Source: an optimization exercise on an open RTL-to-GDS flow (aim: small area, a short achievable clock period and few clock cycles per item). Production flows keep margins and buffers that such runs may drop.
Where RTL was checked, it was by simulation tests only, not by an equivalence proof against the original.
The series may have gaps, and a smaller design here may also do less where the tests do not look.
For runs 1, 7, 15 and 17, only the layout was checked, not whether the RTL still works.

$ cat design/flow/flow/run.sh
#!/bin/bash
# Layout flow: the standard ORFS flow (standard.sh), with
#  - buf_2 cells as the port buffers (buffer_ports' default pick is a slow
#    delay cell), every input and output port still gets its own buffer
#  - timing repair aiming at a setup margin below the clock period
# Each tool's output goes to standard.log.
export BUFFER_PORTS_ARGS="-buffer_cell sky130_fd_sc_hd__buf_2"
export SETUP_SLACK_MARGIN=${MARGIN:-7}
bash standard.sh > standard.log 2>&1
$ cat design/flow/standard.sh
#!/bin/bash
# synth_recipe.tcl (not shown) runs the flow's synth.tcl, then flattens the netlist and writes it again
# the make line also repeats each setting of config.mk as NAME=value (left out here)
make -C /OpenROAD-flow-scripts/flow DESIGN_CONFIG=/design/flow/config.mk WORK_HOME=/design/flow/orfs CLKGATE_MAP_FILE= SYNTH_SCRIPT=/design/flow/synth_recipe.tcl "${@:-finish}"
$ cat design/flow/config.mk
export PLATFORM = sky130hd
export DESIGN_NAME = MGT_01_mul_unit
export DESIGN_NICKNAME = MGT_01_mul_unit
export VERILOG_FILES = /design/flow/design.v
export SDC_FILE = /design/flow/constraint.sdc
export NUM_CORES = 4
export LEC_CHECK = 0
export CAP_MARGIN = 20
export CORE_MARGIN = 2
export CORE_UTILIZATION = 55
export PLACE_DENSITY = 0.65
export SLEW_MARGIN = 20
export SYNTH_HIERARCHICAL = 1
export SYNTH_MINIMUM_KEEP_SIZE = 0
$ cat design/flow/constraint.sdc
create_clock -name core_clock -period 10.0 [get_ports {clk_i}]
set_input_delay 2.0000 -clock core_clock [delete_from_list [all_inputs] [get_ports {clk_i}]]
set_output_delay 2.0000 -clock core_clock [all_outputs]
set_load 0.01 [all_outputs]
$ cat design/flow/design.v
module MGT_01_booth_row
(
  input  logic        one_i, two_i, neg_i,
  input  logic [33:0] y_i,
  output logic [33:0] pp_o
);
  genvar j;
  generate
    for (j = 0; j < 34; j++) begin : g_bit
      if (j == 0) begin : g_lsb
        MGT_01_booth_bit u_bit (.one_i(one_i), .two_i(two_i), .neg_i(neg_i),
                                .y_i(y_i[0]), .ym1_i(1'b0), .pp_o(pp_o[0]));
      end else if (j == 33) begin : g_msb
        MGT_01_booth_bit u_bit (.one_i(one_i), .two_i(two_i), .neg_i(~neg_i),
                                .y_i(y_i[33]), .ym1_i(y_i[32]), .pp_o(pp_o[33]));
      end else begin : g_mid
        MGT_01_booth_bit u_bit (.one_i(one_i), .two_i(two_i), .neg_i(neg_i),
                                .y_i(y_i[j]), .ym1_i(y_i[j-1]), .pp_o(pp_o[j]));
      end
    end
  endgenerate
endmodule
module MGT_01_booth_bit
(
  input  logic one_i, two_i, neg_i, y_i, ym1_i,
  output logic pp_o
);
  assign pp_o = ((one_i & y_i) | (two_i & ym1_i)) ^ neg_i;
endmodule
module MGT_01_fa
(
  input  logic a_i, b_i, c_i,
  output logic s_o, c_o
);
  assign s_o = a_i ^ b_i ^ c_i;
  assign c_o = (a_i & b_i) | (a_i & c_i) | (b_i & c_i);
endmodule
module MGT_01_ha
(
  input  logic a_i, b_i,
  output logic s_o, c_o
);
  assign s_o = a_i ^ b_i;
  assign c_o = a_i & b_i;
endmodule
module MGT_01_mul_unit
(  
  input  logic signed [31:0]       multiplier_i, multiplicand_i,
  input  logic                     clk_i, clk_en_i,                
  input  logic                     rst_n_i,                        
  input  logic [1:0]               operation_i,
  output logic signed [31:0]       result_o,
  output logic                     valid_o
);
  localparam int K = 4;
  logic [31:0]     b_q;       
  logic            bs_q;      
  logic            mul_q;     
  logic [2:0]      cnt_q;
  logic            valid_q;
  logic [3:0]       one_q, two_q, neg_q;    
  logic [33:0]     s_q, c_q;  
  logic [7:0]      ls_q, lc_q;   
  logic            corrl_q;   
  logic            cl_q;      
  logic [31:0]     res_q;
  always_ff @(posedge clk_i) begin
    b_q    <= multiplicand_i;
    bs_q   <= (operation_i == 2'b01) & multiplicand_i[31];
    mul_q  <= (operation_i == 2'b00);
  end
  logic [8:0] chunk;
  always_comb
    case (cnt_q[1:0])
      2'd0: chunk = {multiplier_i[7:0], 1'b0};
      2'd1: chunk = {multiplier_i[15:8], multiplier_i[7]};
      2'd2: chunk = {multiplier_i[23:16], multiplier_i[15]};
      2'd3: chunk = {multiplier_i[31:24], multiplier_i[23]};
      default: chunk = '0;
    endcase
  always_ff @(posedge clk_i)
    if (clk_en_i)
      for (int r = 0; r < 4; r++) begin
        neg_q[r] <= chunk[2*r+2];
        one_q[r] <= chunk[2*r+1] ^ chunk[2*r];
        two_q[r] <= chunk[2*r+2] ? ~(chunk[2*r+1] | chunk[2*r]) : (chunk[2*r+1] & chunk[2*r]);
      end
  logic [33:0] y;
  assign y = {bs_q, bs_q, b_q};
  logic [3:0]       neg;
  logic [3:0][33:0] pp;
  assign neg = neg_q;
  genvar gi;
  generate
    for (gi = 0; gi < 4; gi++) begin : g_row
      MGT_01_booth_row u_row (.one_i(one_q[gi]), .two_i(two_q[gi]), .neg_i(neg_q[gi]), .y_i(y), .pp_o(pp[gi]));
    end
  endgenerate
  logic [31:0] corr_row;
  assign corr_row = corrl_q ? b_q : 32'b0;
  logic t0_s, t0_c;
  MGT_01_ha u_ha0 (.a_i(c_q[6]), .b_i(s_q[6]), .s_o(t0_s), .c_o(t0_c));
  logic t1_s, t1_c;
  MGT_01_ha u_ha1 (.a_i(c_q[7]), .b_i(s_q[7]), .s_o(t1_s), .c_o(t1_c));
  logic t2_s, t2_c;
  MGT_01_fa u_fa2 (.a_i(c_q[8]), .b_i(s_q[8]), .c_i(corr_row[0]), .s_o(t2_s), .c_o(t2_c));
  logic t3_s, t3_c;
  MGT_01_fa u_fa3 (.a_i(c_q[9]), .b_i(s_q[9]), .c_i(corr_row[1]), .s_o(t3_s), .c_o(t3_c));
  logic t4_s, t4_c;
  MGT_01_fa u_fa4 (.a_i(c_q[10]), .b_i(s_q[10]), .c_i(corr_row[2]), .s_o(t4_s), .c_o(t4_c));
  logic t5_s, t5_c;
  MGT_01_fa u_fa5 (.a_i(c_q[11]), .b_i(s_q[11]), .c_i(corr_row[3]), .s_o(t5_s), .c_o(t5_c));
  logic t6_s, t6_c;
  MGT_01_fa u_fa6 (.a_i(c_q[12]), .b_i(s_q[12]), .c_i(corr_row[4]), .s_o(t6_s), .c_o(t6_c));
  logic t7_s, t7_c;
  MGT_01_fa u_fa7 (.a_i(c_q[13]), .b_i(s_q[13]), .c_i(corr_row[5]), .s_o(t7_s), .c_o(t7_c));
  logic t8_s, t8_c;
  MGT_01_fa u_fa8 (.a_i(c_q[14]), .b_i(s_q[14]), .c_i(corr_row[6]), .s_o(t8_s), .c_o(t8_c));
  logic t9_s, t9_c;
  MGT_01_fa u_fa9 (.a_i(c_q[15]), .b_i(s_q[15]), .c_i(corr_row[7]), .s_o(t9_s), .c_o(t9_c));
  logic t10_s, t10_c;
  MGT_01_fa u_fa10 (.a_i(c_q[16]), .b_i(s_q[16]), .c_i(corr_row[8]), .s_o(t10_s), .c_o(t10_c));
  logic t11_s, t11_c;
  MGT_01_fa u_fa11 (.a_i(c_q[17]), .b_i(s_q[17]), .c_i(corr_row[9]), .s_o(t11_s), .c_o(t11_c));
  logic t12_s, t12_c;
  MGT_01_fa u_fa12 (.a_i(c_q[18]), .b_i(s_q[18]), .c_i(corr_row[10]), .s_o(t12_s), .c_o(t12_c));
  logic t13_s, t13_c;
  MGT_01_fa u_fa13 (.a_i(c_q[19]), .b_i(s_q[19]), .c_i(corr_row[11]), .s_o(t13_s), .c_o(t13_c));
  logic t14_s, t14_c;
  MGT_01_fa u_fa14 (.a_i(c_q[20]), .b_i(s_q[20]), .c_i(corr_row[12]), .s_o(t14_s), .c_o(t14_c));
  logic t15_s, t15_c;
  MGT_01_fa u_fa15 (.a_i(c_q[21]), .b_i(s_q[21]), .c_i(corr_row[13]), .s_o(t15_s), .c_o(t15_c));
  logic t16_s, t16_c;
  MGT_01_fa u_fa16 (.a_i(c_q[22]), .b_i(s_q[22]), .c_i(corr_row[14]), .s_o(t16_s), .c_o(t16_c));
  logic t17_s, t17_c;
  MGT_01_fa u_fa17 (.a_i(c_q[23]), .b_i(s_q[23]), .c_i(corr_row[15]), .s_o(t17_s), .c_o(t17_c));
  logic t18_s, t18_c;
  MGT_01_fa u_fa18 (.a_i(c_q[24]), .b_i(s_q[24]), .c_i(corr_row[16]), .s_o(t18_s), .c_o(t18_c));
  logic t19_s, t19_c;
  MGT_01_fa u_fa19 (.a_i(c_q[25]), .b_i(s_q[25]), .c_i(corr_row[17]), .s_o(t19_s), .c_o(t19_c));
  logic t20_s, t20_c;
  MGT_01_fa u_fa20 (.a_i(c_q[26]), .b_i(s_q[26]), .c_i(corr_row[18]), .s_o(t20_s), .c_o(t20_c));
  logic t21_s, t21_c;
  MGT_01_fa u_fa21 (.a_i(c_q[27]), .b_i(s_q[27]), .c_i(corr_row[19]), .s_o(t21_s), .c_o(t21_c));
  logic t22_s, t22_c;
  MGT_01_fa u_fa22 (.a_i(c_q[28]), .b_i(s_q[28]), .c_i(corr_row[20]), .s_o(t22_s), .c_o(t22_c));
  logic t23_s, t23_c;
  MGT_01_fa u_fa23 (.a_i(c_q[29]), .b_i(s_q[29]), .c_i(corr_row[21]), .s_o(t23_s), .c_o(t23_c));
  logic t24_s, t24_c;
  MGT_01_fa u_fa24 (.a_i(c_q[30]), .b_i(s_q[30]), .c_i(corr_row[22]), .s_o(t24_s), .c_o(t24_c));
  logic t25_s, t25_c;
  MGT_01_fa u_fa25 (.a_i(c_q[31]), .b_i(s_q[31]), .c_i(corr_row[23]), .s_o(t25_s), .c_o(t25_c));
  logic t26_s, t26_c;
  MGT_01_fa u_fa26 (.a_i(c_q[32]), .b_i(s_q[32]), .c_i(corr_row[24]), .s_o(t26_s), .c_o(t26_c));
  logic t27_s, t27_c;
  MGT_01_fa u_fa27 (.a_i(c_q[33]), .b_i(s_q[33]), .c_i(corr_row[25]), .s_o(t27_s), .c_o(t27_c));
  logic t28_s, t28_c;
  MGT_01_ha u_ha28 (.a_i(c_q[2]), .b_i(s_q[2]), .s_o(t28_s), .c_o(t28_c));
  logic t29_s, t29_c;
  MGT_01_ha u_ha29 (.a_i(c_q[3]), .b_i(s_q[3]), .s_o(t29_s), .c_o(t29_c));
  logic t30_s, t30_c;
  MGT_01_fa u_fa30 (.a_i(c_q[4]), .b_i(s_q[4]), .c_i(neg[2]), .s_o(t30_s), .c_o(t30_c));
  logic t31_s, t31_c;
  MGT_01_ha u_ha31 (.a_i(pp[0][4]), .b_i(pp[1][2]), .s_o(t31_s), .c_o(t31_c));
  logic t32_s, t32_c;
  MGT_01_fa u_fa32 (.a_i(c_q[5]), .b_i(s_q[5]), .c_i(pp[0][5]), .s_o(t32_s), .c_o(t32_c));
  logic t33_s, t33_c;
  MGT_01_ha u_ha33 (.a_i(pp[1][3]), .b_i(pp[2][1]), .s_o(t33_s), .c_o(t33_c));
  logic t34_s, t34_c;
  MGT_01_fa u_fa34 (.a_i(t0_s), .b_i(neg[3]), .c_i(pp[0][6]), .s_o(t34_s), .c_o(t34_c));
  logic t35_s, t35_c;
  MGT_01_fa u_fa35 (.a_i(pp[1][4]), .b_i(pp[2][2]), .c_i(pp[3][0]), .s_o(t35_s), .c_o(t35_c));
  logic t36_s, t36_c;
  MGT_01_fa u_fa36 (.a_i(t0_c), .b_i(t1_s), .c_i(pp[0][7]), .s_o(t36_s), .c_o(t36_c));
  logic t37_s, t37_c;
  MGT_01_fa u_fa37 (.a_i(pp[1][5]), .b_i(pp[2][3]), .c_i(pp[3][1]), .s_o(t37_s), .c_o(t37_c));
  logic t38_s, t38_c;
  MGT_01_fa u_fa38 (.a_i(t1_c), .b_i(pp[0][8]), .c_i(pp[1][6]), .s_o(t38_s), .c_o(t38_c));
  logic t39_s, t39_c;
  MGT_01_fa u_fa39 (.a_i(pp[2][4]), .b_i(pp[3][2]), .c_i(t2_s), .s_o(t39_s), .c_o(t39_c));
  logic t40_s, t40_c;
  MGT_01_fa u_fa40 (.a_i(pp[0][9]), .b_i(pp[1][7]), .c_i(pp[2][5]), .s_o(t40_s), .c_o(t40_c));
  logic t41_s, t41_c;
  MGT_01_fa u_fa41 (.a_i(pp[3][3]), .b_i(t2_c), .c_i(t3_s), .s_o(t41_s), .c_o(t41_c));
  logic t42_s, t42_c;
  MGT_01_fa u_fa42 (.a_i(pp[0][10]), .b_i(pp[1][8]), .c_i(pp[2][6]), .s_o(t42_s), .c_o(t42_c));
  logic t43_s, t43_c;
  MGT_01_fa u_fa43 (.a_i(pp[3][4]), .b_i(t3_c), .c_i(t4_s), .s_o(t43_s), .c_o(t43_c));
  logic t44_s, t44_c;
  MGT_01_fa u_fa44 (.a_i(pp[0][11]), .b_i(pp[1][9]), .c_i(pp[2][7]), .s_o(t44_s), .c_o(t44_c));
  logic t45_s, t45_c;
  MGT_01_fa u_fa45 (.a_i(pp[3][5]), .b_i(t4_c), .c_i(t5_s), .s_o(t45_s), .c_o(t45_c));
  logic t46_s, t46_c;
  MGT_01_fa u_fa46 (.a_i(pp[0][12]), .b_i(pp[1][10]), .c_i(pp[2][8]), .s_o(t46_s), .c_o(t46_c));
  logic t47_s, t47_c;
  MGT_01_fa u_fa47 (.a_i(pp[3][6]), .b_i(t5_c), .c_i(t6_s), .s_o(t47_s), .c_o(t47_c));
  logic t48_s, t48_c;
  MGT_01_fa u_fa48 (.a_i(pp[0][13]), .b_i(pp[1][11]), .c_i(pp[2][9]), .s_o(t48_s), .c_o(t48_c));
  logic t49_s, t49_c;
  MGT_01_fa u_fa49 (.a_i(pp[3][7]), .b_i(t6_c), .c_i(t7_s), .s_o(t49_s), .c_o(t49_c));
  logic t50_s, t50_c;
  MGT_01_fa u_fa50 (.a_i(pp[0][14]), .b_i(pp[1][12]), .c_i(pp[2][10]), .s_o(t50_s), .c_o(t50_c));
  logic t51_s, t51_c;
  MGT_01_fa u_fa51 (.a_i(pp[3][8]), .b_i(t7_c), .c_i(t8_s), .s_o(t51_s), .c_o(t51_c));
  logic t52_s, t52_c;
  MGT_01_fa u_fa52 (.a_i(pp[0][15]), .b_i(pp[1][13]), .c_i(pp[2][11]), .s_o(t52_s), .c_o(t52_c));
  logic t53_s, t53_c;
  MGT_01_fa u_fa53 (.a_i(pp[3][9]), .b_i(t8_c), .c_i(t9_s), .s_o(t53_s), .c_o(t53_c));
  logic t54_s, t54_c;
  MGT_01_fa u_fa54 (.a_i(pp[0][16]), .b_i(pp[1][14]), .c_i(pp[2][12]), .s_o(t54_s), .c_o(t54_c));
  logic t55_s, t55_c;
  MGT_01_fa u_fa55 (.a_i(pp[3][10]), .b_i(t9_c), .c_i(t10_s), .s_o(t55_s), .c_o(t55_c));
  logic t56_s, t56_c;
  MGT_01_fa u_fa56 (.a_i(pp[0][17]), .b_i(pp[1][15]), .c_i(pp[2][13]), .s_o(t56_s), .c_o(t56_c));
  logic t57_s, t57_c;
  MGT_01_fa u_fa57 (.a_i(pp[3][11]), .b_i(t10_c), .c_i(t11_s), .s_o(t57_s), .c_o(t57_c));
  logic t58_s, t58_c;
  MGT_01_fa u_fa58 (.a_i(pp[0][18]), .b_i(pp[1][16]), .c_i(pp[2][14]), .s_o(t58_s), .c_o(t58_c));
  logic t59_s, t59_c;
  MGT_01_fa u_fa59 (.a_i(pp[3][12]), .b_i(t11_c), .c_i(t12_s), .s_o(t59_s), .c_o(t59_c));
  logic t60_s, t60_c;
  MGT_01_fa u_fa60 (.a_i(pp[0][19]), .b_i(pp[1][17]), .c_i(pp[2][15]), .s_o(t60_s), .c_o(t60_c));
  logic t61_s, t61_c;
  MGT_01_fa u_fa61 (.a_i(pp[3][13]), .b_i(t12_c), .c_i(t13_s), .s_o(t61_s), .c_o(t61_c));
  logic t62_s, t62_c;
  MGT_01_fa u_fa62 (.a_i(pp[0][20]), .b_i(pp[1][18]), .c_i(pp[2][16]), .s_o(t62_s), .c_o(t62_c));
  logic t63_s, t63_c;
  MGT_01_fa u_fa63 (.a_i(pp[3][14]), .b_i(t13_c), .c_i(t14_s), .s_o(t63_s), .c_o(t63_c));
  logic t64_s, t64_c;
  MGT_01_fa u_fa64 (.a_i(pp[0][21]), .b_i(pp[1][19]), .c_i(pp[2][17]), .s_o(t64_s), .c_o(t64_c));
  logic t65_s, t65_c;
  MGT_01_fa u_fa65 (.a_i(pp[3][15]), .b_i(t14_c), .c_i(t15_s), .s_o(t65_s), .c_o(t65_c));
  logic t66_s, t66_c;
  MGT_01_fa u_fa66 (.a_i(pp[0][22]), .b_i(pp[1][20]), .c_i(pp[2][18]), .s_o(t66_s), .c_o(t66_c));
  logic t67_s, t67_c;
  MGT_01_fa u_fa67 (.a_i(pp[3][16]), .b_i(t15_c), .c_i(t16_s), .s_o(t67_s), .c_o(t67_c));
  logic t68_s, t68_c;
  MGT_01_fa u_fa68 (.a_i(pp[0][23]), .b_i(pp[1][21]), .c_i(pp[2][19]), .s_o(t68_s), .c_o(t68_c));
  logic t69_s, t69_c;
  MGT_01_fa u_fa69 (.a_i(pp[3][17]), .b_i(t16_c), .c_i(t17_s), .s_o(t69_s), .c_o(t69_c));
  logic t70_s, t70_c;
  MGT_01_fa u_fa70 (.a_i(pp[0][24]), .b_i(pp[1][22]), .c_i(pp[2][20]), .s_o(t70_s), .c_o(t70_c));
  logic t71_s, t71_c;
  MGT_01_fa u_fa71 (.a_i(pp[3][18]), .b_i(t17_c), .c_i(t18_s), .s_o(t71_s), .c_o(t71_c));
  logic t72_s, t72_c;
  MGT_01_fa u_fa72 (.a_i(pp[0][25]), .b_i(pp[1][23]), .c_i(pp[2][21]), .s_o(t72_s), .c_o(t72_c));
  logic t73_s, t73_c;
  MGT_01_fa u_fa73 (.a_i(pp[3][19]), .b_i(t18_c), .c_i(t19_s), .s_o(t73_s), .c_o(t73_c));
  logic t74_s, t74_c;
  MGT_01_fa u_fa74 (.a_i(pp[0][26]), .b_i(pp[1][24]), .c_i(pp[2][22]), .s_o(t74_s), .c_o(t74_c));
  logic t75_s, t75_c;
  MGT_01_fa u_fa75 (.a_i(pp[3][20]), .b_i(t19_c), .c_i(t20_s), .s_o(t75_s), .c_o(t75_c));
  logic t76_s, t76_c;
  MGT_01_fa u_fa76 (.a_i(pp[0][27]), .b_i(pp[1][25]), .c_i(pp[2][23]), .s_o(t76_s), .c_o(t76_c));
  logic t77_s, t77_c;
  MGT_01_fa u_fa77 (.a_i(pp[3][21]), .b_i(t20_c), .c_i(t21_s), .s_o(t77_s), .c_o(t77_c));
  logic t78_s, t78_c;
  MGT_01_fa u_fa78 (.a_i(pp[0][28]), .b_i(pp[1][26]), .c_i(pp[2][24]), .s_o(t78_s), .c_o(t78_c));
  logic t79_s, t79_c;
  MGT_01_fa u_fa79 (.a_i(pp[3][22]), .b_i(t21_c), .c_i(t22_s), .s_o(t79_s), .c_o(t79_c));
  logic t80_s, t80_c;
  MGT_01_fa u_fa80 (.a_i(pp[0][29]), .b_i(pp[1][27]), .c_i(pp[2][25]), .s_o(t80_s), .c_o(t80_c));
  logic t81_s, t81_c;
  MGT_01_fa u_fa81 (.a_i(pp[3][23]), .b_i(t22_c), .c_i(t23_s), .s_o(t81_s), .c_o(t81_c));
  logic t82_s, t82_c;
  MGT_01_fa u_fa82 (.a_i(pp[0][30]), .b_i(pp[1][28]), .c_i(pp[2][26]), .s_o(t82_s), .c_o(t82_c));
  logic t83_s, t83_c;
  MGT_01_fa u_fa83 (.a_i(pp[3][24]), .b_i(t23_c), .c_i(t24_s), .s_o(t83_s), .c_o(t83_c));
  logic t84_s, t84_c;
  MGT_01_fa u_fa84 (.a_i(pp[0][31]), .b_i(pp[1][29]), .c_i(pp[2][27]), .s_o(t84_s), .c_o(t84_c));
  logic t85_s, t85_c;
  MGT_01_fa u_fa85 (.a_i(pp[3][25]), .b_i(t24_c), .c_i(t25_s), .s_o(t85_s), .c_o(t85_c));
  logic t86_s, t86_c;
  MGT_01_fa u_fa86 (.a_i(pp[0][32]), .b_i(pp[1][30]), .c_i(pp[2][28]), .s_o(t86_s), .c_o(t86_c));
  logic t87_s, t87_c;
  MGT_01_fa u_fa87 (.a_i(pp[3][26]), .b_i(t25_c), .c_i(t26_s), .s_o(t87_s), .c_o(t87_c));
  logic t88_s, t88_c;
  MGT_01_fa u_fa88 (.a_i(pp[0][33]), .b_i(pp[1][31]), .c_i(pp[2][29]), .s_o(t88_s), .c_o(t88_c));
  logic t89_s, t89_c;
  MGT_01_fa u_fa89 (.a_i(pp[3][27]), .b_i(t26_c), .c_i(t27_s), .s_o(t89_s), .c_o(t89_c));
  logic t90_s, t90_c;
  assign t90_s = ~(corr_row[26] ^ pp[1][32]);
  assign t90_c = corr_row[26] | pp[1][32];
  logic t91_s, t91_c;
  MGT_01_fa u_fa91 (.a_i(pp[2][30]), .b_i(pp[3][28]), .c_i(t27_c), .s_o(t91_s), .c_o(t91_c));
  logic t92_s, t92_c;
  MGT_01_fa u_fa92 (.a_i(corr_row[27]), .b_i(pp[1][33]), .c_i(pp[2][31]), .s_o(t92_s), .c_o(t92_c));
  logic t93_s, t93_c;
  assign t93_s = ~corr_row[28];
  assign t93_c = corr_row[28];
  logic t94_s, t94_c;
  MGT_01_ha u_ha94 (.a_i(c_q[0]), .b_i(s_q[0]), .s_o(t94_s), .c_o(t94_c));
  logic t95_s, t95_c;
  MGT_01_ha u_ha95 (.a_i(c_q[1]), .b_i(s_q[1]), .s_o(t95_s), .c_o(t95_c));
  logic t96_s, t96_c;
  MGT_01_fa u_fa96 (.a_i(t28_s), .b_i(neg[1]), .c_i(pp[0][2]), .s_o(t96_s), .c_o(t96_c));
  logic t97_s, t97_c;
  MGT_01_fa u_fa97 (.a_i(t28_c), .b_i(t29_s), .c_i(pp[0][3]), .s_o(t97_s), .c_o(t97_c));
  logic t98_s, t98_c;
  MGT_01_fa u_fa98 (.a_i(t29_c), .b_i(pp[2][0]), .c_i(t30_s), .s_o(t98_s), .c_o(t98_c));
  logic t99_s, t99_c;
  MGT_01_fa u_fa99 (.a_i(t30_c), .b_i(t31_c), .c_i(t33_s), .s_o(t99_s), .c_o(t99_c));
  logic t100_s, t100_c;
  MGT_01_fa u_fa100 (.a_i(t33_c), .b_i(t32_c), .c_i(t34_s), .s_o(t100_s), .c_o(t100_c));
  logic t101_s, t101_c;
  MGT_01_fa u_fa101 (.a_i(t34_c), .b_i(t35_c), .c_i(t36_s), .s_o(t101_s), .c_o(t101_c));
  logic t102_s, t102_c;
  MGT_01_fa u_fa102 (.a_i(t36_c), .b_i(t37_c), .c_i(t38_s), .s_o(t102_s), .c_o(t102_c));
  logic t103_s, t103_c;
  MGT_01_fa u_fa103 (.a_i(t38_c), .b_i(t40_s), .c_i(t39_c), .s_o(t103_s), .c_o(t103_c));
  logic t104_s, t104_c;
  MGT_01_fa u_fa104 (.a_i(t40_c), .b_i(t42_s), .c_i(t41_c), .s_o(t104_s), .c_o(t104_c));
  logic t105_s, t105_c;
  MGT_01_fa u_fa105 (.a_i(t42_c), .b_i(t44_s), .c_i(t43_c), .s_o(t105_s), .c_o(t105_c));
  logic t106_s, t106_c;
  MGT_01_fa u_fa106 (.a_i(t44_c), .b_i(t46_s), .c_i(t45_c), .s_o(t106_s), .c_o(t106_c));
  logic t107_s, t107_c;
  MGT_01_fa u_fa107 (.a_i(t46_c), .b_i(t48_s), .c_i(t47_c), .s_o(t107_s), .c_o(t107_c));
  logic t108_s, t108_c;
  MGT_01_fa u_fa108 (.a_i(t48_c), .b_i(t50_s), .c_i(t49_c), .s_o(t108_s), .c_o(t108_c));
  logic t109_s, t109_c;
  MGT_01_fa u_fa109 (.a_i(t50_c), .b_i(t52_s), .c_i(t51_c), .s_o(t109_s), .c_o(t109_c));
  logic t110_s, t110_c;
  MGT_01_fa u_fa110 (.a_i(t52_c), .b_i(t54_s), .c_i(t53_c), .s_o(t110_s), .c_o(t110_c));
  logic t111_s, t111_c;
  MGT_01_fa u_fa111 (.a_i(t54_c), .b_i(t56_s), .c_i(t55_c), .s_o(t111_s), .c_o(t111_c));
  logic t112_s, t112_c;
  MGT_01_fa u_fa112 (.a_i(t56_c), .b_i(t58_s), .c_i(t57_c), .s_o(t112_s), .c_o(t112_c));
  logic t113_s, t113_c;
  MGT_01_fa u_fa113 (.a_i(t58_c), .b_i(t60_s), .c_i(t59_c), .s_o(t113_s), .c_o(t113_c));
  logic t114_s, t114_c;
  MGT_01_fa u_fa114 (.a_i(t60_c), .b_i(t62_s), .c_i(t61_c), .s_o(t114_s), .c_o(t114_c));
  logic t115_s, t115_c;
  MGT_01_fa u_fa115 (.a_i(t62_c), .b_i(t64_s), .c_i(t63_c), .s_o(t115_s), .c_o(t115_c));
  logic t116_s, t116_c;
  MGT_01_fa u_fa116 (.a_i(t64_c), .b_i(t66_s), .c_i(t65_c), .s_o(t116_s), .c_o(t116_c));
  logic t117_s, t117_c;
  MGT_01_fa u_fa117 (.a_i(t66_c), .b_i(t68_s), .c_i(t67_c), .s_o(t117_s), .c_o(t117_c));
  logic t118_s, t118_c;
  MGT_01_fa u_fa118 (.a_i(t68_c), .b_i(t70_s), .c_i(t69_c), .s_o(t118_s), .c_o(t118_c));
  logic t119_s, t119_c;
  MGT_01_fa u_fa119 (.a_i(t70_c), .b_i(t72_s), .c_i(t71_c), .s_o(t119_s), .c_o(t119_c));
  logic t120_s, t120_c;
  MGT_01_fa u_fa120 (.a_i(t72_c), .b_i(t74_s), .c_i(t73_c), .s_o(t120_s), .c_o(t120_c));
  logic t121_s, t121_c;
  MGT_01_fa u_fa121 (.a_i(t74_c), .b_i(t76_s), .c_i(t75_c), .s_o(t121_s), .c_o(t121_c));
  logic t122_s, t122_c;
  MGT_01_fa u_fa122 (.a_i(t76_c), .b_i(t78_s), .c_i(t77_c), .s_o(t122_s), .c_o(t122_c));
  logic t123_s, t123_c;
  MGT_01_fa u_fa123 (.a_i(t78_c), .b_i(t80_s), .c_i(t79_c), .s_o(t123_s), .c_o(t123_c));
  logic t124_s, t124_c;
  MGT_01_fa u_fa124 (.a_i(t80_c), .b_i(t82_s), .c_i(t81_c), .s_o(t124_s), .c_o(t124_c));
  logic t125_s, t125_c;
  MGT_01_fa u_fa125 (.a_i(t82_c), .b_i(t84_s), .c_i(t83_c), .s_o(t125_s), .c_o(t125_c));
  logic t126_s, t126_c;
  MGT_01_fa u_fa126 (.a_i(t84_c), .b_i(t86_s), .c_i(t85_c), .s_o(t126_s), .c_o(t126_c));
  logic t127_s, t127_c;
  MGT_01_fa u_fa127 (.a_i(t86_c), .b_i(t88_s), .c_i(t87_c), .s_o(t127_s), .c_o(t127_c));
  logic t128_s, t128_c;
  MGT_01_fa u_fa128 (.a_i(t88_c), .b_i(t90_s), .c_i(t89_c), .s_o(t128_s), .c_o(t128_c));
  logic t129_s, t129_c;
  MGT_01_fa u_fa129 (.a_i(pp[3][29]), .b_i(t90_c), .c_i(t91_c), .s_o(t129_s), .c_o(t129_c));
  logic t130_s, t130_c;
  MGT_01_fa u_fa130 (.a_i(t93_s), .b_i(pp[2][32]), .c_i(pp[3][30]), .s_o(t130_s), .c_o(t130_c));
  logic t131_s, t131_c;
  MGT_01_fa u_fa131 (.a_i(corr_row[29]), .b_i(t93_c), .c_i(pp[2][33]), .s_o(t131_s), .c_o(t131_c));
  logic t132_s, t132_c;
  assign t132_s = ~corr_row[30];
  assign t132_c = corr_row[30];
  logic t133_s, t133_c;
  MGT_01_ha u_ha133 (.a_i(t94_s), .b_i(neg[0]), .s_o(t133_s), .c_o(t133_c));
  logic t134_s, t134_c;
  MGT_01_fa u_fa134 (.a_i(t94_c), .b_i(t95_s), .c_i(pp[0][1]), .s_o(t134_s), .c_o(t134_c));
  logic t135_s, t135_c;
  MGT_01_fa u_fa135 (.a_i(t95_c), .b_i(pp[1][0]), .c_i(t96_s), .s_o(t135_s), .c_o(t135_c));
  logic t136_s, t136_c;
  MGT_01_fa u_fa136 (.a_i(pp[1][1]), .b_i(t96_c), .c_i(t97_s), .s_o(t136_s), .c_o(t136_c));
  logic t137_s, t137_c;
  MGT_01_fa u_fa137 (.a_i(t31_s), .b_i(t97_c), .c_i(t98_s), .s_o(t137_s), .c_o(t137_c));
  logic t138_s, t138_c;
  MGT_01_fa u_fa138 (.a_i(t98_c), .b_i(t32_s), .c_i(t99_s), .s_o(t138_s), .c_o(t138_c));
  logic t139_s, t139_c;
  MGT_01_fa u_fa139 (.a_i(t35_s), .b_i(t99_c), .c_i(t100_s), .s_o(t139_s), .c_o(t139_c));
  logic t140_s, t140_c;
  MGT_01_fa u_fa140 (.a_i(t37_s), .b_i(t100_c), .c_i(t101_s), .s_o(t140_s), .c_o(t140_c));
  logic t141_s, t141_c;
  MGT_01_fa u_fa141 (.a_i(t39_s), .b_i(t101_c), .c_i(t102_s), .s_o(t141_s), .c_o(t141_c));
  logic t142_s, t142_c;
  MGT_01_fa u_fa142 (.a_i(t41_s), .b_i(t102_c), .c_i(t103_s), .s_o(t142_s), .c_o(t142_c));
  logic t143_s, t143_c;
  MGT_01_fa u_fa143 (.a_i(t43_s), .b_i(t103_c), .c_i(t104_s), .s_o(t143_s), .c_o(t143_c));
  logic t144_s, t144_c;
  MGT_01_fa u_fa144 (.a_i(t45_s), .b_i(t104_c), .c_i(t105_s), .s_o(t144_s), .c_o(t144_c));
  logic t145_s, t145_c;
  MGT_01_fa u_fa145 (.a_i(t47_s), .b_i(t105_c), .c_i(t106_s), .s_o(t145_s), .c_o(t145_c));
  logic t146_s, t146_c;
  MGT_01_fa u_fa146 (.a_i(t49_s), .b_i(t106_c), .c_i(t107_s), .s_o(t146_s), .c_o(t146_c));
  logic t147_s, t147_c;
  MGT_01_fa u_fa147 (.a_i(t51_s), .b_i(t107_c), .c_i(t108_s), .s_o(t147_s), .c_o(t147_c));
  logic t148_s, t148_c;
  MGT_01_fa u_fa148 (.a_i(t53_s), .b_i(t108_c), .c_i(t109_s), .s_o(t148_s), .c_o(t148_c));
  logic t149_s, t149_c;
  MGT_01_fa u_fa149 (.a_i(t55_s), .b_i(t109_c), .c_i(t110_s), .s_o(t149_s), .c_o(t149_c));
  logic t150_s, t150_c;
  MGT_01_fa u_fa150 (.a_i(t57_s), .b_i(t110_c), .c_i(t111_s), .s_o(t150_s), .c_o(t150_c));
  logic t151_s, t151_c;
  MGT_01_fa u_fa151 (.a_i(t59_s), .b_i(t111_c), .c_i(t112_s), .s_o(t151_s), .c_o(t151_c));
  logic t152_s, t152_c;
  MGT_01_fa u_fa152 (.a_i(t61_s), .b_i(t112_c), .c_i(t113_s), .s_o(t152_s), .c_o(t152_c));
  logic t153_s, t153_c;
  MGT_01_fa u_fa153 (.a_i(t63_s), .b_i(t113_c), .c_i(t114_s), .s_o(t153_s), .c_o(t153_c));
  logic t154_s, t154_c;
  MGT_01_fa u_fa154 (.a_i(t65_s), .b_i(t114_c), .c_i(t115_s), .s_o(t154_s), .c_o(t154_c));
  logic t155_s, t155_c;
  MGT_01_fa u_fa155 (.a_i(t67_s), .b_i(t115_c), .c_i(t116_s), .s_o(t155_s), .c_o(t155_c));
  logic t156_s, t156_c;
  MGT_01_fa u_fa156 (.a_i(t69_s), .b_i(t116_c), .c_i(t117_s), .s_o(t156_s), .c_o(t156_c));
  logic t157_s, t157_c;
  MGT_01_fa u_fa157 (.a_i(t71_s), .b_i(t117_c), .c_i(t118_s), .s_o(t157_s), .c_o(t157_c));
  logic t158_s, t158_c;
  MGT_01_fa u_fa158 (.a_i(t73_s), .b_i(t118_c), .c_i(t119_s), .s_o(t158_s), .c_o(t158_c));
  logic t159_s, t159_c;
  MGT_01_fa u_fa159 (.a_i(t75_s), .b_i(t119_c), .c_i(t120_s), .s_o(t159_s), .c_o(t159_c));
  logic t160_s, t160_c;
  MGT_01_fa u_fa160 (.a_i(t77_s), .b_i(t120_c), .c_i(t121_s), .s_o(t160_s), .c_o(t160_c));
  logic t161_s, t161_c;
  MGT_01_fa u_fa161 (.a_i(t79_s), .b_i(t121_c), .c_i(t122_s), .s_o(t161_s), .c_o(t161_c));
  logic t162_s, t162_c;
  MGT_01_fa u_fa162 (.a_i(t81_s), .b_i(t122_c), .c_i(t123_s), .s_o(t162_s), .c_o(t162_c));
  logic t163_s, t163_c;
  MGT_01_fa u_fa163 (.a_i(t83_s), .b_i(t123_c), .c_i(t124_s), .s_o(t163_s), .c_o(t163_c));
  logic t164_s, t164_c;
  MGT_01_fa u_fa164 (.a_i(t85_s), .b_i(t124_c), .c_i(t125_s), .s_o(t164_s), .c_o(t164_c));
  logic t165_s, t165_c;
  MGT_01_fa u_fa165 (.a_i(t87_s), .b_i(t125_c), .c_i(t126_s), .s_o(t165_s), .c_o(t165_c));
  logic t166_s, t166_c;
  MGT_01_fa u_fa166 (.a_i(t89_s), .b_i(t126_c), .c_i(t127_s), .s_o(t166_s), .c_o(t166_c));
  logic t167_s, t167_c;
  MGT_01_fa u_fa167 (.a_i(t91_s), .b_i(t127_c), .c_i(t128_s), .s_o(t167_s), .c_o(t167_c));
  logic t168_s, t168_c;
  MGT_01_fa u_fa168 (.a_i(t92_s), .b_i(t128_c), .c_i(t129_s), .s_o(t168_s), .c_o(t168_c));
  logic t169_s, t169_c;
  MGT_01_fa u_fa169 (.a_i(t92_c), .b_i(t130_s), .c_i(t129_c), .s_o(t169_s), .c_o(t169_c));
  logic t170_s, t170_c;
  MGT_01_fa u_fa170 (.a_i(pp[3][31]), .b_i(t130_c), .c_i(t131_s), .s_o(t170_s), .c_o(t170_c));
  logic t171_s, t171_c;
  MGT_01_fa u_fa171 (.a_i(t132_s), .b_i(pp[3][32]), .c_i(t131_c), .s_o(t171_s), .c_o(t171_c));
  logic t172_s, t172_c;
  MGT_01_fa u_fa172 (.a_i(corr_row[31]), .b_i(t132_c), .c_i(pp[3][33]), .s_o(t172_s), .c_o(t172_c));
  logic [41:0] row_a, row_b;
  assign row_a = {1'b0, 1'b1, t172_s, t171_s, t170_s, t169_s, t168_s, t167_s, t166_s, t165_s, t164_s, t163_s, t162_s, t161_s, t160_s, t159_s, t158_s, t157_s, t156_s, t155_s, t154_s, t153_s, t152_s, t151_s, t150_s, t149_s, t148_s, t147_s, t146_s, t145_s, t144_s, t143_s, t142_s, t141_s, t140_s, t139_s, t138_s, t137_s, t136_s, t135_s, t134_s, pp[0][0]};
  assign row_b = {1'b0, t172_c, t171_c, t170_c, t169_c, t168_c, t167_c, t166_c, t165_c, t164_c, t163_c, t162_c, t161_c, t160_c, t159_c, t158_c, t157_c, t156_c, t155_c, t154_c, t153_c, t152_c, t151_c, t150_c, t149_c, t148_c, t147_c, t146_c, t145_c, t144_c, t143_c, t142_c, t141_c, t140_c, t139_c, t138_c, t137_c, t136_c, t135_c, t134_c, t133_c, t133_s};
  logic [39:0] fa_a, fa_b;
  assign fa_a = {s_q[31:0], ls_q};
  assign fa_b = {c_q[31:0], lc_q};
  logic [39:0] fa_g0, fa_p0, fa_s;
  logic [40:0] fa_c;
  assign fa_g0 = fa_a & fa_b;
  assign fa_p0 = fa_a ^ fa_b;
  logic fa_G1_1, fa_P1_1;
  assign fa_G1_1 = fa_g0[0] | (fa_p0[0] & cl_q);
  assign fa_P1_1 = fa_p0[0] & 1'b0;
  logic fa_G1_3, fa_P1_3;
  assign fa_G1_3 = fa_g0[2] | (fa_p0[2] & fa_g0[1]);
  assign fa_P1_3 = fa_p0[2] & fa_p0[1];
  logic fa_G1_5, fa_P1_5;
  assign fa_G1_5 = fa_g0[4] | (fa_p0[4] & fa_g0[3]);
  assign fa_P1_5 = fa_p0[4] & fa_p0[3];
  logic fa_G1_7, fa_P1_7;
  assign fa_G1_7 = fa_g0[6] | (fa_p0[6] & fa_g0[5]);
  assign fa_P1_7 = fa_p0[6] & fa_p0[5];
  logic fa_G1_9, fa_P1_9;
  assign fa_G1_9 = fa_g0[8] | (fa_p0[8] & fa_g0[7]);
  assign fa_P1_9 = fa_p0[8] & fa_p0[7];
  logic fa_G1_11, fa_P1_11;
  assign fa_G1_11 = fa_g0[10] | (fa_p0[10] & fa_g0[9]);
  assign fa_P1_11 = fa_p0[10] & fa_p0[9];
  logic fa_G1_13, fa_P1_13;
  assign fa_G1_13 = fa_g0[12] | (fa_p0[12] & fa_g0[11]);
  assign fa_P1_13 = fa_p0[12] & fa_p0[11];
  logic fa_G1_15, fa_P1_15;
  assign fa_G1_15 = fa_g0[14] | (fa_p0[14] & fa_g0[13]);
  assign fa_P1_15 = fa_p0[14] & fa_p0[13];
  logic fa_G1_17, fa_P1_17;
  assign fa_G1_17 = fa_g0[16] | (fa_p0[16] & fa_g0[15]);
  assign fa_P1_17 = fa_p0[16] & fa_p0[15];
  logic fa_G1_19, fa_P1_19;
  assign fa_G1_19 = fa_g0[18] | (fa_p0[18] & fa_g0[17]);
  assign fa_P1_19 = fa_p0[18] & fa_p0[17];
  logic fa_G1_21, fa_P1_21;
  assign fa_G1_21 = fa_g0[20] | (fa_p0[20] & fa_g0[19]);
  assign fa_P1_21 = fa_p0[20] & fa_p0[19];
  logic fa_G1_23, fa_P1_23;
  assign fa_G1_23 = fa_g0[22] | (fa_p0[22] & fa_g0[21]);
  assign fa_P1_23 = fa_p0[22] & fa_p0[21];
  logic fa_G1_25, fa_P1_25;
  assign fa_G1_25 = fa_g0[24] | (fa_p0[24] & fa_g0[23]);
  assign fa_P1_25 = fa_p0[24] & fa_p0[23];
  logic fa_G1_27, fa_P1_27;
  assign fa_G1_27 = fa_g0[26] | (fa_p0[26] & fa_g0[25]);
  assign fa_P1_27 = fa_p0[26] & fa_p0[25];
  logic fa_G1_29, fa_P1_29;
  assign fa_G1_29 = fa_g0[28] | (fa_p0[28] & fa_g0[27]);
  assign fa_P1_29 = fa_p0[28] & fa_p0[27];
  logic fa_G1_31, fa_P1_31;
  assign fa_G1_31 = fa_g0[30] | (fa_p0[30] & fa_g0[29]);
  assign fa_P1_31 = fa_p0[30] & fa_p0[29];
  logic fa_G1_33, fa_P1_33;
  assign fa_G1_33 = fa_g0[32] | (fa_p0[32] & fa_g0[31]);
  assign fa_P1_33 = fa_p0[32] & fa_p0[31];
  logic fa_G1_35, fa_P1_35;
  assign fa_G1_35 = fa_g0[34] | (fa_p0[34] & fa_g0[33]);
  assign fa_P1_35 = fa_p0[34] & fa_p0[33];
  logic fa_G1_37, fa_P1_37;
  assign fa_G1_37 = fa_g0[36] | (fa_p0[36] & fa_g0[35]);
  assign fa_P1_37 = fa_p0[36] & fa_p0[35];
  logic fa_G1_39, fa_P1_39;
  assign fa_G1_39 = fa_g0[38] | (fa_p0[38] & fa_g0[37]);
  assign fa_P1_39 = fa_p0[38] & fa_p0[37];
  logic fa_G2_2, fa_P2_2;
  assign fa_G2_2 = fa_g0[1] | (fa_p0[1] & fa_G1_1);
  assign fa_P2_2 = fa_p0[1] & fa_P1_1;
  logic fa_G2_3, fa_P2_3;
  assign fa_G2_3 = fa_G1_3 | (fa_P1_3 & fa_G1_1);
  assign fa_P2_3 = fa_P1_3 & fa_P1_1;
  logic fa_G2_6, fa_P2_6;
  assign fa_G2_6 = fa_g0[5] | (fa_p0[5] & fa_G1_5);
  assign fa_P2_6 = fa_p0[5] & fa_P1_5;
  logic fa_G2_7, fa_P2_7;
  assign fa_G2_7 = fa_G1_7 | (fa_P1_7 & fa_G1_5);
  assign fa_P2_7 = fa_P1_7 & fa_P1_5;
  logic fa_G2_10, fa_P2_10;
  assign fa_G2_10 = fa_g0[9] | (fa_p0[9] & fa_G1_9);
  assign fa_P2_10 = fa_p0[9] & fa_P1_9;
  logic fa_G2_11, fa_P2_11;
  assign fa_G2_11 = fa_G1_11 | (fa_P1_11 & fa_G1_9);
  assign fa_P2_11 = fa_P1_11 & fa_P1_9;
  logic fa_G2_14, fa_P2_14;
  assign fa_G2_14 = fa_g0[13] | (fa_p0[13] & fa_G1_13);
  assign fa_P2_14 = fa_p0[13] & fa_P1_13;
  logic fa_G2_15, fa_P2_15;
  assign fa_G2_15 = fa_G1_15 | (fa_P1_15 & fa_G1_13);
  assign fa_P2_15 = fa_P1_15 & fa_P1_13;
  logic fa_G2_18, fa_P2_18;
  assign fa_G2_18 = fa_g0[17] | (fa_p0[17] & fa_G1_17);
  assign fa_P2_18 = fa_p0[17] & fa_P1_17;
  logic fa_G2_19, fa_P2_19;
  assign fa_G2_19 = fa_G1_19 | (fa_P1_19 & fa_G1_17);
  assign fa_P2_19 = fa_P1_19 & fa_P1_17;
  logic fa_G2_22, fa_P2_22;
  assign fa_G2_22 = fa_g0[21] | (fa_p0[21] & fa_G1_21);
  assign fa_P2_22 = fa_p0[21] & fa_P1_21;
  logic fa_G2_23, fa_P2_23;
  assign fa_G2_23 = fa_G1_23 | (fa_P1_23 & fa_G1_21);
  assign fa_P2_23 = fa_P1_23 & fa_P1_21;
  logic fa_G2_26, fa_P2_26;
  assign fa_G2_26 = fa_g0[25] | (fa_p0[25] & fa_G1_25);
  assign fa_P2_26 = fa_p0[25] & fa_P1_25;
  logic fa_G2_27, fa_P2_27;
  assign fa_G2_27 = fa_G1_27 | (fa_P1_27 & fa_G1_25);
  assign fa_P2_27 = fa_P1_27 & fa_P1_25;
  logic fa_G2_30, fa_P2_30;
  assign fa_G2_30 = fa_g0[29] | (fa_p0[29] & fa_G1_29);
  assign fa_P2_30 = fa_p0[29] & fa_P1_29;
  logic fa_G2_31, fa_P2_31;
  assign fa_G2_31 = fa_G1_31 | (fa_P1_31 & fa_G1_29);
  assign fa_P2_31 = fa_P1_31 & fa_P1_29;
  logic fa_G2_34, fa_P2_34;
  assign fa_G2_34 = fa_g0[33] | (fa_p0[33] & fa_G1_33);
  assign fa_P2_34 = fa_p0[33] & fa_P1_33;
  logic fa_G2_35, fa_P2_35;
  assign fa_G2_35 = fa_G1_35 | (fa_P1_35 & fa_G1_33);
  assign fa_P2_35 = fa_P1_35 & fa_P1_33;
  logic fa_G2_38, fa_P2_38;
  assign fa_G2_38 = fa_g0[37] | (fa_p0[37] & fa_G1_37);
  assign fa_P2_38 = fa_p0[37] & fa_P1_37;
  logic fa_G2_39, fa_P2_39;
  assign fa_G2_39 = fa_G1_39 | (fa_P1_39 & fa_G1_37);
  assign fa_P2_39 = fa_P1_39 & fa_P1_37;
  logic fa_G3_4, fa_P3_4;
  assign fa_G3_4 = fa_g0[3] | (fa_p0[3] & fa_G2_3);
  assign fa_P3_4 = fa_p0[3] & fa_P2_3;
  logic fa_G3_5, fa_P3_5;
  assign fa_G3_5 = fa_G1_5 | (fa_P1_5 & fa_G2_3);
  assign fa_P3_5 = fa_P1_5 & fa_P2_3;
  logic fa_G3_6, fa_P3_6;
  assign fa_G3_6 = fa_G2_6 | (fa_P2_6 & fa_G2_3);
  assign fa_P3_6 = fa_P2_6 & fa_P2_3;
  logic fa_G3_7, fa_P3_7;
  assign fa_G3_7 = fa_G2_7 | (fa_P2_7 & fa_G2_3);
  assign fa_P3_7 = fa_P2_7 & fa_P2_3;
  logic fa_G3_12, fa_P3_12;
  assign fa_G3_12 = fa_g0[11] | (fa_p0[11] & fa_G2_11);
  assign fa_P3_12 = fa_p0[11] & fa_P2_11;
  logic fa_G3_13, fa_P3_13;
  assign fa_G3_13 = fa_G1_13 | (fa_P1_13 & fa_G2_11);
  assign fa_P3_13 = fa_P1_13 & fa_P2_11;
  logic fa_G3_14, fa_P3_14;
  assign fa_G3_14 = fa_G2_14 | (fa_P2_14 & fa_G2_11);
  assign fa_P3_14 = fa_P2_14 & fa_P2_11;
  logic fa_G3_15, fa_P3_15;
  assign fa_G3_15 = fa_G2_15 | (fa_P2_15 & fa_G2_11);
  assign fa_P3_15 = fa_P2_15 & fa_P2_11;
  logic fa_G3_20, fa_P3_20;
  assign fa_G3_20 = fa_g0[19] | (fa_p0[19] & fa_G2_19);
  assign fa_P3_20 = fa_p0[19] & fa_P2_19;
  logic fa_G3_21, fa_P3_21;
  assign fa_G3_21 = fa_G1_21 | (fa_P1_21 & fa_G2_19);
  assign fa_P3_21 = fa_P1_21 & fa_P2_19;
  logic fa_G3_22, fa_P3_22;
  assign fa_G3_22 = fa_G2_22 | (fa_P2_22 & fa_G2_19);
  assign fa_P3_22 = fa_P2_22 & fa_P2_19;
  logic fa_G3_23, fa_P3_23;
  assign fa_G3_23 = fa_G2_23 | (fa_P2_23 & fa_G2_19);
  assign fa_P3_23 = fa_P2_23 & fa_P2_19;
  logic fa_G3_28, fa_P3_28;
  assign fa_G3_28 = fa_g0[27] | (fa_p0[27] & fa_G2_27);
  assign fa_P3_28 = fa_p0[27] & fa_P2_27;
  logic fa_G3_29, fa_P3_29;
  assign fa_G3_29 = fa_G1_29 | (fa_P1_29 & fa_G2_27);
  assign fa_P3_29 = fa_P1_29 & fa_P2_27;
  logic fa_G3_30, fa_P3_30;
  assign fa_G3_30 = fa_G2_30 | (fa_P2_30 & fa_G2_27);
  assign fa_P3_30 = fa_P2_30 & fa_P2_27;
  logic fa_G3_31, fa_P3_31;
  assign fa_G3_31 = fa_G2_31 | (fa_P2_31 & fa_G2_27);
  assign fa_P3_31 = fa_P2_31 & fa_P2_27;
  logic fa_G3_36, fa_P3_36;
  assign fa_G3_36 = fa_g0[35] | (fa_p0[35] & fa_G2_35);
  assign fa_P3_36 = fa_p0[35] & fa_P2_35;
  logic fa_G3_37, fa_P3_37;
  assign fa_G3_37 = fa_G1_37 | (fa_P1_37 & fa_G2_35);
  assign fa_P3_37 = fa_P1_37 & fa_P2_35;
  logic fa_G3_38, fa_P3_38;
  assign fa_G3_38 = fa_G2_38 | (fa_P2_38 & fa_G2_35);
  assign fa_P3_38 = fa_P2_38 & fa_P2_35;
  logic fa_G3_39, fa_P3_39;
  assign fa_G3_39 = fa_G2_39 | (fa_P2_39 & fa_G2_35);
  assign fa_P3_39 = fa_P2_39 & fa_P2_35;
  logic fa_G4_8, fa_P4_8;
  assign fa_G4_8 = fa_g0[7] | (fa_p0[7] & fa_G3_7);
  assign fa_P4_8 = fa_p0[7] & fa_P3_7;
  logic fa_G4_9, fa_P4_9;
  assign fa_G4_9 = fa_G1_9 | (fa_P1_9 & fa_G3_7);
  assign fa_P4_9 = fa_P1_9 & fa_P3_7;
  logic fa_G4_10, fa_P4_10;
  assign fa_G4_10 = fa_G2_10 | (fa_P2_10 & fa_G3_7);
  assign fa_P4_10 = fa_P2_10 & fa_P3_7;
  logic fa_G4_11, fa_P4_11;
  assign fa_G4_11 = fa_G2_11 | (fa_P2_11 & fa_G3_7);
  assign fa_P4_11 = fa_P2_11 & fa_P3_7;
  logic fa_G4_12, fa_P4_12;
  assign fa_G4_12 = fa_G3_12 | (fa_P3_12 & fa_G3_7);
  assign fa_P4_12 = fa_P3_12 & fa_P3_7;
  logic fa_G4_13, fa_P4_13;
  assign fa_G4_13 = fa_G3_13 | (fa_P3_13 & fa_G3_7);
  assign fa_P4_13 = fa_P3_13 & fa_P3_7;
  logic fa_G4_14, fa_P4_14;
  assign fa_G4_14 = fa_G3_14 | (fa_P3_14 & fa_G3_7);
  assign fa_P4_14 = fa_P3_14 & fa_P3_7;
  logic fa_G4_15, fa_P4_15;
  assign fa_G4_15 = fa_G3_15 | (fa_P3_15 & fa_G3_7);
  assign fa_P4_15 = fa_P3_15 & fa_P3_7;
  logic fa_G4_24, fa_P4_24;
  assign fa_G4_24 = fa_g0[23] | (fa_p0[23] & fa_G3_23);
  assign fa_P4_24 = fa_p0[23] & fa_P3_23;
  logic fa_G4_25, fa_P4_25;
  assign fa_G4_25 = fa_G1_25 | (fa_P1_25 & fa_G3_23);
  assign fa_P4_25 = fa_P1_25 & fa_P3_23;
  logic fa_G4_26, fa_P4_26;
  assign fa_G4_26 = fa_G2_26 | (fa_P2_26 & fa_G3_23);
  assign fa_P4_26 = fa_P2_26 & fa_P3_23;
  logic fa_G4_27, fa_P4_27;
  assign fa_G4_27 = fa_G2_27 | (fa_P2_27 & fa_G3_23);
  assign fa_P4_27 = fa_P2_27 & fa_P3_23;
  logic fa_G4_28, fa_P4_28;
  assign fa_G4_28 = fa_G3_28 | (fa_P3_28 & fa_G3_23);
  assign fa_P4_28 = fa_P3_28 & fa_P3_23;
  logic fa_G4_29, fa_P4_29;
  assign fa_G4_29 = fa_G3_29 | (fa_P3_29 & fa_G3_23);
  assign fa_P4_29 = fa_P3_29 & fa_P3_23;
  logic fa_G4_30, fa_P4_30;
  assign fa_G4_30 = fa_G3_30 | (fa_P3_30 & fa_G3_23);
  assign fa_P4_30 = fa_P3_30 & fa_P3_23;
  logic fa_G4_31, fa_P4_31;
  assign fa_G4_31 = fa_G3_31 | (fa_P3_31 & fa_G3_23);
  assign fa_P4_31 = fa_P3_31 & fa_P3_23;
  logic fa_G4_40, fa_P4_40;
  assign fa_G4_40 = fa_g0[39] | (fa_p0[39] & fa_G3_39);
  assign fa_P4_40 = fa_p0[39] & fa_P3_39;
  logic fa_G5_16, fa_P5_16;
  assign fa_G5_16 = fa_g0[15] | (fa_p0[15] & fa_G4_15);
  assign fa_P5_16 = fa_p0[15] & fa_P4_15;
  logic fa_G5_17, fa_P5_17;
  assign fa_G5_17 = fa_G1_17 | (fa_P1_17 & fa_G4_15);
  assign fa_P5_17 = fa_P1_17 & fa_P4_15;
  logic fa_G5_18, fa_P5_18;
  assign fa_G5_18 = fa_G2_18 | (fa_P2_18 & fa_G4_15);
  assign fa_P5_18 = fa_P2_18 & fa_P4_15;
  logic fa_G5_19, fa_P5_19;
  assign fa_G5_19 = fa_G2_19 | (fa_P2_19 & fa_G4_15);
  assign fa_P5_19 = fa_P2_19 & fa_P4_15;
  logic fa_G5_20, fa_P5_20;
  assign fa_G5_20 = fa_G3_20 | (fa_P3_20 & fa_G4_15);
  assign fa_P5_20 = fa_P3_20 & fa_P4_15;
  logic fa_G5_21, fa_P5_21;
  assign fa_G5_21 = fa_G3_21 | (fa_P3_21 & fa_G4_15);
  assign fa_P5_21 = fa_P3_21 & fa_P4_15;
  logic fa_G5_22, fa_P5_22;
  assign fa_G5_22 = fa_G3_22 | (fa_P3_22 & fa_G4_15);
  assign fa_P5_22 = fa_P3_22 & fa_P4_15;
  logic fa_G5_23, fa_P5_23;
  assign fa_G5_23 = fa_G3_23 | (fa_P3_23 & fa_G4_15);
  assign fa_P5_23 = fa_P3_23 & fa_P4_15;
  logic fa_G5_24, fa_P5_24;
  assign fa_G5_24 = fa_G4_24 | (fa_P4_24 & fa_G4_15);
  assign fa_P5_24 = fa_P4_24 & fa_P4_15;
  logic fa_G5_25, fa_P5_25;
  assign fa_G5_25 = fa_G4_25 | (fa_P4_25 & fa_G4_15);
  assign fa_P5_25 = fa_P4_25 & fa_P4_15;
  logic fa_G5_26, fa_P5_26;
  assign fa_G5_26 = fa_G4_26 | (fa_P4_26 & fa_G4_15);
  assign fa_P5_26 = fa_P4_26 & fa_P4_15;
  logic fa_G5_27, fa_P5_27;
  assign fa_G5_27 = fa_G4_27 | (fa_P4_27 & fa_G4_15);
  assign fa_P5_27 = fa_P4_27 & fa_P4_15;
  logic fa_G5_28, fa_P5_28;
  assign fa_G5_28 = fa_G4_28 | (fa_P4_28 & fa_G4_15);
  assign fa_P5_28 = fa_P4_28 & fa_P4_15;
  logic fa_G5_29, fa_P5_29;
  assign fa_G5_29 = fa_G4_29 | (fa_P4_29 & fa_G4_15);
  assign fa_P5_29 = fa_P4_29 & fa_P4_15;
  logic fa_G5_30, fa_P5_30;
  assign fa_G5_30 = fa_G4_30 | (fa_P4_30 & fa_G4_15);
  assign fa_P5_30 = fa_P4_30 & fa_P4_15;
  logic fa_G5_31, fa_P5_31;
  assign fa_G5_31 = fa_G4_31 | (fa_P4_31 & fa_G4_15);
  assign fa_P5_31 = fa_P4_31 & fa_P4_15;
  logic fa_G6_32, fa_P6_32;
  assign fa_G6_32 = fa_g0[31] | (fa_p0[31] & fa_G5_31);
  assign fa_P6_32 = fa_p0[31] & fa_P5_31;
  logic fa_G6_33, fa_P6_33;
  assign fa_G6_33 = fa_G1_33 | (fa_P1_33 & fa_G5_31);
  assign fa_P6_33 = fa_P1_33 & fa_P5_31;
  logic fa_G6_34, fa_P6_34;
  assign fa_G6_34 = fa_G2_34 | (fa_P2_34 & fa_G5_31);
  assign fa_P6_34 = fa_P2_34 & fa_P5_31;
  logic fa_G6_35, fa_P6_35;
  assign fa_G6_35 = fa_G2_35 | (fa_P2_35 & fa_G5_31);
  assign fa_P6_35 = fa_P2_35 & fa_P5_31;
  logic fa_G6_36, fa_P6_36;
  assign fa_G6_36 = fa_G3_36 | (fa_P3_36 & fa_G5_31);
  assign fa_P6_36 = fa_P3_36 & fa_P5_31;
  logic fa_G6_37, fa_P6_37;
  assign fa_G6_37 = fa_G3_37 | (fa_P3_37 & fa_G5_31);
  assign fa_P6_37 = fa_P3_37 & fa_P5_31;
  logic fa_G6_38, fa_P6_38;
  assign fa_G6_38 = fa_G3_38 | (fa_P3_38 & fa_G5_31);
  assign fa_P6_38 = fa_P3_38 & fa_P5_31;
  logic fa_G6_39, fa_P6_39;
  assign fa_G6_39 = fa_G3_39 | (fa_P3_39 & fa_G5_31);
  assign fa_P6_39 = fa_P3_39 & fa_P5_31;
  logic fa_G6_40, fa_P6_40;
  assign fa_G6_40 = fa_G4_40 | (fa_P4_40 & fa_G5_31);
  assign fa_P6_40 = fa_P4_40 & fa_P5_31;
  assign fa_c[0] = cl_q;
  assign fa_c[1] = fa_G1_1;
  assign fa_c[2] = fa_G2_2;
  assign fa_c[3] = fa_G2_3;
  assign fa_c[4] = fa_G3_4;
  assign fa_c[5] = fa_G3_5;
  assign fa_c[6] = fa_G3_6;
  assign fa_c[7] = fa_G3_7;
  assign fa_c[8] = fa_G4_8;
  assign fa_c[9] = fa_G4_9;
  assign fa_c[10] = fa_G4_10;
  assign fa_c[11] = fa_G4_11;
  assign fa_c[12] = fa_G4_12;
  assign fa_c[13] = fa_G4_13;
  assign fa_c[14] = fa_G4_14;
  assign fa_c[15] = fa_G4_15;
  assign fa_c[16] = fa_G5_16;
  assign fa_c[17] = fa_G5_17;
  assign fa_c[18] = fa_G5_18;
  assign fa_c[19] = fa_G5_19;
  assign fa_c[20] = fa_G5_20;
  assign fa_c[21] = fa_G5_21;
  assign fa_c[22] = fa_G5_22;
  assign fa_c[23] = fa_G5_23;
  assign fa_c[24] = fa_G5_24;
  assign fa_c[25] = fa_G5_25;
  assign fa_c[26] = fa_G5_26;
  assign fa_c[27] = fa_G5_27;
  assign fa_c[28] = fa_G5_28;
  assign fa_c[29] = fa_G5_29;
  assign fa_c[30] = fa_G5_30;
  assign fa_c[31] = fa_G5_31;
  assign fa_c[32] = fa_G6_32;
  assign fa_c[33] = fa_G6_33;
  assign fa_c[34] = fa_G6_34;
  assign fa_c[35] = fa_G6_35;
  assign fa_c[36] = fa_G6_36;
  assign fa_c[37] = fa_G6_37;
  assign fa_c[38] = fa_G6_38;
  assign fa_c[39] = fa_G6_39;
  assign fa_c[40] = fa_G6_40;
  assign fa_s = fa_p0 ^ fa_c[39:0];
  logic [8:0] low;
  assign low = {fa_c[8], fa_s[7:0]};
  logic [31:0] hi;
  assign hi = fa_s[39:8];
  logic compute, last;
  assign compute = (cnt_q != 0) & (cnt_q <= K);
  assign last    = (cnt_q == K + 1);
  always_ff @(posedge clk_i) begin
    if (!rst_n_i) begin
      cnt_q   <= '0;
      valid_q <= 1'b0;
    end else if (clk_en_i) begin
      if (valid_q) begin
        cnt_q   <= '0;
        valid_q <= 1'b0;
      end else begin
        cnt_q   <= cnt_q + 1'b1;
        valid_q <= last;
      end
    end
  end
  always_ff @(posedge clk_i) begin
    if (clk_en_i) begin
      corrl_q <= (cnt_q == K - 1) & operation_i[1] & operation_i[0] & multiplier_i[31];
      if (cnt_q == 0) begin
        s_q  <= 34'(1) << 33;
        c_q  <= '0;
      end else if (compute) begin
        s_q  <= row_a[41:8];
        c_q  <= row_b[41:8];
        ls_q <= row_a[7:0];
        lc_q <= row_b[7:0];
      end
      if (compute | last)
        cl_q <= (cnt_q == 1) ? 1'b0 : low[8];
      if (compute | (last & mul_q))
        res_q <= {low[7:0], res_q[31:8]};
      else if (last)
        res_q <= hi;
    end
  end
  assign result_o = res_q;
  assign valid_o  = valid_q;
endmodule
==> run_1/final_congestion.png <==
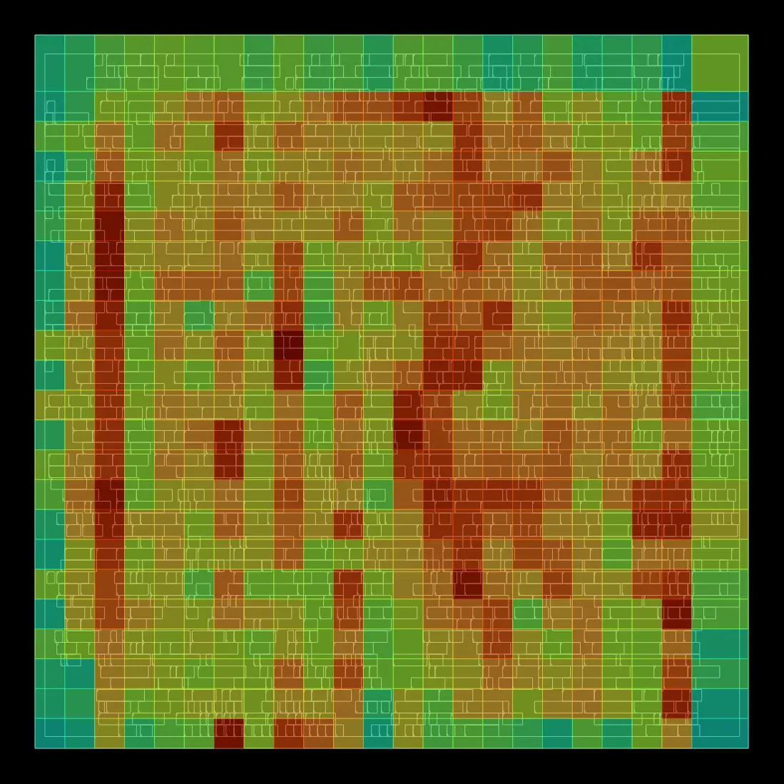
met2 Use GR: 49.0%
post-layout util: 68.7%

==> run_1/wire_density.png <==
(2 px per µm) The die is cut into 33 by 33 equal tiles; black is low, pale yellow is high, scaled to the fullest tile. Values are wire area over tile area, all layers added.
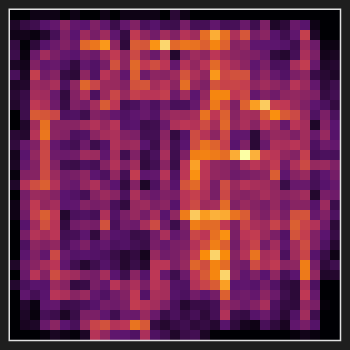
fullest tile: 0.69
tiles over half the peak: 16%
mean over tiles: 0.22

==> notes.md, run 1 <==
* Largest area contributor in the netlist: edfxtp_1
* GR Util met3 at slightly above 5%
* Cells after DPL at around 1,500
* WL met2 at 19,200 µm
* Postcts setup bufs at 49
* DRC Markers at 0
* Kind of end point of the critical path: register
* Met1 Track Usage GR at 39.4%
* Crit-path max FO at 4
* Synth cell count leaders: 167 x fa_1, 151 x xnor2_1, 136 x a22oi_2
* Fin area at approximately 17,000 µm²
* Cell Chain, Critical Path: ha_4 > nand4_1 > buf_4 > a211oi_4 > o2111ai_4 > a21oi_4 > o211ai_4 > and2b_1 > inv_2 > fa_2 > mux2_4
* Worst reg-to-reg path cell count at 11
* Clkbuf count at 19
* Max incr delay on CP at ~0.45 ns
* Yosys cell types at 58
* WL met1 at 16,400 µm
* GRT Residual Overflow at 0
* Number of nets still failing antenna checks after routing at 0
* Slowest CP cell: edfxtp_1
* Pins Over Slew Limit at 0
* Hold buffer count at CTS at 0
* Max Cap Viol at 0
* Family with the most delay on the worst path: compound AO/OA/AOI/OAI gates
* Largest class: multi-input combinational cells
* Worst r2r dst: res_q[23]
* Crit path from: c_q[0]
* Multi-input gate area at 10,300 µm²
* Main combinational cell family by area after synthesis: adder cells
* CTS tree: yes
* Starting Density at 56.2%
* Clock buffer depth at 2
* Post-cts sizing count at between 100 and 150
* Commonest non-fill, non-tap cell in the layout: xnor2_1
* H-Tree Level Count at 4
* Top reg by flops: s_q
* Clock-pin slew on the worst setup and hold paths at 0.07 ns
* Die width at 165 µm
* Register area at roughly 4700 µm²
* Initial DRC count at around 860
* First-pass GRT wire length at between 50,000 and 60,000 µm
* Sink Count at approximately 170
* Post-synthesis sequential area ratio at 32.6%
* Biggest regs: s_q: 34 flops, c_q: 33 flops
* I/O pin cnt at slightly above 100
* DPL Wire Length at ~26,000 µm
* WS Path Type: reg2reg
* WL per Instance at ~23 µm
* Vias per cell at 5.85
* Worst Hold Endpoint: valid_q
* Share of cells above drive strength 1 at about 45%
* Run status: complete, no violations
* Vias post-DR at 9,585
* Most numerous cell in the Yosys netlist: fa_1
* DR top layer: met5
* # Taps at 330
* Max-slew headroom at 43.2%
* GPL Wtd Cong at around 0.84
* Post-synthesis instance total at between 1,000 and 1,500
* Post-synthesis compound-gate area fraction at 17.2%
* Crit Reg-Reg Startpoint: c_q[0]
* Hold Path Class: reg2reg
* Synth area leaders: edfxtp_1 27%, fa_1 23%, a22oi_2 12%
* Area grow syn2layout at 22.3%
* Core Region at approximately 25,000 µm²
* Worst EP required at between 10 and 15 ns
* Fin crit share at about a third
* Hold Crit Depth at 2
* Seq_cells at 167
* Post-Syn Area per Cell at between 10 and 15 µm²
* Most frequent cells in the layout: 142 x xnor2_1, 137 x a22oi_2, 129 x edfxtp_1
* Min-delay src: valid_q
* Multi-input logic cell count at 880
* Setup ws final at roughly 6.8 ns
* Crit path DAT at around 3.4 ns
* Synth Flop Type: edfxtp_1
* Setup TNS at 0 ns
* Startpoint types: register
* Final net count at about 1,600
* Number of non-clock buffers at 191
* Fin cells at 1,638
* Area post-placement at 15,400 µm²
* Multi-input combinational area share at about three fifths
* Adder-cell share of the synthesized area at 29.0%
* Hold slack at between 0.5 and 0.6 ns
* CTS root buf: clkbuf_16
* Initial antenna violation count at 3
* Input/output buffers at 101
* WP depth at 11
* Metal3 WL at ~2000 µm
* Layout clock area frac at 3.03%
* Final Critical Period at between 3 and 4 ns
* Drt pass-1 iters at 5
* Full die area at roughly 27,000 µm²
* Max reg flops at 34
* DRT Wirelength at approximately 38,000 µm
* Post-synth ARST share at 0%
==> run_1/clock_map.png <==
(3 px per µm)
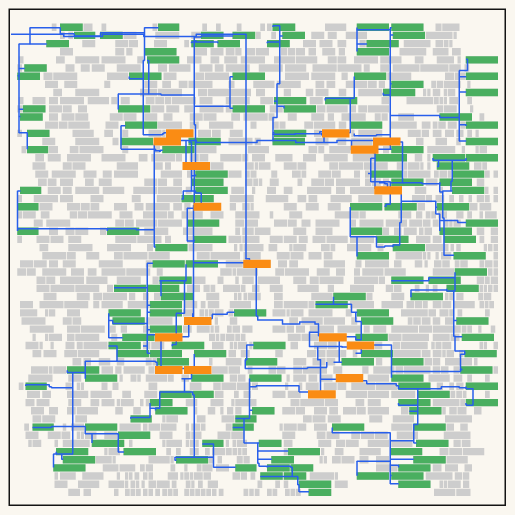
[flip-flops] green | count: 167
[cells driving clock nets] orange | count: 17
[clock wires] blue | length: 2,340 µm
flops lie: all over the die
Worst Skew: 0.0177 ns
clock latency (worst-skew pair): 0.43 ns

## Run 2: files that changed since run 1, shown whole
==> design/flow/design.v <==
module MGT_01_booth_row
(
  input  logic        one_i, two_i, neg_i,
  input  logic [33:0] y_i,
  output logic [33:0] pp_o
);
  genvar j;
  generate
    for (j = 0; j < 34; j++) begin : g_bit
      if (j == 0) begin : g_lsb
        MGT_01_booth_bit u_bit (.one_i(one_i), .two_i(two_i), .neg_i(neg_i),
                                .y_i(y_i[0]), .ym1_i(1'b0), .pp_o(pp_o[0]));
      end else if (j == 33) begin : g_msb
        MGT_01_booth_bit u_bit (.one_i(one_i), .two_i(two_i), .neg_i(~neg_i),
                                .y_i(y_i[33]), .ym1_i(y_i[32]), .pp_o(pp_o[33]));
      end else begin : g_mid
        MGT_01_booth_bit u_bit (.one_i(one_i), .two_i(two_i), .neg_i(neg_i),
                                .y_i(y_i[j]), .ym1_i(y_i[j-1]), .pp_o(pp_o[j]));
      end
    end
  endgenerate
endmodule
module MGT_01_booth_bit
(
  input  logic one_i, two_i, neg_i, y_i, ym1_i,
  output logic pp_o
);
  assign pp_o = ((one_i & y_i) | (two_i & ym1_i)) ^ neg_i;
endmodule
module MGT_01_fa
(
  input  logic a_i, b_i, c_i,
  output logic s_o, c_o
);
  assign s_o = a_i ^ b_i ^ c_i;
  assign c_o = (a_i & b_i) | (a_i & c_i) | (b_i & c_i);
endmodule
module MGT_01_ha
(
  input  logic a_i, b_i,
  output logic s_o, c_o
);
  assign s_o = a_i ^ b_i;
  assign c_o = a_i & b_i;
endmodule
module MGT_01_mul_unit
(  
  input  logic signed [31:0]       multiplier_i, multiplicand_i,
  input  logic                     clk_i, clk_en_i,                
  input  logic                     rst_n_i,                        
  input  logic [1:0]               operation_i,
  output logic signed [31:0]       result_o,
  output logic                     valid_o
);
  localparam int K = 3;
  logic [31:0]     b_q;       
  logic            bs_q;      
  logic            mul_q;     
  logic [2:0]      cnt_q;
  logic            valid_q;
  logic            first_q;   
  logic [5:0]       one_q, two_q, neg_q;    
  logic [33:0]     s_q, c_q;  
  logic [11:0]     ls_q, lc_q;   
  logic            cl_q;      
  logic [31:0]     res_q;
  always_ff @(posedge clk_i) begin
    b_q    <= multiplicand_i;
    bs_q   <= (operation_i == 2'b01) & multiplicand_i[31];
    mul_q  <= (operation_i == 2'b00);
  end
  logic [35:0] x;
  assign x = {{4{(operation_i[0] ^ operation_i[1]) & multiplier_i[31]}}, multiplier_i};
  logic [12:0] chunk;
  always_comb
    case (cnt_q[1:0])
      2'd0: chunk = {x[11:0], 1'b0};
      2'd1: chunk = {x[23:12], x[11]};
      2'd2: chunk = {x[35:24], x[23]};
      default: chunk = {x[11:0], 1'b0};
    endcase
  always_ff @(posedge clk_i)
    if (clk_en_i)
      for (int r = 0; r < 6; r++) begin
        neg_q[r] <= chunk[2*r+2];
        one_q[r] <= chunk[2*r+1] ^ chunk[2*r];
        two_q[r] <= chunk[2*r+2] ? ~(chunk[2*r+1] | chunk[2*r]) : (chunk[2*r+1] & chunk[2*r]);
      end
  logic [33:0] y;
  assign y = {bs_q, bs_q, b_q};
  logic [5:0][33:0] pp;
  genvar gi;
  generate
    for (gi = 0; gi < 6; gi++) begin : g_row
      MGT_01_booth_row u_row (.one_i(one_q[gi]), .two_i(two_q[gi]), .neg_i(neg_q[gi]), .y_i(y), .pp_o(pp[gi]));
    end
  endgenerate
  logic [33:0] s_in, c_in;
  assign s_in = first_q ? (34'(1) << 33) : s_q;
  assign c_in = first_q ? '0 : c_q;
  logic t0_s, t0_c;
  MGT_01_ha u_ha0 (.a_i(neg_q[3]), .b_i(c_in[6]), .s_o(t0_s), .c_o(t0_c));
  logic t1_s, t1_c;
  MGT_01_ha u_ha1 (.a_i(c_in[7]), .b_i(s_in[7]), .s_o(t1_s), .c_o(t1_c));
  logic t2_s, t2_c;
  MGT_01_fa u_fa2 (.a_i(neg_q[4]), .b_i(c_in[8]), .c_i(s_in[8]), .s_o(t2_s), .c_o(t2_c));
  logic t3_s, t3_c;
  MGT_01_ha u_ha3 (.a_i(pp[0][8]), .b_i(pp[1][6]), .s_o(t3_s), .c_o(t3_c));
  logic t4_s, t4_c;
  MGT_01_fa u_fa4 (.a_i(c_in[9]), .b_i(s_in[9]), .c_i(pp[0][9]), .s_o(t4_s), .c_o(t4_c));
  logic t5_s, t5_c;
  MGT_01_ha u_ha5 (.a_i(pp[1][7]), .b_i(pp[2][5]), .s_o(t5_s), .c_o(t5_c));
  logic t6_s, t6_c;
  MGT_01_fa u_fa6 (.a_i(neg_q[5]), .b_i(c_in[10]), .c_i(s_in[10]), .s_o(t6_s), .c_o(t6_c));
  logic t7_s, t7_c;
  MGT_01_fa u_fa7 (.a_i(pp[0][10]), .b_i(pp[1][8]), .c_i(pp[2][6]), .s_o(t7_s), .c_o(t7_c));
  logic t8_s, t8_c;
  MGT_01_ha u_ha8 (.a_i(pp[3][4]), .b_i(pp[4][2]), .s_o(t8_s), .c_o(t8_c));
  logic t9_s, t9_c;
  MGT_01_fa u_fa9 (.a_i(c_in[11]), .b_i(s_in[11]), .c_i(pp[0][11]), .s_o(t9_s), .c_o(t9_c));
  logic t10_s, t10_c;
  MGT_01_fa u_fa10 (.a_i(pp[1][9]), .b_i(pp[2][7]), .c_i(pp[3][5]), .s_o(t10_s), .c_o(t10_c));
  logic t11_s, t11_c;
  MGT_01_ha u_ha11 (.a_i(pp[4][3]), .b_i(pp[5][1]), .s_o(t11_s), .c_o(t11_c));
  logic t12_s, t12_c;
  MGT_01_fa u_fa12 (.a_i(c_in[12]), .b_i(s_in[12]), .c_i(pp[0][12]), .s_o(t12_s), .c_o(t12_c));
  logic t13_s, t13_c;
  MGT_01_fa u_fa13 (.a_i(pp[1][10]), .b_i(pp[2][8]), .c_i(pp[3][6]), .s_o(t13_s), .c_o(t13_c));
  logic t14_s, t14_c;
  MGT_01_ha u_ha14 (.a_i(pp[4][4]), .b_i(pp[5][2]), .s_o(t14_s), .c_o(t14_c));
  logic t15_s, t15_c;
  MGT_01_fa u_fa15 (.a_i(c_in[13]), .b_i(s_in[13]), .c_i(pp[0][13]), .s_o(t15_s), .c_o(t15_c));
  logic t16_s, t16_c;
  MGT_01_fa u_fa16 (.a_i(pp[1][11]), .b_i(pp[2][9]), .c_i(pp[3][7]), .s_o(t16_s), .c_o(t16_c));
  logic t17_s, t17_c;
  MGT_01_ha u_ha17 (.a_i(pp[4][5]), .b_i(pp[5][3]), .s_o(t17_s), .c_o(t17_c));
  logic t18_s, t18_c;
  MGT_01_fa u_fa18 (.a_i(c_in[14]), .b_i(s_in[14]), .c_i(pp[0][14]), .s_o(t18_s), .c_o(t18_c));
  logic t19_s, t19_c;
  MGT_01_fa u_fa19 (.a_i(pp[1][12]), .b_i(pp[2][10]), .c_i(pp[3][8]), .s_o(t19_s), .c_o(t19_c));
  logic t20_s, t20_c;
  MGT_01_ha u_ha20 (.a_i(pp[4][6]), .b_i(pp[5][4]), .s_o(t20_s), .c_o(t20_c));
  logic t21_s, t21_c;
  MGT_01_fa u_fa21 (.a_i(c_in[15]), .b_i(s_in[15]), .c_i(pp[0][15]), .s_o(t21_s), .c_o(t21_c));
  logic t22_s, t22_c;
  MGT_01_fa u_fa22 (.a_i(pp[1][13]), .b_i(pp[2][11]), .c_i(pp[3][9]), .s_o(t22_s), .c_o(t22_c));
  logic t23_s, t23_c;
  MGT_01_ha u_ha23 (.a_i(pp[4][7]), .b_i(pp[5][5]), .s_o(t23_s), .c_o(t23_c));
  logic t24_s, t24_c;
  MGT_01_fa u_fa24 (.a_i(c_in[16]), .b_i(s_in[16]), .c_i(pp[0][16]), .s_o(t24_s), .c_o(t24_c));
  logic t25_s, t25_c;
  MGT_01_fa u_fa25 (.a_i(pp[1][14]), .b_i(pp[2][12]), .c_i(pp[3][10]), .s_o(t25_s), .c_o(t25_c));
  logic t26_s, t26_c;
  MGT_01_ha u_ha26 (.a_i(pp[4][8]), .b_i(pp[5][6]), .s_o(t26_s), .c_o(t26_c));
  logic t27_s, t27_c;
  MGT_01_fa u_fa27 (.a_i(c_in[17]), .b_i(s_in[17]), .c_i(pp[0][17]), .s_o(t27_s), .c_o(t27_c));
  logic t28_s, t28_c;
  MGT_01_fa u_fa28 (.a_i(pp[1][15]), .b_i(pp[2][13]), .c_i(pp[3][11]), .s_o(t28_s), .c_o(t28_c));
  logic t29_s, t29_c;
  MGT_01_ha u_ha29 (.a_i(pp[4][9]), .b_i(pp[5][7]), .s_o(t29_s), .c_o(t29_c));
  logic t30_s, t30_c;
  MGT_01_fa u_fa30 (.a_i(c_in[18]), .b_i(s_in[18]), .c_i(pp[0][18]), .s_o(t30_s), .c_o(t30_c));
  logic t31_s, t31_c;
  MGT_01_fa u_fa31 (.a_i(pp[1][16]), .b_i(pp[2][14]), .c_i(pp[3][12]), .s_o(t31_s), .c_o(t31_c));
  logic t32_s, t32_c;
  MGT_01_ha u_ha32 (.a_i(pp[4][10]), .b_i(pp[5][8]), .s_o(t32_s), .c_o(t32_c));
  logic t33_s, t33_c;
  MGT_01_fa u_fa33 (.a_i(c_in[19]), .b_i(s_in[19]), .c_i(pp[0][19]), .s_o(t33_s), .c_o(t33_c));
  logic t34_s, t34_c;
  MGT_01_fa u_fa34 (.a_i(pp[1][17]), .b_i(pp[2][15]), .c_i(pp[3][13]), .s_o(t34_s), .c_o(t34_c));
  logic t35_s, t35_c;
  MGT_01_ha u_ha35 (.a_i(pp[4][11]), .b_i(pp[5][9]), .s_o(t35_s), .c_o(t35_c));
  logic t36_s, t36_c;
  MGT_01_fa u_fa36 (.a_i(c_in[20]), .b_i(s_in[20]), .c_i(pp[0][20]), .s_o(t36_s), .c_o(t36_c));
  logic t37_s, t37_c;
  MGT_01_fa u_fa37 (.a_i(pp[1][18]), .b_i(pp[2][16]), .c_i(pp[3][14]), .s_o(t37_s), .c_o(t37_c));
  logic t38_s, t38_c;
  MGT_01_ha u_ha38 (.a_i(pp[4][12]), .b_i(pp[5][10]), .s_o(t38_s), .c_o(t38_c));
  logic t39_s, t39_c;
  MGT_01_fa u_fa39 (.a_i(c_in[21]), .b_i(s_in[21]), .c_i(pp[0][21]), .s_o(t39_s), .c_o(t39_c));
  logic t40_s, t40_c;
  MGT_01_fa u_fa40 (.a_i(pp[1][19]), .b_i(pp[2][17]), .c_i(pp[3][15]), .s_o(t40_s), .c_o(t40_c));
  logic t41_s, t41_c;
  MGT_01_ha u_ha41 (.a_i(pp[4][13]), .b_i(pp[5][11]), .s_o(t41_s), .c_o(t41_c));
  logic t42_s, t42_c;
  MGT_01_fa u_fa42 (.a_i(c_in[22]), .b_i(s_in[22]), .c_i(pp[0][22]), .s_o(t42_s), .c_o(t42_c));
  logic t43_s, t43_c;
  MGT_01_fa u_fa43 (.a_i(pp[1][20]), .b_i(pp[2][18]), .c_i(pp[3][16]), .s_o(t43_s), .c_o(t43_c));
  logic t44_s, t44_c;
  MGT_01_ha u_ha44 (.a_i(pp[4][14]), .b_i(pp[5][12]), .s_o(t44_s), .c_o(t44_c));
  logic t45_s, t45_c;
  MGT_01_fa u_fa45 (.a_i(c_in[23]), .b_i(s_in[23]), .c_i(pp[0][23]), .s_o(t45_s), .c_o(t45_c));
  logic t46_s, t46_c;
  MGT_01_fa u_fa46 (.a_i(pp[1][21]), .b_i(pp[2][19]), .c_i(pp[3][17]), .s_o(t46_s), .c_o(t46_c));
  logic t47_s, t47_c;
  MGT_01_ha u_ha47 (.a_i(pp[4][15]), .b_i(pp[5][13]), .s_o(t47_s), .c_o(t47_c));
  logic t48_s, t48_c;
  MGT_01_fa u_fa48 (.a_i(c_in[24]), .b_i(s_in[24]), .c_i(pp[0][24]), .s_o(t48_s), .c_o(t48_c));
  logic t49_s, t49_c;
  MGT_01_fa u_fa49 (.a_i(pp[1][22]), .b_i(pp[2][20]), .c_i(pp[3][18]), .s_o(t49_s), .c_o(t49_c));
  logic t50_s, t50_c;
  MGT_01_ha u_ha50 (.a_i(pp[4][16]), .b_i(pp[5][14]), .s_o(t50_s), .c_o(t50_c));
  logic t51_s, t51_c;
  MGT_01_fa u_fa51 (.a_i(c_in[25]), .b_i(s_in[25]), .c_i(pp[0][25]), .s_o(t51_s), .c_o(t51_c));
  logic t52_s, t52_c;
  MGT_01_fa u_fa52 (.a_i(pp[1][23]), .b_i(pp[2][21]), .c_i(pp[3][19]), .s_o(t52_s), .c_o(t52_c));
  logic t53_s, t53_c;
  MGT_01_ha u_ha53 (.a_i(pp[4][17]), .b_i(pp[5][15]), .s_o(t53_s), .c_o(t53_c));
  logic t54_s, t54_c;
  MGT_01_fa u_fa54 (.a_i(c_in[26]), .b_i(s_in[26]), .c_i(pp[0][26]), .s_o(t54_s), .c_o(t54_c));
  logic t55_s, t55_c;
  MGT_01_fa u_fa55 (.a_i(pp[1][24]), .b_i(pp[2][22]), .c_i(pp[3][20]), .s_o(t55_s), .c_o(t55_c));
  logic t56_s, t56_c;
  MGT_01_ha u_ha56 (.a_i(pp[4][18]), .b_i(pp[5][16]), .s_o(t56_s), .c_o(t56_c));
  logic t57_s, t57_c;
  MGT_01_fa u_fa57 (.a_i(c_in[27]), .b_i(s_in[27]), .c_i(pp[0][27]), .s_o(t57_s), .c_o(t57_c));
  logic t58_s, t58_c;
  MGT_01_fa u_fa58 (.a_i(pp[1][25]), .b_i(pp[2][23]), .c_i(pp[3][21]), .s_o(t58_s), .c_o(t58_c));
  logic t59_s, t59_c;
  MGT_01_ha u_ha59 (.a_i(pp[4][19]), .b_i(pp[5][17]), .s_o(t59_s), .c_o(t59_c));
  logic t60_s, t60_c;
  MGT_01_fa u_fa60 (.a_i(c_in[28]), .b_i(s_in[28]), .c_i(pp[0][28]), .s_o(t60_s), .c_o(t60_c));
  logic t61_s, t61_c;
  MGT_01_fa u_fa61 (.a_i(pp[1][26]), .b_i(pp[2][24]), .c_i(pp[3][22]), .s_o(t61_s), .c_o(t61_c));
  logic t62_s, t62_c;
  MGT_01_ha u_ha62 (.a_i(pp[4][20]), .b_i(pp[5][18]), .s_o(t62_s), .c_o(t62_c));
  logic t63_s, t63_c;
  MGT_01_fa u_fa63 (.a_i(c_in[29]), .b_i(s_in[29]), .c_i(pp[0][29]), .s_o(t63_s), .c_o(t63_c));
  logic t64_s, t64_c;
  MGT_01_fa u_fa64 (.a_i(pp[1][27]), .b_i(pp[2][25]), .c_i(pp[3][23]), .s_o(t64_s), .c_o(t64_c));
  logic t65_s, t65_c;
  MGT_01_ha u_ha65 (.a_i(pp[4][21]), .b_i(pp[5][19]), .s_o(t65_s), .c_o(t65_c));
  logic t66_s, t66_c;
  MGT_01_fa u_fa66 (.a_i(c_in[30]), .b_i(s_in[30]), .c_i(pp[0][30]), .s_o(t66_s), .c_o(t66_c));
  logic t67_s, t67_c;
  MGT_01_fa u_fa67 (.a_i(pp[1][28]), .b_i(pp[2][26]), .c_i(pp[3][24]), .s_o(t67_s), .c_o(t67_c));
  logic t68_s, t68_c;
  MGT_01_ha u_ha68 (.a_i(pp[4][22]), .b_i(pp[5][20]), .s_o(t68_s), .c_o(t68_c));
  logic t69_s, t69_c;
  MGT_01_fa u_fa69 (.a_i(c_in[31]), .b_i(s_in[31]), .c_i(pp[0][31]), .s_o(t69_s), .c_o(t69_c));
  logic t70_s, t70_c;
  MGT_01_fa u_fa70 (.a_i(pp[1][29]), .b_i(pp[2][27]), .c_i(pp[3][25]), .s_o(t70_s), .c_o(t70_c));
  logic t71_s, t71_c;
  MGT_01_ha u_ha71 (.a_i(pp[4][23]), .b_i(pp[5][21]), .s_o(t71_s), .c_o(t71_c));
  logic t72_s, t72_c;
  MGT_01_fa u_fa72 (.a_i(c_in[32]), .b_i(s_in[32]), .c_i(pp[0][32]), .s_o(t72_s), .c_o(t72_c));
  logic t73_s, t73_c;
  MGT_01_fa u_fa73 (.a_i(pp[1][30]), .b_i(pp[2][28]), .c_i(pp[3][26]), .s_o(t73_s), .c_o(t73_c));
  logic t74_s, t74_c;
  MGT_01_ha u_ha74 (.a_i(pp[4][24]), .b_i(pp[5][22]), .s_o(t74_s), .c_o(t74_c));
  logic t75_s, t75_c;
  MGT_01_fa u_fa75 (.a_i(c_in[33]), .b_i(s_in[33]), .c_i(pp[0][33]), .s_o(t75_s), .c_o(t75_c));
  logic t76_s, t76_c;
  MGT_01_fa u_fa76 (.a_i(pp[1][31]), .b_i(pp[2][29]), .c_i(pp[3][27]), .s_o(t76_s), .c_o(t76_c));
  logic t77_s, t77_c;
  MGT_01_ha u_ha77 (.a_i(pp[4][25]), .b_i(pp[5][23]), .s_o(t77_s), .c_o(t77_c));
  logic t78_s, t78_c;
  assign t78_s = ~(pp[1][32] ^ pp[2][30]);
  assign t78_c = pp[1][32] | pp[2][30];
  logic t79_s, t79_c;
  MGT_01_ha u_ha79 (.a_i(pp[3][28]), .b_i(pp[4][26]), .s_o(t79_s), .c_o(t79_c));
  logic t80_s, t80_c;
  MGT_01_ha u_ha80 (.a_i(pp[1][33]), .b_i(pp[2][31]), .s_o(t80_s), .c_o(t80_c));
  logic t81_s, t81_c;
  MGT_01_ha u_ha81 (.a_i(neg_q[1]), .b_i(c_in[2]), .s_o(t81_s), .c_o(t81_c));
  logic t82_s, t82_c;
  MGT_01_ha u_ha82 (.a_i(c_in[3]), .b_i(s_in[3]), .s_o(t82_s), .c_o(t82_c));
  logic t83_s, t83_c;
  MGT_01_fa u_fa83 (.a_i(neg_q[2]), .b_i(c_in[4]), .c_i(s_in[4]), .s_o(t83_s), .c_o(t83_c));
  logic t84_s, t84_c;
  MGT_01_ha u_ha84 (.a_i(pp[0][4]), .b_i(pp[1][2]), .s_o(t84_s), .c_o(t84_c));
  logic t85_s, t85_c;
  MGT_01_fa u_fa85 (.a_i(c_in[5]), .b_i(s_in[5]), .c_i(pp[0][5]), .s_o(t85_s), .c_o(t85_c));
  logic t86_s, t86_c;
  MGT_01_ha u_ha86 (.a_i(pp[1][3]), .b_i(pp[2][1]), .s_o(t86_s), .c_o(t86_c));
  logic t87_s, t87_c;
  MGT_01_fa u_fa87 (.a_i(s_in[6]), .b_i(pp[0][6]), .c_i(pp[1][4]), .s_o(t87_s), .c_o(t87_c));
  logic t88_s, t88_c;
  MGT_01_fa u_fa88 (.a_i(pp[2][2]), .b_i(pp[3][0]), .c_i(t0_s), .s_o(t88_s), .c_o(t88_c));
  logic t89_s, t89_c;
  MGT_01_fa u_fa89 (.a_i(pp[0][7]), .b_i(pp[1][5]), .c_i(pp[2][3]), .s_o(t89_s), .c_o(t89_c));
  logic t90_s, t90_c;
  MGT_01_fa u_fa90 (.a_i(pp[3][1]), .b_i(t0_c), .c_i(t1_s), .s_o(t90_s), .c_o(t90_c));
  logic t91_s, t91_c;
  MGT_01_fa u_fa91 (.a_i(pp[2][4]), .b_i(pp[3][2]), .c_i(pp[4][0]), .s_o(t91_s), .c_o(t91_c));
  logic t92_s, t92_c;
  MGT_01_fa u_fa92 (.a_i(t1_c), .b_i(t2_s), .c_i(t3_s), .s_o(t92_s), .c_o(t92_c));
  logic t93_s, t93_c;
  MGT_01_fa u_fa93 (.a_i(pp[3][3]), .b_i(pp[4][1]), .c_i(t2_c), .s_o(t93_s), .c_o(t93_c));
  logic t94_s, t94_c;
  MGT_01_fa u_fa94 (.a_i(t3_c), .b_i(t5_s), .c_i(t4_s), .s_o(t94_s), .c_o(t94_c));
  logic t95_s, t95_c;
  MGT_01_fa u_fa95 (.a_i(pp[5][0]), .b_i(t5_c), .c_i(t6_s), .s_o(t95_s), .c_o(t95_c));
  logic t96_s, t96_c;
  MGT_01_fa u_fa96 (.a_i(t8_s), .b_i(t4_c), .c_i(t7_s), .s_o(t96_s), .c_o(t96_c));
  logic t97_s, t97_c;
  MGT_01_fa u_fa97 (.a_i(t6_c), .b_i(t8_c), .c_i(t11_s), .s_o(t97_s), .c_o(t97_c));
  logic t98_s, t98_c;
  MGT_01_fa u_fa98 (.a_i(t7_c), .b_i(t10_s), .c_i(t9_s), .s_o(t98_s), .c_o(t98_c));
  logic t99_s, t99_c;
  MGT_01_fa u_fa99 (.a_i(t11_c), .b_i(t14_s), .c_i(t10_c), .s_o(t99_s), .c_o(t99_c));
  logic t100_s, t100_c;
  MGT_01_fa u_fa100 (.a_i(t9_c), .b_i(t12_s), .c_i(t13_s), .s_o(t100_s), .c_o(t100_c));
  logic t101_s, t101_c;
  MGT_01_fa u_fa101 (.a_i(t14_c), .b_i(t17_s), .c_i(t12_c), .s_o(t101_s), .c_o(t101_c));
  logic t102_s, t102_c;
  MGT_01_fa u_fa102 (.a_i(t13_c), .b_i(t15_s), .c_i(t16_s), .s_o(t102_s), .c_o(t102_c));
  logic t103_s, t103_c;
  MGT_01_fa u_fa103 (.a_i(t17_c), .b_i(t20_s), .c_i(t15_c), .s_o(t103_s), .c_o(t103_c));
  logic t104_s, t104_c;
  MGT_01_fa u_fa104 (.a_i(t16_c), .b_i(t18_s), .c_i(t19_s), .s_o(t104_s), .c_o(t104_c));
  logic t105_s, t105_c;
  MGT_01_fa u_fa105 (.a_i(t20_c), .b_i(t23_s), .c_i(t18_c), .s_o(t105_s), .c_o(t105_c));
  logic t106_s, t106_c;
  MGT_01_fa u_fa106 (.a_i(t19_c), .b_i(t21_s), .c_i(t22_s), .s_o(t106_s), .c_o(t106_c));
  logic t107_s, t107_c;
  MGT_01_fa u_fa107 (.a_i(t23_c), .b_i(t26_s), .c_i(t21_c), .s_o(t107_s), .c_o(t107_c));
  logic t108_s, t108_c;
  MGT_01_fa u_fa108 (.a_i(t22_c), .b_i(t24_s), .c_i(t25_s), .s_o(t108_s), .c_o(t108_c));
  logic t109_s, t109_c;
  MGT_01_fa u_fa109 (.a_i(t26_c), .b_i(t29_s), .c_i(t24_c), .s_o(t109_s), .c_o(t109_c));
  logic t110_s, t110_c;
  MGT_01_fa u_fa110 (.a_i(t25_c), .b_i(t27_s), .c_i(t28_s), .s_o(t110_s), .c_o(t110_c));
  logic t111_s, t111_c;
  MGT_01_fa u_fa111 (.a_i(t29_c), .b_i(t32_s), .c_i(t27_c), .s_o(t111_s), .c_o(t111_c));
  logic t112_s, t112_c;
  MGT_01_fa u_fa112 (.a_i(t28_c), .b_i(t30_s), .c_i(t31_s), .s_o(t112_s), .c_o(t112_c));
  logic t113_s, t113_c;
  MGT_01_fa u_fa113 (.a_i(t32_c), .b_i(t35_s), .c_i(t30_c), .s_o(t113_s), .c_o(t113_c));
  logic t114_s, t114_c;
  MGT_01_fa u_fa114 (.a_i(t31_c), .b_i(t33_s), .c_i(t34_s), .s_o(t114_s), .c_o(t114_c));
  logic t115_s, t115_c;
  MGT_01_fa u_fa115 (.a_i(t35_c), .b_i(t38_s), .c_i(t33_c), .s_o(t115_s), .c_o(t115_c));
  logic t116_s, t116_c;
  MGT_01_fa u_fa116 (.a_i(t34_c), .b_i(t36_s), .c_i(t37_s), .s_o(t116_s), .c_o(t116_c));
  logic t117_s, t117_c;
  MGT_01_fa u_fa117 (.a_i(t38_c), .b_i(t41_s), .c_i(t36_c), .s_o(t117_s), .c_o(t117_c));
  logic t118_s, t118_c;
  MGT_01_fa u_fa118 (.a_i(t37_c), .b_i(t39_s), .c_i(t40_s), .s_o(t118_s), .c_o(t118_c));
  logic t119_s, t119_c;
  MGT_01_fa u_fa119 (.a_i(t41_c), .b_i(t44_s), .c_i(t39_c), .s_o(t119_s), .c_o(t119_c));
  logic t120_s, t120_c;
  MGT_01_fa u_fa120 (.a_i(t40_c), .b_i(t42_s), .c_i(t43_s), .s_o(t120_s), .c_o(t120_c));
  logic t121_s, t121_c;
  MGT_01_fa u_fa121 (.a_i(t44_c), .b_i(t47_s), .c_i(t42_c), .s_o(t121_s), .c_o(t121_c));
  logic t122_s, t122_c;
  MGT_01_fa u_fa122 (.a_i(t43_c), .b_i(t45_s), .c_i(t46_s), .s_o(t122_s), .c_o(t122_c));
  logic t123_s, t123_c;
  MGT_01_fa u_fa123 (.a_i(t47_c), .b_i(t50_s), .c_i(t45_c), .s_o(t123_s), .c_o(t123_c));
  logic t124_s, t124_c;
  MGT_01_fa u_fa124 (.a_i(t46_c), .b_i(t48_s), .c_i(t49_s), .s_o(t124_s), .c_o(t124_c));
  logic t125_s, t125_c;
  MGT_01_fa u_fa125 (.a_i(t50_c), .b_i(t53_s), .c_i(t48_c), .s_o(t125_s), .c_o(t125_c));
  logic t126_s, t126_c;
  MGT_01_fa u_fa126 (.a_i(t49_c), .b_i(t51_s), .c_i(t52_s), .s_o(t126_s), .c_o(t126_c));
  logic t127_s, t127_c;
  MGT_01_fa u_fa127 (.a_i(t53_c), .b_i(t56_s), .c_i(t51_c), .s_o(t127_s), .c_o(t127_c));
  logic t128_s, t128_c;
  MGT_01_fa u_fa128 (.a_i(t52_c), .b_i(t54_s), .c_i(t55_s), .s_o(t128_s), .c_o(t128_c));
  logic t129_s, t129_c;
  MGT_01_fa u_fa129 (.a_i(t56_c), .b_i(t59_s), .c_i(t54_c), .s_o(t129_s), .c_o(t129_c));
  logic t130_s, t130_c;
  MGT_01_fa u_fa130 (.a_i(t55_c), .b_i(t57_s), .c_i(t58_s), .s_o(t130_s), .c_o(t130_c));
  logic t131_s, t131_c;
  MGT_01_fa u_fa131 (.a_i(t59_c), .b_i(t62_s), .c_i(t57_c), .s_o(t131_s), .c_o(t131_c));
  logic t132_s, t132_c;
  MGT_01_fa u_fa132 (.a_i(t58_c), .b_i(t60_s), .c_i(t61_s), .s_o(t132_s), .c_o(t132_c));
  logic t133_s, t133_c;
  MGT_01_fa u_fa133 (.a_i(t62_c), .b_i(t65_s), .c_i(t60_c), .s_o(t133_s), .c_o(t133_c));
  logic t134_s, t134_c;
  MGT_01_fa u_fa134 (.a_i(t61_c), .b_i(t63_s), .c_i(t64_s), .s_o(t134_s), .c_o(t134_c));
  logic t135_s, t135_c;
  MGT_01_fa u_fa135 (.a_i(t65_c), .b_i(t68_s), .c_i(t63_c), .s_o(t135_s), .c_o(t135_c));
  logic t136_s, t136_c;
  MGT_01_fa u_fa136 (.a_i(t64_c), .b_i(t66_s), .c_i(t67_s), .s_o(t136_s), .c_o(t136_c));
  logic t137_s, t137_c;
  MGT_01_fa u_fa137 (.a_i(t68_c), .b_i(t71_s), .c_i(t66_c), .s_o(t137_s), .c_o(t137_c));
  logic t138_s, t138_c;
  MGT_01_fa u_fa138 (.a_i(t67_c), .b_i(t69_s), .c_i(t70_s), .s_o(t138_s), .c_o(t138_c));
  logic t139_s, t139_c;
  MGT_01_fa u_fa139 (.a_i(t71_c), .b_i(t74_s), .c_i(t69_c), .s_o(t139_s), .c_o(t139_c));
  logic t140_s, t140_c;
  MGT_01_fa u_fa140 (.a_i(t70_c), .b_i(t72_s), .c_i(t73_s), .s_o(t140_s), .c_o(t140_c));
  logic t141_s, t141_c;
  MGT_01_fa u_fa141 (.a_i(t74_c), .b_i(t77_s), .c_i(t72_c), .s_o(t141_s), .c_o(t141_c));
  logic t142_s, t142_c;
  MGT_01_fa u_fa142 (.a_i(t73_c), .b_i(t75_s), .c_i(t76_s), .s_o(t142_s), .c_o(t142_c));
  logic t143_s, t143_c;
  MGT_01_fa u_fa143 (.a_i(pp[5][24]), .b_i(t77_c), .c_i(t79_s), .s_o(t143_s), .c_o(t143_c));
  logic t144_s, t144_c;
  MGT_01_fa u_fa144 (.a_i(t75_c), .b_i(t76_c), .c_i(t78_s), .s_o(t144_s), .c_o(t144_c));
  logic t145_s, t145_c;
  MGT_01_fa u_fa145 (.a_i(pp[3][29]), .b_i(pp[4][27]), .c_i(pp[5][25]), .s_o(t145_s), .c_o(t145_c));
  logic t146_s, t146_c;
  MGT_01_fa u_fa146 (.a_i(t79_c), .b_i(t80_s), .c_i(t78_c), .s_o(t146_s), .c_o(t146_c));
  logic t147_s, t147_c;
  assign t147_s = ~(pp[2][32] ^ pp[3][30]);
  assign t147_c = pp[2][32] | pp[3][30];
  logic t148_s, t148_c;
  MGT_01_fa u_fa148 (.a_i(pp[4][28]), .b_i(pp[5][26]), .c_i(t80_c), .s_o(t148_s), .c_o(t148_c));
  logic t149_s, t149_c;
  MGT_01_fa u_fa149 (.a_i(pp[2][33]), .b_i(pp[3][31]), .c_i(pp[4][29]), .s_o(t149_s), .c_o(t149_c));
  logic t150_s, t150_c;
  assign t150_s = ~pp[3][32];
  assign t150_c = pp[3][32];
  logic t151_s, t151_c;
  MGT_01_ha u_ha151 (.a_i(neg_q[0]), .b_i(c_in[0]), .s_o(t151_s), .c_o(t151_c));
  logic t152_s, t152_c;
  MGT_01_ha u_ha152 (.a_i(c_in[1]), .b_i(s_in[1]), .s_o(t152_s), .c_o(t152_c));
  logic t153_s, t153_c;
  MGT_01_fa u_fa153 (.a_i(s_in[2]), .b_i(pp[0][2]), .c_i(pp[1][0]), .s_o(t153_s), .c_o(t153_c));
  logic t154_s, t154_c;
  MGT_01_fa u_fa154 (.a_i(pp[0][3]), .b_i(pp[1][1]), .c_i(t81_c), .s_o(t154_s), .c_o(t154_c));
  logic t155_s, t155_c;
  MGT_01_fa u_fa155 (.a_i(pp[2][0]), .b_i(t82_c), .c_i(t83_s), .s_o(t155_s), .c_o(t155_c));
  logic t156_s, t156_c;
  MGT_01_fa u_fa156 (.a_i(t83_c), .b_i(t84_c), .c_i(t86_s), .s_o(t156_s), .c_o(t156_c));
  logic t157_s, t157_c;
  MGT_01_fa u_fa157 (.a_i(t86_c), .b_i(t85_c), .c_i(t87_s), .s_o(t157_s), .c_o(t157_c));
  logic t158_s, t158_c;
  MGT_01_fa u_fa158 (.a_i(t87_c), .b_i(t88_c), .c_i(t89_s), .s_o(t158_s), .c_o(t158_c));
  logic t159_s, t159_c;
  MGT_01_fa u_fa159 (.a_i(t89_c), .b_i(t90_c), .c_i(t91_s), .s_o(t159_s), .c_o(t159_c));
  logic t160_s, t160_c;
  MGT_01_fa u_fa160 (.a_i(t91_c), .b_i(t93_s), .c_i(t92_c), .s_o(t160_s), .c_o(t160_c));
  logic t161_s, t161_c;
  MGT_01_fa u_fa161 (.a_i(t93_c), .b_i(t95_s), .c_i(t94_c), .s_o(t161_s), .c_o(t161_c));
  logic t162_s, t162_c;
  MGT_01_fa u_fa162 (.a_i(t95_c), .b_i(t97_s), .c_i(t96_c), .s_o(t162_s), .c_o(t162_c));
  logic t163_s, t163_c;
  MGT_01_fa u_fa163 (.a_i(t97_c), .b_i(t98_c), .c_i(t99_s), .s_o(t163_s), .c_o(t163_c));
  logic t164_s, t164_c;
  MGT_01_fa u_fa164 (.a_i(t99_c), .b_i(t100_c), .c_i(t101_s), .s_o(t164_s), .c_o(t164_c));
  logic t165_s, t165_c;
  MGT_01_fa u_fa165 (.a_i(t101_c), .b_i(t102_c), .c_i(t103_s), .s_o(t165_s), .c_o(t165_c));
  logic t166_s, t166_c;
  MGT_01_fa u_fa166 (.a_i(t103_c), .b_i(t104_c), .c_i(t105_s), .s_o(t166_s), .c_o(t166_c));
  logic t167_s, t167_c;
  MGT_01_fa u_fa167 (.a_i(t105_c), .b_i(t106_c), .c_i(t107_s), .s_o(t167_s), .c_o(t167_c));
  logic t168_s, t168_c;
  MGT_01_fa u_fa168 (.a_i(t107_c), .b_i(t108_c), .c_i(t109_s), .s_o(t168_s), .c_o(t168_c));
  logic t169_s, t169_c;
  MGT_01_fa u_fa169 (.a_i(t109_c), .b_i(t110_c), .c_i(t111_s), .s_o(t169_s), .c_o(t169_c));
  logic t170_s, t170_c;
  MGT_01_fa u_fa170 (.a_i(t111_c), .b_i(t112_c), .c_i(t113_s), .s_o(t170_s), .c_o(t170_c));
  logic t171_s, t171_c;
  MGT_01_fa u_fa171 (.a_i(t113_c), .b_i(t114_c), .c_i(t115_s), .s_o(t171_s), .c_o(t171_c));
  logic t172_s, t172_c;
  MGT_01_fa u_fa172 (.a_i(t115_c), .b_i(t116_c), .c_i(t117_s), .s_o(t172_s), .c_o(t172_c));
  logic t173_s, t173_c;
  MGT_01_fa u_fa173 (.a_i(t117_c), .b_i(t118_c), .c_i(t119_s), .s_o(t173_s), .c_o(t173_c));
  logic t174_s, t174_c;
  MGT_01_fa u_fa174 (.a_i(t119_c), .b_i(t120_c), .c_i(t121_s), .s_o(t174_s), .c_o(t174_c));
  logic t175_s, t175_c;
  MGT_01_fa u_fa175 (.a_i(t121_c), .b_i(t122_c), .c_i(t123_s), .s_o(t175_s), .c_o(t175_c));
  logic t176_s, t176_c;
  MGT_01_fa u_fa176 (.a_i(t123_c), .b_i(t124_c), .c_i(t125_s), .s_o(t176_s), .c_o(t176_c));
  logic t177_s, t177_c;
  MGT_01_fa u_fa177 (.a_i(t125_c), .b_i(t126_c), .c_i(t127_s), .s_o(t177_s), .c_o(t177_c));
  logic t178_s, t178_c;
  MGT_01_fa u_fa178 (.a_i(t127_c), .b_i(t128_c), .c_i(t129_s), .s_o(t178_s), .c_o(t178_c));
  logic t179_s, t179_c;
  MGT_01_fa u_fa179 (.a_i(t129_c), .b_i(t130_c), .c_i(t131_s), .s_o(t179_s), .c_o(t179_c));
  logic t180_s, t180_c;
  MGT_01_fa u_fa180 (.a_i(t131_c), .b_i(t132_c), .c_i(t133_s), .s_o(t180_s), .c_o(t180_c));
  logic t181_s, t181_c;
  MGT_01_fa u_fa181 (.a_i(t133_c), .b_i(t134_c), .c_i(t135_s), .s_o(t181_s), .c_o(t181_c));
  logic t182_s, t182_c;
  MGT_01_fa u_fa182 (.a_i(t135_c), .b_i(t136_c), .c_i(t137_s), .s_o(t182_s), .c_o(t182_c));
  logic t183_s, t183_c;
  MGT_01_fa u_fa183 (.a_i(t137_c), .b_i(t138_c), .c_i(t139_s), .s_o(t183_s), .c_o(t183_c));
  logic t184_s, t184_c;
  MGT_01_fa u_fa184 (.a_i(t139_c), .b_i(t140_c), .c_i(t141_s), .s_o(t184_s), .c_o(t184_c));
  logic t185_s, t185_c;
  MGT_01_fa u_fa185 (.a_i(t143_s), .b_i(t141_c), .c_i(t142_c), .s_o(t185_s), .c_o(t185_c));
  logic t186_s, t186_c;
  MGT_01_fa u_fa186 (.a_i(t145_s), .b_i(t143_c), .c_i(t144_c), .s_o(t186_s), .c_o(t186_c));
  logic t187_s, t187_c;
  MGT_01_fa u_fa187 (.a_i(t145_c), .b_i(t147_s), .c_i(t148_s), .s_o(t187_s), .c_o(t187_c));
  logic t188_s, t188_c;
  MGT_01_fa u_fa188 (.a_i(pp[5][27]), .b_i(t147_c), .c_i(t149_s), .s_o(t188_s), .c_o(t188_c));
  logic t189_s, t189_c;
  MGT_01_fa u_fa189 (.a_i(pp[4][30]), .b_i(pp[5][28]), .c_i(t150_s), .s_o(t189_s), .c_o(t189_c));
  logic t190_s, t190_c;
  MGT_01_fa u_fa190 (.a_i(pp[3][33]), .b_i(pp[4][31]), .c_i(pp[5][29]), .s_o(t190_s), .c_o(t190_c));
  logic t191_s, t191_c;
  assign t191_s = ~pp[4][32];
  assign t191_c = pp[4][32];
  logic t192_s, t192_c;
  MGT_01_ha u_ha192 (.a_i(s_in[0]), .b_i(pp[0][0]), .s_o(t192_s), .c_o(t192_c));
  logic t193_s, t193_c;
  MGT_01_fa u_fa193 (.a_i(pp[0][1]), .b_i(t151_c), .c_i(t152_s), .s_o(t193_s), .c_o(t193_c));
  logic t194_s, t194_c;
  MGT_01_fa u_fa194 (.a_i(t152_c), .b_i(t81_s), .c_i(t153_s), .s_o(t194_s), .c_o(t194_c));
  logic t195_s, t195_c;
  MGT_01_fa u_fa195 (.a_i(t82_s), .b_i(t153_c), .c_i(t154_s), .s_o(t195_s), .c_o(t195_c));
  logic t196_s, t196_c;
  MGT_01_fa u_fa196 (.a_i(t84_s), .b_i(t154_c), .c_i(t155_s), .s_o(t196_s), .c_o(t196_c));
  logic t197_s, t197_c;
  MGT_01_fa u_fa197 (.a_i(t85_s), .b_i(t155_c), .c_i(t156_s), .s_o(t197_s), .c_o(t197_c));
  logic t198_s, t198_c;
  MGT_01_fa u_fa198 (.a_i(t88_s), .b_i(t156_c), .c_i(t157_s), .s_o(t198_s), .c_o(t198_c));
  logic t199_s, t199_c;
  MGT_01_fa u_fa199 (.a_i(t90_s), .b_i(t157_c), .c_i(t158_s), .s_o(t199_s), .c_o(t199_c));
  logic t200_s, t200_c;
  MGT_01_fa u_fa200 (.a_i(t92_s), .b_i(t158_c), .c_i(t159_s), .s_o(t200_s), .c_o(t200_c));
  logic t201_s, t201_c;
  MGT_01_fa u_fa201 (.a_i(t159_c), .b_i(t94_s), .c_i(t160_s), .s_o(t201_s), .c_o(t201_c));
  logic t202_s, t202_c;
  MGT_01_fa u_fa202 (.a_i(t96_s), .b_i(t160_c), .c_i(t161_s), .s_o(t202_s), .c_o(t202_c));
  logic t203_s, t203_c;
  MGT_01_fa u_fa203 (.a_i(t98_s), .b_i(t161_c), .c_i(t162_s), .s_o(t203_s), .c_o(t203_c));
  logic t204_s, t204_c;
  MGT_01_fa u_fa204 (.a_i(t100_s), .b_i(t162_c), .c_i(t163_s), .s_o(t204_s), .c_o(t204_c));
  logic t205_s, t205_c;
  MGT_01_fa u_fa205 (.a_i(t102_s), .b_i(t163_c), .c_i(t164_s), .s_o(t205_s), .c_o(t205_c));
  logic t206_s, t206_c;
  MGT_01_fa u_fa206 (.a_i(t104_s), .b_i(t164_c), .c_i(t165_s), .s_o(t206_s), .c_o(t206_c));
  logic t207_s, t207_c;
  MGT_01_fa u_fa207 (.a_i(t106_s), .b_i(t165_c), .c_i(t166_s), .s_o(t207_s), .c_o(t207_c));
  logic t208_s, t208_c;
  MGT_01_fa u_fa208 (.a_i(t108_s), .b_i(t166_c), .c_i(t167_s), .s_o(t208_s), .c_o(t208_c));
  logic t209_s, t209_c;
  MGT_01_fa u_fa209 (.a_i(t110_s), .b_i(t167_c), .c_i(t168_s), .s_o(t209_s), .c_o(t209_c));
  logic t210_s, t210_c;
  MGT_01_fa u_fa210 (.a_i(t112_s), .b_i(t168_c), .c_i(t169_s), .s_o(t210_s), .c_o(t210_c));
  logic t211_s, t211_c;
  MGT_01_fa u_fa211 (.a_i(t114_s), .b_i(t169_c), .c_i(t170_s), .s_o(t211_s), .c_o(t211_c));
  logic t212_s, t212_c;
  MGT_01_fa u_fa212 (.a_i(t116_s), .b_i(t170_c), .c_i(t171_s), .s_o(t212_s), .c_o(t212_c));
  logic t213_s, t213_c;
  MGT_01_fa u_fa213 (.a_i(t118_s), .b_i(t171_c), .c_i(t172_s), .s_o(t213_s), .c_o(t213_c));
  logic t214_s, t214_c;
  MGT_01_fa u_fa214 (.a_i(t120_s), .b_i(t172_c), .c_i(t173_s), .s_o(t214_s), .c_o(t214_c));
  logic t215_s, t215_c;
  MGT_01_fa u_fa215 (.a_i(t122_s), .b_i(t173_c), .c_i(t174_s), .s_o(t215_s), .c_o(t215_c));
  logic t216_s, t216_c;
  MGT_01_fa u_fa216 (.a_i(t124_s), .b_i(t174_c), .c_i(t175_s), .s_o(t216_s), .c_o(t216_c));
  logic t217_s, t217_c;
  MGT_01_fa u_fa217 (.a_i(t126_s), .b_i(t175_c), .c_i(t176_s), .s_o(t217_s), .c_o(t217_c));
  logic t218_s, t218_c;
  MGT_01_fa u_fa218 (.a_i(t128_s), .b_i(t176_c), .c_i(t177_s), .s_o(t218_s), .c_o(t218_c));
  logic t219_s, t219_c;
  MGT_01_fa u_fa219 (.a_i(t130_s), .b_i(t177_c), .c_i(t178_s), .s_o(t219_s), .c_o(t219_c));
  logic t220_s, t220_c;
  MGT_01_fa u_fa220 (.a_i(t132_s), .b_i(t178_c), .c_i(t179_s), .s_o(t220_s), .c_o(t220_c));
  logic t221_s, t221_c;
  MGT_01_fa u_fa221 (.a_i(t134_s), .b_i(t179_c), .c_i(t180_s), .s_o(t221_s), .c_o(t221_c));
  logic t222_s, t222_c;
  MGT_01_fa u_fa222 (.a_i(t136_s), .b_i(t180_c), .c_i(t181_s), .s_o(t222_s), .c_o(t222_c));
  logic t223_s, t223_c;
  MGT_01_fa u_fa223 (.a_i(t138_s), .b_i(t181_c), .c_i(t182_s), .s_o(t223_s), .c_o(t223_c));
  logic t224_s, t224_c;
  MGT_01_fa u_fa224 (.a_i(t140_s), .b_i(t182_c), .c_i(t183_s), .s_o(t224_s), .c_o(t224_c));
  logic t225_s, t225_c;
  MGT_01_fa u_fa225 (.a_i(t142_s), .b_i(t183_c), .c_i(t184_s), .s_o(t225_s), .c_o(t225_c));
  logic t226_s, t226_c;
  MGT_01_fa u_fa226 (.a_i(t144_s), .b_i(t184_c), .c_i(t185_s), .s_o(t226_s), .c_o(t226_c));
  logic t227_s, t227_c;
  MGT_01_fa u_fa227 (.a_i(t146_s), .b_i(t185_c), .c_i(t186_s), .s_o(t227_s), .c_o(t227_c));
  logic t228_s, t228_c;
  MGT_01_fa u_fa228 (.a_i(t146_c), .b_i(t187_s), .c_i(t186_c), .s_o(t228_s), .c_o(t228_c));
  logic t229_s, t229_c;
  MGT_01_fa u_fa229 (.a_i(t148_c), .b_i(t188_s), .c_i(t187_c), .s_o(t229_s), .c_o(t229_c));
  logic t230_s, t230_c;
  MGT_01_fa u_fa230 (.a_i(t149_c), .b_i(t189_s), .c_i(t188_c), .s_o(t230_s), .c_o(t230_c));
  logic t231_s, t231_c;
  MGT_01_fa u_fa231 (.a_i(t150_c), .b_i(t190_s), .c_i(t189_c), .s_o(t231_s), .c_o(t231_c));
  logic t232_s, t232_c;
  MGT_01_fa u_fa232 (.a_i(pp[5][30]), .b_i(t191_s), .c_i(t190_c), .s_o(t232_s), .c_o(t232_c));
  logic t233_s, t233_c;
  MGT_01_fa u_fa233 (.a_i(pp[4][33]), .b_i(pp[5][31]), .c_i(t191_c), .s_o(t233_s), .c_o(t233_c));
  logic t234_s, t234_c;
  assign t234_s = ~pp[5][32];
  assign t234_c = pp[5][32];
  logic [45:0] row_a, row_b;
  assign row_a = {1'b0, 1'b1, pp[5][33], t234_s, t233_s, t232_s, t231_s, t230_s, t229_s, t228_s, t227_s, t226_s, t225_s, t224_s, t223_s, t222_s, t221_s, t220_s, t219_s, t218_s, t217_s, t216_s, t215_s, t214_s, t213_s, t212_s, t211_s, t210_s, t209_s, t208_s, t207_s, t206_s, t205_s, t204_s, t203_s, t202_s, t201_s, t200_s, t199_s, t198_s, t197_s, t196_s, t195_s, t194_s, t193_s, t151_s};
  assign row_b = {1'b0, 1'b0, t234_c, t233_c, t232_c, t231_c, t230_c, t229_c, t228_c, t227_c, t226_c, t225_c, t224_c, t223_c, t222_c, t221_c, t220_c, t219_c, t218_c, t217_c, t216_c, t215_c, t214_c, t213_c, t212_c, t211_c, t210_c, t209_c, t208_c, t207_c, t206_c, t205_c, t204_c, t203_c, t202_c, t201_c, t200_c, t199_c, t198_c, t197_c, t196_c, t195_c, t194_c, t193_c, t192_c, t192_s};
  logic [39:0] fa_a, fa_b;
  assign fa_a = {s_q[27:0], ls_q};
  assign fa_b = {c_q[27:0], lc_q};
  logic [39:0] fa_g0, fa_p0, fa_s;
  logic [40:0] fa_c;
  assign fa_g0 = fa_a & fa_b;
  assign fa_p0 = fa_a ^ fa_b;
  logic fa_G1_1, fa_P1_1;
  assign fa_G1_1 = fa_g0[0] | (fa_p0[0] & cl_q);
  assign fa_P1_1 = fa_p0[0] & 1'b0;
  logic fa_G1_3, fa_P1_3;
  assign fa_G1_3 = fa_g0[2] | (fa_p0[2] & fa_g0[1]);
  assign fa_P1_3 = fa_p0[2] & fa_p0[1];
  logic fa_G1_5, fa_P1_5;
  assign fa_G1_5 = fa_g0[4] | (fa_p0[4] & fa_g0[3]);
  assign fa_P1_5 = fa_p0[4] & fa_p0[3];
  logic fa_G1_7, fa_P1_7;
  assign fa_G1_7 = fa_g0[6] | (fa_p0[6] & fa_g0[5]);
  assign fa_P1_7 = fa_p0[6] & fa_p0[5];
  logic fa_G1_9, fa_P1_9;
  assign fa_G1_9 = fa_g0[8] | (fa_p0[8] & fa_g0[7]);
  assign fa_P1_9 = fa_p0[8] & fa_p0[7];
  logic fa_G1_11, fa_P1_11;
  assign fa_G1_11 = fa_g0[10] | (fa_p0[10] & fa_g0[9]);
  assign fa_P1_11 = fa_p0[10] & fa_p0[9];
  logic fa_G1_13, fa_P1_13;
  assign fa_G1_13 = fa_g0[12] | (fa_p0[12] & fa_g0[11]);
  assign fa_P1_13 = fa_p0[12] & fa_p0[11];
  logic fa_G1_15, fa_P1_15;
  assign fa_G1_15 = fa_g0[14] | (fa_p0[14] & fa_g0[13]);
  assign fa_P1_15 = fa_p0[14] & fa_p0[13];
  logic fa_G1_17, fa_P1_17;
  assign fa_G1_17 = fa_g0[16] | (fa_p0[16] & fa_g0[15]);
  assign fa_P1_17 = fa_p0[16] & fa_p0[15];
  logic fa_G1_19, fa_P1_19;
  assign fa_G1_19 = fa_g0[18] | (fa_p0[18] & fa_g0[17]);
  assign fa_P1_19 = fa_p0[18] & fa_p0[17];
  logic fa_G1_21, fa_P1_21;
  assign fa_G1_21 = fa_g0[20] | (fa_p0[20] & fa_g0[19]);
  assign fa_P1_21 = fa_p0[20] & fa_p0[19];
  logic fa_G1_23, fa_P1_23;
  assign fa_G1_23 = fa_g0[22] | (fa_p0[22] & fa_g0[21]);
  assign fa_P1_23 = fa_p0[22] & fa_p0[21];
  logic fa_G1_25, fa_P1_25;
  assign fa_G1_25 = fa_g0[24] | (fa_p0[24] & fa_g0[23]);
  assign fa_P1_25 = fa_p0[24] & fa_p0[23];
  logic fa_G1_27, fa_P1_27;
  assign fa_G1_27 = fa_g0[26] | (fa_p0[26] & fa_g0[25]);
  assign fa_P1_27 = fa_p0[26] & fa_p0[25];
  logic fa_G1_29, fa_P1_29;
  assign fa_G1_29 = fa_g0[28] | (fa_p0[28] & fa_g0[27]);
  assign fa_P1_29 = fa_p0[28] & fa_p0[27];
  logic fa_G1_31, fa_P1_31;
  assign fa_G1_31 = fa_g0[30] | (fa_p0[30] & fa_g0[29]);
  assign fa_P1_31 = fa_p0[30] & fa_p0[29];
  logic fa_G1_33, fa_P1_33;
  assign fa_G1_33 = fa_g0[32] | (fa_p0[32] & fa_g0[31]);
  assign fa_P1_33 = fa_p0[32] & fa_p0[31];
  logic fa_G1_35, fa_P1_35;
  assign fa_G1_35 = fa_g0[34] | (fa_p0[34] & fa_g0[33]);
  assign fa_P1_35 = fa_p0[34] & fa_p0[33];
  logic fa_G1_37, fa_P1_37;
  assign fa_G1_37 = fa_g0[36] | (fa_p0[36] & fa_g0[35]);
  assign fa_P1_37 = fa_p0[36] & fa_p0[35];
  logic fa_G1_39, fa_P1_39;
  assign fa_G1_39 = fa_g0[38] | (fa_p0[38] & fa_g0[37]);
  assign fa_P1_39 = fa_p0[38] & fa_p0[37];
  logic fa_G2_2, fa_P2_2;
  assign fa_G2_2 = fa_g0[1] | (fa_p0[1] & fa_G1_1);
  assign fa_P2_2 = fa_p0[1] & fa_P1_1;
  logic fa_G2_3, fa_P2_3;
  assign fa_G2_3 = fa_G1_3 | (fa_P1_3 & fa_G1_1);
  assign fa_P2_3 = fa_P1_3 & fa_P1_1;
  logic fa_G2_6, fa_P2_6;
  assign fa_G2_6 = fa_g0[5] | (fa_p0[5] & fa_G1_5);
  assign fa_P2_6 = fa_p0[5] & fa_P1_5;
  logic fa_G2_7, fa_P2_7;
  assign fa_G2_7 = fa_G1_7 | (fa_P1_7 & fa_G1_5);
  assign fa_P2_7 = fa_P1_7 & fa_P1_5;
  logic fa_G2_10, fa_P2_10;
  assign fa_G2_10 = fa_g0[9] | (fa_p0[9] & fa_G1_9);
  assign fa_P2_10 = fa_p0[9] & fa_P1_9;
  logic fa_G2_11, fa_P2_11;
  assign fa_G2_11 = fa_G1_11 | (fa_P1_11 & fa_G1_9);
  assign fa_P2_11 = fa_P1_11 & fa_P1_9;
  logic fa_G2_14, fa_P2_14;
  assign fa_G2_14 = fa_g0[13] | (fa_p0[13] & fa_G1_13);
  assign fa_P2_14 = fa_p0[13] & fa_P1_13;
  logic fa_G2_15, fa_P2_15;
  assign fa_G2_15 = fa_G1_15 | (fa_P1_15 & fa_G1_13);
  assign fa_P2_15 = fa_P1_15 & fa_P1_13;
  logic fa_G2_18, fa_P2_18;
  assign fa_G2_18 = fa_g0[17] | (fa_p0[17] & fa_G1_17);
  assign fa_P2_18 = fa_p0[17] & fa_P1_17;
  logic fa_G2_19, fa_P2_19;
  assign fa_G2_19 = fa_G1_19 | (fa_P1_19 & fa_G1_17);
  assign fa_P2_19 = fa_P1_19 & fa_P1_17;
  logic fa_G2_22, fa_P2_22;
  assign fa_G2_22 = fa_g0[21] | (fa_p0[21] & fa_G1_21);
  assign fa_P2_22 = fa_p0[21] & fa_P1_21;
  logic fa_G2_23, fa_P2_23;
  assign fa_G2_23 = fa_G1_23 | (fa_P1_23 & fa_G1_21);
  assign fa_P2_23 = fa_P1_23 & fa_P1_21;
  logic fa_G2_26, fa_P2_26;
  assign fa_G2_26 = fa_g0[25] | (fa_p0[25] & fa_G1_25);
  assign fa_P2_26 = fa_p0[25] & fa_P1_25;
  logic fa_G2_27, fa_P2_27;
  assign fa_G2_27 = fa_G1_27 | (fa_P1_27 & fa_G1_25);
  assign fa_P2_27 = fa_P1_27 & fa_P1_25;
  logic fa_G2_30, fa_P2_30;
  assign fa_G2_30 = fa_g0[29] | (fa_p0[29] & fa_G1_29);
  assign fa_P2_30 = fa_p0[29] & fa_P1_29;
  logic fa_G2_31, fa_P2_31;
  assign fa_G2_31 = fa_G1_31 | (fa_P1_31 & fa_G1_29);
  assign fa_P2_31 = fa_P1_31 & fa_P1_29;
  logic fa_G2_34, fa_P2_34;
  assign fa_G2_34 = fa_g0[33] | (fa_p0[33] & fa_G1_33);
  assign fa_P2_34 = fa_p0[33] & fa_P1_33;
  logic fa_G2_35, fa_P2_35;
  assign fa_G2_35 = fa_G1_35 | (fa_P1_35 & fa_G1_33);
  assign fa_P2_35 = fa_P1_35 & fa_P1_33;
  logic fa_G2_38, fa_P2_38;
  assign fa_G2_38 = fa_g0[37] | (fa_p0[37] & fa_G1_37);
  assign fa_P2_38 = fa_p0[37] & fa_P1_37;
  logic fa_G2_39, fa_P2_39;
  assign fa_G2_39 = fa_G1_39 | (fa_P1_39 & fa_G1_37);
  assign fa_P2_39 = fa_P1_39 & fa_P1_37;
  logic fa_G3_4, fa_P3_4;
  assign fa_G3_4 = fa_g0[3] | (fa_p0[3] & fa_G2_3);
  assign fa_P3_4 = fa_p0[3] & fa_P2_3;
  logic fa_G3_5, fa_P3_5;
  assign fa_G3_5 = fa_G1_5 | (fa_P1_5 & fa_G2_3);
  assign fa_P3_5 = fa_P1_5 & fa_P2_3;
  logic fa_G3_6, fa_P3_6;
  assign fa_G3_6 = fa_G2_6 | (fa_P2_6 & fa_G2_3);
  assign fa_P3_6 = fa_P2_6 & fa_P2_3;
  logic fa_G3_7, fa_P3_7;
  assign fa_G3_7 = fa_G2_7 | (fa_P2_7 & fa_G2_3);
  assign fa_P3_7 = fa_P2_7 & fa_P2_3;
  logic fa_G3_12, fa_P3_12;
  assign fa_G3_12 = fa_g0[11] | (fa_p0[11] & fa_G2_11);
  assign fa_P3_12 = fa_p0[11] & fa_P2_11;
  logic fa_G3_13, fa_P3_13;
  assign fa_G3_13 = fa_G1_13 | (fa_P1_13 & fa_G2_11);
  assign fa_P3_13 = fa_P1_13 & fa_P2_11;
  logic fa_G3_14, fa_P3_14;
  assign fa_G3_14 = fa_G2_14 | (fa_P2_14 & fa_G2_11);
  assign fa_P3_14 = fa_P2_14 & fa_P2_11;
  logic fa_G3_15, fa_P3_15;
  assign fa_G3_15 = fa_G2_15 | (fa_P2_15 & fa_G2_11);
  assign fa_P3_15 = fa_P2_15 & fa_P2_11;
  logic fa_G3_20, fa_P3_20;
  assign fa_G3_20 = fa_g0[19] | (fa_p0[19] & fa_G2_19);
  assign fa_P3_20 = fa_p0[19] & fa_P2_19;
  logic fa_G3_21, fa_P3_21;
  assign fa_G3_21 = fa_G1_21 | (fa_P1_21 & fa_G2_19);
  assign fa_P3_21 = fa_P1_21 & fa_P2_19;
  logic fa_G3_22, fa_P3_22;
  assign fa_G3_22 = fa_G2_22 | (fa_P2_22 & fa_G2_19);
  assign fa_P3_22 = fa_P2_22 & fa_P2_19;
  logic fa_G3_23, fa_P3_23;
  assign fa_G3_23 = fa_G2_23 | (fa_P2_23 & fa_G2_19);
  assign fa_P3_23 = fa_P2_23 & fa_P2_19;
  logic fa_G3_28, fa_P3_28;
  assign fa_G3_28 = fa_g0[27] | (fa_p0[27] & fa_G2_27);
  assign fa_P3_28 = fa_p0[27] & fa_P2_27;
  logic fa_G3_29, fa_P3_29;
  assign fa_G3_29 = fa_G1_29 | (fa_P1_29 & fa_G2_27);
  assign fa_P3_29 = fa_P1_29 & fa_P2_27;
  logic fa_G3_30, fa_P3_30;
  assign fa_G3_30 = fa_G2_30 | (fa_P2_30 & fa_G2_27);
  assign fa_P3_30 = fa_P2_30 & fa_P2_27;
  logic fa_G3_31, fa_P3_31;
  assign fa_G3_31 = fa_G2_31 | (fa_P2_31 & fa_G2_27);
  assign fa_P3_31 = fa_P2_31 & fa_P2_27;
  logic fa_G3_36, fa_P3_36;
  assign fa_G3_36 = fa_g0[35] | (fa_p0[35] & fa_G2_35);
  assign fa_P3_36 = fa_p0[35] & fa_P2_35;
  logic fa_G3_37, fa_P3_37;
  assign fa_G3_37 = fa_G1_37 | (fa_P1_37 & fa_G2_35);
  assign fa_P3_37 = fa_P1_37 & fa_P2_35;
  logic fa_G3_38, fa_P3_38;
  assign fa_G3_38 = fa_G2_38 | (fa_P2_38 & fa_G2_35);
  assign fa_P3_38 = fa_P2_38 & fa_P2_35;
  logic fa_G3_39, fa_P3_39;
  assign fa_G3_39 = fa_G2_39 | (fa_P2_39 & fa_G2_35);
  assign fa_P3_39 = fa_P2_39 & fa_P2_35;
  logic fa_G4_8, fa_P4_8;
  assign fa_G4_8 = fa_g0[7] | (fa_p0[7] & fa_G3_7);
  assign fa_P4_8 = fa_p0[7] & fa_P3_7;
  logic fa_G4_9, fa_P4_9;
  assign fa_G4_9 = fa_G1_9 | (fa_P1_9 & fa_G3_7);
  assign fa_P4_9 = fa_P1_9 & fa_P3_7;
  logic fa_G4_10, fa_P4_10;
  assign fa_G4_10 = fa_G2_10 | (fa_P2_10 & fa_G3_7);
  assign fa_P4_10 = fa_P2_10 & fa_P3_7;
  logic fa_G4_11, fa_P4_11;
  assign fa_G4_11 = fa_G2_11 | (fa_P2_11 & fa_G3_7);
  assign fa_P4_11 = fa_P2_11 & fa_P3_7;
  logic fa_G4_12, fa_P4_12;
  assign fa_G4_12 = fa_G3_12 | (fa_P3_12 & fa_G3_7);
  assign fa_P4_12 = fa_P3_12 & fa_P3_7;
  logic fa_G4_13, fa_P4_13;
  assign fa_G4_13 = fa_G3_13 | (fa_P3_13 & fa_G3_7);
  assign fa_P4_13 = fa_P3_13 & fa_P3_7;
  logic fa_G4_14, fa_P4_14;
  assign fa_G4_14 = fa_G3_14 | (fa_P3_14 & fa_G3_7);
  assign fa_P4_14 = fa_P3_14 & fa_P3_7;
  logic fa_G4_15, fa_P4_15;
  assign fa_G4_15 = fa_G3_15 | (fa_P3_15 & fa_G3_7);
  assign fa_P4_15 = fa_P3_15 & fa_P3_7;
  logic fa_G4_24, fa_P4_24;
  assign fa_G4_24 = fa_g0[23] | (fa_p0[23] & fa_G3_23);
  assign fa_P4_24 = fa_p0[23] & fa_P3_23;
  logic fa_G4_25, fa_P4_25;
  assign fa_G4_25 = fa_G1_25 | (fa_P1_25 & fa_G3_23);
  assign fa_P4_25 = fa_P1_25 & fa_P3_23;
  logic fa_G4_26, fa_P4_26;
  assign fa_G4_26 = fa_G2_26 | (fa_P2_26 & fa_G3_23);
  assign fa_P4_26 = fa_P2_26 & fa_P3_23;
  logic fa_G4_27, fa_P4_27;
  assign fa_G4_27 = fa_G2_27 | (fa_P2_27 & fa_G3_23);
  assign fa_P4_27 = fa_P2_27 & fa_P3_23;
  logic fa_G4_28, fa_P4_28;
  assign fa_G4_28 = fa_G3_28 | (fa_P3_28 & fa_G3_23);
  assign fa_P4_28 = fa_P3_28 & fa_P3_23;
  logic fa_G4_29, fa_P4_29;
  assign fa_G4_29 = fa_G3_29 | (fa_P3_29 & fa_G3_23);
  assign fa_P4_29 = fa_P3_29 & fa_P3_23;
  logic fa_G4_30, fa_P4_30;
  assign fa_G4_30 = fa_G3_30 | (fa_P3_30 & fa_G3_23);
  assign fa_P4_30 = fa_P3_30 & fa_P3_23;
  logic fa_G4_31, fa_P4_31;
  assign fa_G4_31 = fa_G3_31 | (fa_P3_31 & fa_G3_23);
  assign fa_P4_31 = fa_P3_31 & fa_P3_23;
  logic fa_G4_40, fa_P4_40;
  assign fa_G4_40 = fa_g0[39] | (fa_p0[39] & fa_G3_39);
  assign fa_P4_40 = fa_p0[39] & fa_P3_39;
  logic fa_G5_16, fa_P5_16;
  assign fa_G5_16 = fa_g0[15] | (fa_p0[15] & fa_G4_15);
  assign fa_P5_16 = fa_p0[15] & fa_P4_15;
  logic fa_G5_17, fa_P5_17;
  assign fa_G5_17 = fa_G1_17 | (fa_P1_17 & fa_G4_15);
  assign fa_P5_17 = fa_P1_17 & fa_P4_15;
  logic fa_G5_18, fa_P5_18;
  assign fa_G5_18 = fa_G2_18 | (fa_P2_18 & fa_G4_15);
  assign fa_P5_18 = fa_P2_18 & fa_P4_15;
  logic fa_G5_19, fa_P5_19;
  assign fa_G5_19 = fa_G2_19 | (fa_P2_19 & fa_G4_15);
  assign fa_P5_19 = fa_P2_19 & fa_P4_15;
  logic fa_G5_20, fa_P5_20;
  assign fa_G5_20 = fa_G3_20 | (fa_P3_20 & fa_G4_15);
  assign fa_P5_20 = fa_P3_20 & fa_P4_15;
  logic fa_G5_21, fa_P5_21;
  assign fa_G5_21 = fa_G3_21 | (fa_P3_21 & fa_G4_15);
  assign fa_P5_21 = fa_P3_21 & fa_P4_15;
  logic fa_G5_22, fa_P5_22;
  assign fa_G5_22 = fa_G3_22 | (fa_P3_22 & fa_G4_15);
  assign fa_P5_22 = fa_P3_22 & fa_P4_15;
  logic fa_G5_23, fa_P5_23;
  assign fa_G5_23 = fa_G3_23 | (fa_P3_23 & fa_G4_15);
  assign fa_P5_23 = fa_P3_23 & fa_P4_15;
  logic fa_G5_24, fa_P5_24;
  assign fa_G5_24 = fa_G4_24 | (fa_P4_24 & fa_G4_15);
  assign fa_P5_24 = fa_P4_24 & fa_P4_15;
  logic fa_G5_25, fa_P5_25;
  assign fa_G5_25 = fa_G4_25 | (fa_P4_25 & fa_G4_15);
  assign fa_P5_25 = fa_P4_25 & fa_P4_15;
  logic fa_G5_26, fa_P5_26;
  assign fa_G5_26 = fa_G4_26 | (fa_P4_26 & fa_G4_15);
  assign fa_P5_26 = fa_P4_26 & fa_P4_15;
  logic fa_G5_27, fa_P5_27;
  assign fa_G5_27 = fa_G4_27 | (fa_P4_27 & fa_G4_15);
  assign fa_P5_27 = fa_P4_27 & fa_P4_15;
  logic fa_G5_28, fa_P5_28;
  assign fa_G5_28 = fa_G4_28 | (fa_P4_28 & fa_G4_15);
  assign fa_P5_28 = fa_P4_28 & fa_P4_15;
  logic fa_G5_29, fa_P5_29;
  assign fa_G5_29 = fa_G4_29 | (fa_P4_29 & fa_G4_15);
  assign fa_P5_29 = fa_P4_29 & fa_P4_15;
  logic fa_G5_30, fa_P5_30;
  assign fa_G5_30 = fa_G4_30 | (fa_P4_30 & fa_G4_15);
  assign fa_P5_30 = fa_P4_30 & fa_P4_15;
  logic fa_G5_31, fa_P5_31;
  assign fa_G5_31 = fa_G4_31 | (fa_P4_31 & fa_G4_15);
  assign fa_P5_31 = fa_P4_31 & fa_P4_15;
  logic fa_G6_32, fa_P6_32;
  assign fa_G6_32 = fa_g0[31] | (fa_p0[31] & fa_G5_31);
  assign fa_P6_32 = fa_p0[31] & fa_P5_31;
  logic fa_G6_33, fa_P6_33;
  assign fa_G6_33 = fa_G1_33 | (fa_P1_33 & fa_G5_31);
  assign fa_P6_33 = fa_P1_33 & fa_P5_31;
  logic fa_G6_34, fa_P6_34;
  assign fa_G6_34 = fa_G2_34 | (fa_P2_34 & fa_G5_31);
  assign fa_P6_34 = fa_P2_34 & fa_P5_31;
  logic fa_G6_35, fa_P6_35;
  assign fa_G6_35 = fa_G2_35 | (fa_P2_35 & fa_G5_31);
  assign fa_P6_35 = fa_P2_35 & fa_P5_31;
  logic fa_G6_36, fa_P6_36;
  assign fa_G6_36 = fa_G3_36 | (fa_P3_36 & fa_G5_31);
  assign fa_P6_36 = fa_P3_36 & fa_P5_31;
  logic fa_G6_37, fa_P6_37;
  assign fa_G6_37 = fa_G3_37 | (fa_P3_37 & fa_G5_31);
  assign fa_P6_37 = fa_P3_37 & fa_P5_31;
  logic fa_G6_38, fa_P6_38;
  assign fa_G6_38 = fa_G3_38 | (fa_P3_38 & fa_G5_31);
  assign fa_P6_38 = fa_P3_38 & fa_P5_31;
  logic fa_G6_39, fa_P6_39;
  assign fa_G6_39 = fa_G3_39 | (fa_P3_39 & fa_G5_31);
  assign fa_P6_39 = fa_P3_39 & fa_P5_31;
  logic fa_G6_40, fa_P6_40;
  assign fa_G6_40 = fa_G4_40 | (fa_P4_40 & fa_G5_31);
  assign fa_P6_40 = fa_P4_40 & fa_P5_31;
  assign fa_c[0] = cl_q;
  assign fa_c[1] = fa_G1_1;
  assign fa_c[2] = fa_G2_2;
  assign fa_c[3] = fa_G2_3;
  assign fa_c[4] = fa_G3_4;
  assign fa_c[5] = fa_G3_5;
  assign fa_c[6] = fa_G3_6;
  assign fa_c[7] = fa_G3_7;
  assign fa_c[8] = fa_G4_8;
  assign fa_c[9] = fa_G4_9;
  assign fa_c[10] = fa_G4_10;
  assign fa_c[11] = fa_G4_11;
  assign fa_c[12] = fa_G4_12;
  assign fa_c[13] = fa_G4_13;
  assign fa_c[14] = fa_G4_14;
  assign fa_c[15] = fa_G4_15;
  assign fa_c[16] = fa_G5_16;
  assign fa_c[17] = fa_G5_17;
  assign fa_c[18] = fa_G5_18;
  assign fa_c[19] = fa_G5_19;
  assign fa_c[20] = fa_G5_20;
  assign fa_c[21] = fa_G5_21;
  assign fa_c[22] = fa_G5_22;
  assign fa_c[23] = fa_G5_23;
  assign fa_c[24] = fa_G5_24;
  assign fa_c[25] = fa_G5_25;
  assign fa_c[26] = fa_G5_26;
  assign fa_c[27] = fa_G5_27;
  assign fa_c[28] = fa_G5_28;
  assign fa_c[29] = fa_G5_29;
  assign fa_c[30] = fa_G5_30;
  assign fa_c[31] = fa_G5_31;
  assign fa_c[32] = fa_G6_32;
  assign fa_c[33] = fa_G6_33;
  assign fa_c[34] = fa_G6_34;
  assign fa_c[35] = fa_G6_35;
  assign fa_c[36] = fa_G6_36;
  assign fa_c[37] = fa_G6_37;
  assign fa_c[38] = fa_G6_38;
  assign fa_c[39] = fa_G6_39;
  assign fa_c[40] = fa_G6_40;
  assign fa_s = fa_p0 ^ fa_c[39:0];
  logic compute, last;
  assign compute = (cnt_q != 0) & (cnt_q <= K);
  assign last    = (cnt_q == K + 1);
  always_ff @(posedge clk_i) begin
    if (!rst_n_i) begin
      cnt_q   <= '0;
      valid_q <= 1'b0;
    end else if (clk_en_i) begin
      if (valid_q) begin
        cnt_q   <= '0;
        valid_q <= 1'b0;
      end else begin
        cnt_q   <= cnt_q + 1'b1;
        valid_q <= last;
      end
    end
  end
  always_ff @(posedge clk_i) begin
    if (clk_en_i) begin
      first_q <= (cnt_q == 0);
      if (compute) begin
        s_q  <= row_a[45:12];
        c_q  <= row_b[45:12];
        ls_q <= row_a[11:0];
        lc_q <= row_b[11:0];
      end
      if (compute | last)
        cl_q <= (cnt_q == 1) ? 1'b0 : fa_c[12];
      if (cnt_q == 2)
        res_q[11:0] <= fa_s[11:0];
      if (cnt_q == 3)
        res_q[23:12] <= fa_s[11:0];
      if (last & mul_q)
        res_q[31:24] <= fa_s[7:0];
      if (last & !mul_q)
        res_q <= fa_s[39:8];
    end
  end
  assign result_o = res_q;
  assign valid_o  = valid_q;
endmodule
==> design/flow/flow/run.sh <==
#!/bin/bash
# Layout flow: the standard ORFS flow (standard.sh), with
#  - buf_2 cells as the port buffers (buffer_ports' default pick is a slow
#    delay cell); every input and output port still gets its own buffer
#  - the Booth rows' a22oi_2 gates from synthesis sized down to a22oi_1
#    (same function and pins); timing repair sizes up what it needs
#  - timing repair aiming at a setup margin below the clock period
# Each tool's output goes to synth.log and standard.log.
set -e
export BUFFER_PORTS_ARGS="-buffer_cell sky130_fd_sc_hd__buf_2"
export SETUP_SLACK_MARGIN=${MARGIN:-7}
RES=orfs/results/sky130hd/MGT_01_mul_unit/base
bash standard.sh $PWD/$RES/1_2_yosys.v > synth.log 2>&1
sed -i 's/sky130_fd_sc_hd__a22oi_2 /sky130_fd_sc_hd__a22oi_1 /' $RES/1_2_yosys.v
bash standard.sh > standard.log 2>&1
==> run 2 against run 1 <==
  * Still clean
  * Hold slack improved by 0.097 ns
  * First-iteration DRC count grew 25%
  * Die area grew 11%
  * Synthesized cell count grew 16%
  * Setup slack got worse by 0.024 ns
  * Cell count rose by 10%
  * Highest routed layer unchanged
==> notes.md, run 2 <==
* GPL Wtd Cong at between 0.8 and 0.9
* Slowest CP cell: fa_1
* Initial antenna violation count at 2
* Metal3 WL at between 3000 and 4000 µm
* Crit Reg-Reg Startpoint: one_q[0]
* Met1 Track Usage GR at approximately two fifths
* DPL Wire Length at 30,600 µm
* Hold Crit Depth at 2
* Input/output buffers at 101
* Startpoint types: register
* Most frequent cells in the layout: 184 x xnor2_1, 145 x a22oi_1, 140 x edfxtp_1
* DRC Markers at 0
* Area grow syn2layout at 20.0%
* Clkbuf count at 18
* Crit path DAT at between 3 and 4 ns
* WL per Instance at between 20 and 25 µm
* Final net count at around 1,800
* Area post-placement at 17,300 µm²
* WL met2 at approximately 20,000 µm
* GRT Residual Overflow at 0
* Layout clock area frac at 3.14%
* Full die area at 30,100 µm²
* Family with the most delay on the worst path: adder cells
* Crit-path max FO at 34
* Run status: complete, no violations
* Cell Chain, Critical Path: buf_12 > a22oi_1 > xnor2_1 > fa_1 > fa_2 > fa_1 > fa_2
* Vias per cell at roughly 6.1
* Post-synthesis instance total at ~1,300
* I/O pin cnt at slightly above 100
* Multi-input logic cell count at slightly above 1,000
* Cells after DPL at approximately 1,800
* Core Region at between 20,000 and 30,000 µm²
* Worst r2r dst: s_q[14]
* Worst reg-to-reg path cell count at 7
* GR Util met3 at 7.19%
* WL met1 at approximately 19,000 µm
* Max Cap Viol at 0
* CTS root buf: clkbuf_16
* Post-cts sizing count at between 100 and 150
* Clock-pin slew on the worst setup and hold paths at ~0.070 ns
* Initial DRC count at between 1,000 and 1,500
* CTS tree: yes
* Worst EP required at approximately 10 ns
* Pins Over Slew Limit at 0
* Starting Density at between 50% and 60%
* Met2 Use GR at between 40 and 50%
* Die width at 173 µm
* Worst Skew at roughly 0.014 ns
* Hold Path Class: reg2reg
* Postcts setup bufs at 1
* Multi-input combinational area share at between 60% and 70%
* Seq_cells at between 150 and 200
Testbench counts for the RTL of run 2, summed over its fixed seeds: cycles 19,200, items 3,200.
==> run_2/met4.png <==
(2 px per µm)
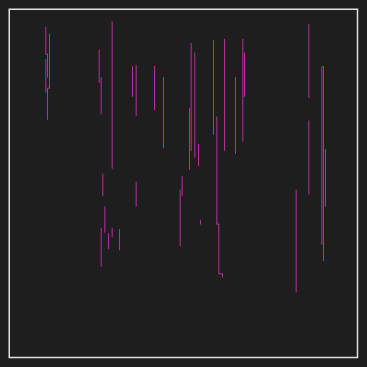
wire length on this layer: 1,190 µm
share of all routed wire: 2.7%
nets with wire on the layer: 28
DRT Wirelength: 43,700 µm
vias post-DR: 11,103

==> run_2/final_congestion.png <==
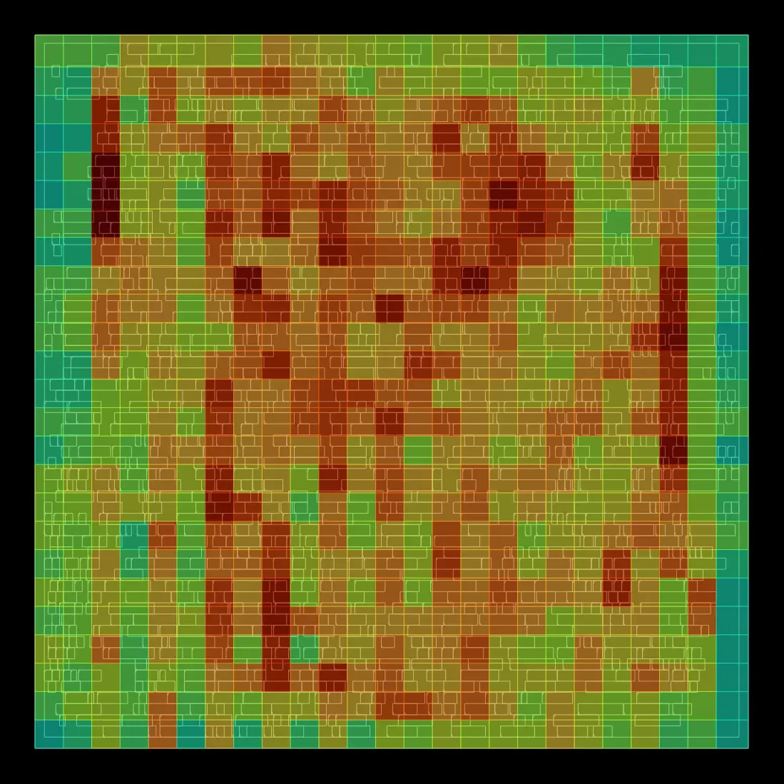
post-layout util: 66.5%
GRT Max-Usage Layer: met2

==> run_2/clock_map.png <==
(3 px per µm)
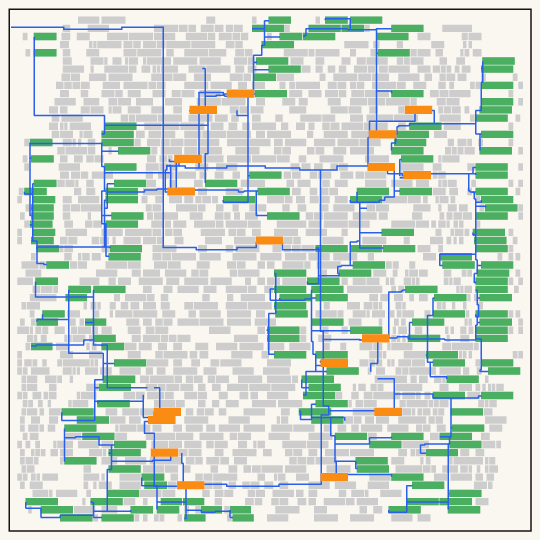

==> inputs of run 3 (changes only) <==
--- a/design/flow/flow/run.sh
+++ b/design/flow/flow/run.sh
@@ -8,7 +8,7 @@
 # Each tool's output goes to synth.log and standard.log.
 set -e
 export BUFFER_PORTS_ARGS="-buffer_cell sky130_fd_sc_hd__buf_2"
-export SETUP_SLACK_MARGIN=${MARGIN:-7}
+export SETUP_SLACK_MARGIN=${MARGIN:-8}
 RES=orfs/results/sky130hd/MGT_01_mul_unit/base
 bash standard.sh $PWD/$RES/1_2_yosys.v > synth.log 2>&1
 sed -i 's/sky130_fd_sc_hd__a22oi_2 /sky130_fd_sc_hd__a22oi_1 /' $RES/1_2_yosys.v
==> run_3/clock_map.png <==
(3 px per µm)
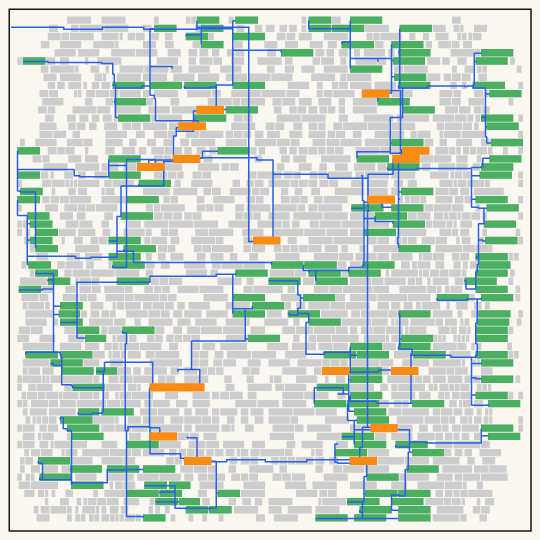
Worst Skew: 0.0213 ns

==> run_3/final_congestion.png <==
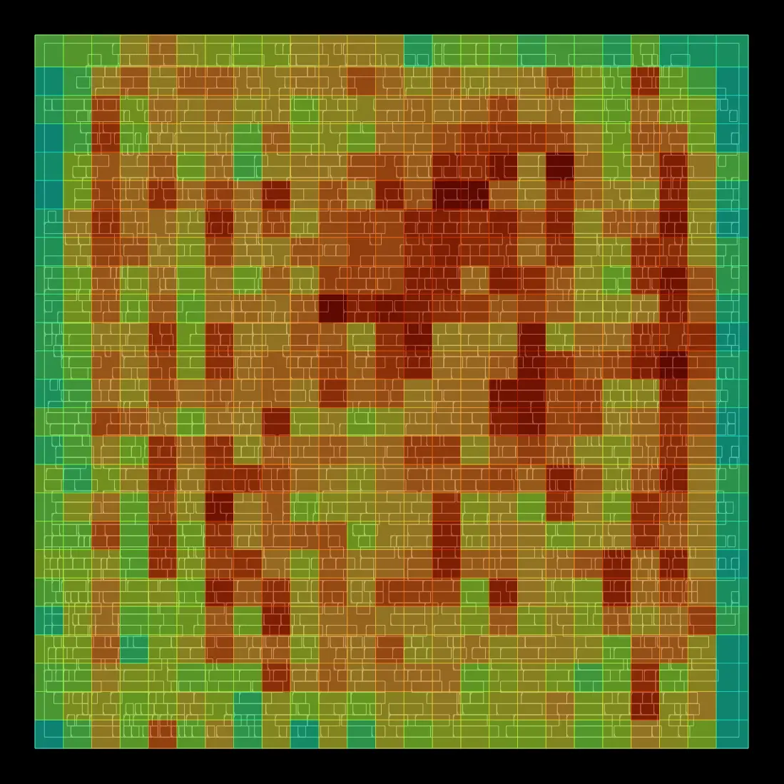
WL per Instance: 25.3 µm
met1 Track Usage GR: 44.9%

==> run 3 against run 2 <==
  * Die area unchanged
  * Flip-flop and latch count unchanged
  * Hold slack improved by 0.090 ns
  * Clock skew increased by 0.0071 ns
  * Register-to-register slack got worse by 0.04 ns
==> notes.md, run 3 <==
* Slowest CP cell: fa_1
* Drt pass-1 iters at 6
* Hold Path Class: reg2reg
* Initial antenna violation count at 0
* WL met1 at approximately 20,000 µm
* Area post-placement at 17,700 µm²
* Sink Count at between 150 and 200
* Setup ws final at approximately 6.7 ns
* CTS root buf: clkbuf_16
* WP depth at 7
* Multi-input logic cell count at 1,037
* Largest class: multi-input combinational cells
* Kind of end point of the critical path: register
* Hold buffer count at CTS at 0
* Number of nets still failing antenna checks after routing at 0
* Register area at 5000 µm²
* Pins Over Slew Limit at 0
* H-Tree Level Count at 4
* Number of non-clock buffers at between 200 and 250
* Core Region at about 28,000 µm²
* Post-Syn Area per Cell at approximately 12 µm²
* Crit path DAT at between 3 and 4 ns
* Final Critical Period at 3.26 ns
* Clock-pin slew on the worst setup and hold paths at around 0.080 ns
* Hold slack at between 0.6 and 0.7 ns
* Min-delay src: cnt_q[1]
* Area grow syn2layout at 35.1%
* Clock latency (worst-skew pair) at between 0.4 and 0.5 ns
* I/O pin cnt at approximately 100
* Met2 Use GR at about half
* Layout clock area frac at approximately 2.9%
* Metal3 WL at approximately 4300 µm
* Max-slew headroom at roughly 40%
* Worst reg-to-reg path cell count at 7
* Post-synthesis instance total at approximately 1,300
* Clkbuf count at 17
* Die width at between 150 and 200 µm
* Final net count at 1,893
* Crit path from: one_q[0]
* Max incr delay on CP at about 0.56 ns
* GRT Residual Overflow at 0
* Commonest non-fill, non-tap cell in the layout: xnor2_1
* Seq_cells at approximately 180
* Post-layout util at 74.9%
* # Taps at around 380
* WL met2 at ~23,000 µm
* Vias per cell at 6.16
* CTS tree: yes
* DRC Markers at 0
* Startpoint types: register
* Vias post-DR at around 12,000
* Postcts setup bufs at between 70 and 80
* Clock buffer depth at 2
* Worst r2r dst: s_q[10]
* Crit Reg-Reg Startpoint: one_q[0]
* Worst Hold Endpoint: cnt_q[1]
* Run status: complete, no violations
* GR Util met3 at ~7.3%
* Multi-input gate area at approximately 12,000 µm²
* Initial DRC count at ~1,200
* Cell Chain, Critical Path: buf_12 > a22oi_2 > xnor2_1 > fa_2 > fa_2 > fa_1 > fa_2
* Crit-path max FO at 34
* Most frequent cells in the layout: 192 x xnor2_1, 160 x a22oi_1, 140 x edfxtp_1
* Fin area at about 21,000 µm²
* Full die area at 30,100 µm²
==> inputs of run 4 (changes only) <==
--- a/design/flow/flow/run.sh
+++ b/design/flow/flow/run.sh
@@ -8,7 +8,7 @@
 # Each tool's output goes to synth.log and standard.log.
 set -e
 export BUFFER_PORTS_ARGS="-buffer_cell sky130_fd_sc_hd__buf_2"
-export SETUP_SLACK_MARGIN=${MARGIN:-8}
+export SETUP_SLACK_MARGIN=${MARGIN:-6}
 RES=orfs/results/sky130hd/MGT_01_mul_unit/base
 bash standard.sh $PWD/$RES/1_2_yosys.v > synth.log 2>&1
 sed -i 's/sky130_fd_sc_hd__a22oi_2 /sky130_fd_sc_hd__a22oi_1 /' $RES/1_2_yosys.v
==> run_4/clock_map.png <==
(3 px per µm)
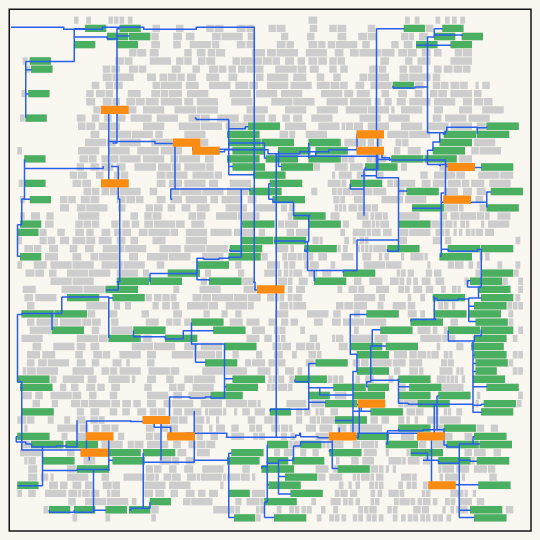
clock latency (worst-skew pair): 0.45 ns
Worst Skew: 0.0134 ns

==> run_4/final_congestion.png <==
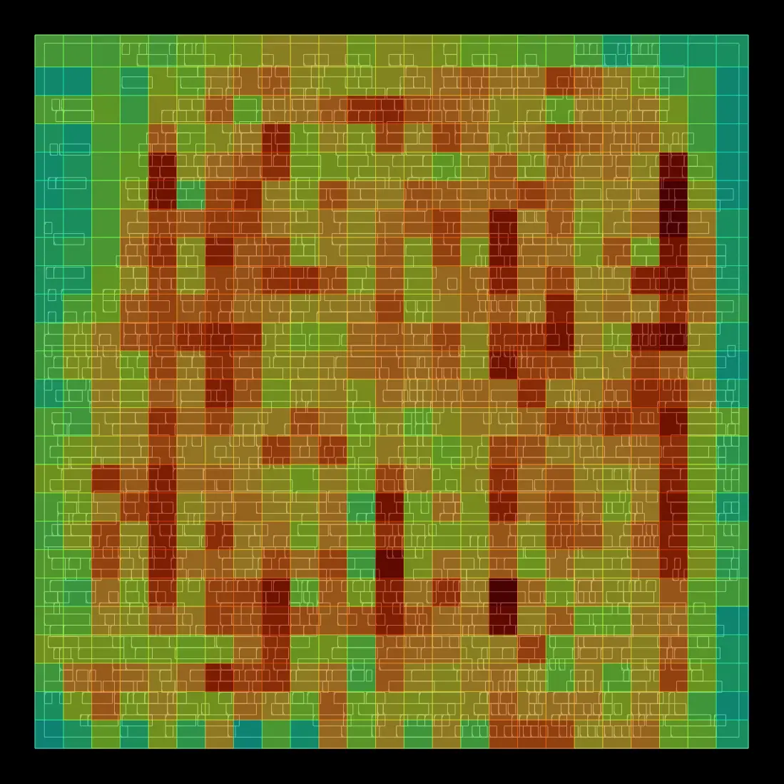
post-layout util: 61.4%
GR Util met3: 4.96%
met2 Use GR: 49.1%
met1 Track Usage GR: 42.1%

==> run 4 against run 3 <==
  * Clock-buffer cell count rose by 1
  * Utilization fell by 13 points
  * Critical path type is now in2reg
  * Via count fell by 5.3%
  * Synthesized area did not move
  * Largest cell class unchanged
  * Synthesized cell count did not move
  * Highest routed layer unchanged
  * Global-route usage fell by 1.8 points
  * Setup slack got worse by 0.54 ns
  * Die area did not move
  * Critical endpoint is now cl_q
==> notes.md, run 4 <==
* Worst Hold Endpoint: valid_q
* WL met1 at around 18,000 µm
* Max-slew headroom at between 40% and 50%
* Crit path DAT at between 3 and 4 ns
* Number of nets still failing antenna checks after routing at 0
* Family with the most delay on the worst path: buffers and inverters
* WP depth at 5
* Core Region at 28,500 µm²
* Most frequent cells in the layout: 217 x xnor2_1, 208 x a22oi_1, 199 x fa_1
* Input/output buffers at approximately 100
* Fin area at roughly 17,000 µm²
* Post-Syn Area per Cell at 12.3 µm²
* Number of non-clock buffers at about 120
* Area post-placement at roughly 17,000 µm²
* Post-synthesis instance total at 1,278
* Metal3 WL at between 2000 and 3000 µm
* Vias post-DR at about 11,000
* Starting Density at 55.4%
* Min-delay src: valid_q
* Area grow syn2layout at 10.9%
* Fin cells at ~1,800
* Sink Count at between 150 and 200
* Worst r2r dst: s_q[21]
* Clock buffer depth at 2
* Full die area at 30,100 µm²
* Largest class: multi-input combinational cells
* Hold Crit Depth at 2
* Hold Path Class: reg2reg
* Clkbuf count at 18
* Fin crit share at 38.0%
* # Taps at ~380
* GRT Residual Overflow at 0
* Post-cts sizing count at 0
* I/O pin cnt at about 100
* Commonest non-fill, non-tap cell in the layout: xnor2_1
* DRT Wirelength at 44,200 µm
* Max Cap Viol at 0
* Pins Over Slew Limit at 0
* Postcts setup bufs at 0
* Setup TNS at 0 ns
* CTS tree: yes
* Multi-input logic cell count at around 1,000
* GPL Wtd Cong at 0.884
* GRT Max-Usage Layer: met2
* First-pass GRT wire length at roughly 69,000 µm
* WL met2 at 21,300 µm
* DPL Wire Length at ~30,000 µm
* Initial DRC count at ~1,100
* Run status: complete, no violations
==> inputs of run 5 (changes only) <==
--- a/design/flow/flow/run.sh
+++ b/design/flow/flow/run.sh
@@ -8,7 +8,7 @@
 # Each tool's output goes to synth.log and standard.log.
 set -e
 export BUFFER_PORTS_ARGS="-buffer_cell sky130_fd_sc_hd__buf_2"
-export SETUP_SLACK_MARGIN=${MARGIN:-6}
+export SETUP_SLACK_MARGIN=${MARGIN:-6.5}
 RES=orfs/results/sky130hd/MGT_01_mul_unit/base
 bash standard.sh $PWD/$RES/1_2_yosys.v > synth.log 2>&1
 sed -i 's/sky130_fd_sc_hd__a22oi_2 /sky130_fd_sc_hd__a22oi_1 /' $RES/1_2_yosys.v
==> run_5/wire_density.png <==
(2 px per µm) The die is cut into 35 by 35 equal tiles; black is low, pale yellow is high, scaled to the fullest tile. Values are wire area over tile area, all layers added.
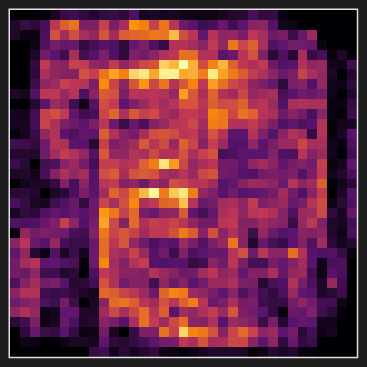
tiles over half the peak: 19%
nearly empty tiles: 6.8%
mean over tiles: 0.23
fullest tile: 0.69
emptiest ninth of the die: south-east

==> run_5/met4.png <==
(2 px per µm)
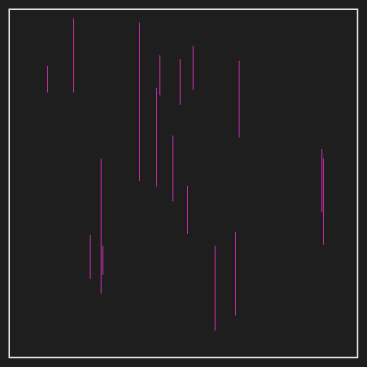
main direction: vertical
longest straight run: 78.9 µm
share of all routed wire: 1.4%
nets with wire on the layer: 13
wire length on this layer: 597 µm
vias post-DR: 10,928
DRT Wirelength: 41,700 µm

==> run 5 against run 4 <==
  * Setup slack gained 0.42 ns
  * Synthesized cell count unchanged
  * Via count decreased by 2.7%
  * Utilization up 0.88 points
  * Global-route usage decreased by 1.7 points
  * Critical endpoint is now s_q[22]
  * Highest routed layer unchanged
==> notes.md, run 5 <==
* Commonest non-fill, non-tap cell in the layout: a22oi_1
* WP depth at 7
* Setup TNS at 0 ns
* Family with the most delay on the worst path: adder cells
* Core Region at between 20,000 and 30,000 µm²
* Number of non-clock buffers at ~120
* Hold Crit Depth at 2
* Fin crit share at 33.8%
* Crit path DAT at roughly 3.6 ns
* Final net count at roughly 1,800
* Register area at 4960 µm²
* DR top layer: met4
* Cell Chain, Critical Path: buf_4 > a22oi_1 > xnor2_1 > fa_2 > fa_2 > fa_2 > fa_1
* Area post-placement at ~17,000 µm²
* Starting Density at around 55%
* H-Tree Level Count at 4
* GRT Max-Usage Layer: met2
* Fin cells at about 1,800
* Max Cap Viol at 0
* GR Util met3 at between 5 and 6%
* Postcts setup bufs at 0
* WL met2 at between 15,000 and 20,000 µm
* Worst Skew at 0.0121 ns
* Vias per cell at 6.06
* Multi-input logic cell count at around 1,000
* Largest class: multi-input combinational cells
* Sink Count at about 180
* # Taps at approximately 380
* Worst reg-to-reg path cell count at 7
* Metal3 WL at roughly 3600 µm
* WL per Instance at about 23 µm
* Crit path from: one_q[2]
* Worst r2r dst: s_q[22]
* Crit-path max FO at 34
* First-pass GRT wire length at approximately 66,000 µm
* I/O pin cnt at 102
* Post-cts sizing count at 3
* Full die area at between 30,000 and 40,000 µm²
* Met2 Use GR at 45.4%
* GRT Residual Overflow at 0
* WL met1 at 18,300 µm
* Met1 Track Usage GR at between 40% and 50%
* Fin area at around 18,000 µm²
* Area grow syn2layout at 12.4%
* Hold Path Class: reg2reg
* Worst Hold Endpoint: valid_q
* Multi-input combinational area share at between 60% and 70%
* WS Path Type: reg2reg
* Cells after DPL at between 1,500 and 2,000
* Clock latency (worst-skew pair) at roughly 0.44 ns
* Drt pass-1 iters at 5
* Most frequent cells in the layout: 208 x a22oi_1, 207 x xnor2_1, 140 x edfxtp_1
* DRC Markers at 0
* Max incr delay on CP at approximately 0.54 ns
* Post-synthesis instance total at about 1,300
* Hold buffer count at CTS at 0
* Min-delay src: valid_q
* Clock buffer depth at 2
* Hold slack at roughly 0.62 ns
* Initial DRC count at between 1,000 and 1,500
* Run status: complete, no violations
* CTS tree: yes
* GPL Wtd Cong at 0.847
* Input/output buffers at ~100
* Pins Over Slew Limit at 0
* Setup ws final at between 6 and 7 ns
* Post-Syn Area per Cell at between 10 and 15 µm²
* Number of nets still failing antenna checks after routing at 0
* Startpoint types: register
* Crit Reg-Reg Startpoint: one_q[2]
* Max-slew headroom at between 50 and 60%
* Clkbuf count at 17
* DPL Wire Length at between 30,000 and 40,000 µm
* CTS root buf: clkbuf_16
==> inputs of run 6 (changes only) <==
==> design/flow/flow/run.sh (replaced) <==
#!/bin/bash
# Layout flow: the standard ORFS flow (standard.sh), with
#  - buf_1 cells as the port buffers (buffer_ports' default pick is a slow
#    delay cell); every input and output port still gets its own buffer
#  - the Booth rows' a22oi_2 gates from synthesis sized down to a22oi_1
#    (same function and pins); timing repair sizes up what it needs
#  - timing repair aiming at a setup margin below the clock period
# Each tool's output goes to synth.log and standard.log.
set -e
export BUFFER_PORTS_ARGS="-buffer_cell sky130_fd_sc_hd__buf_1"
export SETUP_SLACK_MARGIN=${MARGIN:-6.5}
RES=orfs/results/sky130hd/MGT_01_mul_unit/base
bash standard.sh $PWD/$RES/1_2_yosys.v > synth.log 2>&1
sed -i 's/sky130_fd_sc_hd__a22oi_2 /sky130_fd_sc_hd__a22oi_1 /' $RES/1_2_yosys.v
bash standard.sh > standard.log 2>&1
--- a/design/flow/config.mk
+++ b/design/flow/config.mk
@@ -8,6 +8,8 @@
 export CAP_MARGIN = 20
 export CORE_MARGIN = 2
 export CORE_UTILIZATION = 55
+export CTS_CLUSTER_DIAMETER = 100
+export CTS_CLUSTER_SIZE = 40
 export PLACE_DENSITY = 0.65
 export SLEW_MARGIN = 20
 export SYNTH_HIERARCHICAL = 1
==> run_6/final_congestion.png <==
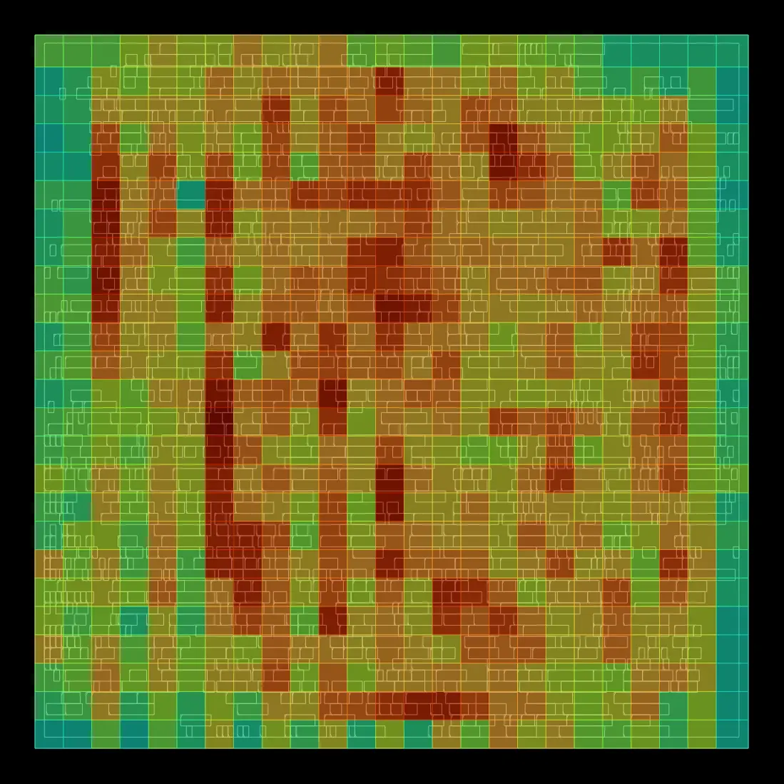
GR Util met3: 4.98%
post-layout util: 62.1%

==> run 6 against run 5 <==
  * Die area unchanged
  * Critical path depth unchanged
  * Via count about the same
  * Synthesized cell count unchanged
  * Critical path type unchanged
  * Global-route usage up 0.17 points
==> notes.md, run 6 <==
* Met2 Use GR at 45.9%
* Cells after DPL at 1,770
* Drt pass-1 iters at 7
* Fin cells at 1,804
* Pins Over Slew Limit at 0
* Family with the most delay on the worst path: adder cells
* Max Cap Viol at 0
* DRT Wirelength at ~42,000 µm
* Setup ws final at 6.61 ns
* Data buffer area share at under 10%
* Final Hold Fails at 0
* Crit Reg-Reg Startpoint: one_q[0]
* GRT Max-Usage Layer: met2
* Fin crit share at 33.9%
* WS Path Type: reg2reg
* Clkbuf count at 17
* Crit path DAT at between 3 and 4 ns
* Hold slack at slightly above 0.6 ns
* Vias post-DR at between 10,000 and 15,000
* Cell Chain, Critical Path: buf_4 > a22oi_1 > xnor2_1 > fa_1 > fa_2 > fa_1 > fa_2
* Full die area at around 30,000 µm²
* WP depth at 7
* DPL Wire Length at around 30,000 µm
* H-Tree Level Count at 4
* WL met2 at slightly below 20,000 µm
* Share of cells above drive strength 1 at roughly 11%
* Setup TNS at 0 ns
* Number of non-clock buffers at between 100 and 150
* CTS tree: yes
* Worst reg-to-reg path cell count at 7
* Slowest CP cell: fa_1
* Final net count at around 1,800
* Metal3 WL at ~3300 µm
* Hold Crit Depth at 2
* Worst Hold Endpoint: valid_q
* Kind of end point of the critical path: register
* Hold Path Class: reg2reg
* CTS root buf: clkbuf_16
* Post-Syn Area per Cell at between 10 and 15 µm²
* Register area at 4970 µm²
* Worst EP required at between 10 and 15 ns
* Postcts setup bufs at 2
* Multi-input combinational area share at roughly 61%
* Starting Density at between 50% and 60%
* Sink Count at between 150 and 200
* Most frequent cells in the layout: 208 x a22oi_1, 207 x xnor2_1, 140 x edfxtp_1
* # Taps at ~380
* WL met1 at about 19,000 µm
* Multi-input logic cell count at 1,036
* Seq_cells at roughly 180
* Crit-path max FO at 34
* Core Region at 28,500 µm²
* Post-synthesis instance total at ~1,300
* Layout clock area frac at 3.48%
* DR top layer: met4
* Area post-placement at ~17,000 µm²
* Post-cts sizing count at 1
* Clock-pin slew on the worst setup and hold paths at 0.07 ns
* Hold buffer count at CTS at 0
* Commonest non-fill, non-tap cell in the layout: a22oi_1
* Clock latency (worst-skew pair) at 0.45 ns
* I/O pin cnt at just over 100
* Min-delay src: valid_q
* WL per Instance at between 20 and 25 µm
* Fin area at 17,700 µm²
* Crit path from: one_q[0]
* Run status: complete, no violations
* Met1 Track Usage GR at 42.5%
* Initial antenna violation count at 0
* GPL Wtd Cong at 0.860
* Worst r2r dst: s_q[15]
* Largest class: multi-input combinational cells
* Die width at 173 µm
* Worst Skew at around 0.016 ns
* DRC Markers at 0
* Input/output buffers at a little over 100
* Initial DRC count at approximately 1,100
* Vias per cell at 6.06
* Clock buffer depth at 2
* Area grow syn2layout at 12.0%
* Max incr delay on CP at 0.54 ns
* Number of nets still failing antenna checks after routing at 0
* Multi-input gate area at between 10,000 and 15,000 µm²
* Final Critical Period at 3.39 ns
* First-pass GRT wire length at roughly 67,000 µm
* GRT Residual Overflow at 0
* Startpoint types: register
* Max-slew headroom at between 50% and 60%
==> run_6/wire_density.png <==
(2 px per µm) The die is cut into 35 by 35 equal tiles; black is low, pale yellow is high, scaled to the fullest tile. Values are wire area over tile area, all layers added.
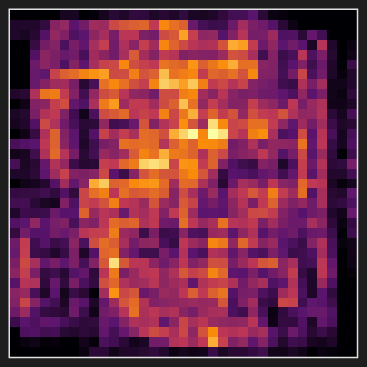
mean over tiles: 0.23
nearly empty tiles: 6.5%
emptiest ninth of the die: south-east
fullest tile: 0.65
tiles over half the peak: 24%

--- run 7: outline of the changes from run 6 ---
design/flow/design.v: 974 -> 902 lines; modules unchanged: 4
  MGT_01_mul_unit: edited, 929 -> 857 lines
--- a/design/flow/config.mk
+++ b/design/flow/config.mk
@@ -9,6 +9,4 @@
 export CORE_MARGIN = 2
 export CORE_UTILIZATION = 55
-export CTS_CLUSTER_DIAMETER = 100
-export CTS_CLUSTER_SIZE = 40
 export PLACE_DENSITY = 0.65
 export SLEW_MARGIN = 20
==> run 7 against run 6 <==
  * First-iteration DRC count is 11% higher
  * Synthesized cell count decreased by 1.8%
  * Design area decreased by 2.6%
  * Utilization rose by 0.20 points
  * Sequential share of layout area increased by 0.58 points
  * Die area down 2.6%
  * Hold slack about the same
  * Routed wire length down 1.3%
  * Global-route usage is 0.47 points higher
==> notes.md, run 7 <==
* Kind of end point of the critical path: register
* Clock-pin slew on the worst setup and hold paths at 0.07 ns
* Drt pass-1 iters at 6
* Worst r2r dst: c_q[23]
* Final Critical Period at about 3.4 ns
* Multi-input combinational area share at about three fifths
* Fin crit share at roughly a third
* Area grow syn2layout at 12.1%
* Worst Hold Endpoint: valid_q
* Multi-input gate area at 10,400 µm²
* Data buffer area share at 3.29%
* Run status: complete, no violations
* Fin area at 17,200 µm²
* Max-slew headroom at 33.5%
* Initial DRC count at approximately 1,300
* Largest class: multi-input combinational cells
* Setup TNS at 0 ns
* Cell Chain, Critical Path: buf_4 > inv_1 > xnor2_1 > fa_1 > fa_1 > fa_1 > fa_1
* DPL Wire Length at just under 30,000 µm
* Vias post-DR at ~11,000
* Metal3 WL at 3930 µm
* H-Tree Level Count at 4
* Met1 Track Usage GR at between 40% and 50%
* DRT Wirelength at slightly above 40,000 µm
* Family with the most delay on the worst path: adder cells
* DR top layer: met4
* Number of nets still failing antenna checks after routing at 0
* Hold buffer count at CTS at 0
* Max Cap Viol at 0
* Biggest regs: b_q: 32 flops, res_q: 32 flops, s_q: 32 flops
* Clkbuf count at 17
* Die width at around 170 µm
* Crit Reg-Reg Startpoint: neg_q[0]
* Worst EP required at 10.16 ns
* Hold slack at just over 0.6 ns
* Worst reg-to-reg path cell count at 7
* Area post-placement at 16,600 µm²
* WS Path Type: reg2reg
* Hold Crit Depth at 2
* CTS root buf: clkbuf_16
* Post-layout util at between 60% and 70%
* Post-cts sizing count at 1
* Vias per cell at just over 6
* Share of cells above drive strength 1 at between 10% and 20%
* Fin cells at 1,776
* Postcts setup bufs at 1
==> run_7/metal_stack.png <==
(4 px per µm)
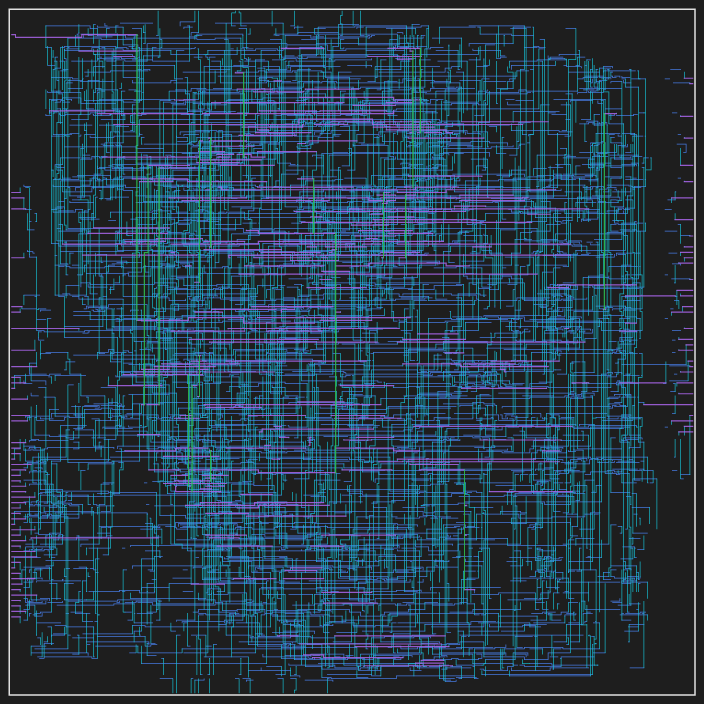
| layer | color | wire length |
|---|---|---|
| met4 | green | 586 µm |
| met3 | purple | 3,930 µm |
| met2 | cyan | 18,800 µm |
| met1 | blue | 18,100 µm |

==> run_7/clock_map.png <==
(3 px per µm)
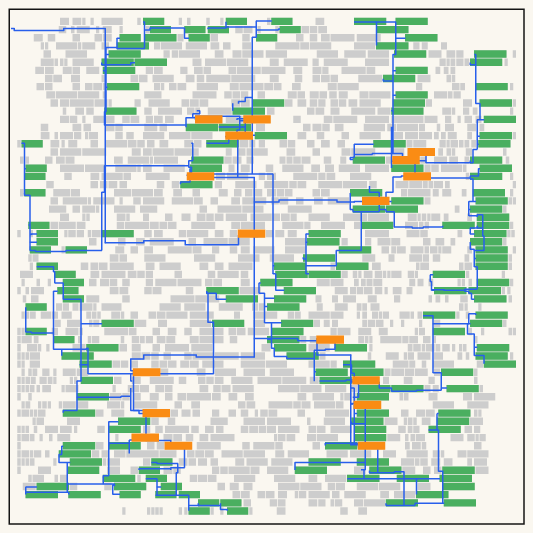
[cells driving clock nets] orange | count: 17
[clock wires] blue | length: 2,320 µm
[flip-flops] green | count: 177
flops lie: all over the die
Worst Skew: 0.00917 ns
clock latency (worst-skew pair): 0.44 ns

==> inputs of run 8 (changes only) <==
--- a/design/flow/design.v
+++ b/design/flow/design.v
@@ -11,8 +11,8 @@
         MGT_01_booth_bit u_bit (.one_i(one_i), .two_i(two_i), .neg_i(neg_i),
                                 .y_i(y_i[0]), .ym1_i(1'b0), .pp_o(pp_o[0]));
       end else if (j == 33) begin : g_msb
-        MGT_01_booth_bit u_bit (.one_i(one_i), .two_i(two_i), .neg_i(~neg_i),
-                                .y_i(y_i[33]), .ym1_i(y_i[32]), .pp_o(pp_o[33]));
+        MGT_01_booth_bit_n u_bit (.one_i(one_i), .two_i(two_i), .neg_i(neg_i),
+                                  .y_i(y_i[33]), .ym1_i(y_i[32]), .pp_o(pp_o[33]));
       end else begin : g_mid
         MGT_01_booth_bit u_bit (.one_i(one_i), .two_i(two_i), .neg_i(neg_i),
                                 .y_i(y_i[j]), .ym1_i(y_i[j-1]), .pp_o(pp_o[j]));
@@ -27,6 +27,13 @@
 );
   assign pp_o = ((one_i & y_i) | (two_i & ym1_i)) ^ neg_i;
 endmodule
+module MGT_01_booth_bit_n
+(
+  input  logic one_i, two_i, neg_i, y_i, ym1_i,
+  output logic pp_o
+);
+  assign pp_o = ~(((one_i & y_i) | (two_i & ym1_i)) ^ neg_i);
+endmodule
 module MGT_01_fa
 (
   input  logic a_i, b_i, c_i,
--- a/design/flow/flow/run.sh
+++ b/design/flow/flow/run.sh
@@ -8,7 +8,7 @@
 # Each tool's output goes to synth.log and standard.log.
 set -e
 export BUFFER_PORTS_ARGS="-buffer_cell sky130_fd_sc_hd__buf_1"
-export SETUP_SLACK_MARGIN=${MARGIN:-6.5}
+export SETUP_SLACK_MARGIN=${MARGIN:-7}
 RES=orfs/results/sky130hd/MGT_01_mul_unit/base
 bash standard.sh $PWD/$RES/1_2_yosys.v > synth.log 2>&1
 sed -i 's/sky130_fd_sc_hd__a22oi_2 /sky130_fd_sc_hd__a22oi_1 /' $RES/1_2_yosys.v
==> run_8/metal_stack.png <==
(4 px per µm)
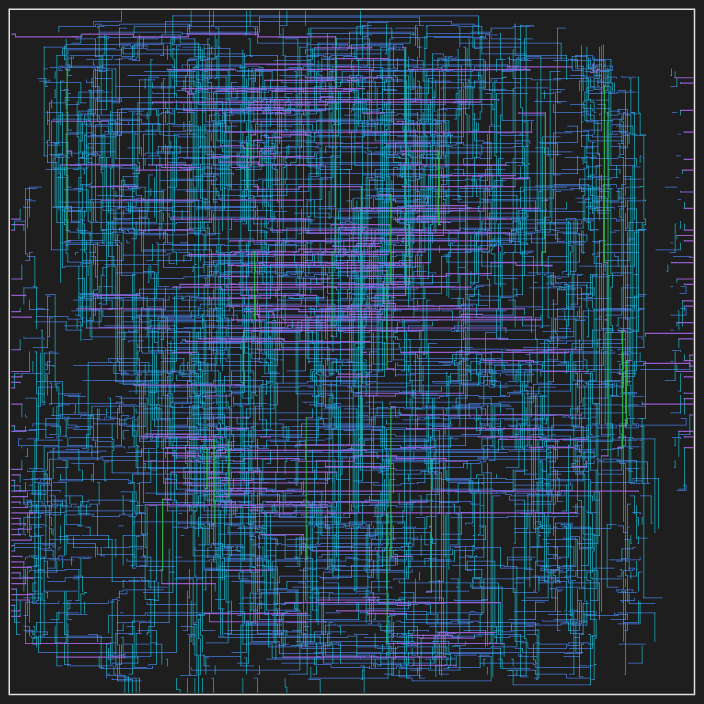
WL per Instance: 24.2 µm
DRT Wirelength: 43,300 µm
vias post-DR: 10,924

==> run_8/met4.png <==
(2 px per µm)
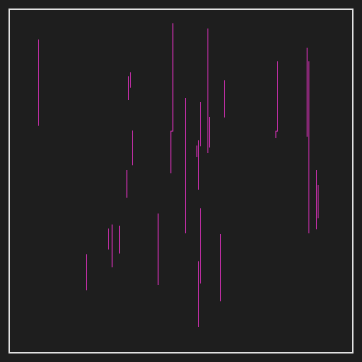

==> run 8 against run 7 <==
  * Still clean
  * Hold slack improved by 0.024 ns
  * Flip-flop and latch count unchanged
  * Clock skew up 0.0044 ns
  * Critical endpoint is now c_q[14]
  * Routed wire length grew 4.4%
  * Largest cell class unchanged
  * Via count up 0.68%
  * Sequential share of layout area fell by 1.5 points
  * Synthesized cell count is 0.48% lower
  * Global-route usage rose by 1.2 points
  * Utilization increased by 3.9 points
  * Maximum frequency increased by 5.8%
  * Clock-buffer cell count unchanged
==> notes.md, run 8 <==
* Place WS at approximately 5.6 ns
* Biggest regs: b_q: 32 flops, res_q: 32 flops, s_q: 32 flops
* Final net count at about 1,700
* Crit path from: one_q[3]
* Multi-input gate area at 11,100 µm²
* I/O pin cnt at between 100 and 150
* Vias per cell at 6.12
* Final Critical Period at roughly 3.2 ns
* Core Region at approximately 28,000 µm²
* Most frequent cells in the layout: 195 x xnor2_1, 162 x a22oi_1, 139 x edfxtp_1
* Data buffer area share at 5.12%
* DPL Wire Length at just under 30,000 µm
* Worst Hold Endpoint: valid_q
* Clock buffer depth at 2
* Postcts setup bufs at 11
* Cell Chain, Critical Path: buf_12 > a22oi_1 > xnor2_1 > fa_2 > fa_2 > fa_1 > fa_2
* WL met1 at between 15,000 and 20,000 µm
* CTS Buf Count at 17
* Worst Skew at approximately 0.014 ns
* Number of non-clock buffers at around 140
* GPL Wtd Cong at 0.876
* WP depth at 7
* Fin crit share at 32.4%
* Run status: complete, no violations
* Share of cells above drive strength 1 at around a quarter
* Post-cts sizing count at about 130
* GRT Max-Usage Layer: met2
* Crit path DAT at approximately 3.4 ns
* Clock-pin slew on the worst setup and hold paths at around 0.080 ns
* Input/output buffers at approximately 100
* Pins Over Slew Limit at 0
* Final Hold Fails at 0
* DR top layer: met4
* GR Util met3 at ~8.5%
* Layout clock area frac at 3.25%
* Max-slew headroom at 53.2%
* Post-synthesis instance total at ~1,200
* Worst r2r dst: c_q[14]
* Family with the most delay on the worst path: adder cells
* Area post-placement at approximately 17,000 µm²
* Drt pass-1 iters at 6
* Sink Count at 177
* Max Cap Viol at 0
* Initial DRC count at 1,156
* Hold slack at 0.645 ns
* Kind of end point of the critical path: register
* Metal3 WL at around 4200 µm
* # Taps at 378
* H-Tree Level Count at 4
* Worst EP required at between 10 and 15 ns
* Die width at about 170 µm
* Hold Path Class: reg2reg
* Area grow syn2layout at 19.3%
* Crit Reg-Reg Startpoint: one_q[3]
* Total GRT Usage at between 30% and 40%
* Fin cells at roughly 1,800
* Max incr delay on CP at 0.56 ns
* Largest class: multi-input combinational cells
* Initial antenna violation count at 0
* Clock latency (worst-skew pair) at roughly 0.45 ns
* WL met2 at approximately 20,000 µm
* Post-layout util at approximately two thirds
* First-pass GRT wire length at 66,700 µm
* Starting Density at between 50% and 60%
* Clkbuf count at 17
* Number of nets still failing antenna checks after routing at 0
* Setup ws final at around 6.8 ns
* Setup TNS at 0 ns
* Seq_cells at approximately 180
* Hold buffer count at CTS at 0
* Crit-path max FO at 34
* Startpoint types: register
* Hold Crit Depth at 2
* Full die area at slightly below 30,000 µm²
* Cells after DPL at roughly 1,700
* Worst reg-to-reg path cell count at 7
* CTS tree: yes
* Slowest CP cell: fa_1
* WS Path Type: reg2reg
* GRT Residual Overflow at 0
* Post-Syn Area per Cell at 12.3 µm²
* Commonest non-fill, non-tap cell in the layout: xnor2_1
* Final setup fails at 0
* Fin area at roughly 18,000 µm²
* CTS root buf: clkbuf_16
* Multi-input logic cell count at ~1,000
* Min-delay src: valid_q
* Flop2flop setup slack at approximately 6.8 ns
* Multi-input combinational area share at between 60% and 70%
Testbench counts for the RTL of run 8, summed over its fixed seeds: cycles 19,200, items 3,200.
==> run_8/clock_map.png <==
(3 px per µm)
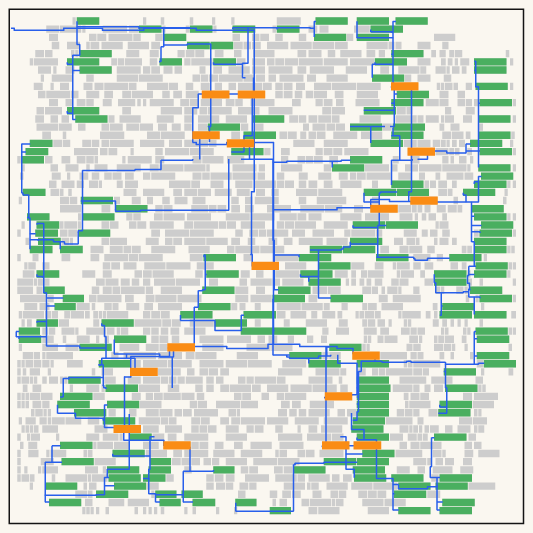

==> inputs of run 9 (changes only) <==
--- a/design/flow/flow/run.sh
+++ b/design/flow/flow/run.sh
@@ -8,7 +8,7 @@
 # Each tool's output goes to synth.log and standard.log.
 set -e
 export BUFFER_PORTS_ARGS="-buffer_cell sky130_fd_sc_hd__buf_1"
-export SETUP_SLACK_MARGIN=${MARGIN:-7}
+export SETUP_SLACK_MARGIN=${MARGIN:-6.5}
 RES=orfs/results/sky130hd/MGT_01_mul_unit/base
 bash standard.sh $PWD/$RES/1_2_yosys.v > synth.log 2>&1
 sed -i 's/sky130_fd_sc_hd__a22oi_2 /sky130_fd_sc_hd__a22oi_1 /' $RES/1_2_yosys.v
==> run_9/clock_map.png <==
(3 px per µm)
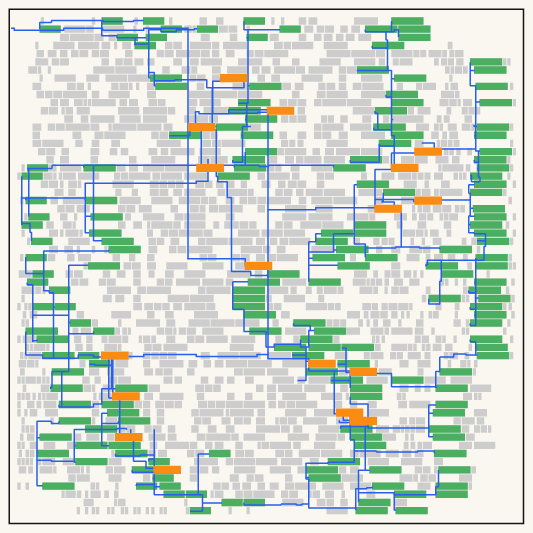
clock latency (worst-skew pair): 0.45 ns
Worst Skew: 0.0146 ns

==> run 9 against run 8 <==
  * Flip-flop and latch count did not move
  * Hold slack got worse by 0.017 ns
  * Sequential share of layout area grew 1.6 points
  * Routed wire length decreased by 3.2%
  * Largest cell class unchanged
  * Highest routed layer unchanged
==> notes.md, run 9 <==
* Run status: complete, no violations
* Vias per cell at a little over 6
* Full die area at around 29,000 µm²
* Cell Chain, Critical Path: buf_1 > buf_4 > nor3b_4 > buf_8 > or2_2
* Final net count at between 1,500 and 2,000
* Kind of end point of the critical path: register
* Pins Over Slew Limit at 0
* Hold buffer count at CTS at 0
* Multi-input gate area at a little over 10,000 µm²
* Worst EP required at approximately 10 ns
* Register area at roughly 5000 µm²
* DR top layer: met4
* Crit Reg-Reg Startpoint: one_q[2]
* Die width at approximately 170 µm
* Seq_cells at roughly 180
* WS Path Type: in2reg
* Cells after DPL at around 1,700
* Fin crit share at approximately a third
* Crit-path max FO at ~70
* Area grow syn2layout at 11.9%
* DRC Markers at 0
* CTS root buf: clkbuf_16
* Met2 Use GR at between 40% and 50%
* WP depth at 5
* Fin area at 17,200 µm²
* Hold slack at approximately 0.63 ns
* Most frequent cells in the layout: 208 x a22oi_1, 208 x xnor2_1, 139 x edfxtp_1
* Post-layout util at ~62%
* Clkbuf count at 17
* Hold Path Class: reg2reg
* WL met2 at approximately 20,000 µm
* Final Hold Fails at 0
* First-pass GRT wire length at 65,700 µm
* Final Critical Period at between 3 and 4 ns
* Post-cts sizing count at 1
* I/O pin cnt at 102
* Drt pass-1 iters at 6
* Max incr delay on CP at roughly 0.44 ns
* Initial antenna violation count at 1
* Layout clock area frac at approximately 3.5%
* Startpoint types: input pin
* Family with the most delay on the worst path: buffers and inverters
* Max Cap Viol at 0
* GR Util met3 at approximately 7.6%
* GRT Residual Overflow at 0
* Final setup fails at 0
* GPL Wtd Cong at 0.844
* Worst r2r dst: c_q[18]
* CTS tree: yes
* Met1 Track Usage GR at between 40 and 50%
* Setup ws final at 6.59 ns
* Fin cells at ~1,800
* Crit path from: clk_en_i
* Number of nets still failing antenna checks after routing at 0
* Place WS at 5.22 ns
* Post-Syn Area per Cell at between 10 and 15 µm²
* Worst Hold Endpoint: valid_q
* Flop2flop setup slack at around 6.6 ns
* Post-synthesis instance total at about 1,200
* H-Tree Level Count at 4
* Biggest regs: b_q: 32 flops, res_q: 32 flops, s_q: 32 flops
* Core Region at 27,600 µm²
* Metal3 WL at 3710 µm
* Clock buffer depth at 2
* Largest class: multi-input combinational cells
* Input/output buffers at roughly 100
* Hold Crit Depth at 2
* Slowest CP cell: nor3b_4
* Initial DRC count at slightly above 1,000
* WL met1 at approximately 18,000 µm
* Setup TNS at 0 ns
* Max-slew headroom at 40.5%
* Crit path DAT at around 3.6 ns
* Sink Count at around 180
* # Taps at about 380
* Multi-input combinational area share at roughly 60%
* Number of non-clock buffers at 126
==> run_9/metal_stack.png <==
(4 px per µm)
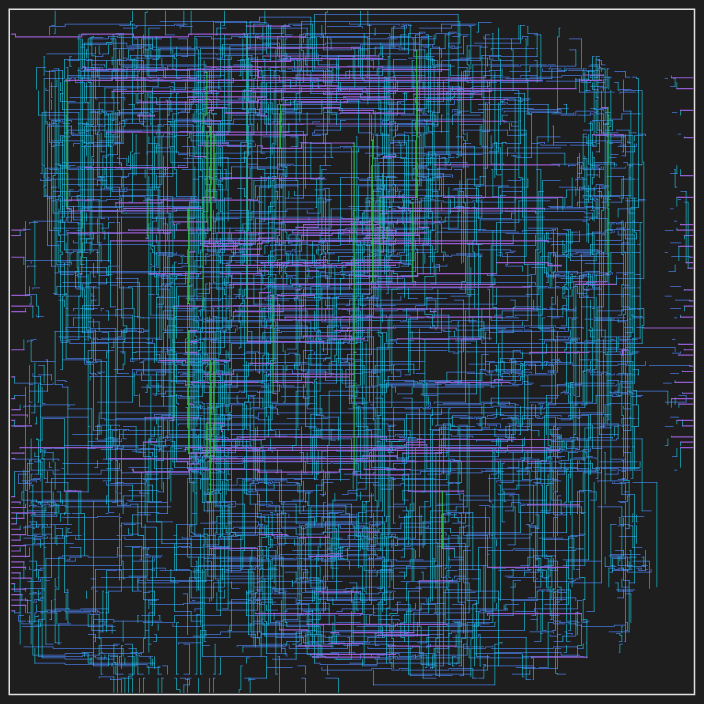
vias post-DR: 10,791
WL per Instance: 23.6 µm
DRT Wirelength: 41,900 µm
Total GRT Usage: 30.4%

==> run_9/met4.png <==
(2 px per µm)
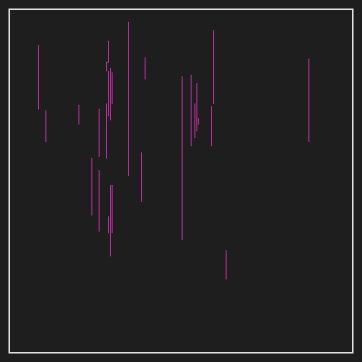

==> inputs of run 10 (changes only) <==
--- a/design/flow/config.mk
+++ b/design/flow/config.mk
@@ -8,6 +8,7 @@
 export CAP_MARGIN = 20
 export CORE_MARGIN = 2
 export CORE_UTILIZATION = 55
+export CTS_BUF_LIST = sky130_fd_sc_hd__clkbuf_8
 export PLACE_DENSITY = 0.65
 export SLEW_MARGIN = 20
 export SYNTH_HIERARCHICAL = 1
==> run_10/met4.png <==
(2 px per µm)
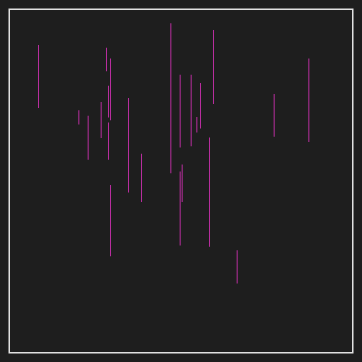
wire length on this layer: 661 µm
longest straight run: 74.8 µm
share of all routed wire: 1.6%

==> run_10/wire_density.png <==
(2 px per µm) The die is cut into 34 by 34 equal tiles; black is low, pale yellow is high, scaled to the fullest tile. Values are wire area over tile area, all layers added.
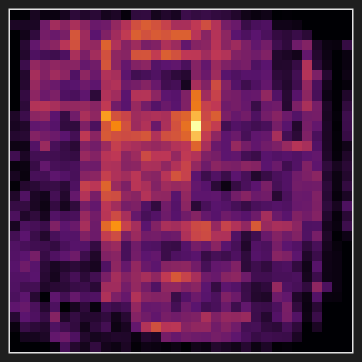
mean over tiles: 0.23
emptiest ninth of the die: south-east
tiles over half the peak: 7.6%
nearly empty tiles: 7.2%
vias post-DR: 10,677
Total GRT Usage: 30.3%
DRT Wirelength: 41,600 µm
WL per Instance: 23.5 µm

==> run 10 against run 9 <==
  * Utilization decreased by 0.68 points
  * Flip-flop and latch count unchanged
  * Global-route usage shrank 0.11 points
  * Die area unchanged
  * Non-clock buffer count did not move
  * Design area is 1.1% lower
  * Register-to-register slack gained 0.05 ns
==> notes.md, run 10 <==
* Vias per cell at 6.03
* Flop2flop setup slack at between 6 and 7 ns
* CTS Buf Count at 17
* Family with the most delay on the worst path: buffers and inverters
* Hold Path Class: reg2reg
* Drt pass-1 iters at 6
* Full die area at between 20,000 and 30,000 µm²
* Initial DRC count at approximately 1,200
* Crit-path max FO at 68
* Share of cells above drive strength 1 at a little over a tenth
* DRC Markers at 0
* WL met2 at between 15,000 and 20,000 µm
* Clkbuf count at 17
* Final net count at 1,711
* GR Util met3 at around 7.0%
* Worst EP required at between 10 and 15 ns
* WP depth at 5
* Postcts setup bufs at 2
* Area grow syn2layout at 10.7%
* Max-slew headroom at 33.0%
* CTS root buf: clkbuf_8
* WS Path Type: in2reg
* Run status: complete, no violations
* Final setup fails at 0
* Die width at 171 µm
* Worst r2r dst: c_q[13]
* First-pass GRT wire length at approximately 65,000 µm
* # Taps at 378
* Slowest CP cell: clkbuf_8
* Hold buffer count at CTS at 0
* WL met1 at 18,000 µm
* Largest class: multi-input combinational cells
* Kind of end point of the critical path: register
* Fin crit share at around a third
* Worst Hold Endpoint: valid_q
* Pins Over Slew Limit at 0
* Sink Count at about 180
* Place WS at around 5.2 ns
* Startpoint types: input pin
* Setup TNS at 0 ns
* Cells after DPL at 1,736
* Most frequent cells in the layout: 208 x a22oi_1, 208 x xnor2_1, 139 x edfxtp_1
* Crit Reg-Reg Startpoint: one_q[3]
* Clock buffer depth at 2
* Data buffer area share at 3.42%
* Final Hold Fails at 0
* CTS tree: yes
* Met1 Track Usage GR at ~44%
* GRT Residual Overflow at 0
* Hold slack at ~0.63 ns
* Post-cts sizing count at 1
* Final Critical Period at between 3 and 4 ns
* Register area at 4930 µm²
* Area post-placement at about 17,000 µm²
* Max incr delay on CP at 0.50 ns
* Input/output buffers at about 100
* Core Region at around 28,000 µm²
* Multi-input combinational area share at between 60% and 70%
* Worst Skew at 0.0259 ns
* Starting Density at between 50% and 60%
* Max Cap Viol at 0
* Initial antenna violation count at 1
* Multi-input logic cell count at 1,001
==> run_10/clock_map.png <==
(3 px per µm)
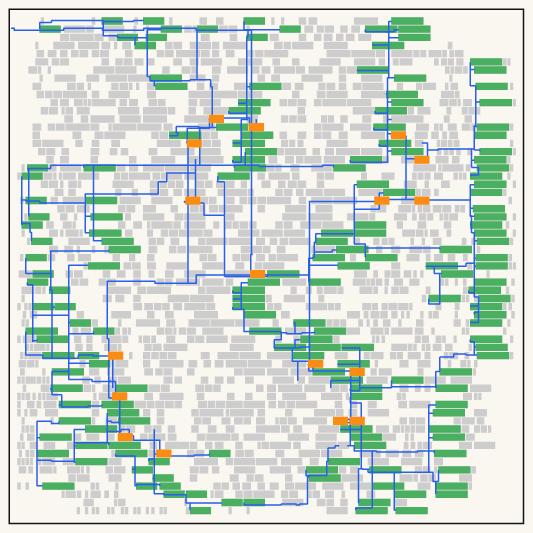

==> inputs of run 11 (changes only) <==
--- a/design/flow/flow/run.sh
+++ b/design/flow/flow/run.sh
@@ -8,7 +8,7 @@
 # Each tool's output goes to synth.log and standard.log.
 set -e
 export BUFFER_PORTS_ARGS="-buffer_cell sky130_fd_sc_hd__buf_1"
-export SETUP_SLACK_MARGIN=${MARGIN:-6.5}
+export SETUP_SLACK_MARGIN=${MARGIN:-6.75}
 RES=orfs/results/sky130hd/MGT_01_mul_unit/base
 bash standard.sh $PWD/$RES/1_2_yosys.v > synth.log 2>&1
 sed -i 's/sky130_fd_sc_hd__a22oi_2 /sky130_fd_sc_hd__a22oi_1 /' $RES/1_2_yosys.v
--- a/design/flow/config.mk
+++ b/design/flow/config.mk
@@ -8,7 +8,6 @@
 export CAP_MARGIN = 20
 export CORE_MARGIN = 2
 export CORE_UTILIZATION = 55
-export CTS_BUF_LIST = sky130_fd_sc_hd__clkbuf_8
 export PLACE_DENSITY = 0.65
 export SLEW_MARGIN = 20
 export SYNTH_HIERARCHICAL = 1
==> run_11/clock_map.png <==
(3 px per µm)
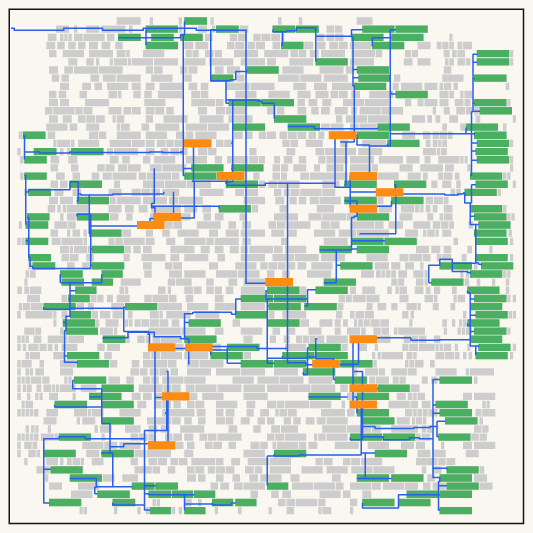
[flip-flops] green | count: 177
[clock wires] blue | length: 2,490 µm
[cells driving clock nets] orange | count: 17
routed clock nets: 18
flops lie: all over the die

==> run 11 against run 10 <==
  * Maximum frequency rose by 6.3%
==> notes.md, run 11 <==
* Run status: complete, no violations
* Biggest regs: b_q: 32 flops, res_q: 32 flops, s_q: 32 flops
* Drt pass-1 iters at 8
* Worst Skew at between 0.01 and 0.015 ns
* Family with the most delay on the worst path: adder cells
* Setup ws final at 6.79 ns
* Post-layout util at between 60 and 70%
* DRT Wirelength at 41,900 µm
* Number of non-clock buffers at between 100 and 150
* Met1 Track Usage GR at 41.7%
* Clock buffer depth at 2
* CTS tree: yes
* GRT Residual Overflow at 0
* Most frequent cells in the layout: 206 x xnor2_1, 184 x a22oi_1, 139 x edfxtp_1
* First-pass GRT wire length at approximately 65,000 µm
* Initial DRC count at 981
* GRT Max-Usage Layer: met2
* Kind of end point of the critical path: register
* Worst reg-to-reg path cell count at 7
* Crit path from: one_q[3]
* Full die area at between 20,000 and 30,000 µm²
* Startpoint types: register
* Post-cts sizing count at 18
* Register area at between 4000 and 5000 µm²
* DRC Markers at 0
* CTS Buf Count at 17
* Area grow syn2layout at 15.3%
* Max-slew headroom at ~55%
* Layout clock area frac at under 10%
* Crit-path max FO at 34
* Worst Hold Endpoint: valid_q
* Final setup fails at 0
* Hold Crit Depth at 2
* Die width at approximately 170 µm
==> run_11/wire_density.png <==
(2 px per µm) The die is cut into 34 by 34 equal tiles; black is low, pale yellow is high, scaled to the fullest tile. Values are wire area over tile area, all layers added.
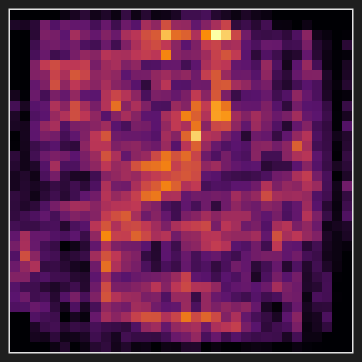
Total GRT Usage: 30.1%
WL per Instance: 23.6 µm

==> inputs of run 12 (changes only) <==
--- a/design/flow/config.mk
+++ b/design/flow/config.mk
@@ -5,6 +5,7 @@
 export SDC_FILE = /design/flow/constraint.sdc
 export NUM_CORES = 4
 export LEC_CHECK = 0
+export ABC_CLOCK_PERIOD_IN_PS = 3000
 export CAP_MARGIN = 20
 export CORE_MARGIN = 2
 export CORE_UTILIZATION = 55
==> run_12/met4.png <==
(2 px per µm)
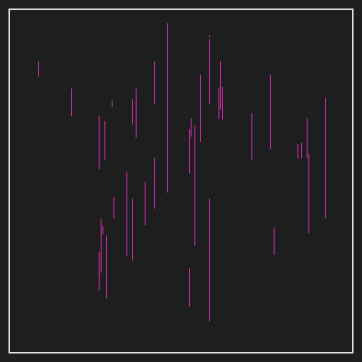
wire length on this layer: 920 µm
share of all routed wire: 2.2%
longest straight run: 84.3 µm
main direction: vertical

==> run_12/metal_stack.png <==
(4 px per µm)
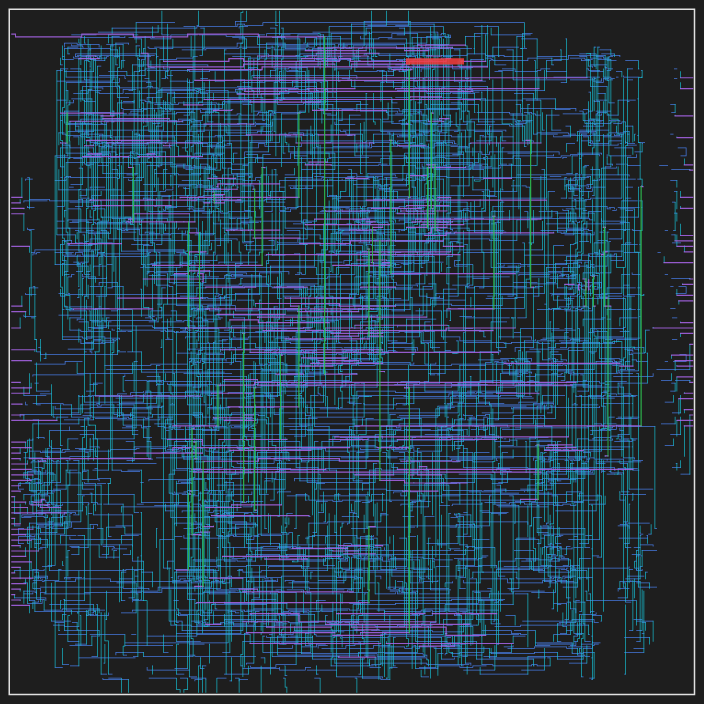
| layer | color | wire length |
|---|---|---|
| met3 | purple | 4,200 µm |
| met2 | cyan | 19,200 µm |
| met4 | green | 920 µm |
| met5 | red | 12.9 µm |
| met1 | blue | 17,500 µm |
vias post-DR: 10,863
DRT Wirelength: 41,900 µm

==> run 12 against run 11 <==
  * Design area is the same
  * Still clean on timing, DRC and antenna
  * Hold slack is the same
  * Cell count did not move
  * Register-to-register slack is essentially flat
==> notes.md, run 12 <==
* Final Hold Fails at 0
* Sink Count at about 180
* Met2 Use GR at a little under half
* Pins Over Slew Limit at 0
* DPL Wire Length at a little under 30,000 µm
* Clock-pin slew on the worst setup and hold paths at around 0.080 ns
* Place WS at between 6 and 7 ns
* Multi-input combinational area share at 60.4%
* Post-Syn Area per Cell at 12.3 µm²
* Starting Density at a little under three fifths
* Total GRT Usage at 30.1%
* Run status: complete, no violations
* Most frequent cells in the layout: 206 x xnor2_1, 184 x a22oi_1, 139 x edfxtp_1
* Multi-input gate area at 10,700 µm²
* Hold slack at roughly 0.66 ns
* I/O pin cnt at around 100
* Hold buffer count at CTS at 0
* Slowest CP cell: fa_2
* Number of nets still failing antenna checks after routing at 0
* Crit Reg-Reg Startpoint: one_q[3]
* GPL Wtd Cong at about 0.84
* GRT Max-Usage Layer: met2
* Postcts setup bufs at 3
* # Taps at between 300 and 400
* Fin crit share at roughly 32%
* Worst Hold Endpoint: valid_q
* Metal3 WL at roughly 4200 µm
* GRT Residual Overflow at 0
* Worst r2r dst: c_q[21]
* Crit-path max FO at 34
* Clkbuf count at 17
* WS Path Type: reg2reg
* Kind of end point of the critical path: register
* Final setup fails at 0
* Min-delay src: valid_q
* Fin cells at about 1,800
* Cells after DPL at 1,737
* Area post-placement at between 15,000 and 20,000 µm²
* Met1 Track Usage GR at 41.7%
* Multi-input logic cell count at 1,000
* CTS tree: yes
* Hold Path Class: reg2reg
* WL met1 at around 18,000 µm
==> inputs of run 13 (changes only) <==
--- a/design/flow/config.mk
+++ b/design/flow/config.mk
@@ -5,10 +5,10 @@
 export SDC_FILE = /design/flow/constraint.sdc
 export NUM_CORES = 4
 export LEC_CHECK = 0
-export ABC_CLOCK_PERIOD_IN_PS = 3000
 export CAP_MARGIN = 20
 export CORE_MARGIN = 2
 export CORE_UTILIZATION = 55
+export CTS_BUF_LIST = sky130_fd_sc_hd__clkbuf_8 sky130_fd_sc_hd__clkbuf_16
 export PLACE_DENSITY = 0.65
 export SLEW_MARGIN = 20
 export SYNTH_HIERARCHICAL = 1
==> run_13/final_congestion.png <==
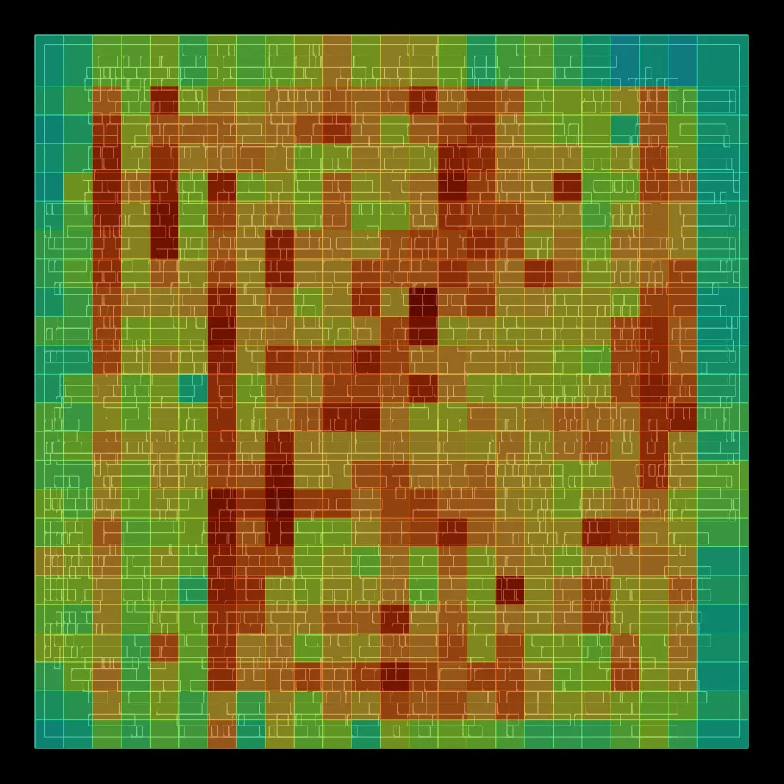
post-layout util: 64.0%
GR Util met3: 8.91%
met2 Use GR: 46.5%
met1 Track Usage GR: 41.7%

==> run 13 against run 12 <==
  * Critical path type unchanged
  * Non-clock buffer count unchanged
  * Still clean
  * Flip-flop and latch count unchanged
  * Critical endpoint unchanged
==> notes.md, run 13 <==
* Initial DRC count at 981
* Postcts setup bufs at 3
* Clkbuf count at 17
* Share of cells above drive strength 1 at between 10% and 20%
* WL met1 at between 15,000 and 20,000 µm
* CTS Buf Count at 17
* GRT Residual Overflow at 0
* DR top layer: met5
* DRT Wirelength at 41,900 µm
* Post-cts sizing count at 18
* Setup TNS at 0 ns
* Input/output buffers at about 100
* Min-delay src: valid_q
* Worst reg-to-reg path cell count at 7
* WL met2 at 19,200 µm
* Clock latency (worst-skew pair) at ~0.44 ns
* Commonest non-fill, non-tap cell in the layout: xnor2_1
* GRT Max-Usage Layer: met2
* Starting Density at a little under three fifths
* Multi-input logic cell count at ~1,000
* Worst Skew at ~0.014 ns
* WL per Instance at between 20 and 25 µm
* Hold slack at 0.660 ns
* Crit path DAT at 3.38 ns
* WS Path Type: reg2reg
* Cells after DPL at ~1,700
* Total GRT Usage at around 30%
* Largest class: multi-input combinational cells
* Worst Hold Endpoint: valid_q
* Run status: complete, no violations
* Worst EP required at a little over 10 ns
* Crit Reg-Reg Startpoint: one_q[3]
* Sink Count at around 180
* Full die area at roughly 29,000 µm²
* Worst r2r dst: c_q[21]
* Clock-pin slew on the worst setup and hold paths at 0.08 ns
* Setup ws final at a little under 7 ns
* Die width at 171 µm
* Max Cap Viol at 0
* Final Hold Fails at 0
* Post-synthesis instance total at ~1,200
* Seq_cells at 177
* Layout clock area frac at under 10%
* Drt pass-1 iters at 8
* WP depth at 7
* Place WS at between 6 and 7 ns
* Initial antenna violation count at 1
* Final net count at around 1,700
* Fin cells at around 1,800
* Fin crit share at 32.1%
* Core Region at about 28,000 µm²
* Crit-path max FO at 34
* Register area at between 4000 and 5000 µm²
==> inputs of run 14 (changes only) <==
--- a/design/flow/config.mk
+++ b/design/flow/config.mk
@@ -7,9 +7,8 @@
 export LEC_CHECK = 0
 export CAP_MARGIN = 20
 export CORE_MARGIN = 2
-export CORE_UTILIZATION = 55
-export CTS_BUF_LIST = sky130_fd_sc_hd__clkbuf_8 sky130_fd_sc_hd__clkbuf_16
-export PLACE_DENSITY = 0.65
+export CORE_UTILIZATION = 70
+export PLACE_DENSITY = 0.8
 export SLEW_MARGIN = 20
 export SYNTH_HIERARCHICAL = 1
 export SYNTH_MINIMUM_KEEP_SIZE = 0
==> run 14 against run 13 <==
  * Die area fell by 21%
  * Clock skew decreased by 0.0026 ns
  * Highest routed layer is now met4
  * Critical path type unchanged
==> notes.md, run 14 <==
* Hold slack at approximately 0.62 ns
* Crit Reg-Reg Startpoint: one_q[0]
* WL met2 at ~19,000 µm
* Family with the most delay on the worst path: adder cells
* Initial DRC count at around 1,400
* DR top layer: met4
* Layout clock area frac at around 3.3%
* Kind of end point of the critical path: register
* Met1 Track Usage GR at roughly half
* Post-Syn Area per Cell at between 10 and 15 µm²
* Clkbuf count at 17
* Largest class: multi-input combinational cells
* Setup TNS at 0 ns
* Seq_cells at 177
* DRC Markers at 0
* Flop2flop setup slack at 6.72 ns
* WS Path Type: reg2reg
* Die width at around 150 µm
* # Taps at between 200 and 300
* CTS tree: yes
* First-pass GRT wire length at approximately 64,000 µm
* Metal3 WL at ~5500 µm
* GRT Max-Usage Layer: met2
* Number of nets still failing antenna checks after routing at 0
* Full die area at approximately 23,000 µm²
* Data buffer area share at approximately 3.9%
* Met2 Use GR at about 54%
* Max incr delay on CP at ~0.54 ns
* Cells after DPL at between 1,500 and 2,000
* Final Critical Period at 3.28 ns
* Clock-pin slew on the worst setup and hold paths at ~0.08 ns
* Worst Hold Endpoint: valid_q
* GR Util met3 at between 10% and 20%
* Final Hold Fails at 0
* Place WS at about 5.6 ns
* Final setup fails at 0
* Multi-input logic cell count at around 1,000
* Post-cts sizing count at 21
* Post-synthesis instance total at 1,249
* Initial antenna violation count at 1
* DPL Wire Length at 28,800 µm
* Crit path from: one_q[0]
* Slowest CP cell: fa_1
* Hold Path Class: reg2reg
* WL met1 at about 16,000 µm
* CTS Buf Count at 17
* Worst reg-to-reg path cell count at 7
* GRT Residual Overflow at 0
* Core Region at 21,700 µm²
* Register area at 4960 µm²
* Postcts setup bufs at 1
* Multi-input combinational area share at about three fifths
* Pins Over Slew Limit at 0
* Final net count at around 1,700
* Worst r2r dst: c_q[14]
* Crit path DAT at 3.46 ns
* Area post-placement at roughly 16,000 µm²
* Max-slew headroom at a little over a third
* Ys Warns at 7
* H-Tree Level Count at 4
* I/O pin cnt at ~100
* Worst EP required at 10.18 ns
* Multi-input gate area at roughly 11,000 µm²
* Clock latency (worst-skew pair) at between 0.4 and 0.5 ns
* Sink Count at between 150 and 200
* GPL Wtd Cong at around 0.90
* Startpoint types: register
* Post-layout util at 80.4%
* Commonest non-fill, non-tap cell in the layout: xnor2_1
* Clock buffer depth at 2
* Drt pass-1 iters at 7
* Crit-path max FO at 34
* Most frequent cells in the layout: 203 x xnor2_1, 187 x a22oi_1, 139 x edfxtp_1
* CTS root buf: clkbuf_16
* Hold Crit Depth at 2
* Vias per cell at slightly below 7
* Number of non-clock buffers at between 100 and 150
* Hold buffer count at CTS at 0
* Min-delay src: valid_q
* Share of cells above drive strength 1 at roughly 17%
* Cell Chain, Critical Path: buf_12 > a22oi_1 > xnor2_1 > fa_1 > fa_2 > fa_1 > fa_2
* WP depth at 7
* Fin crit share at approximately a third
* Run status: complete, no violations
* Starting Density at 70.7%
* Biggest regs: b_q: 32 flops, res_q: 32 flops, s_q: 32 flops
* Max Cap Viol at 0
* Fin cells at 1,669
* Input/output buffers at 101
* Setup ws final at around 6.7 ns
* Worst Skew at approximately 0.011 ns
* Fin area at ~17,000 µm²
* Area grow syn2layout at 13.7%
==> run_14/metal_stack.png <==
(4 px per µm)
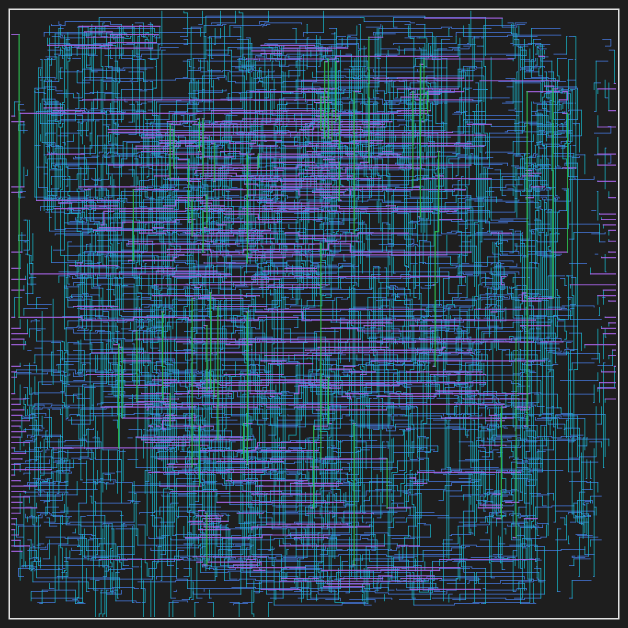
vias post-DR: 11,320
DRT Wirelength: 41,200 µm
Total GRT Usage: 36.0%
WL per Instance: 24.7 µm

==> run_14/clock_map.png <==
(3 px per µm)
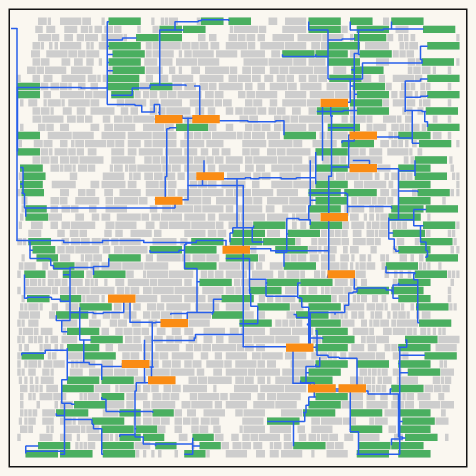
[flip-flops] green | count: 177
[clock wires] blue | length: 2,370 µm
[cells driving clock nets] orange | count: 17
flops lie: all over the die
routed clock nets: 18

--- run 15: outline of the changes from run 14 ---
design/flow/design.v: 909 -> 933 lines; modules unchanged: 5
  MGT_01_fax: new, 10 lines
  MGT_01_xor2: new, 7 lines
  MGT_01_mux2: new, 7 lines
  MGT_01_mul_unit: edited, 857 -> 857 lines
==> module MGT_01_mux2 as of run 15 <==
module MGT_01_mux2
(
  input  logic s_i, d1_i, d0_i,
  output logic y_o
);
  assign y_o = s_i ? d1_i : d0_i;
endmodule
==> module MGT_01_xor2 as of run 15 <==
module MGT_01_xor2
(
  input  logic a_i, b_i,
  output logic y_o
);
  assign y_o = a_i ^ b_i;
endmodule
==> module MGT_01_fax as of run 15 <==
module MGT_01_fax
(
  input  logic a_i, b_i, c_i,
  output logic s_o, c_o
);
  logic p;
  MGT_01_xor2 u_p (.a_i(a_i), .b_i(b_i), .y_o(p));
  MGT_01_xor2 u_s (.a_i(p), .b_i(c_i), .y_o(s_o));
  MGT_01_mux2 u_c (.s_i(p), .d1_i(c_i), .d0_i(a_i), .y_o(c_o));
endmodule
==> design/flow/flow/run.sh (replaced) <==
#!/bin/bash
# Layout flow: the standard ORFS flow (standard.sh), with
#  - buf_1 cells as the port buffers (buffer_ports' default pick is a slow
#    delay cell); every input and output port still gets its own buffer
#  - the a22oi_2 and mux2_4 gates from synthesis sized down to a22oi_1 and
#    mux2_1
#    (same function and pins); timing repair sizes up what it needs
#  - timing repair aiming at a setup margin below the clock period
# Each tool's output goes to synth.log and standard.log.
set -e
export BUFFER_PORTS_ARGS="-buffer_cell sky130_fd_sc_hd__buf_1"
export SETUP_SLACK_MARGIN=${MARGIN:-7}
RES=orfs/results/sky130hd/MGT_01_mul_unit/base
bash standard.sh $PWD/$RES/1_2_yosys.v > synth.log 2>&1
sed -i 's/sky130_fd_sc_hd__a22oi_2 /sky130_fd_sc_hd__a22oi_1 /; s/sky130_fd_sc_hd__mux2_4 /sky130_fd_sc_hd__mux2_1 /' $RES/1_2_yosys.v
bash standard.sh > standard.log 2>&1
--- a/design/flow/config.mk
+++ b/design/flow/config.mk
@@ -8,6 +8,6 @@
 export CAP_MARGIN = 20
 export CORE_MARGIN = 2
-export CORE_UTILIZATION = 70
-export PLACE_DENSITY = 0.8
+export CORE_UTILIZATION = 55
+export PLACE_DENSITY = 0.65
 export SLEW_MARGIN = 20
 export SYNTH_HIERARCHICAL = 1
==> run_15/wire_density.png <==
(2 px per µm) The die is cut into 36 by 36 equal tiles; black is low, pale yellow is high, scaled to the fullest tile. Values are wire area over tile area, all layers added.
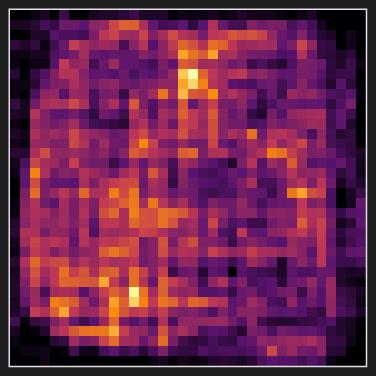
tiles over half the peak: 15%
fullest tile: 0.82
nearly empty tiles: 5.4%
Total GRT Usage: 32.0%
WL per Instance: 23.3 µm
vias post-DR: 13,320

==> run 15 against run 14 <==
  * Still clean
  * Clock skew barely moved
  * Global-route usage fell by 4.0 points
  * Via count rose by 18%
  * Hold slack got worse by 0.022 ns
  * Synthesized area rose by 8.4%
  * Routed wire length rose by 24%
  * Register-to-register slack improved by 0.098 ns
  * Setup slack improved by 0.098 ns
  * Utilization fell by 9.6 points
  * Synthesized cell count rose by 24%
==> notes.md, run 15 <==
* Setup ws final at ~6.8 ns
* Sink Count at 176
* Number of non-clock buffers at 230
* Postcts setup bufs at 69
* GPL Wtd Cong at between 0.9 and 1
* Core Region at ~30,000 µm²
* Startpoint types: register
* Clock buffer depth at 2
* Fin area at around 21,000 µm²
* Cell Chain, Critical Path: buf_4 > buf_16 > nor2b_1 > xor2_1 > xor2_1 > xor2_1 > xor2_1 > xor2_1 > xor2_1 > mux2_4
* CTS Buf Count at 17
* Vias per cell at around 6.1
* DRC Markers at 0
* CTS tree: yes
* DR top layer: met4
* Max-slew headroom at between 50% and 60%
* Ys Warns at 7
* Cells after DPL at between 2,000 and 2,500
* Post-cts sizing count at about 160
* First-pass GRT wire length at 75,400 µm
* Hold slack at between 0.5 and 0.6 ns
* Fin crit share at between 30% and 40%
* Crit-path max FO at 32
* Post-layout util at a little over two thirds
* WS Path Type: reg2reg
* Final net count at approximately 2,000
* Area post-placement at between 15,000 and 20,000 µm²
* Run status: complete, no violations
* Data buffer area share at about 8.5%
* Crit path from: first_q
* # Taps at 390
* Clock latency (worst-skew pair) at between 0.4 and 0.5 ns
* Worst Skew at ~0.012 ns
* Pins Over Slew Limit at 0
* Final setup fails at 0
==> run_15/final_congestion.png <==
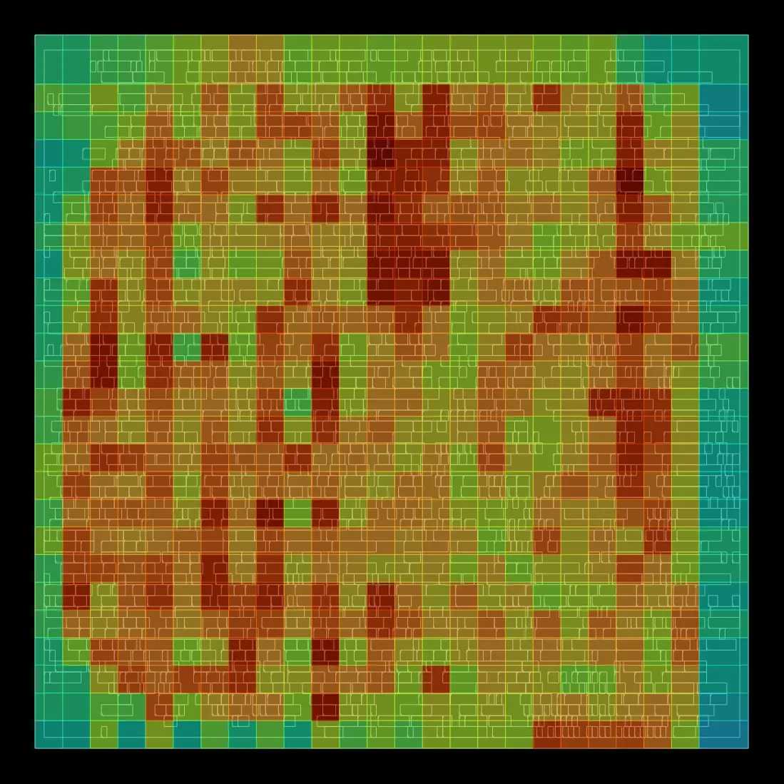
met1 Track Usage GR: 43.4%
met2 Use GR: 52.2%
GR Util met3: 4.41%

--- run 16: outline of the changes from run 15 ---
design/flow/design.v: 933 -> 460 lines; modules unchanged: 3
  MGT_01_booth_row: edited, 22 -> 20 lines
  MGT_01_mul_unit: edited, 857 -> 417 lines
  removed: MGT_01_booth_bit_n, MGT_01_fax, MGT_01_xor2, MGT_01_mux2
==> module MGT_01_booth_row as of run 16 <==
module MGT_01_booth_row
(
  input  logic [2:0]  digit_i,
  input  logic [33:0] y_i,
  output logic [33:0] pp_o,
  output logic        neg_o
);
  logic one, two;
  assign one   = digit_i[1] ^ digit_i[0];
  assign two   = (digit_i[2] & ~digit_i[1] & ~digit_i[0]) | (~digit_i[2] & digit_i[1] & digit_i[0]);
  assign neg_o = digit_i[2];
  genvar j;
  generate
    for (j = 0; j < 34; j++) begin : g_bit
      MGT_01_booth_bit u_bit (.one_i(one), .two_i(two), .neg_i(neg_o),
                              .y_i(y_i[j]), .ym1_i((j == 0) ? 1'b0 : y_i[(j == 0) ? 0 : j - 1]),
                              .pp_o(pp_o[j]));
    end
  endgenerate
endmodule
==> design/flow/run.sh (new file) <==
#!/bin/bash
# synth_recipe.tcl (not shown) runs the flow's synth.tcl, then flattens the netlist and writes it again
# the make line also repeats each setting of config.mk as NAME=value (left out here)
make -C /OpenROAD-flow-scripts/flow DESIGN_CONFIG=/design/flow/config.mk WORK_HOME=/design/flow/orfs CLKGATE_MAP_FILE= SYNTH_SCRIPT=/design/flow/synth_recipe.tcl finish
removed: design/flow/flow/run.sh
removed: design/flow/standard.sh
==> run_16/final_congestion.png <==
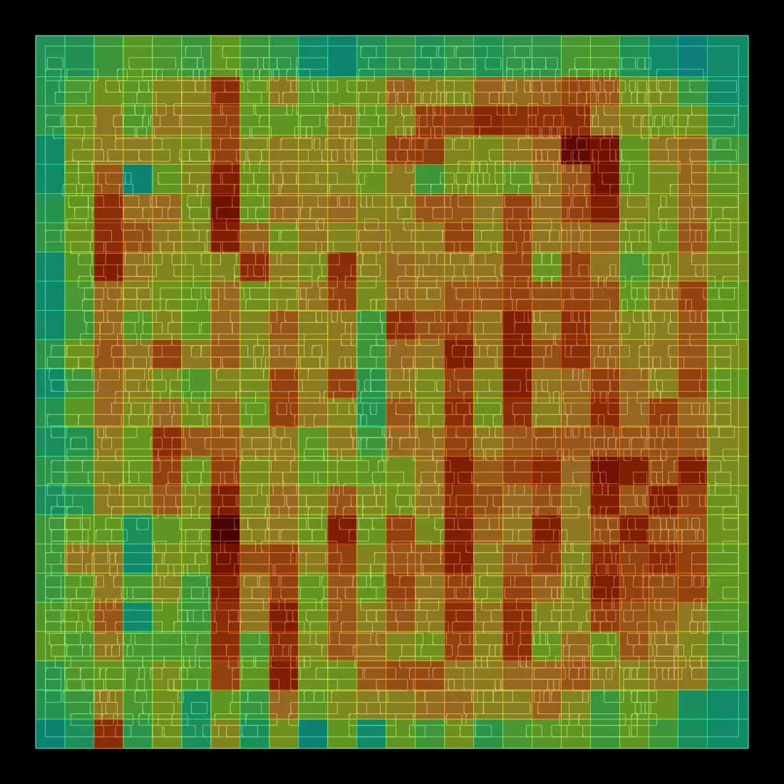
met2 Use GR: 49.3%
GR Util met3: 4.14%
WL per Instance: 21.7 µm
post-layout util: 63.7%
met1 Track Usage GR: 35.7%

==> run 16 against run 15 <==
  * Hold slack lost 0.036 ns
  * Sequential share of layout area decreased by 0.40 points
  * Critical path depth is 4 higher
  * Critical path type unchanged
==> notes.md, run 16 <==
* Worst reg-to-reg path cell count at 14
* Setup ws final at 5.06 ns
* Post-cts sizing count at 0
* Register area at just under 4000 µm²
* WL met1 at 16,200 µm
* Clock-pin slew on the worst setup and hold paths at around 0.070 ns
* DPL Wire Length at roughly 29,000 µm
* Final Critical Period at 4.94 ns
* Fin cells at ~1,800
* Ys Warns at 7
* Min-delay src: res_q[14]
* Hold Path Class: reg2reg
* Worst EP required at a little over 10 ns
* Area post-placement at around 16,000 µm²
* WS Path Type: reg2reg
* Layout clock area frac at about 3.8%
* Run status: complete, no violations
* Setup TNS at 0 ns
* Startpoint types: register
* Input/output buffers at between 100 and 150
* Final setup fails at 0
* Yosys cell types at 63
* Max-slew headroom at about a third
* WL met2 at around 19,000 µm
* Adder-cell share of the synthesized area at a little under a third
* Seq_cells at 144
* Post-synthesis compound-gate area fraction at between 10% and 20%
* First-pass GRT wire length at approximately 60,000 µm
* Hold Crit Depth at 2
* Area grow syn2layout at 14.5%
* Largest area contributor in the netlist: fa_1
* GPL Wtd Cong at between 0.9 and 1
* H-Tree Level Count at 4
* Number of non-clock buffers at about 120
* Crit-path max FO at 40
* Postcts setup bufs at 0
* DR top layer: met4
* Commonest non-fill, non-tap cell in the layout: fa_1
* Post-synth ARST share at 0%
* Post-synthesis sequential area ratio at 26.5%
* Crit path DAT at 5.10 ns
* Worst Skew at ~0.019 ns
* CTS root buf: clkbuf_16
Testbench counts for the RTL of run 16, summed over its fixed seeds: cycles 21,607, items 3,200.
==> run_16/metal_stack.png <==
(4 px per µm)
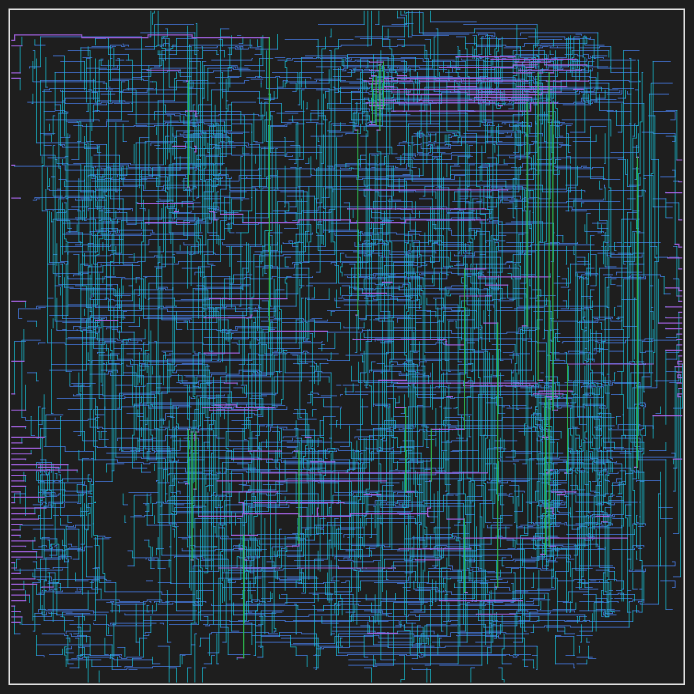
Total GRT Usage: 27.9%
vias post-DR: 10,278
DRT Wirelength: 38,200 µm

--- run 17: outline of the changes from run 16 ---
design/flow/design.v: 460 -> 714 lines; modules unchanged: 4
  MGT_01_mul_unit: edited, 417 -> 671 lines
==> run_17/clock_map.png <==
(2 px per µm)
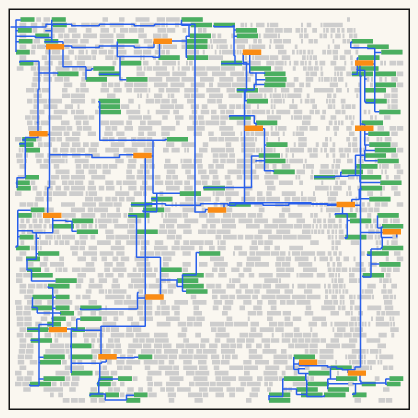
Worst Skew: 0.0126 ns
clock latency (worst-skew pair): 0.50 ns

==> run_17/wire_density.png <==
(2 px per µm) The die is cut into 40 by 40 equal tiles; black is low, pale yellow is high, scaled to the fullest tile. Values are wire area over tile area, all layers added.
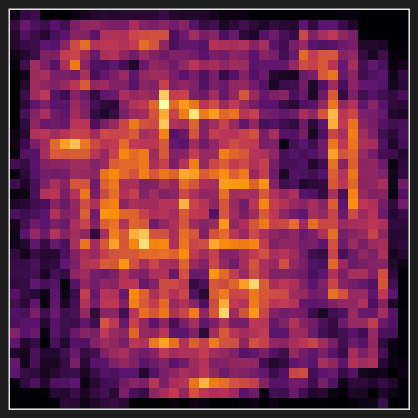
nearly empty tiles: 5.1%
tiles over half the peak: 21%
mean over tiles: 0.26
densest ninth of the die: center
fullest tile: 0.76

==> run 17 against run 16 <==
  * Sequential share of layout area fell by 5.5 points
  * Synthesized cell count rose by 35%
  * Global-route usage rose by 5.6 points
  * Register-to-register slack got worse by 0.77 ns
  * Via count rose by 45%
  * Critical path depth rose by 2
  * Setup slack got worse by 0.77 ns
  * Synthesized area rose by 41%
  * Routed wire length rose by 64%
  * Critical endpoint unchanged
  * Largest cell class unchanged
==> notes.md, run 17 <==
* Flop2flop setup slack at 4.29 ns
* Post-layout util at 63.2%
* WP depth at 16
* Post-Syn Area per Cell at ~12 µm²
* Fin crit share at 57.1%
* Multi-input logic cell count at approximately 1,400
* WL per Instance at roughly 26 µm
* Data buffer area share at around 6.3%
* Crit path DAT at 6.04 ns
* Max-slew headroom at approximately a quarter
* Register area at between 4000 and 5000 µm²
* Max incr delay on CP at between 0.6 and 0.7 ns
* Synth area leaders: fa_1 27%, a22oi_2 16%, edfxtp_1 16%
* Drt pass-1 iters at 5
* Multi-input gate area at ~16,000 µm²
* Kind of end point of the critical path: register
* Postcts setup bufs at 0
* DR top layer: met4
* Total GRT Usage at between 30% and 40%
* Clkbuf count at 19
* Post-synth ARST share at 0%
* Biggest regs: b_q: 32 flops, res_q: 32 flops, s_q: 32 flops
* # Taps at a little over 500
* Vias post-DR at ~15,000
* Core Region at approximately 38,000 µm²
* Hold Path Class: reg2reg
* Post-synthesis instance total at approximately 1,800
* Sink Count at about 150
* GR Util met3 at approximately 6.6%
* Max Cap Viol at 0
* Worst r2r dst: res_q[31]
* Initial antenna violation count at 1
* Met2 Use GR at between 50% and 60%
* Slowest CP cell: buf_4
* Clock-pin slew on the worst setup and hold paths at about 0.070 ns
* Hold slack at between 0.5 and 0.6 ns
* Worst EP required at a little over 10 ns
* Final setup fails at 0
* DRC Markers at 0
* Setup TNS at 0 ns
* Vias per cell at 6.11
* Met1 Track Usage GR at between 40% and 50%
* Adder-cell share of the synthesized area at between 30% and 40%
* Worst Hold Endpoint: res_q[1]
* WS Path Type: reg2reg
* Input/output buffers at roughly 100
* Final net count at about 2,400
* Final Hold Fails at 0
* Setup ws final at ~4.3 ns
* Starting Density at 55.8%
* Post-synthesis sequential area ratio at approximately a fifth
* Min-delay src: res_q[17]
* Crit Reg-Reg Startpoint: d_q[4]
* Most frequent cells in the layout: 285 x xnor2_1, 285 x fa_1, 272 x a22oi_2
* Run status: complete, no violations
* Cells after DPL at ~2,400

## static timing again, ports no longer ideal
Ports are ideal in the flow. The routed layouts listed here were re-timed in OpenROAD.
Step 1: set_driving_cell puts a clkbuf_16 on clk_i and a buf_2 on each other input, an assumption about the parent block.
Step 2 times the ports against the registers' clock, not the clock port: input delays grow and output delays shrink by t, the midpoint of the rising clock arrivals with the driver on.
Three values: ideal ports, drivers, drivers and shift; two values: the first two.
run | t (ns) | setup slack, ns | worst slew at a driven data input, ns | pins driven straight from the clock port
run 1 | 0.472 | 6.804 / 6.804 / 6.619 | 0.05 | 1
run 2 | 0.495 | 6.779 / 6.779 / 6.395 | 0.05 | 1
run 3 | 0.498 | 6.739 / 6.739 / 6.397 | 0.17 | 1
run 4 | 0.499 | 6.200 / 6.232 / 5.733 | 0.04 | 1
run 5 | 0.490 | 6.622 / 6.622 / 6.178 | 0.03 | 1
run 6 | 0.495 | 6.608 / 6.608 / 6.250 | 0.04 | 1
run 7 | 0.485 | 6.576 / 6.576 / 6.164 | 0.03 | 1
run 8 | 0.494 | 6.763 / 6.763 / 6.396 | 0.05 | 1
run 9 | 0.494 | 6.594 / 6.596 / 6.130 | 0.04 | 1
run 10 | 0.532 | 6.589 / 6.613 / 6.082 | 0.04 | 1
run 11 | 0.482 | 6.792 / 6.792 / 6.403 | 0.03 | 1
run 12 | 0.482 | 6.792 / 6.792 / 6.403 | 0.03 | 1
run 13 | 0.482 | 6.792 / 6.792 / 6.403 | 0.03 | 1
run 14 | 0.488 | 6.717 / 6.717 / 6.369 | 0.05 | 1
run 15 | 0.502 | 6.815 / 6.815 / 6.393 | 0.06 | 1
run 16 | 0.478 | 5.059 / 5.059 / 5.059 | 0.04 | 1
run 17 | 0.552 | 4.287 / 4.287 / 4.287 | 0.04 | 1
After both steps setup and hold are still met in every run listed. The setup slack of run 10, which loses most, moves by +0.024 ns with the drivers and by -0.507 ns with both steps.
